This is an optimization exercise on Yosys and OpenROAD, whose aim is small area, a short achievable clock period and few clock cycles, not a production implementation. RTL that was checked went through simulation tests only; none was proved equivalent to the original. The series may have gaps, and a smaller design here may also do less where the tests do not look. Function not checked in runs 1 to 4 and 10 to 12: the RTL went through the layout flow alone. Power is estimated from default activity; no workload was simulated.

<file path="design.v">
module FPU(clk, rstn, ctl, x1, x2, y, ready, en);
    input clk, rstn;
    input [4:0] ctl;
    input [31:0] x1, x2;
    input en;
    output reg ready;
    output [31:0] y;
    wire op_add   = (ctl == 5'd0) | (ctl == 5'd1);
    wire op_mul   = (ctl == 5'd2) | (ctl == 5'd20);
    wire op_fhalf = (ctl == 5'd5);
    wire op_ftoi  = (ctl == 5'd6);
    wire op_itof  = (ctl == 5'd7);
    wire op_floor = (ctl == 5'd8);
    wire op_feq   = (ctl == 5'd9);
    wire op_fle   = (ctl == 5'd10);
    wire op_fabs  = (ctl == 5'd11);
    wire op_fneg  = (ctl == 5'd12);
    wire op_fless = (ctl == 5'd13);
    wire op_fmin  = (ctl == 5'd14);
    wire op_fmax  = (ctl == 5'd15);
    wire op_fisz  = (ctl == 5'd16);
    wire op_fisp  = (ctl == 5'd17);
    wire op_fisn  = (ctl == 5'd18);
    wire lt = (x1[30:0] <  x2[30:0]);
    wire eq = (x1[30:0] == x2[30:0]);
    wire [26:0] m_ra, m_rb;
    wire m_cin;
    wire [31:0] mb = ctl[4] ? x1 : x2;
    fmul_s1 u_mul1 (.a(x1[22:0]), .b(mb[22:0]), .ra(m_ra), .rb(m_rb), .cin(m_cin));
    wire [9:0] m_ye0 = x1[30:23] + mb[30:23] + 10'd129;
    wire m_zero = ~(|x1[30:23]) | ~(|mb[30:23]);
    wire m_inf  = (&x1[30:23]) | (&mb[30:23]);
    wire m_ys   = x1[31] ^ mb[31];
    wire [26:0] a_S;
    wire [24:0] a_R;
    wire [7:0]  a_le;
    wire a_effsub, a_bs, a_ls, a_near, a_spec;
    wire [31:0] a_spec_y;
    wire [31:0] tsh;
    wire [31:0] mx;
    fadd_s1 u_add1 (.x1(x1), .x2(x2), .sub(ctl[0]), .ge(~lt), .is_ftoi(ctl[2]), .mx(mx[30:0]),
                    .tsh(tsh), .S(a_S), .R(a_R), .le(a_le),
                    .effsub(a_effsub), .bs(a_bs), .ls(a_ls), .isnear(a_near),
                    .spec(a_spec), .spec_y(a_spec_y));
    wire [31:0] half_v, ftoi_v, itof_v, floor_v;
    wire fmin_x1;
    wire half_i, ftoi_i, itof_i, floor_i;
    wire feq_y, fle_y, fless_y;
    fhalf_u u_half (.x(x1), .v(half_v), .inc(half_i));
    ftoi_u  u_ftoi (.x(x1), .t(tsh), .v(ftoi_v), .inc(ftoi_i));
    itof_u  u_itof (.x(x1), .v(itof_v), .inc(itof_i));
    floor_u u_floor(.x(x1), .v(floor_v), .inc(floor_i));
    fcmp_u  u_cmp  (.x1(x1), .x2(x2), .lt(lt), .eq(eq), .feq(feq_y), .fle(fle_y),
                    .fless(fless_y), .fmin_x1(fmin_x1));
    wire pick_x1 = ctl[3] ? (fmin_x1 ^ ctl[0]) : ~lt;
    assign mx = pick_x1 ? x1 : x2;
    wire nz1 = |x1[30:0];
    wire bit0 = (op_feq & feq_y) | (op_fle & fle_y) | (op_fless & fless_y) |
                (op_fisz & ~nz1) | (op_fisp & ~x1[31] & nz1) | (op_fisn & x1[31] & nz1);
    wire add_spec = op_add & a_spec;
    wire [31:0] misc_v =
        ({32{add_spec}} & a_spec_y) |
        ({32{op_fhalf}} & half_v)  |
        ({32{op_ftoi}}  & ftoi_v)  |
        ({32{op_itof}}  & itof_v)  |
        ({32{op_floor}} & floor_v) |
        ({32{op_fmin | op_fmax}} & mx) |
        ({32{op_fabs}}  & {1'b0, x1[30:0]}) |
        ({32{op_fneg}}  & {~x1[31], x1[30:0]}) |
        {31'b0, bit0};
    wire misc_i = (op_fhalf & half_i) | (op_ftoi & ftoi_i) | (op_itof & itof_i) |
                  (op_floor & floor_i);
    reg sel_mul, sel_far, sel_near, sel_misc;
    reg [26:0] r_ra, r_rb, r_S;
    reg r_cin;
    reg [9:0] r_ye0;
    reg r_zero, r_inf, r_ys;
    reg [7:0] r_le;
    reg r_effsub, r_bs, r_ls;
    reg [31:0] r_misc;
    reg r_inc;
    always @(posedge clk) begin
        ready <= rstn & en;
        sel_mul  <= op_mul;
        sel_far  <= op_add & ~a_spec & ~a_near;
        sel_near <= op_add & ~a_spec & a_near;
        sel_misc <= ~op_mul & ~(op_add & ~a_spec);
        r_ra <= m_ra; r_rb <= m_rb; r_cin <= m_cin;
        r_ye0 <= m_ye0; r_zero <= m_zero; r_inf <= m_inf; r_ys <= m_ys;
        r_S <= a_S; r_le <= a_le;
        r_effsub <= a_effsub; r_bs <= a_bs; r_ls <= a_ls;
        r_misc <= misc_v; r_inc <= misc_i;
    end
    wire [31:0] mul_y, far_y, near_y;
    fmul_s2 u_mul2 (.ra(r_ra), .rb(r_rb), .cin(r_cin), .ye0(r_ye0), .iszero(r_zero),
                    .isinf(r_inf), .ys(r_ys), .y(mul_y));
    fadd_s2 u_add2 (.S(r_S), .R(r_S[25:1]), .le(r_le), .effsub(r_effsub), .bs(r_bs), .ls(r_ls),
                    .far_y(far_y), .near_y(near_y));
    wire [31:0] misc_y = r_misc + {31'b0, r_inc};
    assign y = ({32{sel_mul}}  & mul_y)  | ({32{sel_far}}  & far_y) |
               ({32{sel_near}} & near_y) | ({32{sel_misc}} & misc_y);
endmodule
`default_nettype none
module fadd_s1 (
    input  wire [31:0] x1,
    input  wire [31:0] x2,
    input  wire        sub,
    input  wire        ge,       
    input  wire        is_ftoi,  
    input  wire [30:0] mx,       
    output wire [31:0] tsh,      
    output wire [26:0] S,        
    output wire [24:0] R,        
    output wire [7:0]  le,       
    output wire        effsub,
    output wire        bs,       
    output wire        ls,       
    output wire        isnear,
    output wire        spec,
    output wire [31:0] spec_y);
wire        s1 = x1[31];
wire        s2 = x2[31] ^ sub;
wire [7:0]  e1 = x1[30:23];
wire [7:0]  e2 = x2[30:23];
wire [22:0] m1 = x1[22:0];
wire [22:0] m2 = x2[22:0];
assign effsub = s1 ^ s2;
assign ls = ge ? s1 : s2;
wire [8:0]  d12 = {1'b0, e1} - {1'b0, e2};
wire [7:0]  d21 = e2 - e1;
wire        e1lt = d12[8];
wire [7:0]  shift = e1lt ? d21 : d12[7:0];
assign le = e1lt ? e2 : e1;
wire [22:0] fbm = e1lt ? m2 : m1;
wire [22:0] fsm = (e1lt | is_ftoi) ? m1 : m2;
assign bs = ls;
wire [26:0] lf = {2'b01, fbm, 2'b00};
wire [7:0]  fsh = 8'd157 - e1;
wire [4:0]  sa = is_ftoi ? fsh[4:0] : shift[4:0];
wire        sz = is_ftoi ? (e1 < 8'd126) : (|shift[7:5]);
wire [31:0] sh32 = sz ? 32'd0 : ({1'b1, fsm, 8'b0} >> sa);
wire [26:0] sf = {1'b0, sh32[31:6]};
assign tsh = sh32;
wire        neq = (e1 == e2);
wire        swap = neq & ~ge;
wire [26:0] opa = swap ? sf : lf;
wire [26:0] opb = swap ? lf : sf;
assign S = opa + (opb ^ {27{effsub}}) + {26'd0, effsub};
assign R = S[25:1];
wire inf = (&e1) | (&e2);
wire z1 = ~(|e1);
wire z2 = ~(|e2);
assign spec = inf | z1 | z2;
assign spec_y = {ls, (~inf & z1 & z2) ? 31'b0 : mx};
assign isnear = effsub & (shift[7:1] == 7'd0);
endmodule
module fadd_s2 (
    input  wire [26:0] S,
    input  wire [24:0] R,
    input  wire [7:0]  le,
    input  wire        effsub,
    input  wire        bs,
    input  wire        ls,
    output wire [31:0] far_y,
    output wire [31:0] near_y);
function [8:0] fexp;   
    input [9:0] e;
    begin
        fexp = e[8] ? {1'b1, 8'hff} : {(e[7:0] == 8'hff) | (e[7:0] == 8'h00), e[7:0]};
    end
endfunction
wire [8:0] em1 = fexp({2'b0, le} - 10'd1);
wire [8:0] e0  = fexp({2'b0, le});
wire [8:0] ep1 = fexp({2'b0, le} + 10'd1);
wire [8:0] ep2 = fexp({2'b0, le} + 10'd2);
wire [23:0] w25 = S[25:2];
wire [23:0] wx  = effsub ? S[24:1] : S[26:3];
wire        r25 = S[1];
wire        rx  = effsub ? S[0] : S[2];
wire [23:0] i25 = w25 + r25;
wire [23:0] ix  = wx + rx;
wire        o25 = r25 & (&w25);      
wire        ox  = rx & (&wx);
wire        tx  = effsub ? ~S[25] : S[26];        
wire [8:0]  fe25 = o25 ? ep1 : e0;
wire [8:0]  fex  = effsub ? (ox ? e0 : em1) : (ox ? ep2 : ep1);
wire [8:0]  fe   = tx ? fex : fe25;
wire [22:0] fm   = tx ? ix[22:0] : i25[22:0];
assign far_y = {bs, fe[7:0], fe[8] ? 23'd0 : fm};
wire [23:0] ar  = R[24:1] + R[0];
wire        ro  = R[0] & (&R[24:1]);
wire [31:0] nr_y = {ls, ro ? ep1[7:0] : le, ar[22:0]};
wire [4:0]  lz;
wire [31:0] nv;
lzc32 u_lzc (.v({R[23:0], 8'h80}), .n(lz));
shl32 u_shl (.v({R[23:0], 8'h00}), .n(lz), .y(nv));
wire [23:0] norm = nv[31:8];
wire [8:0]  nae = {1'b0, le} - {4'b0, lz} - 9'd1;
wire        nzero = nae[8] | (nae[7:0] == 8'd0);
wire [31:0] nn_y = nzero ? {ls, 31'b0} : {ls, nae[7:0], norm[22:0]};
assign near_y = R[24] ? nr_y : nn_y;
endmodule
`default_nettype wire
`default_nettype none
module fmul_s1 (
    input  wire [22:0] a,
    input  wire [22:0] b,
    output wire [26:0] ra,
    output wire [26:0] rb,
    output wire        cin);
wire uone1 = b[0] ^ 1'b0;
wire utwo2 = (b[1] & ~b[0] & ~1'b0) | (~b[1] & b[0] & 1'b0);
wire upp3 = ((uone1 & a[11])) ^ b[1];
wire upp4 = ((uone1 & a[12]) | (utwo2 & a[11])) ^ b[1];
wire upp5 = ((uone1 & a[13]) | (utwo2 & a[12])) ^ b[1];
wire upp6 = ((uone1 & a[14]) | (utwo2 & a[13])) ^ b[1];
wire upp7 = ((uone1 & a[15]) | (utwo2 & a[14])) ^ b[1];
wire upp8 = ((uone1 & a[16]) | (utwo2 & a[15])) ^ b[1];
wire upp9 = ((uone1 & a[17]) | (utwo2 & a[16])) ^ b[1];
wire upp10 = ((uone1 & a[18]) | (utwo2 & a[17])) ^ b[1];
wire upp11 = ((uone1 & a[19]) | (utwo2 & a[18])) ^ b[1];
wire upp12 = ((uone1 & a[20]) | (utwo2 & a[19])) ^ b[1];
wire upp13 = ((uone1 & a[21]) | (utwo2 & a[20])) ^ b[1];
wire upp14 = ((uone1 & a[22]) | (utwo2 & a[21])) ^ b[1];
wire upp15 = (uone1 | (utwo2 & a[22])) ^ b[1];
wire upp16 = (utwo2) ^ b[1];
wire unn17 = ~b[1];
wire uone18 = b[2] ^ b[1];
wire utwo19 = (b[3] & ~b[2] & ~b[1]) | (~b[3] & b[2] & b[1]);
wire upp20 = ((uone18 & a[11])) ^ b[3];
wire upp21 = ((uone18 & a[12]) | (utwo19 & a[11])) ^ b[3];
wire upp22 = ((uone18 & a[13]) | (utwo19 & a[12])) ^ b[3];
wire upp23 = ((uone18 & a[14]) | (utwo19 & a[13])) ^ b[3];
wire upp24 = ((uone18 & a[15]) | (utwo19 & a[14])) ^ b[3];
wire upp25 = ((uone18 & a[16]) | (utwo19 & a[15])) ^ b[3];
wire upp26 = ((uone18 & a[17]) | (utwo19 & a[16])) ^ b[3];
wire upp27 = ((uone18 & a[18]) | (utwo19 & a[17])) ^ b[3];
wire upp28 = ((uone18 & a[19]) | (utwo19 & a[18])) ^ b[3];
wire upp29 = ((uone18 & a[20]) | (utwo19 & a[19])) ^ b[3];
wire upp30 = ((uone18 & a[21]) | (utwo19 & a[20])) ^ b[3];
wire upp31 = ((uone18 & a[22]) | (utwo19 & a[21])) ^ b[3];
wire upp32 = (uone18 | (utwo19 & a[22])) ^ b[3];
wire upp33 = (utwo19) ^ b[3];
wire unn34 = ~b[3];
wire uone35 = b[4] ^ b[3];
wire utwo36 = (b[5] & ~b[4] & ~b[3]) | (~b[5] & b[4] & b[3]);
wire upp37 = ((uone35 & a[11])) ^ b[5];
wire upp38 = ((uone35 & a[12]) | (utwo36 & a[11])) ^ b[5];
wire upp39 = ((uone35 & a[13]) | (utwo36 & a[12])) ^ b[5];
wire upp40 = ((uone35 & a[14]) | (utwo36 & a[13])) ^ b[5];
wire upp41 = ((uone35 & a[15]) | (utwo36 & a[14])) ^ b[5];
wire upp42 = ((uone35 & a[16]) | (utwo36 & a[15])) ^ b[5];
wire upp43 = ((uone35 & a[17]) | (utwo36 & a[16])) ^ b[5];
wire upp44 = ((uone35 & a[18]) | (utwo36 & a[17])) ^ b[5];
wire upp45 = ((uone35 & a[19]) | (utwo36 & a[18])) ^ b[5];
wire upp46 = ((uone35 & a[20]) | (utwo36 & a[19])) ^ b[5];
wire upp47 = ((uone35 & a[21]) | (utwo36 & a[20])) ^ b[5];
wire upp48 = ((uone35 & a[22]) | (utwo36 & a[21])) ^ b[5];
wire upp49 = (uone35 | (utwo36 & a[22])) ^ b[5];
wire upp50 = (utwo36) ^ b[5];
wire unn51 = ~b[5];
wire uone52 = b[6] ^ b[5];
wire utwo53 = (b[7] & ~b[6] & ~b[5]) | (~b[7] & b[6] & b[5]);
wire upp54 = ((uone52 & a[11])) ^ b[7];
wire upp55 = ((uone52 & a[12]) | (utwo53 & a[11])) ^ b[7];
wire upp56 = ((uone52 & a[13]) | (utwo53 & a[12])) ^ b[7];
wire upp57 = ((uone52 & a[14]) | (utwo53 & a[13])) ^ b[7];
wire upp58 = ((uone52 & a[15]) | (utwo53 & a[14])) ^ b[7];
wire upp59 = ((uone52 & a[16]) | (utwo53 & a[15])) ^ b[7];
wire upp60 = ((uone52 & a[17]) | (utwo53 & a[16])) ^ b[7];
wire upp61 = ((uone52 & a[18]) | (utwo53 & a[17])) ^ b[7];
wire upp62 = ((uone52 & a[19]) | (utwo53 & a[18])) ^ b[7];
wire upp63 = ((uone52 & a[20]) | (utwo53 & a[19])) ^ b[7];
wire upp64 = ((uone52 & a[21]) | (utwo53 & a[20])) ^ b[7];
wire upp65 = ((uone52 & a[22]) | (utwo53 & a[21])) ^ b[7];
wire upp66 = (uone52 | (utwo53 & a[22])) ^ b[7];
wire upp67 = (utwo53) ^ b[7];
wire unn68 = ~b[7];
wire uone69 = b[8] ^ b[7];
wire utwo70 = (b[9] & ~b[8] & ~b[7]) | (~b[9] & b[8] & b[7]);
wire upp71 = ((uone69 & a[11])) ^ b[9];
wire upp72 = ((uone69 & a[12]) | (utwo70 & a[11])) ^ b[9];
wire upp73 = ((uone69 & a[13]) | (utwo70 & a[12])) ^ b[9];
wire upp74 = ((uone69 & a[14]) | (utwo70 & a[13])) ^ b[9];
wire upp75 = ((uone69 & a[15]) | (utwo70 & a[14])) ^ b[9];
wire upp76 = ((uone69 & a[16]) | (utwo70 & a[15])) ^ b[9];
wire upp77 = ((uone69 & a[17]) | (utwo70 & a[16])) ^ b[9];
wire upp78 = ((uone69 & a[18]) | (utwo70 & a[17])) ^ b[9];
wire upp79 = ((uone69 & a[19]) | (utwo70 & a[18])) ^ b[9];
wire upp80 = ((uone69 & a[20]) | (utwo70 & a[19])) ^ b[9];
wire upp81 = ((uone69 & a[21]) | (utwo70 & a[20])) ^ b[9];
wire upp82 = ((uone69 & a[22]) | (utwo70 & a[21])) ^ b[9];
wire upp83 = (uone69 | (utwo70 & a[22])) ^ b[9];
wire upp84 = (utwo70) ^ b[9];
wire unn85 = ~b[9];
wire uone86 = b[10] ^ b[9];
wire utwo87 = (b[11] & ~b[10] & ~b[9]) | (~b[11] & b[10] & b[9]);
wire upp88 = ((uone86 & a[11])) ^ b[11];
wire upp89 = ((uone86 & a[12]) | (utwo87 & a[11])) ^ b[11];
wire upp90 = ((uone86 & a[13]) | (utwo87 & a[12])) ^ b[11];
wire upp91 = ((uone86 & a[14]) | (utwo87 & a[13])) ^ b[11];
wire upp92 = ((uone86 & a[15]) | (utwo87 & a[14])) ^ b[11];
wire upp93 = ((uone86 & a[16]) | (utwo87 & a[15])) ^ b[11];
wire upp94 = ((uone86 & a[17]) | (utwo87 & a[16])) ^ b[11];
wire upp95 = ((uone86 & a[18]) | (utwo87 & a[17])) ^ b[11];
wire upp96 = ((uone86 & a[19]) | (utwo87 & a[18])) ^ b[11];
wire upp97 = ((uone86 & a[20]) | (utwo87 & a[19])) ^ b[11];
wire upp98 = ((uone86 & a[21]) | (utwo87 & a[20])) ^ b[11];
wire upp99 = ((uone86 & a[22]) | (utwo87 & a[21])) ^ b[11];
wire upp100 = (uone86 | (utwo87 & a[22])) ^ b[11];
wire upp101 = (utwo87) ^ b[11];
wire unn102 = ~b[11];
wire uone103 = b[12] ^ b[11];
wire utwo104 = (b[13] & ~b[12] & ~b[11]) | (~b[13] & b[12] & b[11]);
wire upp105 = ((uone103 & a[11])) ^ b[13];
wire upp106 = ((uone103 & a[12]) | (utwo104 & a[11])) ^ b[13];
wire upp107 = ((uone103 & a[13]) | (utwo104 & a[12])) ^ b[13];
wire upp108 = ((uone103 & a[14]) | (utwo104 & a[13])) ^ b[13];
wire upp109 = ((uone103 & a[15]) | (utwo104 & a[14])) ^ b[13];
wire upp110 = ((uone103 & a[16]) | (utwo104 & a[15])) ^ b[13];
wire upp111 = ((uone103 & a[17]) | (utwo104 & a[16])) ^ b[13];
wire upp112 = ((uone103 & a[18]) | (utwo104 & a[17])) ^ b[13];
wire upp113 = ((uone103 & a[19]) | (utwo104 & a[18])) ^ b[13];
wire upp114 = ((uone103 & a[20]) | (utwo104 & a[19])) ^ b[13];
wire upp115 = ((uone103 & a[21]) | (utwo104 & a[20])) ^ b[13];
wire upp116 = ((uone103 & a[22]) | (utwo104 & a[21])) ^ b[13];
wire upp117 = (uone103 | (utwo104 & a[22])) ^ b[13];
wire upp118 = (utwo104) ^ b[13];
wire unn119 = ~b[13];
wire uone120 = b[14] ^ b[13];
wire utwo121 = (b[15] & ~b[14] & ~b[13]) | (~b[15] & b[14] & b[13]);
wire upp122 = ((uone120 & a[11])) ^ b[15];
wire upp123 = ((uone120 & a[12]) | (utwo121 & a[11])) ^ b[15];
wire upp124 = ((uone120 & a[13]) | (utwo121 & a[12])) ^ b[15];
wire upp125 = ((uone120 & a[14]) | (utwo121 & a[13])) ^ b[15];
wire upp126 = ((uone120 & a[15]) | (utwo121 & a[14])) ^ b[15];
wire upp127 = ((uone120 & a[16]) | (utwo121 & a[15])) ^ b[15];
wire upp128 = ((uone120 & a[17]) | (utwo121 & a[16])) ^ b[15];
wire upp129 = ((uone120 & a[18]) | (utwo121 & a[17])) ^ b[15];
wire upp130 = ((uone120 & a[19]) | (utwo121 & a[18])) ^ b[15];
wire upp131 = ((uone120 & a[20]) | (utwo121 & a[19])) ^ b[15];
wire upp132 = ((uone120 & a[21]) | (utwo121 & a[20])) ^ b[15];
wire upp133 = ((uone120 & a[22]) | (utwo121 & a[21])) ^ b[15];
wire upp134 = (uone120 | (utwo121 & a[22])) ^ b[15];
wire upp135 = (utwo121) ^ b[15];
wire unn136 = ~b[15];
wire uone137 = b[16] ^ b[15];
wire utwo138 = (b[17] & ~b[16] & ~b[15]) | (~b[17] & b[16] & b[15]);
wire upp139 = ((uone137 & a[11])) ^ b[17];
wire upp140 = ((uone137 & a[12]) | (utwo138 & a[11])) ^ b[17];
wire upp141 = ((uone137 & a[13]) | (utwo138 & a[12])) ^ b[17];
wire upp142 = ((uone137 & a[14]) | (utwo138 & a[13])) ^ b[17];
wire upp143 = ((uone137 & a[15]) | (utwo138 & a[14])) ^ b[17];
wire upp144 = ((uone137 & a[16]) | (utwo138 & a[15])) ^ b[17];
wire upp145 = ((uone137 & a[17]) | (utwo138 & a[16])) ^ b[17];
wire upp146 = ((uone137 & a[18]) | (utwo138 & a[17])) ^ b[17];
wire upp147 = ((uone137 & a[19]) | (utwo138 & a[18])) ^ b[17];
wire upp148 = ((uone137 & a[20]) | (utwo138 & a[19])) ^ b[17];
wire upp149 = ((uone137 & a[21]) | (utwo138 & a[20])) ^ b[17];
wire upp150 = ((uone137 & a[22]) | (utwo138 & a[21])) ^ b[17];
wire upp151 = (uone137 | (utwo138 & a[22])) ^ b[17];
wire upp152 = (utwo138) ^ b[17];
wire unn153 = ~b[17];
wire uone154 = b[18] ^ b[17];
wire utwo155 = (b[19] & ~b[18] & ~b[17]) | (~b[19] & b[18] & b[17]);
wire upp156 = ((uone154 & a[11])) ^ b[19];
wire upp157 = ((uone154 & a[12]) | (utwo155 & a[11])) ^ b[19];
wire upp158 = ((uone154 & a[13]) | (utwo155 & a[12])) ^ b[19];
wire upp159 = ((uone154 & a[14]) | (utwo155 & a[13])) ^ b[19];
wire upp160 = ((uone154 & a[15]) | (utwo155 & a[14])) ^ b[19];
wire upp161 = ((uone154 & a[16]) | (utwo155 & a[15])) ^ b[19];
wire upp162 = ((uone154 & a[17]) | (utwo155 & a[16])) ^ b[19];
wire upp163 = ((uone154 & a[18]) | (utwo155 & a[17])) ^ b[19];
wire upp164 = ((uone154 & a[19]) | (utwo155 & a[18])) ^ b[19];
wire upp165 = ((uone154 & a[20]) | (utwo155 & a[19])) ^ b[19];
wire upp166 = ((uone154 & a[21]) | (utwo155 & a[20])) ^ b[19];
wire upp167 = ((uone154 & a[22]) | (utwo155 & a[21])) ^ b[19];
wire upp168 = (uone154 | (utwo155 & a[22])) ^ b[19];
wire upp169 = (utwo155) ^ b[19];
wire unn170 = ~b[19];
wire uone171 = b[20] ^ b[19];
wire utwo172 = (b[21] & ~b[20] & ~b[19]) | (~b[21] & b[20] & b[19]);
wire upp173 = ((uone171 & a[11])) ^ b[21];
wire upp174 = ((uone171 & a[12]) | (utwo172 & a[11])) ^ b[21];
wire upp175 = ((uone171 & a[13]) | (utwo172 & a[12])) ^ b[21];
wire upp176 = ((uone171 & a[14]) | (utwo172 & a[13])) ^ b[21];
wire upp177 = ((uone171 & a[15]) | (utwo172 & a[14])) ^ b[21];
wire upp178 = ((uone171 & a[16]) | (utwo172 & a[15])) ^ b[21];
wire upp179 = ((uone171 & a[17]) | (utwo172 & a[16])) ^ b[21];
wire upp180 = ((uone171 & a[18]) | (utwo172 & a[17])) ^ b[21];
wire upp181 = ((uone171 & a[19]) | (utwo172 & a[18])) ^ b[21];
wire upp182 = ((uone171 & a[20]) | (utwo172 & a[19])) ^ b[21];
wire upp183 = ((uone171 & a[21]) | (utwo172 & a[20])) ^ b[21];
wire upp184 = ((uone171 & a[22]) | (utwo172 & a[21])) ^ b[21];
wire upp185 = (uone171 | (utwo172 & a[22])) ^ b[21];
wire upp186 = (utwo172) ^ b[21];
wire unn187 = ~b[21];
wire uone188 = b[22] ^ b[21];
wire utwo189 = (1'b1 & ~b[22] & ~b[21]) | (~1'b1 & b[22] & b[21]);
wire upp190 = ((uone188 & a[11])) ^ 1'b1;
wire upp191 = ((uone188 & a[12]) | (utwo189 & a[11])) ^ 1'b1;
wire upp192 = ((uone188 & a[13]) | (utwo189 & a[12])) ^ 1'b1;
wire upp193 = ((uone188 & a[14]) | (utwo189 & a[13])) ^ 1'b1;
wire upp194 = ((uone188 & a[15]) | (utwo189 & a[14])) ^ 1'b1;
wire upp195 = ((uone188 & a[16]) | (utwo189 & a[15])) ^ 1'b1;
wire upp196 = ((uone188 & a[17]) | (utwo189 & a[16])) ^ 1'b1;
wire upp197 = ((uone188 & a[18]) | (utwo189 & a[17])) ^ 1'b1;
wire upp198 = ((uone188 & a[19]) | (utwo189 & a[18])) ^ 1'b1;
wire upp199 = ((uone188 & a[20]) | (utwo189 & a[19])) ^ 1'b1;
wire upp200 = ((uone188 & a[21]) | (utwo189 & a[20])) ^ 1'b1;
wire upp201 = ((uone188 & a[22]) | (utwo189 & a[21])) ^ 1'b1;
wire upp202 = (uone188 | (utwo189 & a[22])) ^ 1'b1;
wire upp203 = (utwo189) ^ 1'b1;
wire unn204 = ~1'b1;
wire vone205 = a[0] ^ 1'b0;
wire vtwo206 = (a[1] & ~a[0] & ~1'b0) | (~a[1] & a[0] & 1'b0);
wire vpp207 = ((vone205 & b[11])) ^ a[1];
wire vpp208 = ((vone205 & b[12]) | (vtwo206 & b[11])) ^ a[1];
wire vpp209 = ((vone205 & b[13]) | (vtwo206 & b[12])) ^ a[1];
wire vpp210 = ((vone205 & b[14]) | (vtwo206 & b[13])) ^ a[1];
wire vpp211 = ((vone205 & b[15]) | (vtwo206 & b[14])) ^ a[1];
wire vpp212 = ((vone205 & b[16]) | (vtwo206 & b[15])) ^ a[1];
wire vpp213 = ((vone205 & b[17]) | (vtwo206 & b[16])) ^ a[1];
wire vpp214 = ((vone205 & b[18]) | (vtwo206 & b[17])) ^ a[1];
wire vpp215 = ((vone205 & b[19]) | (vtwo206 & b[18])) ^ a[1];
wire vpp216 = ((vone205 & b[20]) | (vtwo206 & b[19])) ^ a[1];
wire vpp217 = ((vone205 & b[21]) | (vtwo206 & b[20])) ^ a[1];
wire vpp218 = ((vone205 & b[22]) | (vtwo206 & b[21])) ^ a[1];
wire vpp219 = (vone205 | (vtwo206 & b[22])) ^ a[1];
wire vpp220 = (vtwo206) ^ a[1];
wire vnn221 = ~a[1];
wire vone222 = a[2] ^ a[1];
wire vtwo223 = (a[3] & ~a[2] & ~a[1]) | (~a[3] & a[2] & a[1]);
wire vpp224 = ((vone222 & b[11])) ^ a[3];
wire vpp225 = ((vone222 & b[12]) | (vtwo223 & b[11])) ^ a[3];
wire vpp226 = ((vone222 & b[13]) | (vtwo223 & b[12])) ^ a[3];
wire vpp227 = ((vone222 & b[14]) | (vtwo223 & b[13])) ^ a[3];
wire vpp228 = ((vone222 & b[15]) | (vtwo223 & b[14])) ^ a[3];
wire vpp229 = ((vone222 & b[16]) | (vtwo223 & b[15])) ^ a[3];
wire vpp230 = ((vone222 & b[17]) | (vtwo223 & b[16])) ^ a[3];
wire vpp231 = ((vone222 & b[18]) | (vtwo223 & b[17])) ^ a[3];
wire vpp232 = ((vone222 & b[19]) | (vtwo223 & b[18])) ^ a[3];
wire vpp233 = ((vone222 & b[20]) | (vtwo223 & b[19])) ^ a[3];
wire vpp234 = ((vone222 & b[21]) | (vtwo223 & b[20])) ^ a[3];
wire vpp235 = ((vone222 & b[22]) | (vtwo223 & b[21])) ^ a[3];
wire vpp236 = (vone222 | (vtwo223 & b[22])) ^ a[3];
wire vpp237 = (vtwo223) ^ a[3];
wire vnn238 = ~a[3];
wire vone239 = a[4] ^ a[3];
wire vtwo240 = (a[5] & ~a[4] & ~a[3]) | (~a[5] & a[4] & a[3]);
wire vpp241 = ((vone239 & b[11])) ^ a[5];
wire vpp242 = ((vone239 & b[12]) | (vtwo240 & b[11])) ^ a[5];
wire vpp243 = ((vone239 & b[13]) | (vtwo240 & b[12])) ^ a[5];
wire vpp244 = ((vone239 & b[14]) | (vtwo240 & b[13])) ^ a[5];
wire vpp245 = ((vone239 & b[15]) | (vtwo240 & b[14])) ^ a[5];
wire vpp246 = ((vone239 & b[16]) | (vtwo240 & b[15])) ^ a[5];
wire vpp247 = ((vone239 & b[17]) | (vtwo240 & b[16])) ^ a[5];
wire vpp248 = ((vone239 & b[18]) | (vtwo240 & b[17])) ^ a[5];
wire vpp249 = ((vone239 & b[19]) | (vtwo240 & b[18])) ^ a[5];
wire vpp250 = ((vone239 & b[20]) | (vtwo240 & b[19])) ^ a[5];
wire vpp251 = ((vone239 & b[21]) | (vtwo240 & b[20])) ^ a[5];
wire vpp252 = ((vone239 & b[22]) | (vtwo240 & b[21])) ^ a[5];
wire vpp253 = (vone239 | (vtwo240 & b[22])) ^ a[5];
wire vpp254 = (vtwo240) ^ a[5];
wire vnn255 = ~a[5];
wire vone256 = a[6] ^ a[5];
wire vtwo257 = (a[7] & ~a[6] & ~a[5]) | (~a[7] & a[6] & a[5]);
wire vpp258 = ((vone256 & b[11])) ^ a[7];
wire vpp259 = ((vone256 & b[12]) | (vtwo257 & b[11])) ^ a[7];
wire vpp260 = ((vone256 & b[13]) | (vtwo257 & b[12])) ^ a[7];
wire vpp261 = ((vone256 & b[14]) | (vtwo257 & b[13])) ^ a[7];
wire vpp262 = ((vone256 & b[15]) | (vtwo257 & b[14])) ^ a[7];
wire vpp263 = ((vone256 & b[16]) | (vtwo257 & b[15])) ^ a[7];
wire vpp264 = ((vone256 & b[17]) | (vtwo257 & b[16])) ^ a[7];
wire vpp265 = ((vone256 & b[18]) | (vtwo257 & b[17])) ^ a[7];
wire vpp266 = ((vone256 & b[19]) | (vtwo257 & b[18])) ^ a[7];
wire vpp267 = ((vone256 & b[20]) | (vtwo257 & b[19])) ^ a[7];
wire vpp268 = ((vone256 & b[21]) | (vtwo257 & b[20])) ^ a[7];
wire vpp269 = ((vone256 & b[22]) | (vtwo257 & b[21])) ^ a[7];
wire vpp270 = (vone256 | (vtwo257 & b[22])) ^ a[7];
wire vpp271 = (vtwo257) ^ a[7];
wire vnn272 = ~a[7];
wire vone273 = a[8] ^ a[7];
wire vtwo274 = (a[9] & ~a[8] & ~a[7]) | (~a[9] & a[8] & a[7]);
wire vpp275 = ((vone273 & b[11])) ^ a[9];
wire vpp276 = ((vone273 & b[12]) | (vtwo274 & b[11])) ^ a[9];
wire vpp277 = ((vone273 & b[13]) | (vtwo274 & b[12])) ^ a[9];
wire vpp278 = ((vone273 & b[14]) | (vtwo274 & b[13])) ^ a[9];
wire vpp279 = ((vone273 & b[15]) | (vtwo274 & b[14])) ^ a[9];
wire vpp280 = ((vone273 & b[16]) | (vtwo274 & b[15])) ^ a[9];
wire vpp281 = ((vone273 & b[17]) | (vtwo274 & b[16])) ^ a[9];
wire vpp282 = ((vone273 & b[18]) | (vtwo274 & b[17])) ^ a[9];
wire vpp283 = ((vone273 & b[19]) | (vtwo274 & b[18])) ^ a[9];
wire vpp284 = ((vone273 & b[20]) | (vtwo274 & b[19])) ^ a[9];
wire vpp285 = ((vone273 & b[21]) | (vtwo274 & b[20])) ^ a[9];
wire vpp286 = ((vone273 & b[22]) | (vtwo274 & b[21])) ^ a[9];
wire vpp287 = (vone273 | (vtwo274 & b[22])) ^ a[9];
wire vpp288 = (vtwo274) ^ a[9];
wire vnn289 = ~a[9];
wire vone290 = a[10] ^ a[9];
wire vtwo291 = (1'b0 & ~a[10] & ~a[9]) | (~1'b0 & a[10] & a[9]);
wire vpp292 = (vone290 & b[11]);
wire vpp293 = (vone290 & b[12]) | (vtwo291 & b[11]);
wire vpp294 = (vone290 & b[13]) | (vtwo291 & b[12]);
wire vpp295 = (vone290 & b[14]) | (vtwo291 & b[13]);
wire vpp296 = (vone290 & b[15]) | (vtwo291 & b[14]);
wire vpp297 = (vone290 & b[16]) | (vtwo291 & b[15]);
wire vpp298 = (vone290 & b[17]) | (vtwo291 & b[16]);
wire vpp299 = (vone290 & b[18]) | (vtwo291 & b[17]);
wire vpp300 = (vone290 & b[19]) | (vtwo291 & b[18]);
wire vpp301 = (vone290 & b[20]) | (vtwo291 & b[19]);
wire vpp302 = (vone290 & b[21]) | (vtwo291 & b[20]);
wire vpp303 = (vone290 & b[22]) | (vtwo291 & b[21]);
wire vpp304 = vone290 | (vtwo291 & b[22]);
wire vpp305 = vtwo291;
wire s306 = b[11] ^ upp13;
wire c307 = b[11] & upp13;
wire s308 = b[7] ^ upp9;
wire c309 = b[7] & upp9;
wire s310 = upp10 ^ upp25;
wire c311 = upp10 & upp25;
wire s312 = b[9] ^ upp11 ^ upp26;
wire c313 = (b[9] & upp11) | (b[9] & upp26) | (upp11 & upp26);
wire s314 = upp41 ^ upp56;
wire c315 = upp41 & upp56;
wire s316 = upp12 ^ upp27 ^ upp42;
wire c317 = (upp12 & upp27) | (upp12 & upp42) | (upp27 & upp42);
wire s318 = upp57 ^ upp72;
wire c319 = upp57 & upp72;
wire s320 = upp28 ^ upp43 ^ upp58;
wire c321 = (upp28 & upp43) | (upp28 & upp58) | (upp43 & upp58);
wire s322 = upp73 ^ upp88 ^ s306;
wire c323 = (upp73 & upp88) | (upp73 & s306) | (upp88 & s306);
wire s324 = b[5] ^ upp7;
wire c325 = b[5] & upp7;
wire s326 = upp8 ^ upp23;
wire c327 = upp8 & upp23;
wire s328 = upp24 ^ upp39 ^ upp54;
wire c329 = (upp24 & upp39) | (upp24 & upp54) | (upp39 & upp54);
wire s330 = upp40 ^ upp55 ^ c309;
wire c331 = (upp40 & upp55) | (upp40 & c309) | (upp55 & c309);
wire s332 = upp71 ^ c311 ^ s314;
wire c333 = (upp71 & c311) | (upp71 & s314) | (c311 & s314);
wire s334 = c315 ^ s318 ^ c313;
wire c335 = (c315 & s318) | (c315 & c313) | (s318 & c313);
wire s336 = c319 ^ c317 ^ s320;
wire c337 = (c319 & c317) | (c319 & s320) | (c317 & s320);
wire s338 = b[3] ^ upp5;
wire c339 = b[3] & upp5;
wire s340 = upp6 ^ upp21;
wire c341 = upp6 & upp21;
wire s342 = upp22 ^ upp37 ^ s324;
wire c343 = (upp22 & upp37) | (upp22 & s324) | (upp37 & s324);
wire s344 = upp38 ^ c325 ^ s326;
wire c345 = (upp38 & c325) | (upp38 & s326) | (c325 & s326);
wire s346 = c327 ^ s308 ^ s328;
wire c347 = (c327 & s308) | (c327 & s328) | (s308 & s328);
wire s348 = s310 ^ c329 ^ s330;
wire c349 = (s310 & c329) | (s310 & s330) | (c329 & s330);
wire s350 = s312 ^ c331 ^ s332;
wire c351 = (s312 & c331) | (s312 & s332) | (c331 & s332);
wire s352 = s316 ^ c333 ^ s334;
wire c353 = (s316 & c333) | (s316 & s334) | (c333 & s334);
wire s354 = s322 ^ c335 ^ s336;
wire c355 = (s322 & c335) | (s322 & s336) | (c335 & s336);
wire g356 = b[1] & upp3;
wire g357 = upp4 & 1'b0;
wire g358 = upp20 & s338;
wire g359 = s340 & c339;
wire g360 = s342 & c341;
wire g361 = s344 & c343;
wire g362 = s346 & c345;
wire g363 = s348 & c347;
wire g364 = s350 & c349;
wire g365 = s352 & c351;
wire g366 = s354 & c353;
wire p367 = b[1] ^ upp3;
wire p368 = upp4 ^ 1'b0;
wire p369 = upp20 ^ s338;
wire p370 = s340 ^ c339;
wire p371 = s342 ^ c341;
wire p372 = s344 ^ c343;
wire p373 = s346 ^ c345;
wire p374 = s348 ^ c347;
wire p375 = s350 ^ c349;
wire p376 = s352 ^ c351;
wire p377 = s354 ^ c353;
wire g378 = g357 | (p368 & g356);
wire q379 = p368 & p367;
wire g380 = g359 | (p370 & g358);
wire q381 = p370 & p369;
wire g382 = g361 | (p372 & g360);
wire q383 = p372 & p371;
wire g384 = g363 | (p374 & g362);
wire q385 = p374 & p373;
wire g386 = g365 | (p376 & g364);
wire q387 = p376 & p375;
wire g388 = g358 | (p369 & g378);
wire q389 = p369 & q379;
wire g390 = g380 | (q381 & g378);
wire q391 = q381 & q379;
wire g392 = g362 | (p373 & g382);
wire q393 = p373 & q383;
wire g394 = g384 | (q385 & g382);
wire q395 = q385 & q383;
wire g396 = g366 | (p377 & g386);
wire q397 = p377 & q387;
wire g398 = g360 | (p371 & g390);
wire q399 = p371 & q391;
wire g400 = g382 | (q383 & g390);
wire q401 = q383 & q391;
wire g402 = g392 | (q393 & g390);
wire q403 = q393 & q391;
wire g404 = g394 | (q395 & g390);
wire q405 = q395 & q391;
wire g406 = g364 | (p375 & g404);
wire q407 = p375 & q405;
wire g408 = g386 | (q387 & g404);
wire q409 = q387 & q405;
wire g410 = g396 | (q397 & g404);
wire q411 = q397 & q405;
wire z412 = p367 ^ 1'b0;
wire z413 = p368 ^ g356;
wire z414 = p369 ^ g378;
wire z415 = p370 ^ g388;
wire z416 = p371 ^ g390;
wire z417 = p372 ^ g398;
wire z418 = p373 ^ g400;
wire z419 = p374 ^ g402;
wire z420 = p375 ^ g404;
wire z421 = p376 ^ g406;
wire z422 = p377 ^ g408;
wire s423 = a[7] ^ vpp213;
wire c424 = a[7] & vpp213;
wire s425 = vpp214 ^ vpp229;
wire c426 = vpp214 & vpp229;
wire s427 = a[9] ^ vpp215 ^ vpp230;
wire c428 = (a[9] & vpp215) | (a[9] & vpp230) | (vpp215 & vpp230);
wire s429 = vpp245 ^ vpp260;
wire c430 = vpp245 & vpp260;
wire s431 = vpp216 ^ vpp231 ^ vpp246;
wire c432 = (vpp216 & vpp231) | (vpp216 & vpp246) | (vpp231 & vpp246);
wire s433 = vpp261 ^ vpp276;
wire c434 = vpp261 & vpp276;
wire s435 = vpp217 ^ vpp232 ^ vpp247;
wire c436 = (vpp217 & vpp232) | (vpp217 & vpp247) | (vpp232 & vpp247);
wire s437 = vpp262 ^ vpp277 ^ vpp292;
wire c438 = (vpp262 & vpp277) | (vpp262 & vpp292) | (vpp277 & vpp292);
wire s439 = a[5] ^ vpp211;
wire c440 = a[5] & vpp211;
wire s441 = vpp212 ^ vpp227;
wire c442 = vpp212 & vpp227;
wire s443 = vpp228 ^ vpp243 ^ vpp258;
wire c444 = (vpp228 & vpp243) | (vpp228 & vpp258) | (vpp243 & vpp258);
wire s445 = vpp244 ^ vpp259 ^ c424;
wire c446 = (vpp244 & vpp259) | (vpp244 & c424) | (vpp259 & c424);
wire s447 = vpp275 ^ c426 ^ s429;
wire c448 = (vpp275 & c426) | (vpp275 & s429) | (c426 & s429);
wire s449 = c430 ^ s433 ^ c428;
wire c450 = (c430 & s433) | (c430 & c428) | (s433 & c428);
wire s451 = c434 ^ c432 ^ s435;
wire c452 = (c434 & c432) | (c434 & s435) | (c432 & s435);
wire s453 = a[3] ^ vpp209;
wire c454 = a[3] & vpp209;
wire s455 = vpp210 ^ vpp225;
wire c456 = vpp210 & vpp225;
wire s457 = vpp226 ^ vpp241 ^ s439;
wire c458 = (vpp226 & vpp241) | (vpp226 & s439) | (vpp241 & s439);
wire s459 = vpp242 ^ c440 ^ s441;
wire c460 = (vpp242 & c440) | (vpp242 & s441) | (c440 & s441);
wire s461 = c442 ^ s423 ^ s443;
wire c462 = (c442 & s423) | (c442 & s443) | (s423 & s443);
wire s463 = s425 ^ c444 ^ s445;
wire c464 = (s425 & c444) | (s425 & s445) | (c444 & s445);
wire s465 = s427 ^ c446 ^ s447;
wire c466 = (s427 & c446) | (s427 & s447) | (c446 & s447);
wire s467 = s431 ^ c448 ^ s449;
wire c468 = (s431 & c448) | (s431 & s449) | (c448 & s449);
wire s469 = s437 ^ c450 ^ s451;
wire c470 = (s437 & c450) | (s437 & s451) | (c450 & s451);
wire g471 = a[1] & vpp207;
wire g472 = vpp208 & 1'b0;
wire g473 = vpp224 & s453;
wire g474 = s455 & c454;
wire g475 = s457 & c456;
wire g476 = s459 & c458;
wire g477 = s461 & c460;
wire g478 = s463 & c462;
wire g479 = s465 & c464;
wire g480 = s467 & c466;
wire g481 = s469 & c468;
wire p482 = a[1] ^ vpp207;
wire p483 = vpp208 ^ 1'b0;
wire p484 = vpp224 ^ s453;
wire p485 = s455 ^ c454;
wire p486 = s457 ^ c456;
wire p487 = s459 ^ c458;
wire p488 = s461 ^ c460;
wire p489 = s463 ^ c462;
wire p490 = s465 ^ c464;
wire p491 = s467 ^ c466;
wire p492 = s469 ^ c468;
wire g493 = g472 | (p483 & g471);
wire q494 = p483 & p482;
wire g495 = g474 | (p485 & g473);
wire q496 = p485 & p484;
wire g497 = g476 | (p487 & g475);
wire q498 = p487 & p486;
wire g499 = g478 | (p489 & g477);
wire q500 = p489 & p488;
wire g501 = g480 | (p491 & g479);
wire q502 = p491 & p490;
wire g503 = g473 | (p484 & g493);
wire q504 = p484 & q494;
wire g505 = g495 | (q496 & g493);
wire q506 = q496 & q494;
wire g507 = g477 | (p488 & g497);
wire q508 = p488 & q498;
wire g509 = g499 | (q500 & g497);
wire q510 = q500 & q498;
wire g511 = g481 | (p492 & g501);
wire q512 = p492 & q502;
wire g513 = g475 | (p486 & g505);
wire q514 = p486 & q506;
wire g515 = g497 | (q498 & g505);
wire q516 = q498 & q506;
wire g517 = g507 | (q508 & g505);
wire q518 = q508 & q506;
wire g519 = g509 | (q510 & g505);
wire q520 = q510 & q506;
wire g521 = g479 | (p490 & g519);
wire q522 = p490 & q520;
wire g523 = g501 | (q502 & g519);
wire q524 = q502 & q520;
wire g525 = g511 | (q512 & g519);
wire q526 = q512 & q520;
wire z527 = p482 ^ 1'b0;
wire z528 = p483 ^ g471;
wire z529 = p484 ^ g493;
wire z530 = p485 ^ g503;
wire z531 = p486 ^ g505;
wire z532 = p487 ^ g513;
wire z533 = p488 ^ g515;
wire z534 = p489 ^ g517;
wire z535 = p490 ^ g519;
wire z536 = p491 ^ g521;
wire z537 = p492 ^ g523;
wire s538 = upp14 ^ upp29 ^ upp44;
wire c539 = (upp14 & upp29) | (upp14 & upp44) | (upp29 & upp44);
wire s540 = upp59 ^ upp74 ^ upp89;
wire c541 = (upp59 & upp74) | (upp59 & upp89) | (upp74 & upp89);
wire s542 = vpp218 ^ vpp233 ^ vpp248;
wire c543 = (vpp218 & vpp233) | (vpp218 & vpp248) | (vpp233 & vpp248);
wire s544 = vpp263 ^ vpp278 ^ vpp293;
wire c545 = (vpp263 & vpp278) | (vpp263 & vpp293) | (vpp278 & vpp293);
wire s546 = b[13] ^ 1'b1 ^ upp15;
wire c547 = (b[13] & 1'b1) | (b[13] & upp15) | (1'b1 & upp15);
wire s548 = upp30 ^ upp45 ^ upp60;
wire c549 = (upp30 & upp45) | (upp30 & upp60) | (upp45 & upp60);
wire s550 = upp75 ^ upp90 ^ upp105;
wire c551 = (upp75 & upp90) | (upp75 & upp105) | (upp90 & upp105);
wire s552 = upp16 ^ upp31 ^ upp46;
wire c553 = (upp16 & upp31) | (upp16 & upp46) | (upp31 & upp46);
wire s554 = upp61 ^ upp76;
wire c555 = upp61 & upp76;
wire s556 = b[15] ^ unn17 ^ vnn221;
wire c557 = (b[15] & unn17) | (b[15] & vnn221) | (unn17 & vnn221);
wire s558 = upp32 ^ upp47 ^ upp62;
wire c559 = (upp32 & upp47) | (upp32 & upp62) | (upp47 & upp62);
wire s560 = 1'b1 ^ upp33 ^ upp48;
wire c561 = (1'b1 & upp33) | (1'b1 & upp48) | (upp33 & upp48);
wire s562 = b[17] ^ 1'b1 ^ unn34;
wire c563 = (b[17] & 1'b1) | (b[17] & unn34) | (1'b1 & unn34);
wire s564 = vnn238 ^ upp49;
wire c565 = vnn238 & upp49;
wire s566 = b[19] ^ 1'b1;
wire c567 = b[19] & 1'b1;
wire s568 = c307 ^ c321 ^ c436;
wire c569 = (c307 & c321) | (c307 & c436) | (c321 & c436);
wire s570 = c438 ^ s538 ^ s540;
wire c571 = (c438 & s538) | (c438 & s540) | (s538 & s540);
wire s572 = vpp219 ^ vpp234 ^ vpp249;
wire c573 = (vpp219 & vpp234) | (vpp219 & vpp249) | (vpp234 & vpp249);
wire s574 = vpp264 ^ vpp279 ^ vpp294;
wire c575 = (vpp264 & vpp279) | (vpp264 & vpp294) | (vpp279 & vpp294);
wire s576 = c539 ^ c541 ^ c543;
wire c577 = (c539 & c541) | (c539 & c543) | (c541 & c543);
wire s578 = upp91 ^ upp106 ^ vpp220;
wire c579 = (upp91 & upp106) | (upp91 & vpp220) | (upp106 & vpp220);
wire s580 = vpp235 ^ vpp250 ^ vpp265;
wire c581 = (vpp235 & vpp250) | (vpp235 & vpp265) | (vpp250 & vpp265);
wire s582 = vpp280 ^ vpp295 ^ s554;
wire c583 = (vpp280 & vpp295) | (vpp280 & s554) | (vpp295 & s554);
wire s584 = c547 ^ c549;
wire c585 = c547 & c549;
wire s586 = upp77 ^ upp92 ^ upp107;
wire c587 = (upp77 & upp92) | (upp77 & upp107) | (upp92 & upp107);
wire s588 = upp122 ^ vpp236 ^ vpp251;
wire c589 = (upp122 & vpp236) | (upp122 & vpp251) | (vpp236 & vpp251);
wire s590 = vpp266 ^ vpp281 ^ vpp296;
wire c591 = (vpp266 & vpp281) | (vpp266 & vpp296) | (vpp281 & vpp296);
wire s592 = s556 ^ c555 ^ c553;
wire c593 = (s556 & c555) | (s556 & c553) | (c555 & c553);
wire s594 = c557 ^ upp63 ^ upp78;
wire c595 = (c557 & upp63) | (c557 & upp78) | (upp63 & upp78);
wire s596 = upp93 ^ upp108 ^ upp123;
wire c597 = (upp93 & upp108) | (upp93 & upp123) | (upp108 & upp123);
wire s598 = vpp237 ^ vpp252 ^ vpp267;
wire c599 = (vpp237 & vpp252) | (vpp237 & vpp267) | (vpp252 & vpp267);
wire s600 = vpp282 ^ vpp297 ^ c559;
wire c601 = (vpp282 & vpp297) | (vpp282 & c559) | (vpp297 & c559);
wire s602 = upp64 ^ upp79 ^ upp94;
wire c603 = (upp64 & upp79) | (upp64 & upp94) | (upp79 & upp94);
wire s604 = upp109 ^ upp124 ^ upp139;
wire c605 = (upp109 & upp124) | (upp109 & upp139) | (upp124 & upp139);
wire s606 = vpp253 ^ vpp268 ^ vpp283;
wire c607 = (vpp253 & vpp268) | (vpp253 & vpp283) | (vpp268 & vpp283);
wire s608 = vpp298 ^ s562 ^ s564;
wire c609 = (vpp298 & s562) | (vpp298 & s564) | (s562 & s564);
wire s610 = c563 ^ upp50 ^ upp65;
wire c611 = (c563 & upp50) | (c563 & upp65) | (upp50 & upp65);
wire s612 = upp80 ^ upp95 ^ upp110;
wire c613 = (upp80 & upp95) | (upp80 & upp110) | (upp95 & upp110);
wire s614 = upp125 ^ upp140 ^ vpp254;
wire c615 = (upp125 & upp140) | (upp125 & vpp254) | (upp140 & vpp254);
wire s616 = vpp269 ^ vpp284 ^ vpp299;
wire c617 = (vpp269 & vpp284) | (vpp269 & vpp299) | (vpp284 & vpp299);
wire s618 = unn51 ^ vnn255 ^ s566;
wire c619 = (unn51 & vnn255) | (unn51 & s566) | (vnn255 & s566);
wire s620 = upp66 ^ upp81 ^ upp96;
wire c621 = (upp66 & upp81) | (upp66 & upp96) | (upp81 & upp96);
wire s622 = upp111 ^ upp126 ^ upp141;
wire c623 = (upp111 & upp126) | (upp111 & upp141) | (upp126 & upp141);
wire s624 = upp156 ^ vpp270 ^ vpp285;
wire c625 = (upp156 & vpp270) | (upp156 & vpp285) | (vpp270 & vpp285);
wire s626 = c567 ^ upp67 ^ upp82;
wire c627 = (c567 & upp67) | (c567 & upp82) | (upp67 & upp82);
wire s628 = upp97 ^ upp112 ^ upp127;
wire c629 = (upp97 & upp112) | (upp97 & upp127) | (upp112 & upp127);
wire s630 = upp142 ^ upp157 ^ vpp271;
wire c631 = (upp142 & upp157) | (upp142 & vpp271) | (upp157 & vpp271);
wire s632 = b[21] ^ 1'b1 ^ unn68;
wire c633 = (b[21] & 1'b1) | (b[21] & unn68) | (1'b1 & unn68);
wire s634 = vnn272 ^ upp83 ^ upp98;
wire c635 = (vnn272 & upp83) | (vnn272 & upp98) | (upp83 & upp98);
wire s636 = upp113 ^ upp128 ^ upp143;
wire c637 = (upp113 & upp128) | (upp113 & upp143) | (upp128 & upp143);
wire s638 = upp158 ^ upp173;
wire c639 = upp158 & upp173;
wire s640 = upp84 ^ upp99 ^ upp114;
wire c641 = (upp84 & upp99) | (upp84 & upp114) | (upp99 & upp114);
wire s642 = upp129 ^ upp144 ^ upp159;
wire c643 = (upp129 & upp144) | (upp129 & upp159) | (upp144 & upp159);
wire s644 = 1'b1 ^ 1'b1 ^ unn85;
wire c645 = (1'b1 & 1'b1) | (1'b1 & unn85) | (1'b1 & unn85);
wire s646 = vnn289 ^ upp100 ^ upp115;
wire c647 = (vnn289 & upp100) | (vnn289 & upp115) | (upp100 & upp115);
wire s648 = upp130 ^ upp145;
wire c649 = upp130 & upp145;
wire s650 = upp101 ^ upp116 ^ upp131;
wire c651 = (upp101 & upp116) | (upp101 & upp131) | (upp116 & upp131);
wire s652 = s542 ^ s544 ^ c323;
wire c653 = (s542 & s544) | (s542 & c323) | (s544 & c323);
wire s654 = c337 ^ c452;
wire c655 = c337 & c452;
wire s656 = c545 ^ s546 ^ s548;
wire c657 = (c545 & s546) | (c545 & s548) | (s546 & s548);
wire s658 = s550 ^ s572 ^ s574;
wire c659 = (s550 & s572) | (s550 & s574) | (s572 & s574);
wire s660 = c569 ^ s576;
wire c661 = c569 & s576;
wire s662 = c551 ^ c573 ^ c575;
wire c663 = (c551 & c573) | (c551 & c575) | (c573 & c575);
wire s664 = s552 ^ s578 ^ s580;
wire c665 = (s552 & s578) | (s552 & s580) | (s578 & s580);
wire s666 = s584 ^ s582 ^ c577;
wire c667 = (s584 & s582) | (s584 & c577) | (s582 & c577);
wire s668 = c579 ^ c581 ^ s558;
wire c669 = (c579 & c581) | (c579 & s558) | (c581 & s558);
wire s670 = s586 ^ s588 ^ s590;
wire c671 = (s586 & s588) | (s586 & s590) | (s588 & s590);
wire s672 = c585 ^ c583 ^ s592;
wire c673 = (c585 & c583) | (c585 & s592) | (c583 & s592);
wire s674 = c587 ^ c589 ^ c591;
wire c675 = (c587 & c589) | (c587 & c591) | (c589 & c591);
wire s676 = s560 ^ s594 ^ s596;
wire c677 = (s560 & s594) | (s560 & s596) | (s594 & s596);
wire s678 = s598 ^ c593 ^ s600;
wire c679 = (s598 & c593) | (s598 & s600) | (c593 & s600);
wire s680 = c561 ^ c595 ^ c597;
wire c681 = (c561 & c595) | (c561 & c597) | (c595 & c597);
wire s682 = c599 ^ s602 ^ s604;
wire c683 = (c599 & s602) | (c599 & s604) | (s602 & s604);
wire s684 = s606 ^ s608 ^ c601;
wire c685 = (s606 & s608) | (s606 & c601) | (s608 & c601);
wire s686 = c565 ^ c603 ^ c605;
wire c687 = (c565 & c603) | (c565 & c605) | (c603 & c605);
wire s688 = c607 ^ s610 ^ s612;
wire c689 = (c607 & s610) | (c607 & s612) | (s610 & s612);
wire s690 = s614 ^ s616 ^ c609;
wire c691 = (s614 & s616) | (s614 & c609) | (s616 & c609);
wire s692 = vpp300 ^ s618 ^ c611;
wire c693 = (vpp300 & s618) | (vpp300 & c611) | (s618 & c611);
wire s694 = c613 ^ c615 ^ c617;
wire c695 = (c613 & c615) | (c613 & c617) | (c615 & c617);
wire s696 = s620 ^ s622 ^ s624;
wire c697 = (s620 & s622) | (s620 & s624) | (s622 & s624);
wire s698 = vpp286 ^ vpp301 ^ c619;
wire c699 = (vpp286 & vpp301) | (vpp286 & c619) | (vpp301 & c619);
wire s700 = c621 ^ c623 ^ c625;
wire c701 = (c621 & c623) | (c621 & c625) | (c623 & c625);
wire s702 = s626 ^ s628 ^ s630;
wire c703 = (s626 & s628) | (s626 & s630) | (s628 & s630);
wire s704 = vpp287 ^ vpp302 ^ s632;
wire c705 = (vpp287 & vpp302) | (vpp287 & s632) | (vpp302 & s632);
wire s706 = s638 ^ c627 ^ c629;
wire c707 = (s638 & c627) | (s638 & c629) | (c627 & c629);
wire s708 = c631 ^ s634 ^ s636;
wire c709 = (c631 & s634) | (c631 & s636) | (s634 & s636);
wire s710 = c633 ^ upp174 ^ vpp288;
wire c711 = (c633 & upp174) | (c633 & vpp288) | (upp174 & vpp288);
wire s712 = vpp303 ^ c639 ^ c635;
wire c713 = (vpp303 & c639) | (vpp303 & c635) | (c639 & c635);
wire s714 = c637 ^ s640 ^ s642;
wire c715 = (c637 & s640) | (c637 & s642) | (s640 & s642);
wire s716 = upp160 ^ upp175 ^ upp190;
wire c717 = (upp160 & upp175) | (upp160 & upp190) | (upp175 & upp190);
wire s718 = vpp304 ^ s644 ^ s648;
wire c719 = (vpp304 & s644) | (vpp304 & s648) | (s644 & s648);
wire s720 = c641 ^ c643 ^ s646;
wire c721 = (c641 & c643) | (c641 & s646) | (c643 & s646);
wire s722 = c645 ^ upp146 ^ upp161;
wire c723 = (c645 & upp146) | (c645 & upp161) | (upp146 & upp161);
wire s724 = upp176 ^ upp191 ^ vpp305;
wire c725 = (upp176 & upp191) | (upp176 & vpp305) | (upp191 & vpp305);
wire s726 = c649 ^ c647 ^ s650;
wire c727 = (c649 & c647) | (c649 & s650) | (c647 & s650);
wire s728 = a[11] ^ unn102 ^ upp117;
wire c729 = (a[11] & unn102) | (a[11] & upp117) | (unn102 & upp117);
wire s730 = upp132 ^ upp147 ^ upp162;
wire c731 = (upp132 & upp147) | (upp132 & upp162) | (upp147 & upp162);
wire s732 = upp177 ^ upp192 ^ c651;
wire c733 = (upp177 & upp192) | (upp177 & c651) | (upp192 & c651);
wire s734 = a[12] ^ 1'b1 ^ upp118;
wire c735 = (a[12] & 1'b1) | (a[12] & upp118) | (1'b1 & upp118);
wire s736 = upp133 ^ upp148 ^ upp163;
wire c737 = (upp133 & upp148) | (upp133 & upp163) | (upp148 & upp163);
wire s738 = upp178 ^ upp193;
wire c739 = upp178 & upp193;
wire s740 = a[13] ^ unn119 ^ upp134;
wire c741 = (a[13] & unn119) | (a[13] & upp134) | (unn119 & upp134);
wire s742 = upp149 ^ upp164 ^ upp179;
wire c743 = (upp149 & upp164) | (upp149 & upp179) | (upp164 & upp179);
wire s744 = a[14] ^ 1'b1 ^ upp135;
wire c745 = (a[14] & 1'b1) | (a[14] & upp135) | (1'b1 & upp135);
wire s746 = upp150 ^ upp165;
wire c747 = upp150 & upp165;
wire s748 = a[15] ^ unn136 ^ upp151;
wire c749 = (a[15] & unn136) | (a[15] & upp151) | (unn136 & upp151);
wire s750 = a[16] ^ 1'b1;
wire c751 = a[16] & 1'b1;
wire s752 = s568 ^ s570 ^ s652;
wire c753 = (s568 & s570) | (s568 & s652) | (s570 & s652);
wire s754 = c571 ^ s656 ^ s658;
wire c755 = (c571 & s656) | (c571 & s658) | (s656 & s658);
wire s756 = c655 ^ c653;
wire c757 = c655 & c653;
wire s758 = s662 ^ c657 ^ c659;
wire c759 = (s662 & c657) | (s662 & c659) | (c657 & c659);
wire s760 = s664 ^ c661 ^ s666;
wire c761 = (s664 & c661) | (s664 & s666) | (c661 & s666);
wire s762 = c663 ^ c665 ^ s668;
wire c763 = (c663 & c665) | (c663 & s668) | (c665 & s668);
wire s764 = s670 ^ c667 ^ s672;
wire c765 = (s670 & c667) | (s670 & s672) | (c667 & s672);
wire s766 = s674 ^ c669 ^ c671;
wire c767 = (s674 & c669) | (s674 & c671) | (c669 & c671);
wire s768 = s676 ^ c673 ^ s678;
wire c769 = (s676 & c673) | (s676 & s678) | (c673 & s678);
wire s770 = c675 ^ s680 ^ c677;
wire c771 = (c675 & s680) | (c675 & c677) | (s680 & c677);
wire s772 = s682 ^ s684 ^ c679;
wire c773 = (s682 & s684) | (s682 & c679) | (s684 & c679);
wire s774 = c681 ^ s686 ^ c683;
wire c775 = (c681 & s686) | (c681 & c683) | (s686 & c683);
wire s776 = s688 ^ s690 ^ c685;
wire c777 = (s688 & s690) | (s688 & c685) | (s690 & c685);
wire s778 = c687 ^ s692 ^ s694;
wire c779 = (c687 & s692) | (c687 & s694) | (s692 & s694);
wire s780 = c689 ^ s696 ^ c691;
wire c781 = (c689 & s696) | (c689 & c691) | (s696 & c691);
wire s782 = s698 ^ c693 ^ c695;
wire c783 = (s698 & c693) | (s698 & c695) | (c693 & c695);
wire s784 = s700 ^ c697 ^ s702;
wire c785 = (s700 & c697) | (s700 & s702) | (c697 & s702);
wire s786 = s704 ^ c699 ^ c701;
wire c787 = (s704 & c699) | (s704 & c701) | (c699 & c701);
wire s788 = s706 ^ c703 ^ s708;
wire c789 = (s706 & c703) | (s706 & s708) | (c703 & s708);
wire s790 = c705 ^ s710 ^ c707;
wire c791 = (c705 & s710) | (c705 & c707) | (s710 & c707);
wire s792 = s712 ^ c709 ^ s714;
wire c793 = (s712 & c709) | (s712 & s714) | (c709 & s714);
wire s794 = c711 ^ s716 ^ s718;
wire c795 = (c711 & s716) | (c711 & s718) | (s716 & s718);
wire s796 = c713 ^ c715 ^ s720;
wire c797 = (c713 & c715) | (c713 & s720) | (c715 & s720);
wire s798 = c717 ^ s722 ^ s724;
wire c799 = (c717 & s722) | (c717 & s724) | (s722 & s724);
wire s800 = c719 ^ c721 ^ s726;
wire c801 = (c719 & c721) | (c719 & s726) | (c721 & s726);
wire s802 = c723 ^ c725 ^ s728;
wire c803 = (c723 & c725) | (c723 & s728) | (c725 & s728);
wire s804 = s730 ^ s732 ^ c727;
wire c805 = (s730 & s732) | (s730 & c727) | (s732 & c727);
wire s806 = s738 ^ c729 ^ c731;
wire c807 = (s738 & c729) | (s738 & c731) | (c729 & c731);
wire s808 = s734 ^ s736 ^ c733;
wire c809 = (s734 & s736) | (s734 & c733) | (s736 & c733);
wire s810 = upp194 ^ c739 ^ c735;
wire c811 = (upp194 & c739) | (upp194 & c735) | (c739 & c735);
wire s812 = c737 ^ s740 ^ s742;
wire c813 = (c737 & s740) | (c737 & s742) | (s740 & s742);
wire s814 = upp180 ^ upp195 ^ s746;
wire c815 = (upp180 & upp195) | (upp180 & s746) | (upp195 & s746);
wire s816 = c741 ^ c743 ^ s744;
wire c817 = (c741 & c743) | (c741 & s744) | (c743 & s744);
wire s818 = upp166 ^ upp181 ^ upp196;
wire c819 = (upp166 & upp181) | (upp166 & upp196) | (upp181 & upp196);
wire s820 = c747 ^ c745 ^ s748;
wire c821 = (c747 & c745) | (c747 & s748) | (c745 & s748);
wire s822 = s750 ^ upp152 ^ upp167;
wire c823 = (s750 & upp152) | (s750 & upp167) | (upp152 & upp167);
wire s824 = upp182 ^ upp197 ^ c749;
wire c825 = (upp182 & upp197) | (upp182 & c749) | (upp197 & c749);
wire s826 = a[17] ^ unn153 ^ c751;
wire c827 = (a[17] & unn153) | (a[17] & c751) | (unn153 & c751);
wire s828 = upp168 ^ upp183 ^ upp198;
wire c829 = (upp168 & upp183) | (upp168 & upp198) | (upp183 & upp198);
wire s830 = a[18] ^ 1'b1 ^ upp169;
wire c831 = (a[18] & 1'b1) | (a[18] & upp169) | (1'b1 & upp169);
wire s832 = upp184 ^ upp199;
wire c833 = upp184 & upp199;
wire s834 = a[19] ^ unn170 ^ upp185;
wire c835 = (a[19] & unn170) | (a[19] & upp185) | (unn170 & upp185);
wire s836 = a[20] ^ 1'b1;
wire c837 = a[20] & 1'b1;
wire s838 = s654 ^ c355;
wire c839 = s654 & c355;
wire s840 = s660 ^ s756 ^ s754;
wire c841 = (s660 & s756) | (s660 & s754) | (s756 & s754);
wire s842 = c757 ^ s758 ^ c755;
wire c843 = (c757 & s758) | (c757 & c755) | (s758 & c755);
wire s844 = c759 ^ s762 ^ c761;
wire c845 = (c759 & s762) | (c759 & c761) | (s762 & c761);
wire s846 = s766 ^ c763 ^ c765;
wire c847 = (s766 & c763) | (s766 & c765) | (c763 & c765);
wire s848 = c767 ^ s770 ^ s772;
wire c849 = (c767 & s770) | (c767 & s772) | (s770 & s772);
wire s850 = c771 ^ s774 ^ s776;
wire c851 = (c771 & s774) | (c771 & s776) | (s774 & s776);
wire s852 = c775 ^ s778 ^ s780;
wire c853 = (c775 & s778) | (c775 & s780) | (s778 & s780);
wire s854 = s782 ^ c779 ^ s784;
wire c855 = (s782 & c779) | (s782 & s784) | (c779 & s784);
wire s856 = c783 ^ s786 ^ c785;
wire c857 = (c783 & s786) | (c783 & c785) | (s786 & c785);
wire s858 = c787 ^ s790 ^ c789;
wire c859 = (c787 & s790) | (c787 & c789) | (s790 & c789);
wire s860 = s794 ^ c791 ^ c793;
wire c861 = (s794 & c791) | (s794 & c793) | (c791 & c793);
wire s862 = s798 ^ c795 ^ c797;
wire c863 = (s798 & c795) | (s798 & c797) | (c795 & c797);
wire s864 = c799 ^ s802 ^ s804;
wire c865 = (c799 & s802) | (c799 & s804) | (s802 & s804);
wire s866 = s806 ^ c803 ^ s808;
wire c867 = (s806 & c803) | (s806 & s808) | (c803 & s808);
wire s868 = c807 ^ s810 ^ s812;
wire c869 = (c807 & s810) | (c807 & s812) | (s810 & s812);
wire s870 = s814 ^ c811 ^ c813;
wire c871 = (s814 & c811) | (s814 & c813) | (c811 & c813);
wire s872 = s818 ^ c815 ^ c817;
wire c873 = (s818 & c815) | (s818 & c817) | (c815 & c817);
wire s874 = c819 ^ s822 ^ s824;
wire c875 = (c819 & s822) | (c819 & s824) | (s822 & s824);
wire s876 = s826 ^ c823 ^ s828;
wire c877 = (s826 & c823) | (s826 & s828) | (c823 & s828);
wire s878 = c827 ^ s832 ^ c829;
wire c879 = (c827 & s832) | (c827 & c829) | (s832 & c829);
wire s880 = upp200 ^ c833 ^ c831;
wire c881 = (upp200 & c833) | (upp200 & c831) | (c833 & c831);
wire s882 = s836 ^ upp186 ^ upp201;
wire c883 = (s836 & upp186) | (s836 & upp201) | (upp186 & upp201);
wire s884 = a[21] ^ unn187 ^ c837;
wire c885 = (a[21] & unn187) | (a[21] & c837) | (unn187 & c837);
wire s886 = a[22] ^ 1'b1;
wire c887 = a[22] & 1'b1;
wire s888 = c470 ^ s752 ^ s838;
wire c889 = (c470 & s752) | (c470 & s838) | (s752 & s838);
wire s890 = c839 ^ c753 ^ s840;
wire c891 = (c839 & c753) | (c839 & s840) | (c753 & s840);
wire s892 = s760 ^ s842 ^ c841;
wire c893 = (s760 & s842) | (s760 & c841) | (s842 & c841);
wire s894 = c843 ^ s764 ^ s844;
wire c895 = (c843 & s764) | (c843 & s844) | (s764 & s844);
wire s896 = s768 ^ c845 ^ s846;
wire c897 = (s768 & c845) | (s768 & s846) | (c845 & s846);
wire s898 = c769 ^ c847 ^ s848;
wire c899 = (c769 & c847) | (c769 & s848) | (c847 & s848);
wire s900 = c773 ^ s850 ^ c849;
wire c901 = (c773 & s850) | (c773 & c849) | (s850 & c849);
wire s902 = c777 ^ s852 ^ c851;
wire c903 = (c777 & s852) | (c777 & c851) | (s852 & c851);
wire s904 = c781 ^ s854 ^ c853;
wire c905 = (c781 & s854) | (c781 & c853) | (s854 & c853);
wire s906 = s788 ^ s856 ^ c855;
wire c907 = (s788 & s856) | (s788 & c855) | (s856 & c855);
wire s908 = s792 ^ c857 ^ s858;
wire c909 = (s792 & c857) | (s792 & s858) | (c857 & s858);
wire s910 = s796 ^ c859 ^ s860;
wire c911 = (s796 & c859) | (s796 & s860) | (c859 & s860);
wire s912 = s800 ^ c861 ^ s862;
wire c913 = (s800 & c861) | (s800 & s862) | (c861 & s862);
wire s914 = c801 ^ c863 ^ s864;
wire c915 = (c801 & c863) | (c801 & s864) | (c863 & s864);
wire s916 = c805 ^ s866 ^ c865;
wire c917 = (c805 & s866) | (c805 & c865) | (s866 & c865);
wire s918 = c809 ^ s868 ^ c867;
wire c919 = (c809 & s868) | (c809 & c867) | (s868 & c867);
wire s920 = s816 ^ s870 ^ c869;
wire c921 = (s816 & s870) | (s816 & c869) | (s870 & c869);
wire s922 = s820 ^ c871 ^ s872;
wire c923 = (s820 & c871) | (s820 & s872) | (c871 & s872);
wire s924 = c821 ^ c873 ^ s874;
wire c925 = (c821 & c873) | (c821 & s874) | (c873 & s874);
wire s926 = c825 ^ s876 ^ c875;
wire c927 = (c825 & s876) | (c825 & c875) | (s876 & c875);
wire s928 = s830 ^ s878 ^ c877;
wire c929 = (s830 & s878) | (s830 & c877) | (s878 & c877);
wire s930 = s834 ^ c879 ^ s880;
wire c931 = (s834 & c879) | (s834 & s880) | (c879 & s880);
wire s932 = c835 ^ s882 ^ c881;
wire c933 = (c835 & s882) | (c835 & c881) | (s882 & c881);
wire s934 = upp202 ^ s884 ^ c883;
wire c935 = (upp202 & s884) | (upp202 & c883) | (s884 & c883);
wire s936 = s886 ^ upp203 ^ c885;
wire c937 = (s886 & upp203) | (s886 & c885) | (upp203 & c885);
wire s938 = 1'b1 ^ unn204 ^ c887;
wire c939 = (1'b1 & unn204) | (1'b1 & c887) | (unn204 & c887);
assign ra = {1'b1, s938, s936, s934, s932, s930, s928, s926, s924, s922, s920, s918, s916, s914, s912, s910, s908, s906, s904, s902, s900, s898, s896, s894, s892, s890, s888};
assign rb = {c939, c937, c935, c933, c931, c929, c927, c925, c923, c921, c919, c917, c915, c913, c911, c909, c907, c905, c903, c901, c899, c897, c895, c893, c891, c889, g410};
assign cin = g525;
endmodule
module fmul_s2 (
    input  wire [26:0] ra,
    input  wire [26:0] rb,
    input  wire        cin,
    input  wire [9:0]  ye0,      
    input  wire        iszero,
    input  wire        isinf,
    input  wire        ys,
    output wire [31:0] y);
wire [26:0] mmul = ra + rb + {26'd0, cin};
wire [8:0] c0 = {1'b0, ye0[7:0]};
wire [8:0] c1 = {1'b0, ye0[7:0]} + 9'd1;
wire [8:0] c2 = {1'b0, ye0[7:0]} + 9'd2;
function [8:0] fin;    
    input [9:0] y0;
    input [8:0] c;
    input zero, inf;
    reg [8:0] y1;
    reg [7:0] e;
    begin
        y1 = y0[9] ? 9'd255 : ~y0[8] ? 9'd0 : c;
        e = y1[8] ? 8'd255 : y1[7:0];
        fin = zero ? 9'h100 : inf ? {1'b1, 8'hff} : {(e == 8'd255) | (e == 8'd0), e};
    end
endfunction
wire [8:0] f0 = fin(ye0, c0, iszero, isinf);
wire [8:0] f1 = fin(ye0, c1, iszero, isinf);
wire [8:0] f2 = fin(ye0, c2, iszero, isinf);
wire [8:0]  fs  = mmul[26] ? f2 : mmul[25] ? f1 : f0;
wire [22:0] ym0 = mmul[26] ? mmul[25:3] : mmul[25] ? mmul[24:2] : mmul[23:1];
assign y = {ys, fs[7:0], fs[8] ? 23'd0 : ym0};
endmodule
`default_nettype wire
`default_nettype none
module fhalf_u (
    input  wire [31:0] x,
    output wire [31:0] v,
    output wire        inc);
wire [7:0] e = x[30:23];
wire [7:0] xem1 = (e == 8'd0) ? 8'd0 : (e == 8'hff) ? 8'hff : e - 8'd1;
wire e1 = (e == 8'd1);
assign v = e1 ? {x[31], 8'b0, x[23:1]} : {x[31], xem1, x[22:0]};
assign inc = e1 & x[0] & x[1];
endmodule
`default_nettype wire
`default_nettype none
module ftoi_u (
    input  wire [31:0] x,
    input  wire [31:0] t,        
    output wire [31:0] v,
    output wire        inc);
wire [7:0]  e = x[30:23];
wire [32:0] u = {1'b0, t} ^ {33{x[31]}};
wire        big = (e > 8'd157);
assign v = big ? 32'h80000000 : u[32:1];
assign inc = ~big & u[0];
endmodule
`default_nettype wire
`default_nettype none
module itof_u (
    input  wire [31:0] x,
    output wire [31:0] v,
    output wire        inc);
wire        s = x[31];
wire [31:0] absx = s ? (~x + 32'd1) : x;
wire [4:0]  lz;
wire [31:0] nv;
lzc32 u_lzc (.v({absx[30:0], 1'b1}), .n(lz));
shl32 u_shl (.v({absx[30:0], 1'b0}), .n(lz), .y(nv));
wire [30:0] norm = nv[31:1];
wire [7:0]  e = 8'd157 - {3'b0, lz};
wire        zero = (absx[30:0] == 31'd0);
assign v = absx[31] ? 32'hcf000000 : zero ? 32'd0 : {s, e, norm[29:7]};
assign inc = ~absx[31] & ~zero & norm[6];
endmodule
`default_nettype wire
`default_nettype none
module floor_u (
    input  wire [31:0] x,
    output wire [31:0] v,
    output wire        inc);
wire        s = x[31];
wire [7:0]  e = x[30:23];
wire [22:0] m = x[22:0];
wire [22:0] low;
genvar i;
generate
    for (i = 0; i < 23; i = i + 1) begin : g_low
        assign low[i] = (e < 8'd150 - i);
    end
endgenerate
wire        lo = (e < 8'd127);
wire        frac = |(m & low);
wire        up = ~lo & s & frac;       
wire [22:0] mv;
generate
    for (i = 0; i < 23; i = i + 1) begin : g_mv
        assign mv[i] = low[i] ? up : m[i];
    end
endgenerate
assign v = lo ? ((s & (|x[30:0])) ? 32'hbf800000 : {s, 31'b0}) : {s, e, mv};
assign inc = up;
endmodule
`default_nettype wire
`default_nettype none
module fcmp_u (
    input  wire [31:0] x1,
    input  wire [31:0] x2,
    input  wire        lt,       
    input  wire        eq,       
    output wire        feq,
    output wire        fle,
    output wire        fless,
    output wire        fmin_x1);   
wire s1 = x1[31];
wire s2 = x2[31];
wire absle = lt | eq;
assign feq = eq & (s1 == s2);
assign fle = (~s1 & ~s2 & absle) | (s1 & ~s2) | (s1 & s2 & (~absle | eq));
assign fless = (~s1 & ~s2 & lt) | (s1 & ~s2 & ((|x1[30:0]) | (|x2[30:0]))) |
               (s1 & s2 & ~lt & ~eq);
assign fmin_x1 = fle;
endmodule
`default_nettype wire
`default_nettype none
module lzc32 (
    input  wire [31:0] v,
    output wire [4:0]  n);
wire [15:0] z1;  wire [15:0] c1;
wire [7:0]  z2;  wire [15:0] c2;
wire [3:0]  z3;  wire [11:0] c3;
wire [1:0]  z4;  wire [7:0]  c4;
genvar i;
generate
    for (i = 0; i < 16; i = i + 1) begin : l1
        assign z1[i] = ~v[2*i+1] & ~v[2*i];
        assign c1[i] = ~v[2*i+1];
    end
    for (i = 0; i < 8; i = i + 1) begin : l2
        assign z2[i] = z1[2*i+1] & z1[2*i];
        assign c2[2*i+1:2*i] = z1[2*i+1] ? {1'b1, c1[2*i]} : {1'b0, c1[2*i+1]};
    end
    for (i = 0; i < 4; i = i + 1) begin : l3
        assign z3[i] = z2[2*i+1] & z2[2*i];
        assign c3[3*i+2:3*i] = z2[2*i+1] ? {1'b1, c2[4*i+1:4*i]} : {1'b0, c2[4*i+3:4*i+2]};
    end
    for (i = 0; i < 2; i = i + 1) begin : l4
        assign z4[i] = z3[2*i+1] & z3[2*i];
        assign c4[4*i+3:4*i] = z3[2*i+1] ? {1'b1, c3[6*i+2:6*i]} : {1'b0, c3[6*i+5:6*i+3]};
    end
endgenerate
assign n = z4[1] ? {1'b1, c4[3:0]} : {1'b0, c4[7:4]};
endmodule
module shl32 (
    input  wire [31:0] v,
    input  wire [4:0]  n,
    output wire [31:0] y);
wire [31:0] s4 = n[4] ? {v[15:0], 16'b0} : v;
wire [31:0] s3 = n[3] ? {s4[23:0], 8'b0} : s4;
wire [31:0] s2 = n[2] ? {s3[27:0], 4'b0} : s3;
wire [31:0] s1 = n[1] ? {s2[29:0], 2'b0} : s2;
assign y = n[0] ? {s1[30:0], 1'b0} : s1;
endmodule
`default_nettype wire
</file>
<file path="config.mk">
export PLATFORM = sky130hd
export DESIGN_NAME = FPU
export DESIGN_NICKNAME = FPU
export VERILOG_FILES = /design/flow/design.v
export SDC_FILE = /design/flow/constraint.sdc
export NUM_CORES = 4
export LEC_CHECK = 0
export CAP_MARGIN = 20
export CORE_MARGIN = 2
export CORE_UTILIZATION = 55
export SETUP_SLACK_MARGIN = 3
export SLEW_MARGIN = 20
</file>
<file path="standard.sh">
#!/bin/bash
# synth_recipe.tcl (not shown) runs the flow's synth.tcl, then flattens the netlist and writes it again
# the make line also repeats each setting of config.mk as NAME=value (left out here)
make -C /OpenROAD-flow-scripts/flow DESIGN_CONFIG=/design/flow/config.mk WORK_HOME=/design/flow/orfs CLKGATE_MAP_FILE= SYNTH_SCRIPT=/design/flow/synth_recipe.tcl "${@:-finish}"
</file>
<file path="flow/run.sh">
#!/bin/bash
# The standard layout (standard.sh: ORFS synthesis to finish, same
# constraints and settings), with two changes to how it is made:
#  - MATCH_CELL_FOOTPRINT=0: the resizer may swap a cell for any drive
#    strength of the same function (sky130hd's platform file limits it to
#    cells of the same footprint, so most gates cannot be upsized);
#  - the port buffers that buffer_ports puts on every input and output start
#    as buf_4 instead of a delay buffer.
# The whole make output goes to make.log; ORFS's per-step logs stay under
# orfs/logs.
set -euo pipefail
bash standard.sh MATCH_CELL_FOOTPRINT=0 \
    "BUFFER_PORTS_ARGS=-buffer_cell sky130_fd_sc_hd__buf_4" finish > make.log 2>&1
</file>
<file path="constraint.sdc">
create_clock -name core_clock -period 10.0 [get_ports {clk}]
set_input_delay 2.0000 -clock core_clock [delete_from_list [all_inputs] [get_ports {clk}]]
set_output_delay 2.0000 -clock core_clock [all_outputs]
set_load 0.01 [all_outputs]
</file>
Fig. 1: run 1, zoomed window
Region (171, 44) to (211, 84) um. Cells in grey, sequential cells in the stronger grey; small squares are vias.
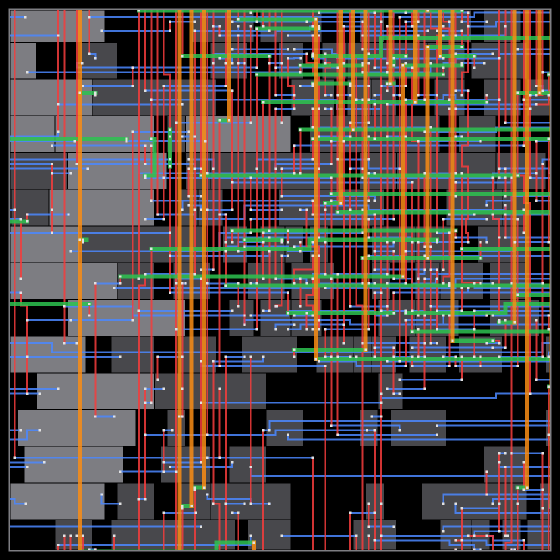
blue -> M1
red -> M2
orange -> M4
green -> M3
sequential cells in the window = 14
netlist names of flops here include = `r_S` (14)
most frequent = buf_4 (17), a21oi_1 (6)
cells with their middle in the window = 103

Fig. 2: run 1, the routed nets
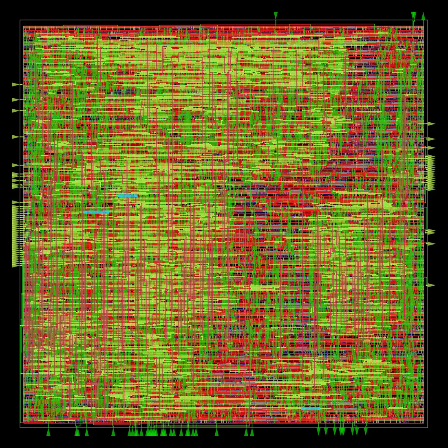
count of vias placed by the detailed router: 38,900
wire length on met1: 60,800 um

==> results.json, run 1 <==
{
  "number_of_buffers_created_by_cts": 17,
  "groute.layer.met1.usage_pct": 63.1,
  "die-area_sq_um": 64600,
  "placeableCoreArea_sq_um": 61700,
  "timing_worst_slew_pin_value_ns": 1.24,
  "all_layer_gr_usage_pct": 46.6,
  "final_area_sq_um": 38700,
  "p_sw_mw": 5.29,
  "dominant_cells_by_area_after_synthesis": "sky130_fd_sc_hd__fa_1 12%, sky130_fd_sc_hd__dfxtp_1 8.3%, sky130_fd_sc_hd__ha_1 7.4%",
  "outcome": "no timing/DRC/antenna violations",
  "taps": 837,
  "power.share.combinational_pct": 81.1,
  "multi_input_area_sq_um": 29900,
  "detail-route-antenna-nets": 0,
  "endpoint_of_the_worst_setup_timing_path": "r_S[26]",
  "yosys_warnings": 3,
  "yosysSeqAreaShare_pct": 8.27,
  "yosys.area_share.simple_pct": 16.8,
  "clockBufferCount": 19,
  "cts_max_level": 4,
  "largest_net_degree_at_the_start_of_global_routing": 66,
  "dpl_worst_slack_ns": 1.56,
  "syn-instance-count": 4733,
  "floorplan.rows": 91,
  "power.share.clock_pct": 7.0,
  "cellLeakagePower_nw": 16.0,
  "met3_demand_to_capacity_share_in_global_routing_pct": 16.9,
  "timing.critical_path.from_type": "input port",
  "slew_headroom_pct": 17.3,
  "hold_path_end": "ready",
  "syn_avg_cell_area_sq_um": 7.27,
  "biggestRegsByFlops": "r_misc x32, r_S x27, r_rb x27",
  "fraction_of_standard_cell_area_in_multi_input_logic_pct": 77.2,
  "yosys_register_bits": 142,
  "synth_fa_ha_area_share_pct": 19.9,
  "start_util_pct": 55.7,
  "worst_hold_startpoint": "en",
  "timing.critical_path.from": "x1[26]",
  "finalMaxSlewViolations": 0,
  "max_stage_delay_ns": 0.67,
  "seq_area_share_pct": 7.42,
  "power_density_nw_per_um2": 249,
  "syn_nets": 5222,
  "grt_pass1_vias": 34600,
  "most-common-layout-cells": "396 x sky130_fd_sc_hd__nand2_1, 374 x sky130_fd_sc_hd__a21oi_1, 369 x sky130_fd_sc_hd__o21ai_0",
  "cts.root.buffer_cell": "sky130_fd_sc_hd__clkbuf_16",
  "cp.required_ns": 10.37,
  "yosysTopAreaCellShare_pct": 12.4,
  "fillCellCount": 5681,
  "final_report_setup_violation_count": 0,
  "dr_wl_met2_um": 61900
}
Fig. 3: run 1, met4 routing
The bar under the picture is 100 um long.
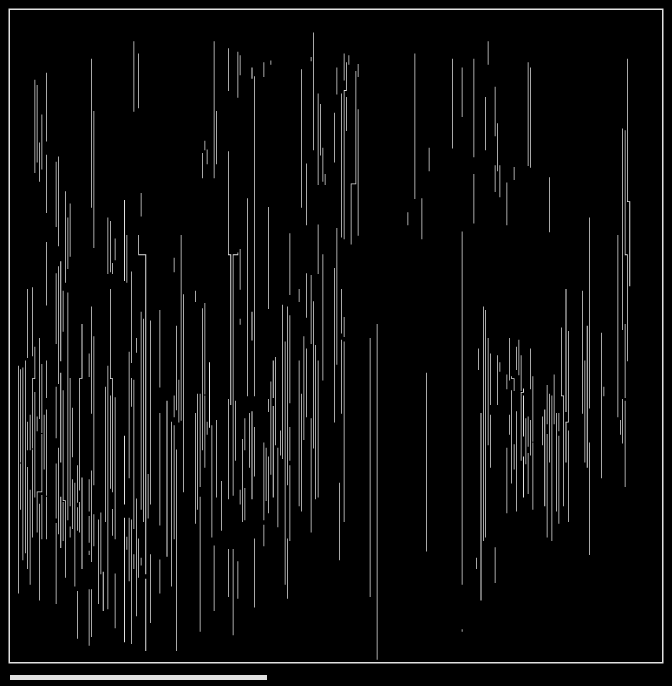
main direction = vertical
share of all routed wire = 6.4%
wire length on this layer = 10,200 um
nets with wire on the layer = 237
longest straight run = 137 um
Final Routed Wirelength: 158,000 um

--- run 2 (diff from run 1) ---
--- a/config.mk
+++ b/config.mk
@@ -7,6 +7,6 @@
 export LEC_CHECK = 0
-export CAP_MARGIN = 20
+export CAP_MARGIN = 5
 export CORE_MARGIN = 2
-export CORE_UTILIZATION = 55
+export CORE_UTILIZATION = 40
 export SETUP_SLACK_MARGIN = 3
-export SLEW_MARGIN = 20
+export SLEW_MARGIN = 5
Fig. 4: run 2, the routed nets
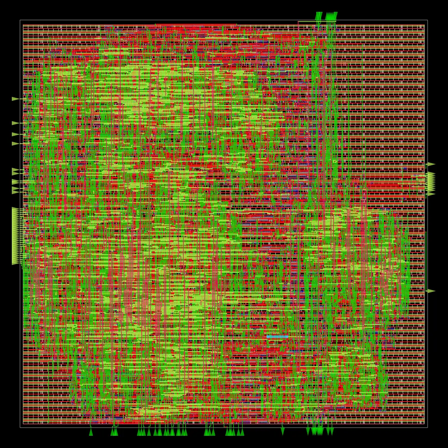
post-DR wirelength/cell: 27.1 um
wire length on met2: 66,900 um
All-Layer GR Usage: 34.5%

==> run 2 against run 1 <==
  * Critical path depth down 5
  * Still clean
  * Synthesized cell count unchanged
  * Sequential power about the same
  * Combinational power down 2.7%
  * Die area up 37%
  * Highest routed layer unchanged
==> results.json, run 2 <==
{
  "antenna_violations_before_repair": 4,
  "seq_area_share_pct": 7.32,
  "cts_hold_buf": 0,
  "viasPerCell": 6.47,
  "post_cts.resized_instances": 146,
  "post_cts_setup_repair_buffer_count": 61,
  "report.power.total_mw": 9.37,
  "final_area_sq_um": 39300,
  "cellLeakagePower_nw": 16.2,
  "drtIter0Drc": 5150,
  "clock_network_area_fraction_pct": 1.41,
  "synth_top_area_cell": "sky130_fd_sc_hd__fa_1",
  "endpoint_of_the_worst_setup_timing_path": "y[3]",
  "detail-route-antenna-nets": 0,
  "type_of_the_worst_setup_path": "reg2out",
  "num_antenna_cells": 3,
  "most-common-layout-cells": "398 x sky130_fd_sc_hd__nand2_1, 369 x sky130_fd_sc_hd__a21oi_1, 367 x sky130_fd_sc_hd__o21ai_0",
  "die_height_um": 297,
  "final-hold-violation-count": 0,
  "synth.mux.area_fraction_pct": 9.04,
  "data_arrival_at_the_endpoint_of_the_critical_path_ns": 5.36,
  "wl_met1_um": 65100,
  "largest_cell_class": "multi-input combinational cells",
  "drc": 0,
  "cts.root.buffer_cell": "sky130_fd_sc_hd__clkbuf_16",
  "yosysTopAreaCellShare_pct": 12.4,
  "taps": 1144,
  "synth_area_sq_um": 34400,
  "floorplan.io_pins": 105,
  "path_cells": "or4_4 > nor2_4 > buf_6 > and3_4 > clkinvlp_4 > buf_6 > a21oi_4 > a21oi_4 > buf_12 > clkinv_8 > ha_4 > fa_2 > or4_4 > nor2_4 > a31oi_2 > buf_6 > a32o_2 > a222oi_1 > nand2_1 > buf_6",
  "largest_register_ff_count": 32,
  "dominant_power_group": "combinational cells",
  "dp_hpwl_um": 117000,
  "die-area_sq_um": 88300,
  "non_clock_buffer_area_share_pct": 7.68,
  "syn-instance-count": 4733,
  "area.growth.synth_to_final_pct": 14.3,
  "start_util_pct": 40.4,
  "dominant_cells_by_area_after_synthesis": "sky130_fd_sc_hd__fa_1 12%, sky130_fd_sc_hd__dfxtp_1 8.3%, sky130_fd_sc_hd__ha_1 7.4%",
  "power.share.clock_pct": 6.6,
  "timing.critical_path.from_type": "register",
  "cpMostUsedCell": "sky130_fd_sc_hd__buf_6",
  "cts.reportedPaths.clkPinSlew_ns": 0.06,
  "floorplan.rows": 107,
  "power.share.combinational_pct": 81.1,
  "ys_top_cells_by_count": "409 x sky130_fd_sc_hd__nand2_1, 395 x sky130_fd_sc_hd__a21oi_1, 392 x sky130_fd_sc_hd__o21ai_0, 363 x sky130_fd_sc_hd__inv_1",
  "dpl_worst_slack_ns": 1.59,
  "final_common_cell": "sky130_fd_sc_hd__nand2_1",
  "hold_path_end": "ready",
  "synth_fa_ha_area_share_pct": 19.9,
  "fraction_of_standard_cell_area_in_multi_input_logic_pct": 76.0,
  "yosys_register_bits": 142,
  "timing.critical_path.to_type": "output pin",
  "timing.critical_path.from": "r_S[17]",
  "met3_demand_to_capacity_share_in_global_routing_pct": 8.94,
  "grt_pass1_vias": 35200,
  "drive_gt1_share_pct": 14.9,
  "p_int_mw": 4.25,
  "number_of_buffers_created_by_cts": 17,
  "fillCellCount": 8657,
  "max_stage_delay_ns": 0.90,
  "yosys_warnings": 3,
  "unrepaired_setup_endpoints_after_global_routing": "true",
  "yosysMostFrequentCell": "sky130_fd_sc_hd__nand2_1",
  "syn_avg_cell_area_sq_um": 7.27,
  "placeableCoreArea_sq_um": 85100,
  "numSequentialCells": 142,
  "final.setup.tns_ns": 0,
  "outcome": "no timing/DRC/antenna violations",
  "worst_hold_startpoint": "en",
  "slew_headroom_pct": 11.2,
  "xor_xnor_portion_of_the_synthesized_cell_area_pct": 8.40,
  "gr-total-overflow": 0,
  "critical_path_buf_inv_count": 7,
  "finalHoldWorstSlack_ns": 1.74,
  "nNonClkBuffers": 353,
  "biggestRegsByFlops": "r_misc x32, r_S x27, r_rb x27",
  "switching_power_as_a_share_of_total_power_pct": 54.6,
  "final_report_setup_violation_count": 0,
  "yosysSeqAreaShare_pct": 8.27,
  "cts_max_level": 4,
  "met2_usage_pct": 50.7,
  "multi_input_area_sq_um": 29900,
  "p_sw_mw": 5.12,
  "clockBufferCount": 18,
  "clock_net_power_mw": 0.620,
  "maximum_fanout_along_the_worst_path": 4,
  "crit_path_top_delay_cell": "sky130_fd_sc_hd__a222oi_1",
  "routabilityCongestion": 1.08,
  "yosys.area_share.simple_pct": 16.8,
  "syn_nets": 5222,
  "groute.layer.met1.usage_pct": 46.7,
  "hold_path_depth": 2,
  "cp.required_ns": 8.00,
  "cts.sink_count": 142,
  "die_x_um": 297,
  "synth-async-reset-ratio_pct": 0,
  "timing_worst_slew_pin_value_ns": 1.32,
  "largest_net_degree_at_the_start_of_global_routing": 60,
  "p_seq_share_pct": 12.3,
  "met3_length_um": 18500,
  "globalRoute.busiestLayer": "met2",
  "powerComb_mw": 7.60,
  "top_register": "r_misc",
  "postSynth.topFlopCell": "sky130_fd_sc_hd__dfxtp_1",
  "ctsLongestPathBuffers": 2,
  "power_density_nw_per_um2": 238,
  "finalMaxSlewViolations": 0,
  "worstSetupPathDepth": 20,
  "number_of_different_library_cells_in_the_post_synthesis_netlist": 99
}
Fig. 5: run 2, met4 routing
The bar under the picture is 100 um long.
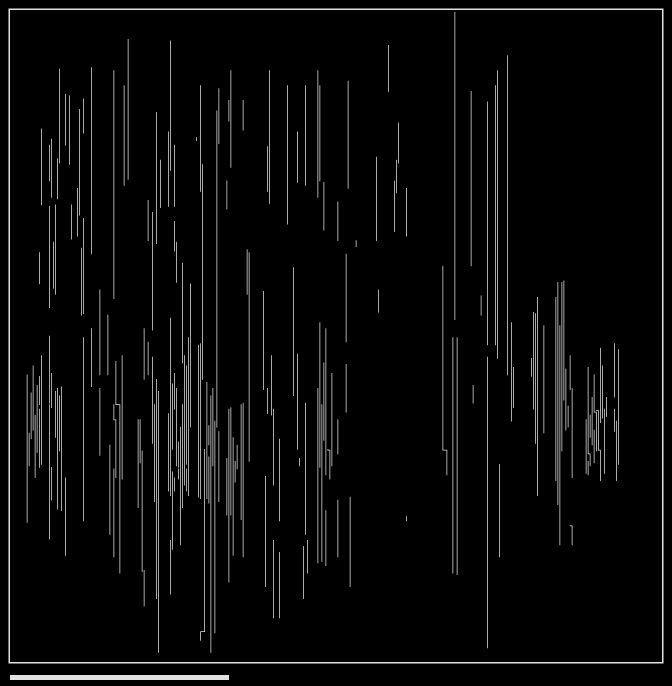
share of all routed wire = 5.5%
main direction = vertical
Final Routed Wirelength: 159,000 um
count of vias placed by the detailed router: 37,900

Fig. 6: run 2, sequential cells coloured by netlist name
The bar under the picture is 100 um long. Other sequential cells in the stronger grey, the rest of the logic in the fainter grey.
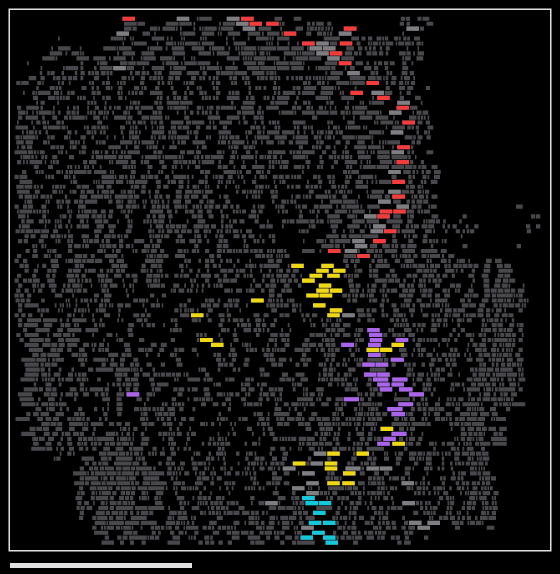

--- run 3 (diff from run 2) ---
==> flow/run.sh (replaced) <==
#!/bin/bash
# The standard layout (standard.sh: ORFS synthesis to finish, same
# constraints and settings), with three changes to how it is made:
#  - ADDER_MAP_FILE empty: synthesis does not pre-map full and half adders
#    into adder cells before abc, so abc sees whole carry paths and keeps the
#    parallel-prefix adders instead of relaxing them into ripple chains;
#  - MATCH_CELL_FOOTPRINT=0: the resizer may swap a cell for any drive
#    strength of the same function (sky130hd's platform file limits it to
#    cells of the same footprint);
#  - the port buffers that buffer_ports puts on every input and output start
#    as buf_4 instead of a delay buffer.
# Registers, their names and cell types are those of the standard synthesis.
# The whole make output goes to make.log; ORFS's per-step logs stay under
# orfs/logs.
set -euo pipefail
bash standard.sh ADDER_MAP_FILE= MATCH_CELL_FOOTPRINT=0 \
    "BUFFER_PORTS_ARGS=-buffer_cell sky130_fd_sc_hd__buf_4" finish > make.log 2>&1
--- a/config.mk
+++ b/config.mk
@@ -7,3 +7,3 @@
 export LEC_CHECK = 0
-export CAP_MARGIN = 5
+export CAP_MARGIN = 20
 export CORE_MARGIN = 2
@@ -11,2 +11,2 @@
 export SETUP_SLACK_MARGIN = 3
-export SLEW_MARGIN = 5
+export SLEW_MARGIN = 20
Fig. 7: run 3, sequential cells coloured by netlist name
The bar under the picture is 100 um long. Other sequential cells in the stronger grey, the rest of the logic in the fainter grey.
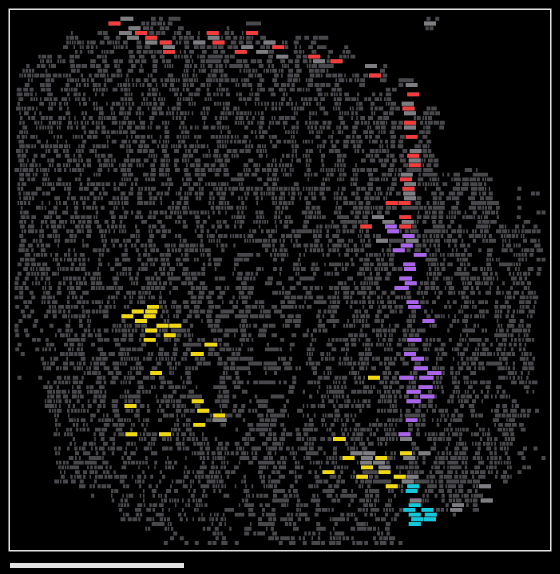
cyan -> `r_ye0`  # sequential cells 10, where lower right
purple -> `r_S`  # sequential cells 27, where middle right
yellow -> `r_misc`  # sequential cells 32
red -> `r_ra`  # sequential cells 26
not coloured = 47
sequential cell area in the final layout: 2900 sq um
core occupancy in the finished layout: 44.1%
Flop+latch power: 1.19 mW
Seq area share: 7.04%

==> run 3 against run 2 <==
  * Still clean on timing, DRC and antenna
  * Die area increased by 9.5%
  * Combinational power increased by 4.7%
  * Flip-flop and latch count did not move
  * Critical path depth decreased by 2
  * Synthesized cell count rose by 23%
  * Total power up 5.0%
  * Maximum frequency rose by 3.3%
  * Synthesized area rose by 9.7%
==> results.json, run 3 <==
{
  "outcome": "no timing/DRC/antenna violations",
  "met3_length_um": 20400,
  "cts.root.buffer_cell": "sky130_fd_sc_hd__clkbuf_16",
  "fraction_of_standard_cell_area_in_multi_input_logic_pct": 80.8,
  "ctsLongestPathBuffers": 2,
  "post_cts.resized_instances": 158,
  "nNonClkBuffers": 280,
  "globalRoute.busiestLayer": "met2",
  "ys_top_cells_by_count": "721 x sky130_fd_sc_hd__nand2_1, 610 x sky130_fd_sc_hd__nor2_1, 541 x sky130_fd_sc_hd__o21ai_0, 535 x sky130_fd_sc_hd__xnor2_1, 445 x sky130_fd_sc_hd__a21oi_1",
  "yosysTopAreaCellShare_pct": 12.4,
  "numSequentialCells": 142,
  "power.share.clock_pct": 7.0,
  "number_of_different_library_cells_in_the_post_synthesis_netlist": 127,
  "fillCellCount": 9928,
  "antenna_violations_before_repair": 9,
  "die-area_sq_um": 96800,
  "max_stage_delay_ns": 0.75,
  "hold_path_depth": 2,
  "yosys_warnings": 3,
  "detail-route-antenna-nets": 0,
  "all_layer_gr_usage_pct": 34.3,
  "synth_top_area_cell": "sky130_fd_sc_hd__xnor2_1",
  "die_x_um": 311,
  "route.vias.total": 44800,
  "synth-async-reset-ratio_pct": 0,
  "drive_gt1_share_pct": 12.4,
  "crit_path_top_delay_cell": "sky130_fd_sc_hd__a222oi_1",
  "met2_usage_pct": 51.0,
  "switching_power_as_a_share_of_total_power_pct": 54.6,
  "floorplan.rows": 112,
  "synth.mux.area_fraction_pct": 8.93,
  "area.growth.synth_to_final_pct": 9.08,
  "dr_wl_met2_um": 72600,
  "maximum_fanout_along_the_worst_path": 20,
  "cts.sink_count": 142,
  "power.share.combinational_pct": 80.9,
  "timing.critical_path.from": "r_S[2]",
  "cts_hold_buf": 0,
  "synth_area_sq_um": 37700,
  "dpl_worst_slack_ns": 1.85,
  "postRouteWirelength_um": 175000,
  "final-hold-violation-count": 0,
  "postSynth.topFlopCell": "sky130_fd_sc_hd__dfxtp_1",
  "multi_input_area_sq_um": 33300,
  "worst_hold_startpoint": "en",
  "cellLeakagePower_nw": 15.1,
  "unrepaired_setup_endpoints_after_global_routing": "true",
  "yosys.area_share.simple_pct": 23.0,
  "num_antenna_cells": 4,
  "timing_worst_slew_pin_value_ns": 1.17,
  "yosysMostFrequentCell": "sky130_fd_sc_hd__nand2_1",
  "yosys_register_bits": 142,
  "largest_register_ff_count": 32,
  "worstSetupPathDepth": 18,
  "timing.critical_path.from_type": "register",
  "cts.reportedPaths.clkPinSlew_ns": 0.07,
  "dominant_power_group": "combinational cells",
  "final.setup.tns_ns": 0,
  "syn_nets": 5877,
  "met3_demand_to_capacity_share_in_global_routing_pct": 7.38,
  "post_cts_setup_repair_buffer_count": 34,
  "groute.layer.met1.usage_pct": 47.5,
  "wl_met1_um": 73500,
  "non_clock_buffer_area_share_pct": 5.77,
  "drc": 0,
  "clockBufferCount": 17,
  "final_common_cell": "sky130_fd_sc_hd__nand2_1",
  "p_int_mw": 4.46,
  "routabilityCongestion": 1.04,
  "timing.critical_path.to_type": "output pin",
  "syn_avg_cell_area_sq_um": 6.50,
  "p_sw_mw": 5.37,
  "floorplan.io_pins": 105,
  "grt_pass1_vias": 39200,
  "data_arrival_at_the_endpoint_of_the_critical_path_ns": 5.12,
  "die_height_um": 311,
  "final_area_sq_um": 41100,
  "biggestRegsByFlops": "r_misc x32, r_S x27, r_rb x27",
  "dp_hpwl_um": 128000,
  "finalMaxSlewViolations": 0,
  "report.power.total_mw": 9.83,
  "critical_path_buf_inv_count": 3,
  "yosysSeqAreaShare_pct": 7.54,
  "endpoint_of_the_worst_setup_timing_path": "y[14]",
  "largest_cell_class": "multi-input combinational cells",
  "cp.required_ns": 8.00,
  "dominant_cells_by_area_after_synthesis": "sky130_fd_sc_hd__xnor2_1 12%, sky130_fd_sc_hd__dfxtp_1 7.5%, sky130_fd_sc_hd__o21ai_0 7.2%",
  "hold_path_end": "ready",
  "syn-instance-count": 5805,
  "top_register": "r_misc",
  "number_of_buffers_created_by_cts": 17,
  "drtIter0Drc": 6364
}
Fig. 8: run 3, metal layers overlaid
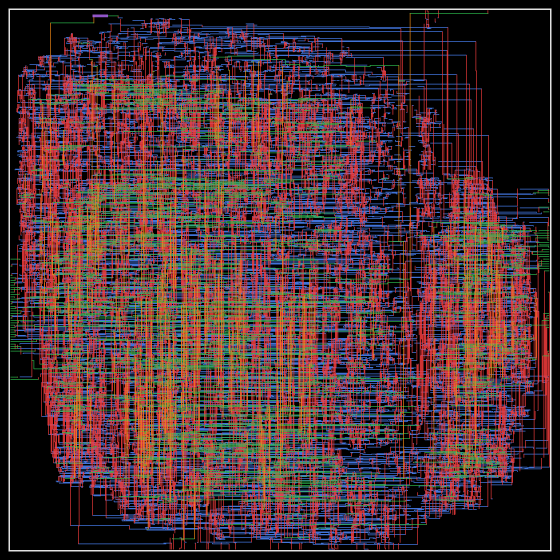
orange -> M4  # wire length 8,880 um
blue -> M1  # wire length 73.5 mm
red -> M2  # wire length 72.6 mm
green -> M3  # wire length 20.4 mm
purple -> M5  # wire length 7.40 um

--- run 4 (diff from run 3) ---
--- a/flow/run.sh
+++ b/flow/run.sh
@@ -2,5 +2,6 @@
 # The standard layout (standard.sh: ORFS synthesis to finish, same
-# constraints and settings), with three changes to how it is made:
+# constraints; config.mk's settings, among them ABC_AREA 1, apply as usual),
+# with three changes to how it is made:
 #  - ADDER_MAP_FILE empty: synthesis does not pre-map full and half adders
-#    into adder cells before abc, so abc sees whole carry paths and keeps the
+#    into adder cells before abc, so abc maps whole carry paths and keeps the
 #    parallel-prefix adders instead of relaxing them into ripple chains;
--- a/config.mk
+++ b/config.mk
@@ -7,2 +7,3 @@
 export LEC_CHECK = 0
+export ABC_AREA = 1
 export CAP_MARGIN = 20
@@ -10,3 +11,3 @@
 export CORE_UTILIZATION = 40
-export SETUP_SLACK_MARGIN = 3
+export SETUP_SLACK_MARGIN = 4
 export SLEW_MARGIN = 20
==> run 4 against run 3 <==
  * Final cell count up 17%
  * Global-route usage up 5.5 points
  * Synthesized cell count up 15%
  * Sequential power down 13%
  * Final area up 0.18%
  * Still clean on timing, DRC and antenna
  * Die area down 6.2%
  * Largest cell class unchanged
  * Utilization up 2.8 points
  * Combinational power up 7.9%
  * Routed wire length up 7.6%
  * Clock-buffer cell count unchanged
  * Worst hold slack worse by 0.016 ns
==> results.json, run 4 <==
{
  "syn-instance-count": 6701,
  "hold_path_end": "ready",
  "timing.critical_path.from_type": "register",
  "cts.reportedPaths.clkPinSlew_ns": 0.08,
  "timing_worst_slew_pin_value_ns": 1.28,
  "worst_hold_startpoint": "en",
  "largest_cell_class": "multi-input combinational cells",
  "syn_avg_cell_area_sq_um": 5.28,
  "final_area_sq_um": 41200,
  "routabilityCongestion": 1.08,
  "synth-async-reset-ratio_pct": 0,
  "dominant_power_group": "combinational cells",
  "synth_area_sq_um": 35400,
  "outcome": "no timing/DRC/antenna violations",
  "p_sw_mw": 6.21,
  "power.share.clock_pct": 6.6,
  "final_common_cell": "sky130_fd_sc_hd__nand2_1",
  "met2_usage_pct": 58.7,
  "cts.root.buffer_cell": "sky130_fd_sc_hd__clkbuf_16",
  "grt_pass1_vias": 42000,
  "critical_path_buf_inv_count": 5,
  "yosysSeqAreaShare_pct": 8.04,
  "unrepaired_setup_endpoints_after_global_routing": "true",
  "syn_nets": 6773,
  "die_height_um": 301,
  "antenna_violations_before_repair": 13,
  "cp.required_ns": 8.00,
  "cellLeakagePower_nw": 20.6,
  "largest_register_ff_count": 32,
  "biggestRegsByFlops": "r_misc x32, r_S x27, r_rb x27",
  "dp_hpwl_um": 142000,
  "switching_power_as_a_share_of_total_power_pct": 60.3,
  "met3_demand_to_capacity_share_in_global_routing_pct": 8.96,
  "yosys.area_share.simple_pct": 43.7,
  "floorplan.io_pins": 105,
  "number_of_buffers_created_by_cts": 17,
  "ys_top_cells_by_count": "1,908 x sky130_fd_sc_hd__nand2_1, 778 x sky130_fd_sc_hd__inv_1, 655 x sky130_fd_sc_hd__nor2_1, 619 x sky130_fd_sc_hd__nand3_1, 413 x sky130_fd_sc_hd__xor2_1",
  "data_arrival_at_the_endpoint_of_the_critical_path_ns": 4.04,
  "yosysMostFrequentCell": "sky130_fd_sc_hd__nand2_1",
  "num_antenna_cells": 12
}
Fig. 9: run 4, metal layers overlaid
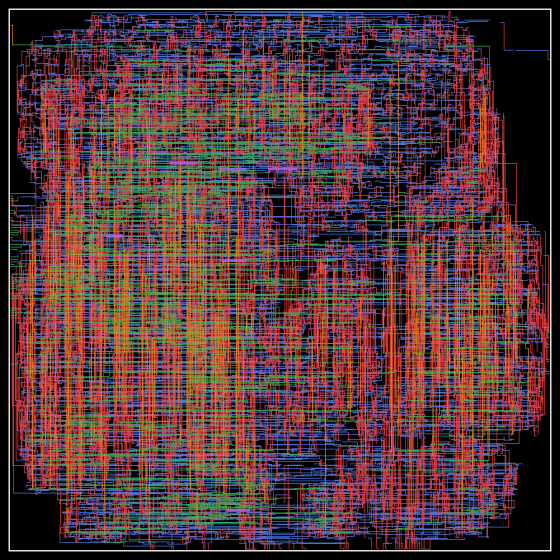
blue -> M1  # wire length 77.6 mm
purple -> M5  # wire length 72.7 um
green -> M3  # wire length 21.0 mm
orange -> M4  # wire length 12,900 um
red -> M2  # wire length 77.1 mm
post-DR wirelength/cell: 23.7 um
Final Routed Wirelength: 189,000 um

Fig. 10: run 4, the routed nets
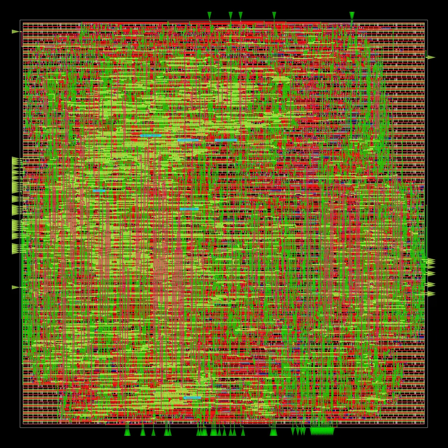
count of vias placed by the detailed router: 46,800
met3 routed wirelength: 21,000 um

Fig. 11: run 4, sequential cells coloured by netlist name
The bar under the picture is 100 um long. Other sequential cells in the stronger grey, the rest of the logic in the fainter grey.
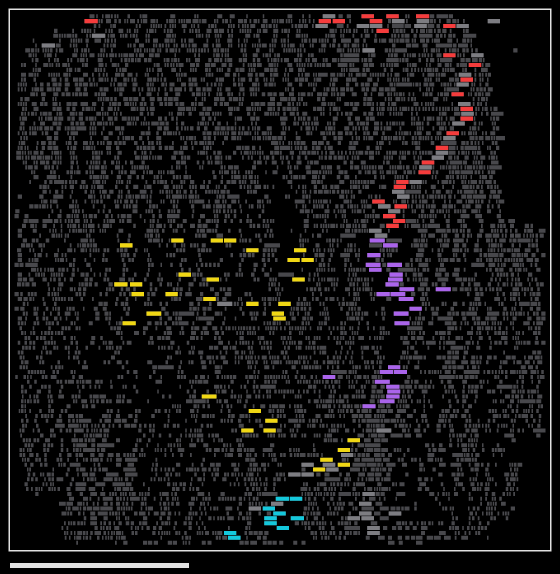

--- run 5 (diff from run 4) ---
--- a/design.v
+++ b/design.v
@@ -1237,19 +1237,11 @@
 wire [22:0] m = x[22:0];
-wire [22:0] low;
-genvar i;
-generate
-    for (i = 0; i < 23; i = i + 1) begin : g_low
-        assign low[i] = (e < 8'd150 - i);
-    end
-endgenerate
-wire        lo = (e < 8'd127);
+wire [7:0]  k = e - 8'd127;
+wire [22:0] low = 23'h7fffff >> k[4:0];
 wire        frac = |(m & low);
-wire        up = ~lo & s & frac;       
-wire [22:0] mv;
-generate
-    for (i = 0; i < 23; i = i + 1) begin : g_mv
-        assign mv[i] = low[i] ? up : m[i];
-    end
-endgenerate
-assign v = lo ? ((s & (|x[30:0])) ? 32'hbf800000 : {s, 31'b0}) : {s, e, mv};
+wire        lo = (e < 8'd127);
+wire        hi = (e > 8'd149);
+wire        up = ~lo & ~hi & s & frac;
+assign v = lo ? ((s & (|x[30:0])) ? 32'hbf800000 : {s, 31'b0}) :
+           hi ? x :
+           up ? {s, e, m | low} : {s, e, m & ~low};
 assign inc = up;
Fig. 12: run 5, sequential cells coloured by netlist name
The bar under the picture is 100 um long. Other sequential cells in the stronger grey, the rest of the logic in the fainter grey.
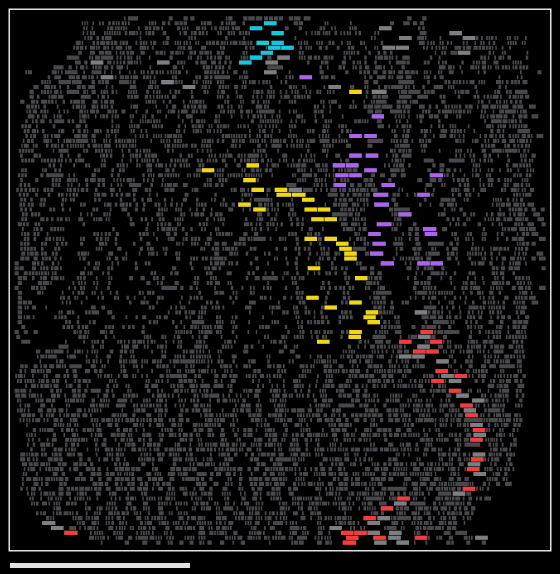
purple -> `r_S`  # sequential cells 27
red -> `r_ra`  # sequential cells 26, where lower right
yellow -> `r_misc`  # sequential cells 32, where centre
cyan -> `r_ye0`  # sequential cells 10, where top centre
Seq area share: 7.24%
Flop+latch power: 1.00 mW
sequential cell area in the final layout: 2880 sq um
core occupancy in the finished layout: 45.8%

Fig. 13: run 5, zoomed window
Region (205, 55) to (245, 95) um. Cells in grey, sequential cells in the stronger grey; small squares are vias.
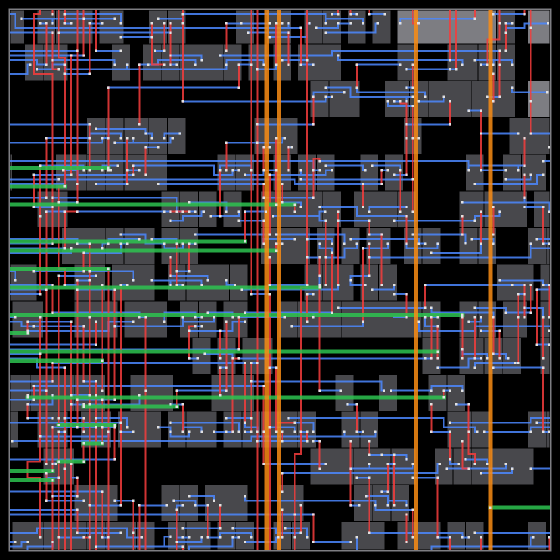
red -> M2
green -> M3
blue -> M1
orange -> M4
most frequent = nand2_1 (60), inv_1 (27), nor2_1 (20)
cells with their middle in the window = 172
sequential cells in the window = 1
netlist names of flops here include = `r_ra` (1)

==> run 5 against run 4 <==
  * Still clean
  * Synthesized cell count decreased by 0.16%
  * Final cell count decreased by 1.4%
  * Synthesized area decreased by 1.0%
  * Worst hold slack got worse by 0.030 ns
  * Routed wire length decreased by 4.9%
  * Clock power increased by 4.4%
  * Total power decreased by 0.12%
  * Final area decreased by 3.6%
  * Sequential power decreased by 4%
  * Maximum frequency decreased by 0.60%
  * Setup slack got worse by 0.037 ns
  * Critical endpoint is now y[23]
==> results.json, run 5 <==
{
  "crit_path_top_delay_cell": "sky130_fd_sc_hd__dfxtp_2",
  "met3_length_um": 19600,
  "drtPass1Iterations": 9,
  "p_sw_mw": 6.25,
  "ys_top_cells_by_count": "1,977 x sky130_fd_sc_hd__nand2_1, 790 x sky130_fd_sc_hd__inv_1, 634 x sky130_fd_sc_hd__nor2_1, 546 x sky130_fd_sc_hd__nand3_1, 431 x sky130_fd_sc_hd__o21ai_0",
  "fin_nets": 6769,
  "start_util_pct": 40.3,
  "cellLeakagePower_nw": 20.1,
  "largest_cell_class": "multi-input combinational cells",
  "biggestRegsByFlops": "r_misc x32, r_S x27, r_rb x27",
  "all_layer_gr_usage_pct": 38.1,
  "number_of_different_library_cells_in_the_post_synthesis_netlist": 84,
  "number_of_buffers_created_by_cts": 17,
  "num_antenna_cells": 3,
  "worst_hold_startpoint": "en",
  "cts_hold_buf": 0,
  "met3_demand_to_capacity_share_in_global_routing_pct": 7.73,
  "fillCellCount": 9637,
  "final_common_cell": "sky130_fd_sc_hd__nand2_1",
  "clock_net_power_mw": 0.713,
  "drtIter0Drc": 5619,
  "largest_family_of_logic_cells_by_synthesized_area": "simple AND/OR/NAND/NOR gates",
  "cts.sink_count": 142,
  "post_drt_wl_per_cell_um": 22.8,
  "dominant_power_group": "combinational cells",
  "final_area_sq_um": 39700,
  "syn-instance-count": 6690,
  "groute.layer.met1.usage_pct": 53.1,
  "switching_power_as_a_share_of_total_power_pct": 60.7,
  "cp.required_ns": 8.00,
  "clockBufferCount": 18,
  "power.share.clock_pct": 6.9,
  "route.vias.total": 45500,
  "detailed_place.area_sq_um": 36200,
  "grt_pass1_vias": 39700,
  "cts.reportedPaths.clkPinSlew_ns": 0.07,
  "syn_avg_cell_area_sq_um": 5.23,
  "largest_register_ff_count": 32,
  "timing_worst_slew_pin_value_ns": 1.17,
  "synth-async-reset-ratio_pct": 0,
  "power_density_nw_per_um2": 259,
  "viasPerCell": 5.79,
  "met2_usage_pct": 54.0,
  "critical_path_buf_inv_count": 5,
  "yosysMostFrequentCell": "sky130_fd_sc_hd__nand2_1",
  "synth_area_sq_um": 35000,
  "syn_nets": 6762,
  "dpl_worst_slack_ns": 2.27,
  "maxClockFrequency_mhz": 164,
  "die_height_um": 300,
  "yosysSeqAreaShare_pct": 8.12,
  "floorplan.io_pins": 105,
  "timing.critical_path.to_type": "output pin",
  "grt_first_pass_wirelength_um": 258000,
  "postRouteWirelength_um": 180000,
  "dp_hpwl_um": 139000,
  "hold_path_class": "in2reg",
  "report.power.total_mw": 10.3,
  "routabilityCongestion": 1.07,
  "timing.critical_path.from_type": "register",
  "cts.root.buffer_cell": "sky130_fd_sc_hd__clkbuf_16",
  "instances_no_fill": 7868,
  "unrepaired_setup_endpoints_after_global_routing": "true",
  "final_report_setup_violation_count": 0,
  "non_clock_buffer_area_share_pct": 6.51,
  "placeableCoreArea_sq_um": 86800,
  "outcome": "no timing/DRC/antenna violations",
  "yosys.area_share.simple_pct": 43.1,
  "hold_path_end": "ready",
  "antenna_violations_before_repair": 4,
  "postSynth.topFlopCell": "sky130_fd_sc_hd__dfxtp_1",
  "data_arrival_at_the_endpoint_of_the_critical_path_ns": 4.08,
  "nNonClkBuffers": 289,
  "area.growth.synth_to_final_pct": 13.6,
  "inverters": 861
}
Testbench counts for the RTL of run 5, summed over its fixed seeds: cycles 24,008.
--- run 6 (diff from run 5) ---
--- a/config.mk
+++ b/config.mk
@@ -10,3 +10,3 @@
 export CORE_MARGIN = 2
-export CORE_UTILIZATION = 40
+export CORE_UTILIZATION = 55
 export SETUP_SLACK_MARGIN = 4
Fig. 14: run 6, the routed nets
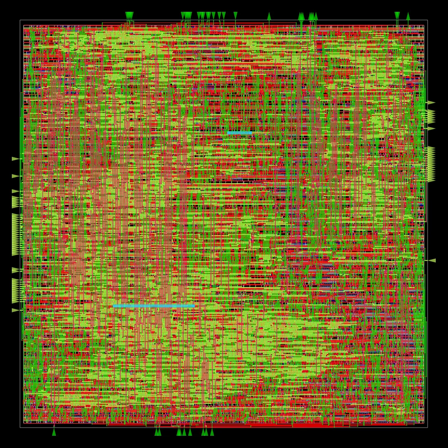
All-Layer GR Usage: 48.3%
count of vias placed by the detailed router: 47,300

Fig. 15: run 6, metal layers overlaid
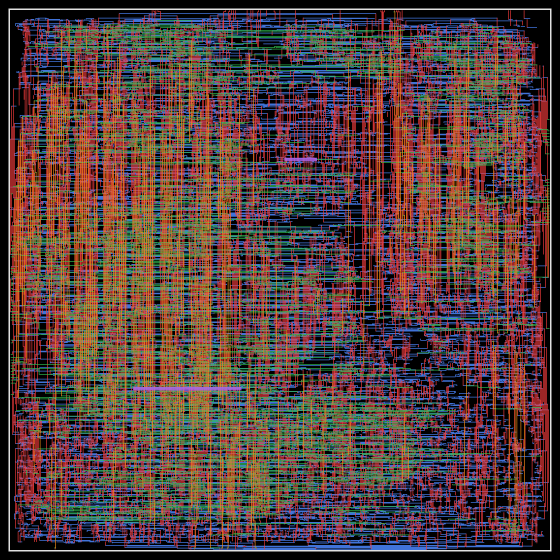
orange -> M4  # wire length 14,300 um
red -> M2  # wire length 65.0 mm
purple -> M5  # wire length 63.5 um
blue -> M1  # wire length 64.8 mm
green -> M3  # wire length 26.1 mm
Final Routed Wirelength: 170,000 um
post-DR wirelength/cell: 22.6 um

==> run 6 against run 5 <==
  * Still clean on timing, DRC and antenna
  * Clock-buffer cell count did not move
  * Critical path depth shrank 10
  * Synthesized cell count stayed put
  * Critical path type unchanged
  * Critical endpoint is now y[28]
==> results.json, run 6 <==
{
  "yosysMostFrequentCell": "sky130_fd_sc_hd__nand2_1",
  "cts.sink_count": 142,
  "drtIter0Drc": 7805,
  "largest_register_ff_count": 32,
  "largest_cell_class": "multi-input combinational cells",
  "instances_no_fill": 7533,
  "dpl_worst_slack_ns": 2.49,
  "hold_path_end": "ready",
  "start_util_pct": 55.6,
  "yosysSeqAreaShare_pct": 8.12,
  "largest_family_of_logic_cells_by_synthesized_area": "simple AND/OR/NAND/NOR gates",
  "switching_power_as_a_share_of_total_power_pct": 61.0,
  "syn_nets": 6762,
  "data_arrival_at_the_endpoint_of_the_critical_path_ns": 4.10,
  "power.share.clock_pct": 7.1,
  "maxClockFrequency_mhz": 164,
  "antenna_violations_before_repair": 2,
  "detailed_place.area_sq_um": 35800,
  "grt_pass1_vias": 40400,
  "p_seq_mw": 0.997,
  "timing_worst_slew_pin_value_ns": 1.06,
  "viasPerCell": 6.28,
  "area.growth.synth_to_final_pct": 10.6,
  "synth-async-reset-ratio_pct": 0,
  "final_report_setup_violation_count": 0,
  "syn_avg_cell_area_sq_um": 5.23,
  "cp.required_ns": 8.00,
  "power_density_nw_per_um2": 252,
  "routabilityCongestion": 1.13,
  "timing.critical_path.from_type": "register",
  "final_common_cell": "sky130_fd_sc_hd__nand2_1",
  "worst_hold_startpoint": "en",
  "met2_usage_pct": 67.0,
  "inverters": 860,
  "p_sw_mw": 5.97,
  "nNonClkBuffers": 264,
  "die_height_um": 256,
  "met3_length_um": 26100,
  "cts.reportedPaths.clkPinSlew_ns": 0.07,
  "postSynth.topFlopCell": "sky130_fd_sc_hd__dfxtp_1",
  "crit_path_top_delay_cell": "sky130_fd_sc_hd__o21ai_0",
  "unrepaired_setup_endpoints_after_global_routing": "true",
  "num_antenna_cells": 0,
  "non_clock_buffer_area_share_pct": 5.93,
  "cts.root.buffer_cell": "sky130_fd_sc_hd__clkbuf_16",
  "final_area_sq_um": 38700,
  "final_util_pct": 61.5,
  "outcome": "no timing/DRC/antenna violations",
  "met3_demand_to_capacity_share_in_global_routing_pct": 15.8,
  "seq_area_share_pct": 7.42,
  "cellLeakagePower_nw": 19.9,
  "grt_first_pass_wirelength_um": 244000,
  "drtPass1Iterations": 12,
  "synth_area_sq_um": 35000,
  "number_of_different_library_cells_in_the_post_synthesis_netlist": 84,
  "floorplan.io_pins": 105,
  "groute.layer.met1.usage_pct": 63.6,
  "cts_hold_buf": 0
}
--- run 7 (diff from run 6) ---
--- a/flow/run.sh
+++ b/flow/run.sh
@@ -2,6 +2,5 @@
 # The standard layout (standard.sh: ORFS synthesis to finish, same
-# constraints; config.mk's settings, among them ABC_AREA 1, apply as usual),
-# with three changes to how it is made:
+# constraints and settings), with three changes to how it is made:
 #  - ADDER_MAP_FILE empty: synthesis does not pre-map full and half adders
-#    into adder cells before abc, so abc maps whole carry paths and keeps the
+#    into adder cells before abc, so abc sees whole carry paths and keeps the
 #    parallel-prefix adders instead of relaxing them into ripple chains;
--- a/config.mk
+++ b/config.mk
@@ -10,4 +10,4 @@
 export CORE_MARGIN = 2
-export CORE_UTILIZATION = 55
-export SETUP_SLACK_MARGIN = 4
+export CORE_UTILIZATION = 40
+export SETUP_SLACK_MARGIN = 3
 export SLEW_MARGIN = 20
Fig. 16: run 7, zoomed window
Region (205, 55) to (245, 95) um. Cells in grey, sequential cells in the stronger grey; small squares are vias.
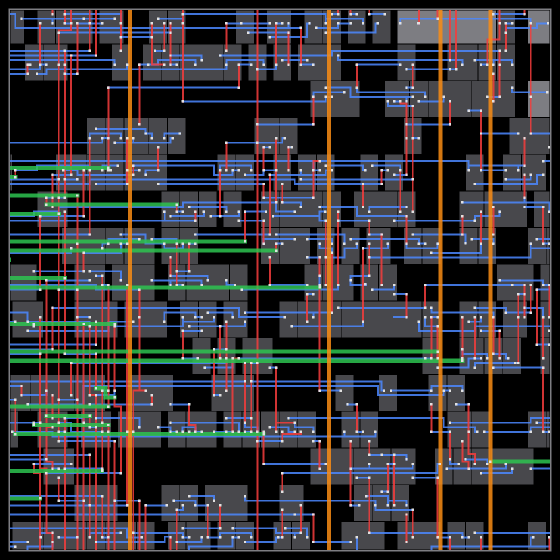
orange -> M4
blue -> M1
red -> M2
green -> M3
netlist names of flops here include = `r_ra` (1)
sequential cells in the window = 1
most frequent = nand2_1 (60), inv_1 (27), nor2_1 (20)
cells with their middle in the window = 172

Fig. 17: run 7, metal layers overlaid
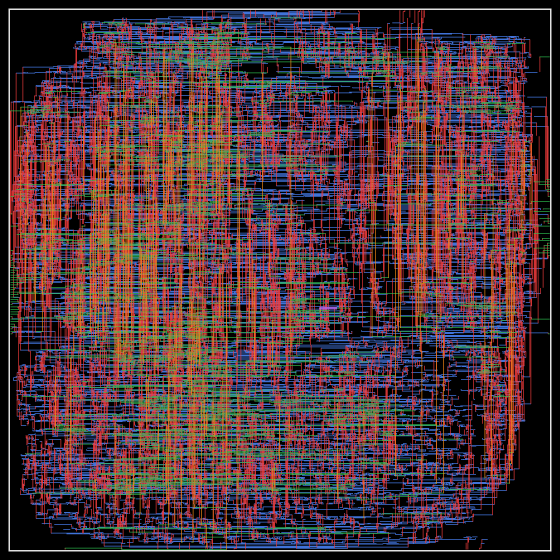
orange -> M4  # wire length 11,900 um
green -> M3  # wire length 18,300 um
red -> M2  # wire length 67.6 mm
purple -> M5  # wire length 8.30 um
blue -> M1  # wire length 76.2 mm

==> run 7 against run 6 <==
  * Die area grew 37%
  * Sequential power decreased by 2.1%
  * Non-clock buffer count fell by 90
  * Worst hold slack got worse by 0.027 ns
  * Largest power group unchanged
  * Highest routed layer unchanged
  * Sequential share of layout area rose by 0.26 points
  * Global-route usage down 11 points
  * Clock-buffer cell count stayed put
  * Critical path depth increased by 10
  * Via count is 6.1% lower
  * Final cell count is 2.8% higher
==> results.json, run 7 <==
{
  "outcome": "no timing/DRC/antenna violations",
  "largest_cell_class": "multi-input combinational cells",
  "largest_family_of_logic_cells_by_synthesized_area": "simple AND/OR/NAND/NOR gates",
  "cts.root.buffer_cell": "sky130_fd_sc_hd__clkbuf_16",
  "detailed_place.area_sq_um": 36200,
  "seq_area_share_pct": 7.68,
  "area.growth.synth_to_final_pct": 5.83,
  "largest_register_ff_count": 32,
  "groute.layer.met1.usage_pct": 52.4,
  "grt_first_pass_wirelength_um": 253000,
  "synth-async-reset-ratio_pct": 0,
  "synth_area_sq_um": 35000,
  "syn_avg_cell_area_sq_um": 5.23,
  "p_sw_mw": 5.83,
  "switching_power_as_a_share_of_total_power_pct": 61.8,
  "final_area_sq_um": 37000,
  "num_antenna_cells": 3,
  "unrepaired_setup_endpoints_after_global_routing": "false",
  "routabilityCongestion": 1.07,
  "all_layer_gr_usage_pct": 37.3,
  "final_util_pct": 42.7,
  "data_arrival_at_the_endpoint_of_the_critical_path_ns": 7.21,
  "maxClockFrequency_mhz": 146,
  "drtIter0Drc": 5597,
  "floorplan.io_pins": 105,
  "worst_hold_startpoint": "en",
  "cts.sink_count": 142,
  "number_of_buffers_created_by_cts": 17,
  "start_util_pct": 40.3,
  "post_drt_wl_per_cell_um": 22.5,
  "inverters": 859,
  "cts.reportedPaths.clkPinSlew_ns": 0.07,
  "p_seq_mw": 0.976,
  "cp.required_ns": 10.36,
  "met3_demand_to_capacity_share_in_global_routing_pct": 7.37,
  "cellLeakagePower_nw": 19.1,
  "instances_no_fill": 7744,
  "yosysMostFrequentCell": "sky130_fd_sc_hd__nand2_1",
  "wl_met1_um": 76200,
  "power_density_nw_per_um2": 254,
  "cts_hold_buf": 0,
  "met3_length_um": 18300,
  "drtPass1Iterations": 6,
  "route.vias.total": 44400,
  "dpl_worst_slack_ns": 2.27,
  "timing_worst_slew_pin_value_ns": 1.15,
  "die_height_um": 300,
  "nNonClkBuffers": 174,
  "hold_path_depth": 3,
  "number_of_different_library_cells_in_the_post_synthesis_netlist": 84,
  "power.share.clock_pct": 7.5,
  "postRouteWirelength_um": 174000,
  "antenna_violations_before_repair": 5
}
--- run 8 (diff from run 7) ---
--- a/config.mk
+++ b/config.mk
@@ -11,3 +11,3 @@
 export CORE_UTILIZATION = 40
-export SETUP_SLACK_MARGIN = 3
+export SETUP_SLACK_MARGIN = 4
 export SLEW_MARGIN = 20
Fig. 18: run 8, met4 routing
The bar under the picture is 100 um long.
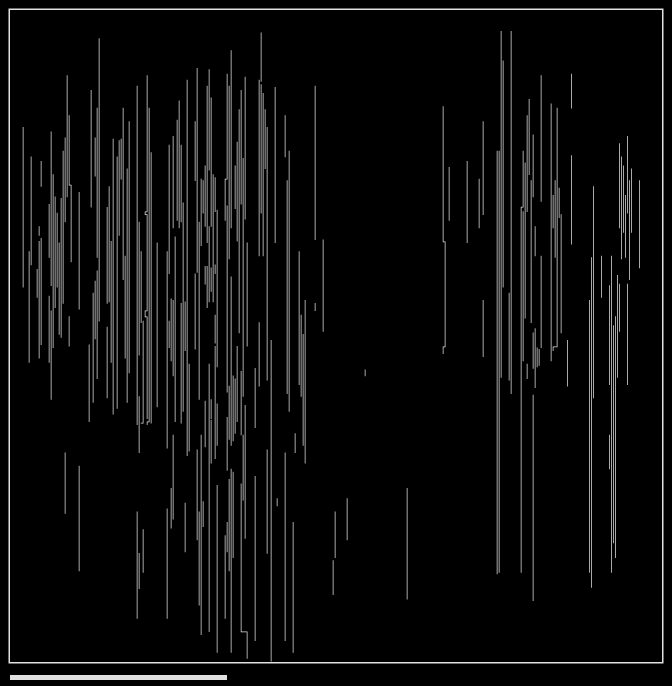
main direction = vertical
longest straight run = 195 um
wire length on this layer = 12,100 um
nets with wire on the layer = 190
share of all routed wire = 6.8%

==> run 8 against run 7 <==
  * Die area did not move
  * Synthesized cell count unchanged
  * Flip-flop and latch count is the same
  * Worst hold slack lost 0.0019 ns
  * Total power grew 9.3%
  * Non-clock buffer count is 115 higher
  * Final area grew 7.3%
==> results.json, run 8 <==
{
  "met3_length_um": 19600,
  "detailed_place.area_sq_um": 36200,
  "slew_headroom_pct": 21.4,
  "hold_path_depth": 3,
  "post_cts.resized_instances": 204,
  "power.share.combinational_pct": 83.3,
  "final_area_sq_um": 39700,
  "number_of_different_library_cells_in_the_post_synthesis_netlist": 84,
  "worst_hold_startpoint": "en",
  "largest_cell_class": "multi-input combinational cells",
  "cellLeakagePower_nw": 20.1,
  "cts_hold_buf": 0,
  "tritoncts": "yes",
  "drtIter0Drc": 5619,
  "most-common-layout-cells": "1,912 x sky130_fd_sc_hd__nand2_1, 752 x sky130_fd_sc_hd__inv_1, 575 x sky130_fd_sc_hd__nor2_1",
  "worstSetupPathDepth": 25,
  "number_of_buffers_created_by_cts": 17,
  "timing_worst_slew_pin_value_ns": 1.17,
  "synth_fa_ha_area_share_pct": 0.0858,
  "antenna_violations_before_repair": 4,
  "outcome": "no timing/DRC/antenna violations",
  "wl_met1_um": 76500,
  "drv.max_cap_violation_count": 0,
  "nNonClkBuffers": 289,
  "unrepaired_setup_endpoints_after_global_routing": "true",
  "dominant_cells_by_area_after_synthesis": "sky130_fd_sc_hd__nand2_1 21%, sky130_fd_sc_hd__xor2_1 10%, sky130_fd_sc_hd__inv_1 8.5%",
  "seqCellArea_sq_um": 2880,
  "routabilityCongestion": 1.07,
  "maxClockFrequency_mhz": 164,
  "synth_area_sq_um": 35000,
  "area.growth.synth_to_final_pct": 13.6,
  "data_arrival_at_the_endpoint_of_the_critical_path_ns": 4.08,
  "switching_power_as_a_share_of_total_power_pct": 60.7,
  "cts.reportedPaths.clkPinSlew_ns": 0.07,
  "die_height_um": 300,
  "die-area_sq_um": 89900,
  "p_seq_mw": 1.00,
  "seq_area_share_pct": 7.24,
  "dpl_worst_slack_ns": 2.27,
  "top_family_by_delay_on_critical_path": "simple AND/OR/NAND/NOR gates",
  "p_sw_mw": 6.25,
  "start_util_pct": 40.3,
  "crit_path_top_delay_cell": "sky130_fd_sc_hd__dfxtp_2",
  "xor_xnor_portion_of_the_synthesized_cell_area_pct": 12.6,
  "clockBufferCount": 18,
  "final_util_pct": 45.8,
  "yosysMostFrequentCell": "sky130_fd_sc_hd__nand2_1",
  "instances_no_fill": 7868,
  "num_antenna_cells": 3,
  "inverters": 861,
  "grt_first_pass_wirelength_um": 258000,
  "ctsLongestPathBuffers": 2,
  "cp.required_ns": 8.00,
  "syn_avg_cell_area_sq_um": 5.23,
  "synth-async-reset-ratio_pct": 0,
  "largest_family_of_logic_cells_by_synthesized_area": "simple AND/OR/NAND/NOR gates",
  "power_density_nw_per_um2": 259,
  "fillCellCount": 9637,
  "cts_max_level": 4,
  "dr_wl_met2_um": 71400,
  "powerComb_mw": 8.58,
  "cts.sink_count": 142,
  "largest_register_ff_count": 32,
  "groute.layer.met1.usage_pct": 53.1,
  "syn-instance-count": 6690,
  "drtPass1Iterations": 9,
  "p_int_mw": 4.05,
  "cts.root.buffer_cell": "sky130_fd_sc_hd__clkbuf_16",
  "power.share.clock_pct": 6.9,
  "floorplan.io_pins": 105,
  "timing.critical_path.from": "r_S[19]",
  "grt_pass1_vias": 39700,
  "met3_demand_to_capacity_share_in_global_routing_pct": 7.73,
  "cpMostUsedCell": "sky130_fd_sc_hd__nand2_1"
}
Fig. 19: run 8, metal layers overlaid
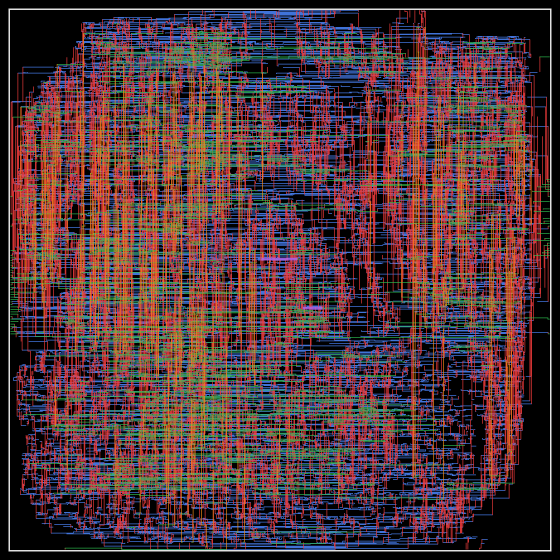
orange -> M4  # wire length 12,100 um
purple -> M5  # wire length 27.6 um
green -> M3  # wire length 19,600 um
blue -> M1  # wire length 76.5 mm
red -> M2  # wire length 71.4 mm
Final Routed Wirelength: 180,000 um
All-Layer GR Usage: 38.1%
post-DR wirelength/cell: 22.8 um
count of vias placed by the detailed router: 45,500

--- run 9 (diff from run 8) ---
--- a/config.mk
+++ b/config.mk
@@ -11,3 +11,3 @@
 export CORE_UTILIZATION = 40
-export SETUP_SLACK_MARGIN = 4
+export SETUP_SLACK_MARGIN = 3.5
 export SLEW_MARGIN = 20
==> run 9 against run 8 <==
  * Still clean on timing, DRC and antenna
  * Non-clock buffer count down 89
  * Via count shrank 2.1%
  * Routed wire length fell by 2.7%
  * Setup slack got worse by 0.35 ns
  * Highest routed layer unchanged
==> results.json, run 9 <==
{
  "yosysTopAreaCellShare_pct": 21.2,
  "placeableCoreArea_sq_um": 86800,
  "floorplan.io_pins": 105,
  "yosysMostFrequentCell": "sky130_fd_sc_hd__nand2_1",
  "dominant_cells_by_area_after_synthesis": "sky130_fd_sc_hd__nand2_1 21%, sky130_fd_sc_hd__xor2_1 10%, sky130_fd_sc_hd__inv_1 8.5%",
  "timing.critical_path.to_type": "register",
  "top_family_by_delay_on_critical_path": "simple AND/OR/NAND/NOR gates",
  "cts.root.buffer_cell": "sky130_fd_sc_hd__clkbuf_16",
  "worst_hold_startpoint": "en",
  "multi_input_area_sq_um": 27800,
  "clockBufferCount": 18,
  "met3_length_um": 18800,
  "switching_power_as_a_share_of_total_power_pct": 61.7,
  "drv.max_cap_violation_count": 0,
  "synth_area_sq_um": 35000,
  "drive_gt1_share_pct": 8.53,
  "number_of_different_library_cells_in_the_post_synthesis_netlist": 84,
  "syn-instance-count": 6690,
  "post_cts.resized_instances": 46,
  "instances_no_fill": 7772,
  "fillCellCount": 9865,
  "most-common-layout-cells": "1,963 x sky130_fd_sc_hd__nand2_1, 780 x sky130_fd_sc_hd__inv_1, 618 x sky130_fd_sc_hd__nor2_1",
  "start_util_pct": 40.3,
  "synth_fa_ha_area_share_pct": 0.0858,
  "cts_max_level": 4,
  "outcome": "no timing/DRC/antenna violations",
  "antenna_violations_before_repair": 5,
  "endpoint_of_the_worst_setup_timing_path": "r_misc[14]",
  "max_stage_delay_ns": 0.78,
  "top_register": "r_misc",
  "grt_pass1_vias": 39000,
  "cp.required_ns": 10.35,
  "synth-async-reset-ratio_pct": 0,
  "final_area_sq_um": 37500,
  "crit_path_top_delay_cell": "sky130_fd_sc_hd__a211oi_1",
  "routabilityCongestion": 1.07,
  "ys_top_cells_by_count": "1,977 x sky130_fd_sc_hd__nand2_1, 790 x sky130_fd_sc_hd__inv_1, 634 x sky130_fd_sc_hd__nor2_1, 546 x sky130_fd_sc_hd__nand3_1, 431 x sky130_fd_sc_hd__o21ai_0",
  "timing.critical_path.from": "x1[25]",
  "wl_met1_um": 76000,
  "die-area_sq_um": 89900,
  "powerComb_mw": 7.82,
  "data_arrival_at_the_endpoint_of_the_critical_path_ns": 6.78,
  "numSequentialCells": 142,
  "globalRoute.busiestLayer": "met2",
  "die_height_um": 300,
  "power.share.clock_pct": 7.5,
  "post_drt_wl_per_cell_um": 22.5,
  "report.power.total_mw": 9.51,
  "inverters": 859,
  "power.share.combinational_pct": 82.2,
  "clock_network_area_fraction_pct": 1.62,
  "largest_family_of_logic_cells_by_synthesized_area": "simple AND/OR/NAND/NOR gates",
  "all_layer_gr_usage_pct": 37.4,
  "number_of_buffers_created_by_cts": 17,
  "port-buffer-count": 104,
  "cts_hold_buf": 0,
  "post_cts_setup_repair_buffer_count": 6,
  "dp_cells": 7690,
  "detailed_place.area_sq_um": 36200,
  "yosys.area_share.simple_pct": 43.1,
  "postSynth.topFlopCell": "sky130_fd_sc_hd__dfxtp_1",
  "xor_xnor_portion_of_the_synthesized_cell_area_pct": 12.6,
  "timing.critical_path.from_type": "input port",
  "synth_edf_count": 0,
  "layout_min_cycle_time_ns": 6.43,
  "route.vias.total": 44600,
  "syn_avg_cell_area_sq_um": 5.23,
  "finalHoldWorstSlack_ns": 1.67,
  "final.setup.tns_ns": 0,
  "cpMostUsedCell": "sky130_fd_sc_hd__nand2_1",
  "drtIter0Drc": 5234,
  "hold_path_class": "in2reg",
  "largest_net_degree_at_the_start_of_global_routing": 64,
  "postRouteWirelength_um": 175000,
  "clock_net_power_mw": 0.712,
  "tritoncts": "yes",
  "synth_top_area_cell": "sky130_fd_sc_hd__nand2_1",
  "unrepaired_setup_endpoints_after_global_routing": "true",
  "grt_first_pass_wirelength_um": 254000,
  "cts.sink_count": 142,
  "largest_register_ff_count": 32,
  "synth_compound_gate_area_share_pct": 22.3,
  "type_of_the_worst_setup_path": "in2reg",
  "groute.layer.met1.usage_pct": 52.4,
  "met2_usage_pct": 52.6,
  "ctsLongestPathBuffers": 2,
  "p_int_mw": 3.65,
  "p_seq_share_pct": 10.3,
  "nNonClkBuffers": 200,
  "hold_path_depth": 3,
  "maxClockFrequency_mhz": 156,
  "cts.reportedPaths.clkPinSlew_ns": 0.08,
  "dr_wl_met2_um": 68300,
  "timing_worst_slew_pin_value_ns": 1.17,
  "dominant_power_group": "combinational cells",
  "area.growth.synth_to_final_pct": 7.25,
  "final-hold-violation-count": 0,
  "dpl_worst_slack_ns": 2.27,
  "worstSetupPathDepth": 17,
  "met3_demand_to_capacity_share_in_global_routing_pct": 7.69,
  "cellLeakagePower_nw": 19.3,
  "p_sw_mw": 5.87,
  "drtPass1Iterations": 7,
  "dp_hpwl_um": 139000,
  "largest_cell_class": "multi-input combinational cells",
  "num_antenna_cells": 2,
  "power_density_nw_per_um2": 253,
  "gr-total-overflow": 0,
  "slew_headroom_pct": 21.7
}
Fig. 20: run 9, sequential cells coloured by netlist name
The bar under the picture is 100 um long. Other sequential cells in the stronger grey, the rest of the logic in the fainter grey.
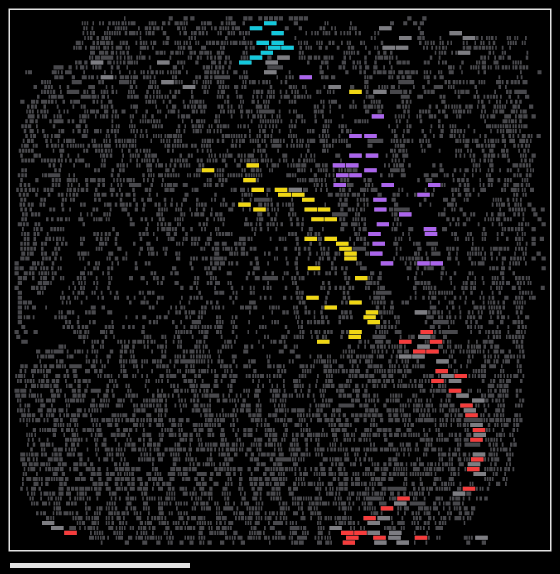
cyan -> `r_ye0`  # sequential cells 10, where top centre
purple -> `r_S`  # sequential cells 27
yellow -> `r_misc`  # sequential cells 32, where centre
red -> `r_ra`  # sequential cells 26, where lower right
not coloured = 47
sequential cell area in the final layout: 2850 sq um
Seq area share: 7.59%
Flop+latch power: 0.980 mW
core occupancy in the finished layout: 43.3%

Fig. 21: run 9, met4 routing
The bar under the picture is 100 um long.
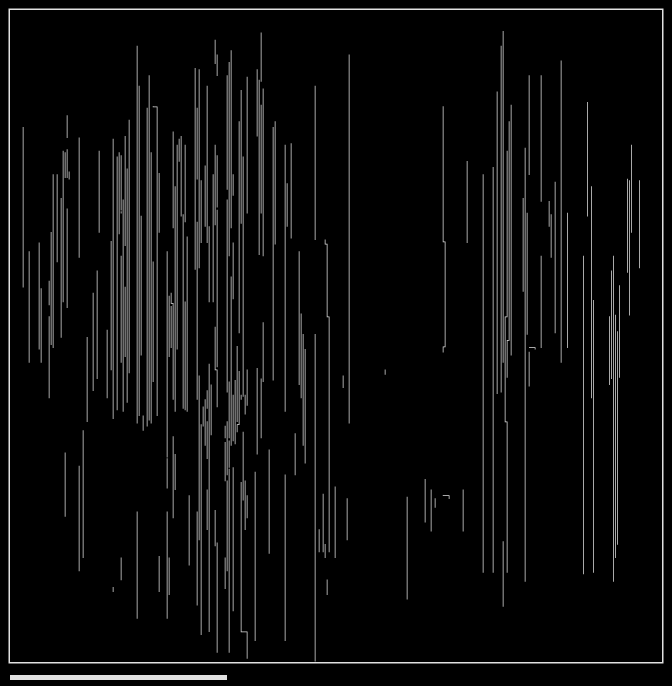
share of all routed wire = 6.6%
longest straight run = 199 um
nets with wire on the layer = 174

--- run 10 (diff from run 9) ---
--- a/design.v
+++ b/design.v
@@ -40,3 +40,3 @@
     wire [31:0] mx;
-    fadd_s1 u_add1 (.x1(x1), .x2(x2), .sub(ctl[0]), .ge(~lt), .is_ftoi(ctl[2]), .mx(mx[30:0]),
+    fadd_s1 u_add1 (.x1(x1), .x2(x2), .sub(ctl[0]), .ge(~lt), .is_ftoi(op_ftoi), .mx(mx[30:0]),
                     .tsh(tsh), .S(a_S), .R(a_R), .le(a_le),
@@ -54,3 +54,3 @@
                     .fless(fless_y), .fmin_x1(fmin_x1));
-    wire pick_x1 = ctl[3] ? (fmin_x1 ^ ctl[0]) : ~lt;
+    wire pick_x1 = op_add ? ~lt : (fmin_x1 ^ op_fmax);
     assign mx = pick_x1 ? x1 : x2;
@@ -77,2 +77,3 @@
     reg r_zero, r_inf, r_ys;
+    reg [24:0] r_R;
     reg [7:0] r_le;
@@ -89,3 +90,3 @@
         r_ye0 <= m_ye0; r_zero <= m_zero; r_inf <= m_inf; r_ys <= m_ys;
-        r_S <= a_S; r_le <= a_le;
+        r_S <= a_S; r_R <= a_R; r_le <= a_le;
         r_effsub <= a_effsub; r_bs <= a_bs; r_ls <= a_ls;
@@ -96,3 +97,3 @@
                     .isinf(r_inf), .ys(r_ys), .y(mul_y));
-    fadd_s2 u_add2 (.S(r_S), .R(r_S[25:1]), .le(r_le), .effsub(r_effsub), .bs(r_bs), .ls(r_ls),
+    fadd_s2 u_add2 (.S(r_S), .R(r_R), .le(r_le), .effsub(r_effsub), .bs(r_bs), .ls(r_ls),
                     .far_y(far_y), .near_y(near_y));
@@ -143,8 +144,9 @@
 assign tsh = sh32;
+assign S = lf + (sf ^ {27{effsub}}) + {26'd0, effsub};
 wire        neq = (e1 == e2);
-wire        swap = neq & ~ge;
-wire [26:0] opa = swap ? sf : lf;
-wire [26:0] opb = swap ? lf : sf;
-assign S = opa + (opb ^ {27{effsub}}) + {26'd0, effsub};
-assign R = S[25:1];
+wire [22:0] nbm = mx[22:0];
+wire [22:0] nsm = ge ? m2 : m1;
+wire [24:0] A = {1'b1, nbm, 1'b0};
+wire [24:0] B = neq ? {1'b1, nsm, 1'b0} : {2'b01, nsm};
+assign R = A - B;
 wire inf = (&e1) | (&e2);
==> flow/run.sh (replaced) <==
#!/bin/bash
# The standard layout (standard.sh: ORFS synthesis to finish, same
# constraints and settings), with two changes to how it is made:
#  - MATCH_CELL_FOOTPRINT=0: the resizer may swap a cell for any drive
#    strength of the same function (sky130hd's platform file limits it to
#    cells of the same footprint, so most gates cannot be upsized);
#  - the port buffers that buffer_ports puts on every input and output start
#    as buf_4 instead of a delay buffer.
# The whole make output goes to make.log; ORFS's per-step logs stay under
# orfs/logs.
set -euo pipefail
bash standard.sh MATCH_CELL_FOOTPRINT=0 \
    "BUFFER_PORTS_ARGS=-buffer_cell sky130_fd_sc_hd__buf_4" finish > make.log 2>&1
--- a/config.mk
+++ b/config.mk
@@ -7,3 +7,2 @@
 export LEC_CHECK = 0
-export ABC_AREA = 1
 export CAP_MARGIN = 20
@@ -11,3 +10,3 @@
 export CORE_UTILIZATION = 40
-export SETUP_SLACK_MARGIN = 3.5
+export SETUP_SLACK_MARGIN = 2.5
 export SLEW_MARGIN = 20
Fig. 22: run 10, the routed nets
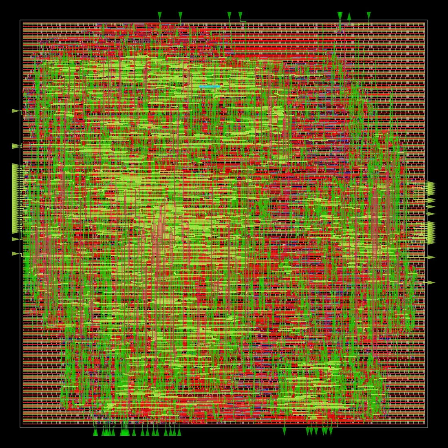
highest metal layer with signal wires: met5
wire length on met2: 69,200 um
Final Routed Wirelength: 172,000 um
wire length on met1: 74,500 um
post-DR wirelength/cell: 27.6 um

Fig. 23: run 10, sequential cells coloured by netlist name
The bar under the picture is 100 um long. Other sequential cells in the stronger grey, the rest of the logic in the fainter grey.
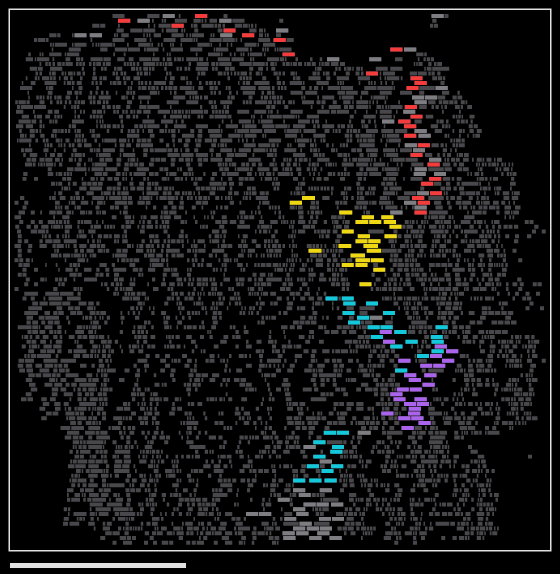
purple -> `r_S`  # sequential cells 27
red -> `r_ra`  # sequential cells 26
yellow -> `r_R`  # sequential cells 25
cyan -> `r_misc`  # sequential cells 32

==> run 10 against run 9 <==
  * Sequential share of layout area increased by 0.66 points
  * First-iteration DRC count is 9.3% higher
  * Largest power group unchanged
  * Flip-flop and latch count is 25 higher
  * Via count down 10%
  * Total power grew 6.1%
  * Maximum frequency down 14%
  * Die area is 4.7% higher
  * Utilization is 1.5 points higher
  * Clock power down 4.6%
==> results.json, run 10 <==
{
  "clockBufferCount": 20,
  "met3_length_um": 19700,
  "dominant_power_group": "combinational cells",
  "cellLeakagePower_nw": 16.8,
  "largest_register_ff_count": 32,
  "area.growth.synth_to_final_pct": 11.3,
  "drtPass1Iterations": 10,
  "most-common-layout-cells": "504 x sky130_fd_sc_hd__nand2_1, 460 x sky130_fd_sc_hd__o21ai_0, 413 x sky130_fd_sc_hd__a21oi_1",
  "final_area_sq_um": 40800,
  "gr-total-overflow": 0,
  "dpl_worst_slack_ns": 0.974,
  "final.setup.tns_ns": 0,
  "drv.max_cap_violation_count": 0,
  "port-buffer-count": 104,
  "numSequentialCells": 167,
  "cts_hold_buf": 0,
  "start_util_pct": 40.2,
  "final_util_pct": 44.7,
  "tritoncts": "yes",
  "slew_headroom_pct": 21.2,
  "xor_xnor_portion_of_the_synthesized_cell_area_pct": 9.17,
  "drtIter0Drc": 5720,
  "globalRoute.busiestLayer": "met1",
  "outcome": "no timing/DRC/antenna violations",
  "num_antenna_cells": 2,
  "fillCellCount": 9379,
  "synth_edf_count": 0,
  "all_layer_gr_usage_pct": 35.3,
  "data_arrival_at_the_endpoint_of_the_critical_path_ns": 5.48,
  "type_of_the_worst_setup_path": "reg2out",
  "cpMostUsedCell": "sky130_fd_sc_hd__a21oi_2",
  "synth-async-reset-ratio_pct": 0,
  "seq_area_share_pct": 8.25,
  "p_sw_mw": 5.60,
  "p_seq_share_pct": 14.0,
  "largest_cell_class": "multi-input combinational cells",
  "nNonClkBuffers": 315,
  "route.vias.total": 39900,
  "largest_net_degree_at_the_start_of_global_routing": 59,
  "clock_network_area_fraction_pct": 1.47,
  "largest_family_of_logic_cells_by_synthesized_area": "compound AO/OA/AOI/OAI gates",
  "die_height_um": 307,
  "detailed_place.area_sq_um": 38300,
  "inverters": 402,
  "power.share.clock_pct": 6.7,
  "seqCellArea_sq_um": 3370,
  "unrepaired_setup_endpoints_after_global_routing": "true",
  "timing.critical_path.from": "r_R[15]",
  "post_cts.resized_instances": 81,
  "grt_pass1_vias": 36900,
  "ys_top_cells_by_count": "514 x sky130_fd_sc_hd__nand2_1, 470 x sky130_fd_sc_hd__o21ai_0, 432 x sky130_fd_sc_hd__a21oi_1, 383 x sky130_fd_sc_hd__inv_1, 378 x sky130_fd_sc_hd__nor2_1",
  "cp.required_ns": 8.00,
  "synth_fa_ha_area_share_pct": 19.5,
  "cts_max_level": 4,
  "postSynth.topFlopCell": "sky130_fd_sc_hd__dfxtp_1",
  "layout_min_cycle_time_ns": 7.48,
  "die-area_sq_um": 94100,
  "p_seq_mw": 1.41,
  "dominant_cells_by_area_after_synthesis": "sky130_fd_sc_hd__fa_1 12%, sky130_fd_sc_hd__dfxtp_1 9.1%, sky130_fd_sc_hd__ha_1 7.7%",
  "switching_power_as_a_share_of_total_power_pct": 55.5,
  "cts.sink_count": 167,
  "maxClockFrequency_mhz": 134,
  "grt_first_pass_wirelength_um": 250000,
  "report.power.total_mw": 10.1,
  "yosysTopAreaCellShare_pct": 11.6,
  "power_density_nw_per_um2": 247,
  "powerComb_mw": 8.00,
  "cts.root.buffer_cell": "sky130_fd_sc_hd__clkbuf_16",
  "clock_net_power_mw": 0.679,
  "crit_path_top_delay_cell": "sky130_fd_sc_hd__a222oi_1",
  "hold_path_depth": 2,
  "top_family_by_delay_on_critical_path": "compound AO/OA/AOI/OAI gates",
  "dp_cells": 6077,
  "top_register": "r_misc",
  "multi_input_area_sq_um": 31300,
  "max_stage_delay_ns": 0.58,
  "endpoint_of_the_worst_setup_timing_path": "y[3]",
  "routabilityCongestion": 1.02,
  "number_of_buffers_created_by_cts": 17,
  "timing.critical_path.from_type": "register",
  "placeableCoreArea_sq_um": 91200,
  "met2_usage_pct": 50.1,
  "yosysMostFrequentCell": "sky130_fd_sc_hd__nand2_1",
  "drive_gt1_share_pct": 12.7,
  "cts.reportedPaths.clkPinSlew_ns": 0.07,
  "timing_worst_slew_pin_value_ns": 1.17,
  "instances_no_fill": 6230,
  "dp_hpwl_um": 128000,
  "ctsLongestPathBuffers": 2,
  "synth_compound_gate_area_share_pct": 28.9,
  "p_int_mw": 4.49,
  "floorplan.io_pins": 105,
  "antenna_violations_before_repair": 5,
  "final-hold-violation-count": 0
}
--- run 11 (diff from run 10) ---
--- a/design.v
+++ b/design.v
@@ -99,3 +99,4 @@
                     .far_y(far_y), .near_y(near_y));
-    wire [31:0] misc_y = r_misc + {31'b0, r_inc};
+    wire [31:0] misc_y;
+    addw #(32) u_inc (.a(r_misc), .b(32'd0), .ci(r_inc), .s(misc_y));
     assign y = ({32{sel_mul}}  & mul_y)  | ({32{sel_far}}  & far_y) |
@@ -144,3 +145,3 @@
 assign tsh = sh32;
-assign S = lf + (sf ^ {27{effsub}}) + {26'd0, effsub};
+addw #(27) u_addS (.a(lf), .b(sf ^ {27{effsub}}), .ci(effsub), .s(S));
 wire        neq = (e1 == e2);
@@ -150,3 +151,3 @@
 wire [24:0] B = neq ? {1'b1, nsm, 1'b0} : {2'b01, nsm};
-assign R = A - B;
+addw #(25) u_addR (.a(A), .b(~B), .ci(1'b1), .s(R));
 wire inf = (&e1) | (&e2);
@@ -181,4 +182,5 @@
 wire        rx  = effsub ? S[0] : S[2];
-wire [23:0] i25 = w25 + r25;
-wire [23:0] ix  = wx + rx;
+wire [23:0] i25, ix;
+addw #(24) u_i25 (.a(w25), .b(24'd0), .ci(r25), .s(i25));
+addw #(24) u_ix  (.a(wx),  .b(24'd0), .ci(rx),  .s(ix));
 wire        o25 = r25 & (&w25);      
@@ -191,3 +193,4 @@
 assign far_y = {bs, fe[7:0], fe[8] ? 23'd0 : fm};
-wire [23:0] ar  = R[24:1] + R[0];
+wire [23:0] ar;
+addw #(24) u_ar (.a(R[24:1]), .b(24'd0), .ci(R[0]), .s(ar));
 wire        ro  = R[0] & (&R[24:1]);
@@ -1164,3 +1167,4 @@
     output wire [31:0] y);
-wire [26:0] mmul = ra + rb + {26'd0, cin};
+wire [26:0] mmul;
+addw #(27) u_add (.a(ra), .b(rb), .ci(cin), .s(mmul));
 wire [8:0] c0 = {1'b0, ye0[7:0]};
@@ -1219,3 +1223,4 @@
 wire        s = x[31];
-wire [31:0] absx = s ? (~x + 32'd1) : x;
+wire [31:0] absx;
+addw #(32) u_neg (.a(x ^ {32{s}}), .b(32'd0), .ci(s), .s(absx));
 wire [4:0]  lz;
@@ -1310,2 +1315,11 @@
 endmodule
+`default_nettype wire
+`default_nettype none
+module addw #(parameter W = 8) (
+    input  wire [W-1:0] a,
+    input  wire [W-1:0] b,
+    input  wire         ci,
+    output wire [W-1:0] s);
+assign s = a + b + {{(W-1){1'b0}}, ci};
+endmodule
 `default_nettype wire
==> run.sh (new file) <==
#!/bin/bash
# synth_recipe.tcl (not shown) runs the flow's synth.tcl, then flattens the netlist and writes it again
# the make line also repeats each setting of config.mk as NAME=value (left out here)
make -C /OpenROAD-flow-scripts/flow DESIGN_CONFIG=/design/flow/config.mk WORK_HOME=/design/flow/orfs CLKGATE_MAP_FILE= SYNTH_SCRIPT=/design/flow/synth_recipe.tcl finish
--- a/config.mk
+++ b/config.mk
@@ -12 +12,3 @@
 export SLEW_MARGIN = 20
+export SYNTH_HIERARCHICAL = 1
+export SYNTH_MINIMUM_KEEP_SIZE = 400
removed: flow/run.sh
removed: standard.sh
Fig. 24: run 11, metal layers overlaid
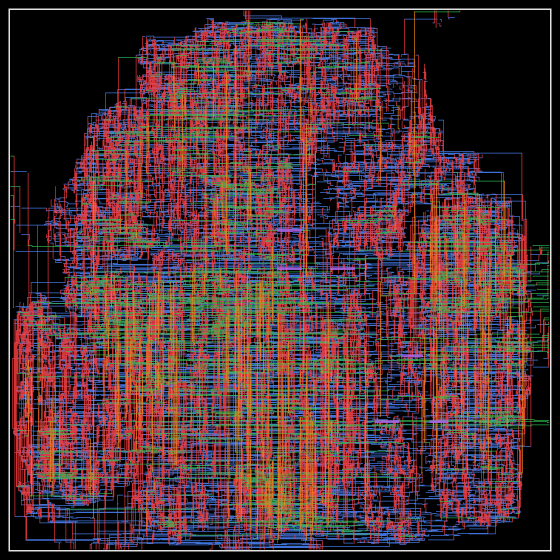
blue -> M1  # wire length 83.0 mm
purple -> M5  # wire length 77.0 um
green -> M3  # wire length 20.3 mm
red -> M2  # wire length 81.1 mm
orange -> M4  # wire length 11,200 um
All-Layer GR Usage: 33.4%
count of vias placed by the detailed router: 47,100
Final Routed Wirelength: 196,000 um
post-DR wirelength/cell: 27.2 um

Fig. 25: run 11, zoomed window
Region (232, 64) to (272, 104) um. Cells in grey, sequential cells in the stronger grey; small squares are vias.
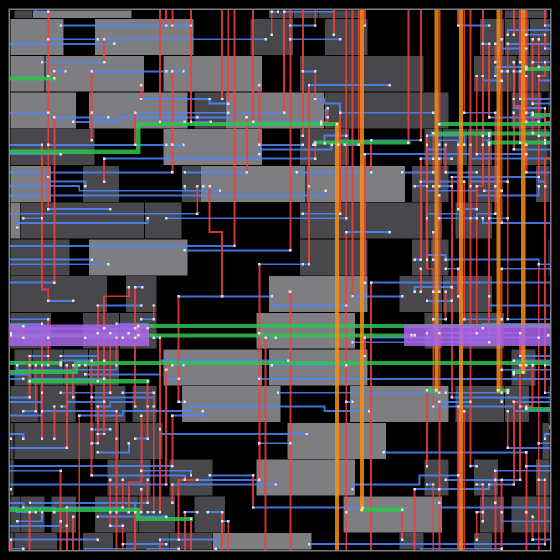
green -> M3
purple -> M5
red -> M2
orange -> M4
blue -> M1
cells with their middle in the window = 85
netlist names of flops here include = `r_le` (6), `r_misc` (6), `r_S` (4)
most frequent = dfxtp_1 (19), a21oi_1 (8), clkbuf_16 (6)
sequential cells in the window = 20

==> run 11 against run 10 <==
  * Still clean on timing, DRC and antenna
  * Critical path type unchanged
  * Synthesized area grew 20%
  * First-iteration DRC count grew 11%
  * Critical path depth shrank 2
  * Combinational power grew 12%
==> results.json, run 11 <==
{
  "nNonClkBuffers": 362,
  "p_seq_mw": 1.41,
  "data_arrival_at_the_endpoint_of_the_critical_path_ns": 5.44,
  "type_of_the_worst_setup_path": "reg2out",
  "timing_worst_slew_pin_value_ns": 1.17,
  "cts.root.buffer_cell": "sky130_fd_sc_hd__clkbuf_16",
  "drtPass1Iterations": 11,
  "drv.max_cap_violation_count": 0,
  "dr_wl_met2_um": 81100,
  "wl_met1_um": 83000,
  "clock_net_power_mw": 0.747,
  "top_register": "r_misc",
  "grt_first_pass_wirelength_um": 287000,
  "dominant_power_group": "combinational cells",
  "floorplan.io_pins": 105,
  "drive_gt1_share_pct": 13.5,
  "p_sw_mw": 6.28,
  "outcome": "no timing/DRC/antenna violations",
  "drtIter0Drc": 6359,
  "synth_edf_count": 0,
  "yosysMostFrequentCell": "sky130_fd_sc_hd__a21oi_1",
  "switching_power_as_a_share_of_total_power_pct": 56.3,
  "dp_hpwl_um": 147000,
  "number_of_buffers_created_by_cts": 25,
  "largest_register_ff_count": 32,
  "synth-async-reset-ratio_pct": 0,
  "largest_cell_class": "multi-input combinational cells",
  "dr.max_layer_used": "met5",
  "cts.sink_count": 169,
  "largest_net_degree_at_the_start_of_global_routing": 67,
  "numSequentialCells": 169,
  "clockBufferCount": 30,
  "detailed_place.area_sq_um": 45200,
  "seqCellArea_sq_um": 3400,
  "dpl_worst_slack_ns": 0.842,
  "p_seq_share_pct": 12.7,
  "met2_usage_pct": 48.7,
  "antenna_violations_before_repair": 23,
  "gr-total-overflow": 0,
  "final.setup.tns_ns": 0,
  "synth_fa_ha_area_share_pct": 16.9,
  "area.growth.synth_to_final_pct": 8.19,
  "unrepaired_setup_endpoints_after_global_routing": "true",
  "timing.critical_path.from_type": "register",
  "start_util_pct": 40.4,
  "multi_input_area_sq_um": 37000,
  "largest_family_of_logic_cells_by_synthesized_area": "compound AO/OA/AOI/OAI gates",
  "cellLeakagePower_nw": 19.2,
  "cts_max_level": 4,
  "ys_top_cells_by_count": "466 x sky130_fd_sc_hd__a21oi_1, 436 x sky130_fd_sc_hd__inv_1, 416 x sky130_fd_sc_hd__nand2_1, 373 x sky130_fd_sc_hd__nor2_1, 352 x sky130_fd_sc_hd__o21ai_0",
  "crit_path_top_delay_cell": "sky130_fd_sc_hd__or4_4",
  "final-hold-violation-count": 0,
  "timing.critical_path.from": "r_R[10]"
}
Fig. 26: run 11, sequential cells coloured by netlist name
The bar under the picture is 100 um long. Other sequential cells in the stronger grey, the rest of the logic in the fainter grey.
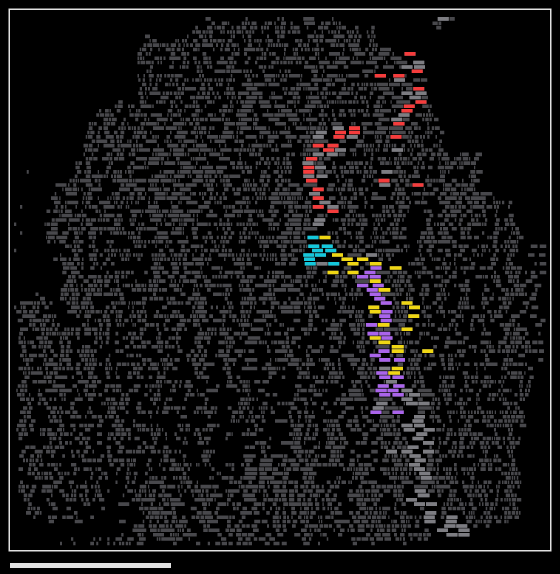

--- run 12: outline of the changes from run 11 ---
design.v: 1325 -> 1625 lines; modules unchanged: 2
  FPU: edited, 104 -> 96 lines
  fadd_s1: edited, 54 -> 47 lines
  fadd_s2: edited, 48 -> 34 lines
  fmul_s1: edited, 949 -> 1322 lines
  fmul_s2: edited, 33 -> 32 lines
  ftoi_u: edited, 11 -> 13 lines
  itof_u: edited, 17 -> 19 lines
  fcmp_u: edited, 18 -> 20 lines
  removed: lzc32, shl32, addw
==> module fcmp_u as of run 12 <==
module fcmp_u (
    input  wire [31:0] x1,
    input  wire [31:0] x2,
    input  wire        lt,       
    input  wire        eq,       
    output wire        feq,
    output wire        fle,
    output wire        fless,
    output wire [31:0] fmin,
    output wire [31:0] fmax);
wire s1 = x1[31];
wire s2 = x2[31];
wire absle = lt | eq;
assign feq = eq & (s1 == s2);
assign fle = (~s1 & ~s2 & absle) | (s1 & ~s2) | (s1 & s2 & (~absle | eq));
assign fless = (~s1 & ~s2 & lt) | (s1 & ~s2 & ((|x1[30:0]) | (|x2[30:0]))) |
               (s1 & s2 & ~lt & ~eq);
assign fmin = fle ? x1 : x2;
assign fmax = fle ? x2 : x1;
endmodule
==> module FPU as of run 12 <==
module FPU(clk, rstn, ctl, x1, x2, y, ready, en);
    input clk, rstn;
    input [4:0] ctl;
    input [31:0] x1, x2;
    input en;
    output reg ready;
    output [31:0] y;
    wire op_add   = (ctl == 5'd0) | (ctl == 5'd1);
    wire op_mul   = (ctl == 5'd2) | (ctl == 5'd20);
    wire op_fhalf = (ctl == 5'd5);
    wire op_ftoi  = (ctl == 5'd6);
    wire op_itof  = (ctl == 5'd7);
    wire op_floor = (ctl == 5'd8);
    wire op_feq   = (ctl == 5'd9);
    wire op_fle   = (ctl == 5'd10);
    wire op_fabs  = (ctl == 5'd11);
    wire op_fneg  = (ctl == 5'd12);
    wire op_fless = (ctl == 5'd13);
    wire op_fmin  = (ctl == 5'd14);
    wire op_fmax  = (ctl == 5'd15);
    wire op_fisz  = (ctl == 5'd16);
    wire op_fisp  = (ctl == 5'd17);
    wire op_fisn  = (ctl == 5'd18);
    wire lt = (x1[30:0] <  x2[30:0]);
    wire eq = (x1[30:0] == x2[30:0]);
    wire [26:0] m_ra, m_rb;
    wire m_cin;
    wire [31:0] mb = ctl[4] ? x1 : x2;
    fmul_s1 u_mul1 (.a(x1[22:0]), .b(mb[22:0]), .ra(m_ra), .rb(m_rb), .cin(m_cin));
    wire [9:0] m_ye0 = x1[30:23] + mb[30:23] + 10'd129;
    wire m_zero = ~(|x1[30:23]) | ~(|mb[30:23]);
    wire m_inf  = (&x1[30:23]) | (&mb[30:23]);
    wire m_ys   = x1[31] ^ mb[31];
    wire [26:0] a_S;
    wire [24:0] a_R;
    wire [7:0]  a_le;
    wire a_effsub, a_bs, a_ls, a_near, a_spec;
    wire [31:0] a_spec_y;
    fadd_s1 u_add1 (.x1(x1), .x2(x2), .sub(ctl[0]), .ge(~lt), .S(a_S), .R(a_R), .le(a_le),
                    .effsub(a_effsub), .bs(a_bs), .ls(a_ls), .isnear(a_near),
                    .spec(a_spec), .spec_y(a_spec_y));
    wire [31:0] half_v, ftoi_v, itof_v, floor_v, min_y, max_y;
    wire half_i, ftoi_i, itof_i, floor_i;
    wire feq_y, fle_y, fless_y;
    fhalf_u u_half (.x(x1), .v(half_v), .inc(half_i));
    ftoi_u  u_ftoi (.x(x1), .v(ftoi_v), .inc(ftoi_i));
    itof_u  u_itof (.x(x1), .v(itof_v), .inc(itof_i));
    floor_u u_floor(.x(x1), .v(floor_v), .inc(floor_i));
    fcmp_u  u_cmp  (.x1(x1), .x2(x2), .lt(lt), .eq(eq), .feq(feq_y), .fle(fle_y),
                    .fless(fless_y), .fmin(min_y), .fmax(max_y));
    wire nz1 = |x1[30:0];
    wire bit0 = (op_feq & feq_y) | (op_fle & fle_y) | (op_fless & fless_y) |
                (op_fisz & ~nz1) | (op_fisp & ~x1[31] & nz1) | (op_fisn & x1[31] & nz1);
    wire add_spec = op_add & a_spec;
    wire [31:0] misc_v =
        ({32{add_spec}} & a_spec_y) |
        ({32{op_fhalf}} & half_v)  |
        ({32{op_ftoi}}  & ftoi_v)  |
        ({32{op_itof}}  & itof_v)  |
        ({32{op_floor}} & floor_v) |
        ({32{op_fmin}}  & min_y)   |
        ({32{op_fmax}}  & max_y)   |
        ({32{op_fabs}}  & {1'b0, x1[30:0]}) |
        ({32{op_fneg}}  & {~x1[31], x1[30:0]}) |
        {31'b0, bit0};
    wire misc_i = (op_fhalf & half_i) | (op_ftoi & ftoi_i) | (op_itof & itof_i) |
                  (op_floor & floor_i);
    reg sel_mul, sel_far, sel_near;
    reg [26:0] r_ra, r_rb, r_S;
    reg r_cin;
    reg [9:0] r_ye0;
    reg r_zero, r_inf, r_ys;
    reg [24:0] r_R;
    reg [7:0] r_le;
    reg r_effsub, r_bs, r_ls;
    reg [31:0] r_misc;
    reg r_inc;
    always @(posedge clk) begin
        ready <= rstn & en;
        sel_mul  <= op_mul;
        sel_far  <= op_add & ~a_spec & ~a_near;
        sel_near <= op_add & ~a_spec & a_near;
        r_ra <= m_ra; r_rb <= m_rb; r_cin <= m_cin;
        r_ye0 <= m_ye0; r_zero <= m_zero; r_inf <= m_inf; r_ys <= m_ys;
        r_S <= a_S; r_R <= a_R; r_le <= a_le;
        r_effsub <= a_effsub; r_bs <= a_bs; r_ls <= a_ls;
        r_misc <= misc_v; r_inc <= misc_i;
    end
    wire [31:0] mul_y, far_y, near_y;
    fmul_s2 u_mul2 (.ra(r_ra), .rb(r_rb), .cin(r_cin), .ye0(r_ye0), .iszero(r_zero),
                    .isinf(r_inf), .ys(r_ys), .y(mul_y));
    fadd_s2 u_add2 (.S(r_S), .R(r_R), .le(r_le), .effsub(r_effsub), .bs(r_bs), .ls(r_ls),
                    .far_y(far_y), .near_y(near_y));
    wire [31:0] misc_y = r_misc + {31'b0, r_inc};
    assign y = sel_mul ? mul_y : sel_far ? far_y : sel_near ? near_y : misc_y;
endmodule
==> module fmul_s2 as of run 12 <==
module fmul_s2 (
    input  wire [26:0] ra,
    input  wire [26:0] rb,
    input  wire        cin,
    input  wire [9:0]  ye0,      
    input  wire        iszero,
    input  wire        isinf,
    input  wire        ys,
    output wire [31:0] y);
wire [26:0] mmul = ra + rb + {26'd0, cin};
wire [8:0] c0 = {1'b0, ye0[7:0]};
wire [8:0] c1 = {1'b0, ye0[7:0]} + 9'd1;
wire [8:0] c2 = {1'b0, ye0[7:0]} + 9'd2;
function [8:0] fin;    
    input [9:0] y0;
    input [8:0] c;
    input zero, inf;
    reg [8:0] y1;
    reg [7:0] e;
    begin
        y1 = y0[9] ? 9'd255 : ~y0[8] ? 9'd0 : c;
        e = y1[8] ? 8'd255 : y1[7:0];
        fin = zero ? 9'h100 : inf ? {1'b1, 8'hff} : {(e == 8'd255) | (e == 8'd0), e};
    end
endfunction
wire [8:0] f0 = fin(ye0, c0, iszero, isinf);
wire [8:0] f1 = fin(ye0, c1, iszero, isinf);
wire [8:0] f2 = fin(ye0, c2, iszero, isinf);
wire [8:0]  fs  = mmul[26] ? f2 : mmul[25] ? f1 : f0;
wire [22:0] ym0 = mmul[26] ? mmul[25:3] : mmul[25] ? mmul[24:2] : mmul[23:1];
assign y = {ys, fs[7:0], fs[8] ? 23'd0 : ym0};
endmodule
==> module fadd_s1 as of run 12 <==
module fadd_s1 (
    input  wire [31:0] x1,
    input  wire [31:0] x2,
    input  wire        sub,
    input  wire        ge,       
    output wire [26:0] S,        
    output wire [24:0] R,        
    output wire [7:0]  le,       
    output wire        effsub,
    output wire        bs,       
    output wire        ls,       
    output wire        isnear,
    output wire        spec,
    output wire [31:0] spec_y);
wire        s1 = x1[31];
wire        s2 = x2[31] ^ sub;
wire [7:0]  e1 = x1[30:23];
wire [7:0]  e2 = x2[30:23];
wire [22:0] m1 = x1[22:0];
wire [22:0] m2 = x2[22:0];
assign effsub = s1 ^ s2;
assign ls = ge ? s1 : s2;
wire [31:0] lx = ge ? x1 : {s2, x2[30:0]};
wire [8:0] d12 = {1'b0, e1} - {1'b0, e2};
wire [8:0] d21 = {1'b0, e2} - {1'b0, e1};
wire       e1lt = d12[8];
wire [7:0] shift = e1lt ? d21[7:0] : d12[7:0];
assign le = e1lt ? e2 : e1;
wire [22:0] bm = e1lt ? m2 : m1;
wire [22:0] sm = e1lt ? m1 : m2;
assign bs = e1lt ? s2 : s1;
wire [25:0] lf = {1'b1, bm, 2'b00};
wire [25:0] sf = (|shift[7:5]) ? 26'd0 : ({1'b1, sm, 2'b00} >> shift[4:0]);
assign S = effsub ? {1'b0, lf} - {1'b0, sf} : {1'b0, lf} + {1'b0, sf};
wire        neq = (shift == 8'd0);
wire [24:0] A = neq ? {1'b1, m1, 1'b0} : {1'b1, bm, 1'b0};
wire [24:0] B = neq ? {1'b1, m2, 1'b0} : {2'b01, sm};
wire [25:0] D  = {1'b0, A} - {1'b0, B};
wire [24:0] Dn = B - A;
assign R = D[25] ? Dn : D[24:0];
wire inf = (&e1) | (&e2);
wire z1 = ~(|e1);
wire z2 = ~(|e2);
assign spec = inf | z1 | z2;
assign spec_y = (~inf & z1 & z2) ? {ls, 31'b0} : lx;
assign isnear = effsub & (shift[7:1] == 7'd0);
endmodule
==> module fadd_s2 as of run 12 <==
module fadd_s2 (
    input  wire [26:0] S,
    input  wire [24:0] R,
    input  wire [7:0]  le,
    input  wire        effsub,
    input  wire        bs,
    input  wire        ls,
    output wire [31:0] far_y,
    output wire [31:0] near_y);
wire t26 = ~effsub & S[26];
wire t24 = effsub & ~S[25];
wire [23:0] W = t26 ? S[26:3] : t24 ? S[24:1] : S[25:2];
wire        r = t26 ? S[2]    : t24 ? S[0]    : S[1];
wire [24:0] af = W + r;
wire [9:0]  fae = {2'b0, le} + {8'b0, t26, ~t26 & ~t24} + {9'b0, af[24]} - 10'd1;
wire [7:0]  fye = (fae[8]) ? 8'hff : fae[7:0];
wire        fflush = (fye == 8'hff) | (fye == 8'h00);
assign far_y = {bs, fye, fflush ? 23'd0 : af[22:0]};
wire [24:0] ar  = R[24:1] + R[0];
wire [7:0]  rye = le + ar[24];
wire [31:0] nr_y = {ls, rye, ar[22:0]};
reg  [4:0]  lz;
integer i;
always @* begin
    lz = 5'd24;
    for (i = 0; i <= 23; i = i + 1)
        if (R[i]) lz = 5'd23 - i[4:0];
end
wire [23:0] norm = R[23:0] << lz;
wire [8:0]  nae = {1'b0, le} - {4'b0, lz} - 9'd1;
wire        nzero = nae[8] | (nae[7:0] == 8'd0);
wire [31:0] nn_y = nzero ? {ls, 31'b0} : {ls, nae[7:0], norm[22:0]};
assign near_y = R[24] ? nr_y : nn_y;
endmodule
==> module itof_u as of run 12 <==
module itof_u (
    input  wire [31:0] x,
    output wire [31:0] v,
    output wire        inc);
wire        s = x[31];
wire [31:0] absx = s ? (~x + 32'd1) : x;
reg [4:0] lz;
integer i;
always @* begin
    lz = 5'd30;
    for (i = 0; i <= 30; i = i + 1)
        if (absx[i]) lz = 5'd30 - i[4:0];
end
wire [30:0] norm = absx[30:0] << lz;
wire [7:0]  e = 8'd157 - {3'b0, lz};
wire        zero = (absx[30:0] == 31'd0);
assign v = absx[31] ? 32'hcf000000 : zero ? 32'd0 : {s, e, norm[29:7]};
assign inc = ~absx[31] & ~zero & norm[6];
endmodule
==> module ftoi_u as of run 12 <==
module ftoi_u (
    input  wire [31:0] x,
    output wire [31:0] v,
    output wire        inc);
wire [7:0]  e = x[30:23];
wire [31:0] r = {1'b1, x[22:0], 8'b0};      
wire [7:0]  sh = 8'd157 - e;
wire [31:0] t = (e < 8'd126) ? 32'd0 : (r >> sh[4:0]);
wire [32:0] u = {1'b0, t} ^ {33{x[31]}};
wire        big = (e > 8'd157);
assign v = big ? 32'h80000000 : u[32:1];
assign inc = ~big & u[0];
endmodule
--- a/config.mk
+++ b/config.mk
@@ -9,6 +9,3 @@
 export CORE_MARGIN = 2
 export CORE_UTILIZATION = 40
-export SETUP_SLACK_MARGIN = 2.5
 export SLEW_MARGIN = 20
-export SYNTH_HIERARCHICAL = 1
-export SYNTH_MINIMUM_KEEP_SIZE = 400
Fig. 27: run 12, sequential cells coloured by netlist name
The bar under the picture is 100 um long. Other sequential cells in the stronger grey, the rest of the logic in the fainter grey.
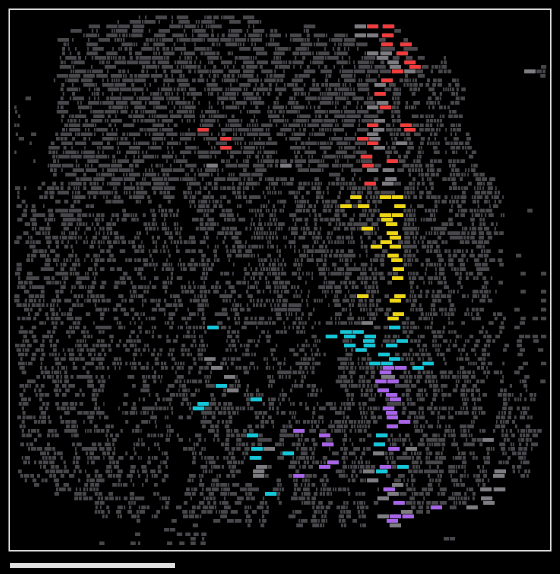
yellow -> `r_R`  # sequential cells 25
red -> `r_ra`  # sequential cells 24
cyan -> `r_misc`  # sequential cells 32
purple -> `r_S`  # sequential cells 27
not coloured = 53
Flop+latch power: 1.25 mW
core occupancy in the finished layout: 43.2%
Seq area share: 7.22%
sequential cell area in the final layout: 3230 sq um

==> run 12 against run 11 <==
  * Clock-buffer cell count is 13 lower
  * Combinational power is 8.6% lower
  * Clock power shrank 11%
  * Critical endpoint is now y[21]
==> results.json, run 12 <==
{
  "numSequentialCells": 161,
  "route.vias.total": 43000,
  "largest_register_ff_count": 32,
  "postSynth.topFlopCell": "sky130_fd_sc_hd__dfxtp_1",
  "dp_cells": 6868,
  "cts.sink_count": 161,
  "cts.root.buffer_cell": "sky130_fd_sc_hd__clkbuf_16",
  "cellLeakagePower_nw": 19.5,
  "floorplan.io_pins": 105,
  "unrepaired_setup_endpoints_after_global_routing": "false",
  "type_of_the_worst_setup_path": "reg2out",
  "p_seq_share_pct": 12.3,
  "dp_hpwl_um": 147000,
  "clock_network_area_fraction_pct": 1.27,
  "die_height_um": 327,
  "drive_gt1_share_pct": 6.67,
  "number_of_buffers_created_by_cts": 17,
  "finalMaxSlewViolations": 0,
  "taps": 1380,
  "powerComb_mw": 8.23,
  "outcome": "no timing/DRC/antenna violations",
  "synth_edf_count": 0,
  "wl_met1_um": 76400,
  "largest_net_degree_at_the_start_of_global_routing": 65,
  "hold_path_end": "ready",
  "nNonClkBuffers": 267,
  "cts_max_level": 4,
  "timing.critical_path.from": "r_S[25]",
  "dominant_power_group": "combinational cells",
  "grt_pass1_vias": 41500,
  "yosysMostFrequentCell": "sky130_fd_sc_hd__inv_1",
  "timing.critical_path.from_type": "register",
  "all_layer_gr_usage_pct": 34.0,
  "switching_power_as_a_share_of_total_power_pct": 58.0,
  "cts_hold_buf": 0,
  "grt_first_pass_wirelength_um": 275000,
  "timing_worst_slew_pin_value_ns": 1.28,
  "ys_top_cells_by_count": "646 x sky130_fd_sc_hd__inv_1, 524 x sky130_fd_sc_hd__nand2_1, 483 x sky130_fd_sc_hd__nor2_1, 392 x sky130_fd_sc_hd__fa_1, 353 x sky130_fd_sc_hd__a21oi_1",
  "final-hold-violation-count": 0,
  "antenna_violations_before_repair": 10,
  "clockBufferCount": 17,
  "met2_usage_pct": 51.9,
  "p_sw_mw": 5.89,
  "dr_wl_met2_um": 79900,
  "postRouteWirelength_um": 186000,
  "drv.max_cap_violation_count": 0,
  "start_util_pct": 40.3,
  "synth_fa_ha_area_share_pct": 25.9,
  "drtPass1Iterations": 8,
  "multi_input_area_sq_um": 34500,
  "synth-async-reset-ratio_pct": 0,
  "biggestRegsByFlops": "r_misc x32, r_S x27, r_R x25",
  "data_arrival_at_the_endpoint_of_the_critical_path_ns": 7.42,
  "fillCellCount": 10700,
  "drtIter0Drc": 5243,
  "dr.max_layer_used": "met5",
  "area.growth.synth_to_final_pct": 7.20,
  "synth_area_sq_um": 41700,
  "number_of_different_library_cells_in_the_post_synthesis_netlist": 114,
  "largest_family_of_logic_cells_by_synthesized_area": "adder cells",
  "crit_path_top_delay_cell": "sky130_fd_sc_hd__clkdlybuf4s50_1",
  "tritoncts": "yes",
  "largest_cell_class": "multi-input combinational cells",
  "post_drt_wl_per_cell_um": 27.0,
  "final.setup.tns_ns": 0,
  "dpl_worst_slack_ns": 0.642,
  "top_register": "r_misc",
  "clock_net_power_mw": 0.668,
  "detailed_place.area_sq_um": 44100
}
Fig. 28: run 12, zoomed window
Region (225, 62) to (265, 102) um. Cells in grey, sequential cells in the stronger grey; small squares are vias.
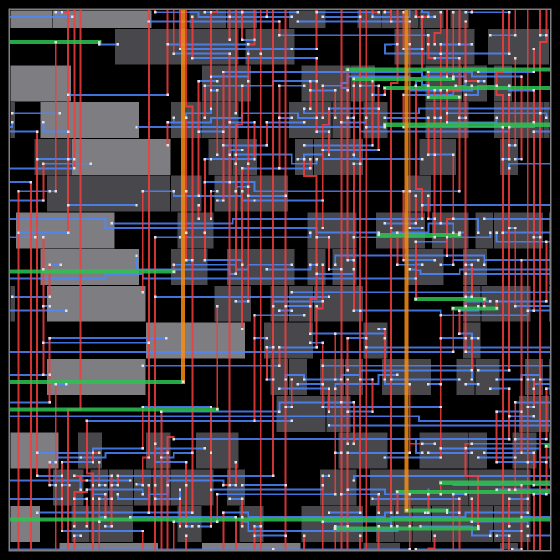
green -> M3
blue -> M1
red -> M2
orange -> M4
sequential cells in the window = 8
most frequent = mux2i_1 (18), nor2_1 (16), a21oi_1 (10)
cells with their middle in the window = 97
netlist names of flops here include = `r_S` (8)


==> notes/layouts.md <==
Pictures saved along the way, in no particular order.

The routed nets.
picture 1
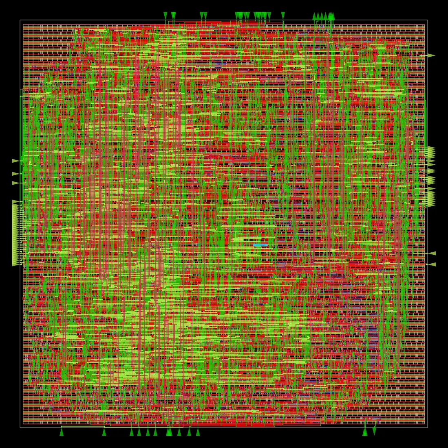
picture 2
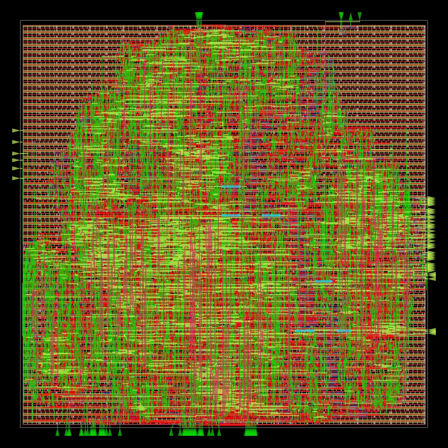
picture 3
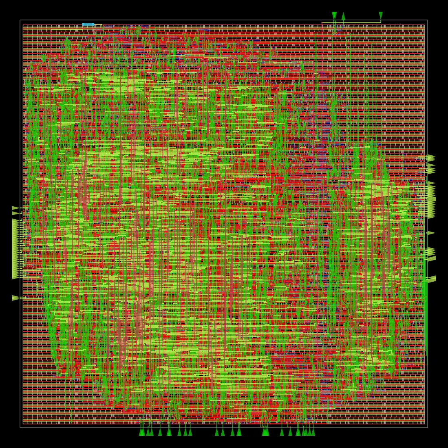
Picture 1 comes from run 7.
Picture 3 comes from run 3.
Picture 2 comes from run 11.


==> notes/layouts.md <==
Pictures saved along the way, in no particular order.

Metal layers overlaid.
shot_01.png
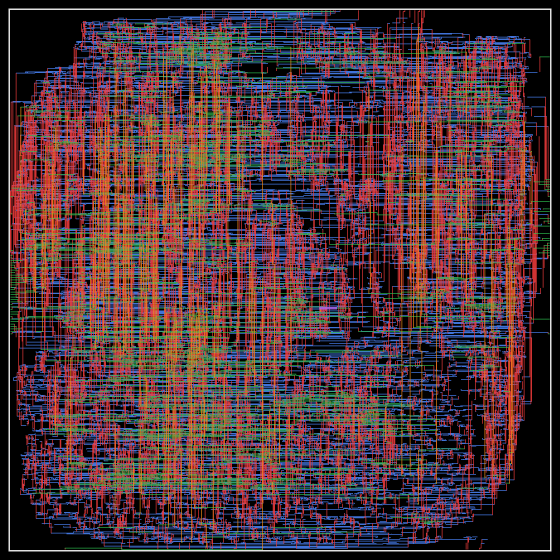
shot_02.png
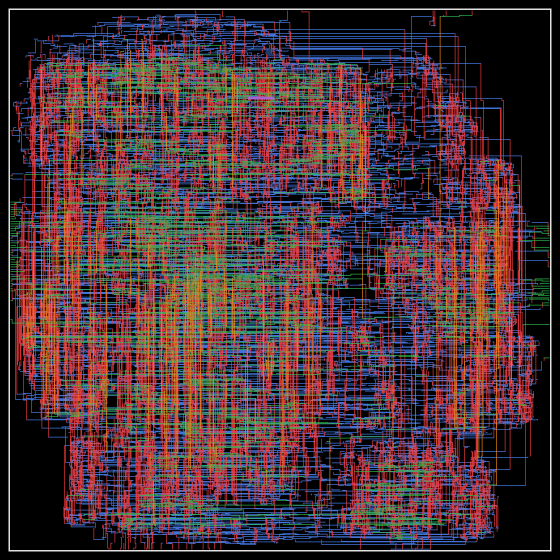
shot_03.png
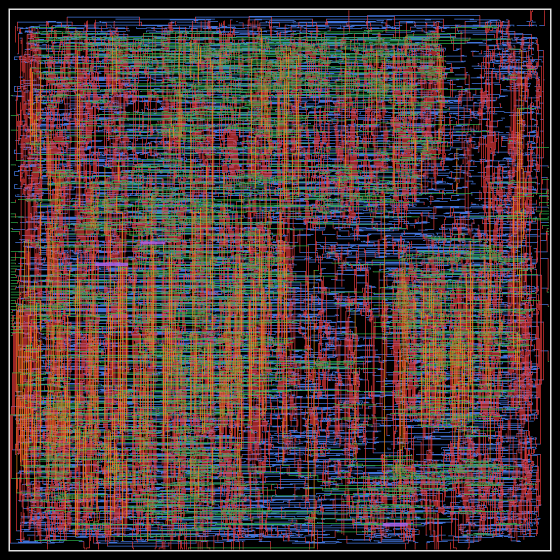
shot_04.png
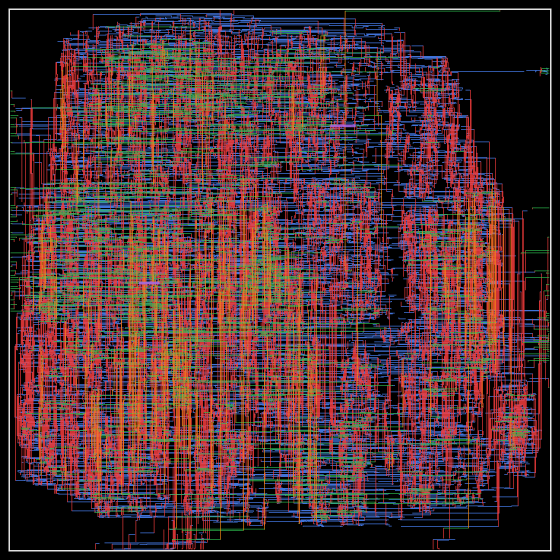
shot_02.png comes from run 10.
shot_03.png comes from run 1.
shot_04.png comes from run 12.
shot_01.png comes from run 9.

-- static timing again, ports no longer ideal --
No port has a modelled driver above. Below, the same layouts with a new extraction and two added sets of constraints.
Step 1, drivers: a clkbuf_16 drives clk and a buf_2 each remaining input, both assumed.
Step 2 adds t to the input delays and takes it off the output delays; t is the mean of the earliest and latest rising clock arrival at the registers after step 1. Input paths then give back, and output paths get back, about the clock's delay inside the block.
a / b / c = ideal / step 1 / step 2; a / b = the first two.
run	t, ns	slack for setup (ns)	hold WS [ns]	worst setup path at the end	clock arrival spread, ns
run 1	0.509	2.842 / 2.812 / 2.335	1.747 / 1.721 / 2.230	input to register	0.026 / 0.026
run 2	0.522	2.640 / 2.581 / 2.464	1.744 / 1.715 / 2.237	input to register	0.040 / 0.040
run 3	0.546	2.878 / 2.817 / 2.600	1.717 / 1.681 / 2.226	input to register	0.018 / 0.019
run 4	0.554	3.955 / 3.882 / 3.507	1.700 / 1.655 / 2.209	input to register	0.033 / 0.033
run 5	0.565	3.919 / 3.855 / 3.455	1.670 / 1.634 / 2.199	input to register	0.038 / 0.038
run 6	0.552	3.898 / 3.825 / 3.411	1.699 / 1.652 / 2.205	input to register	0.038 / 0.037
run 7	0.558	3.143 / 3.183 / 2.624	1.672 / 1.636 / 2.194	input to register	0.037 / 0.037
run 8	0.565	3.919 / 3.855 / 3.455	1.670 / 1.634 / 2.199	input to register	0.038 / 0.038
run 9	0.569	3.573 / 3.613 / 3.044	1.669 / 1.631 / 2.200	input to register	0.023 / 0.024
run 10	0.538	2.515 / 2.447 / 2.036	1.741 / 1.699 / 2.237	input to register	0.025 / 0.025
run 11	0.550	2.560 / 2.499 / 2.075	1.935 / 1.957 / 2.506	input to register	0.021 / 0.021
run 12	0.513	0.580 / 0.520 / 0.616	2.114 / 2.079 / 2.592	input to register	0.021 / 0.022
After both steps every run listed still meets setup and hold. The setup slack of run 9, which loses most, moves by +0.040 ns with the drivers and by -0.529 ns with both steps.
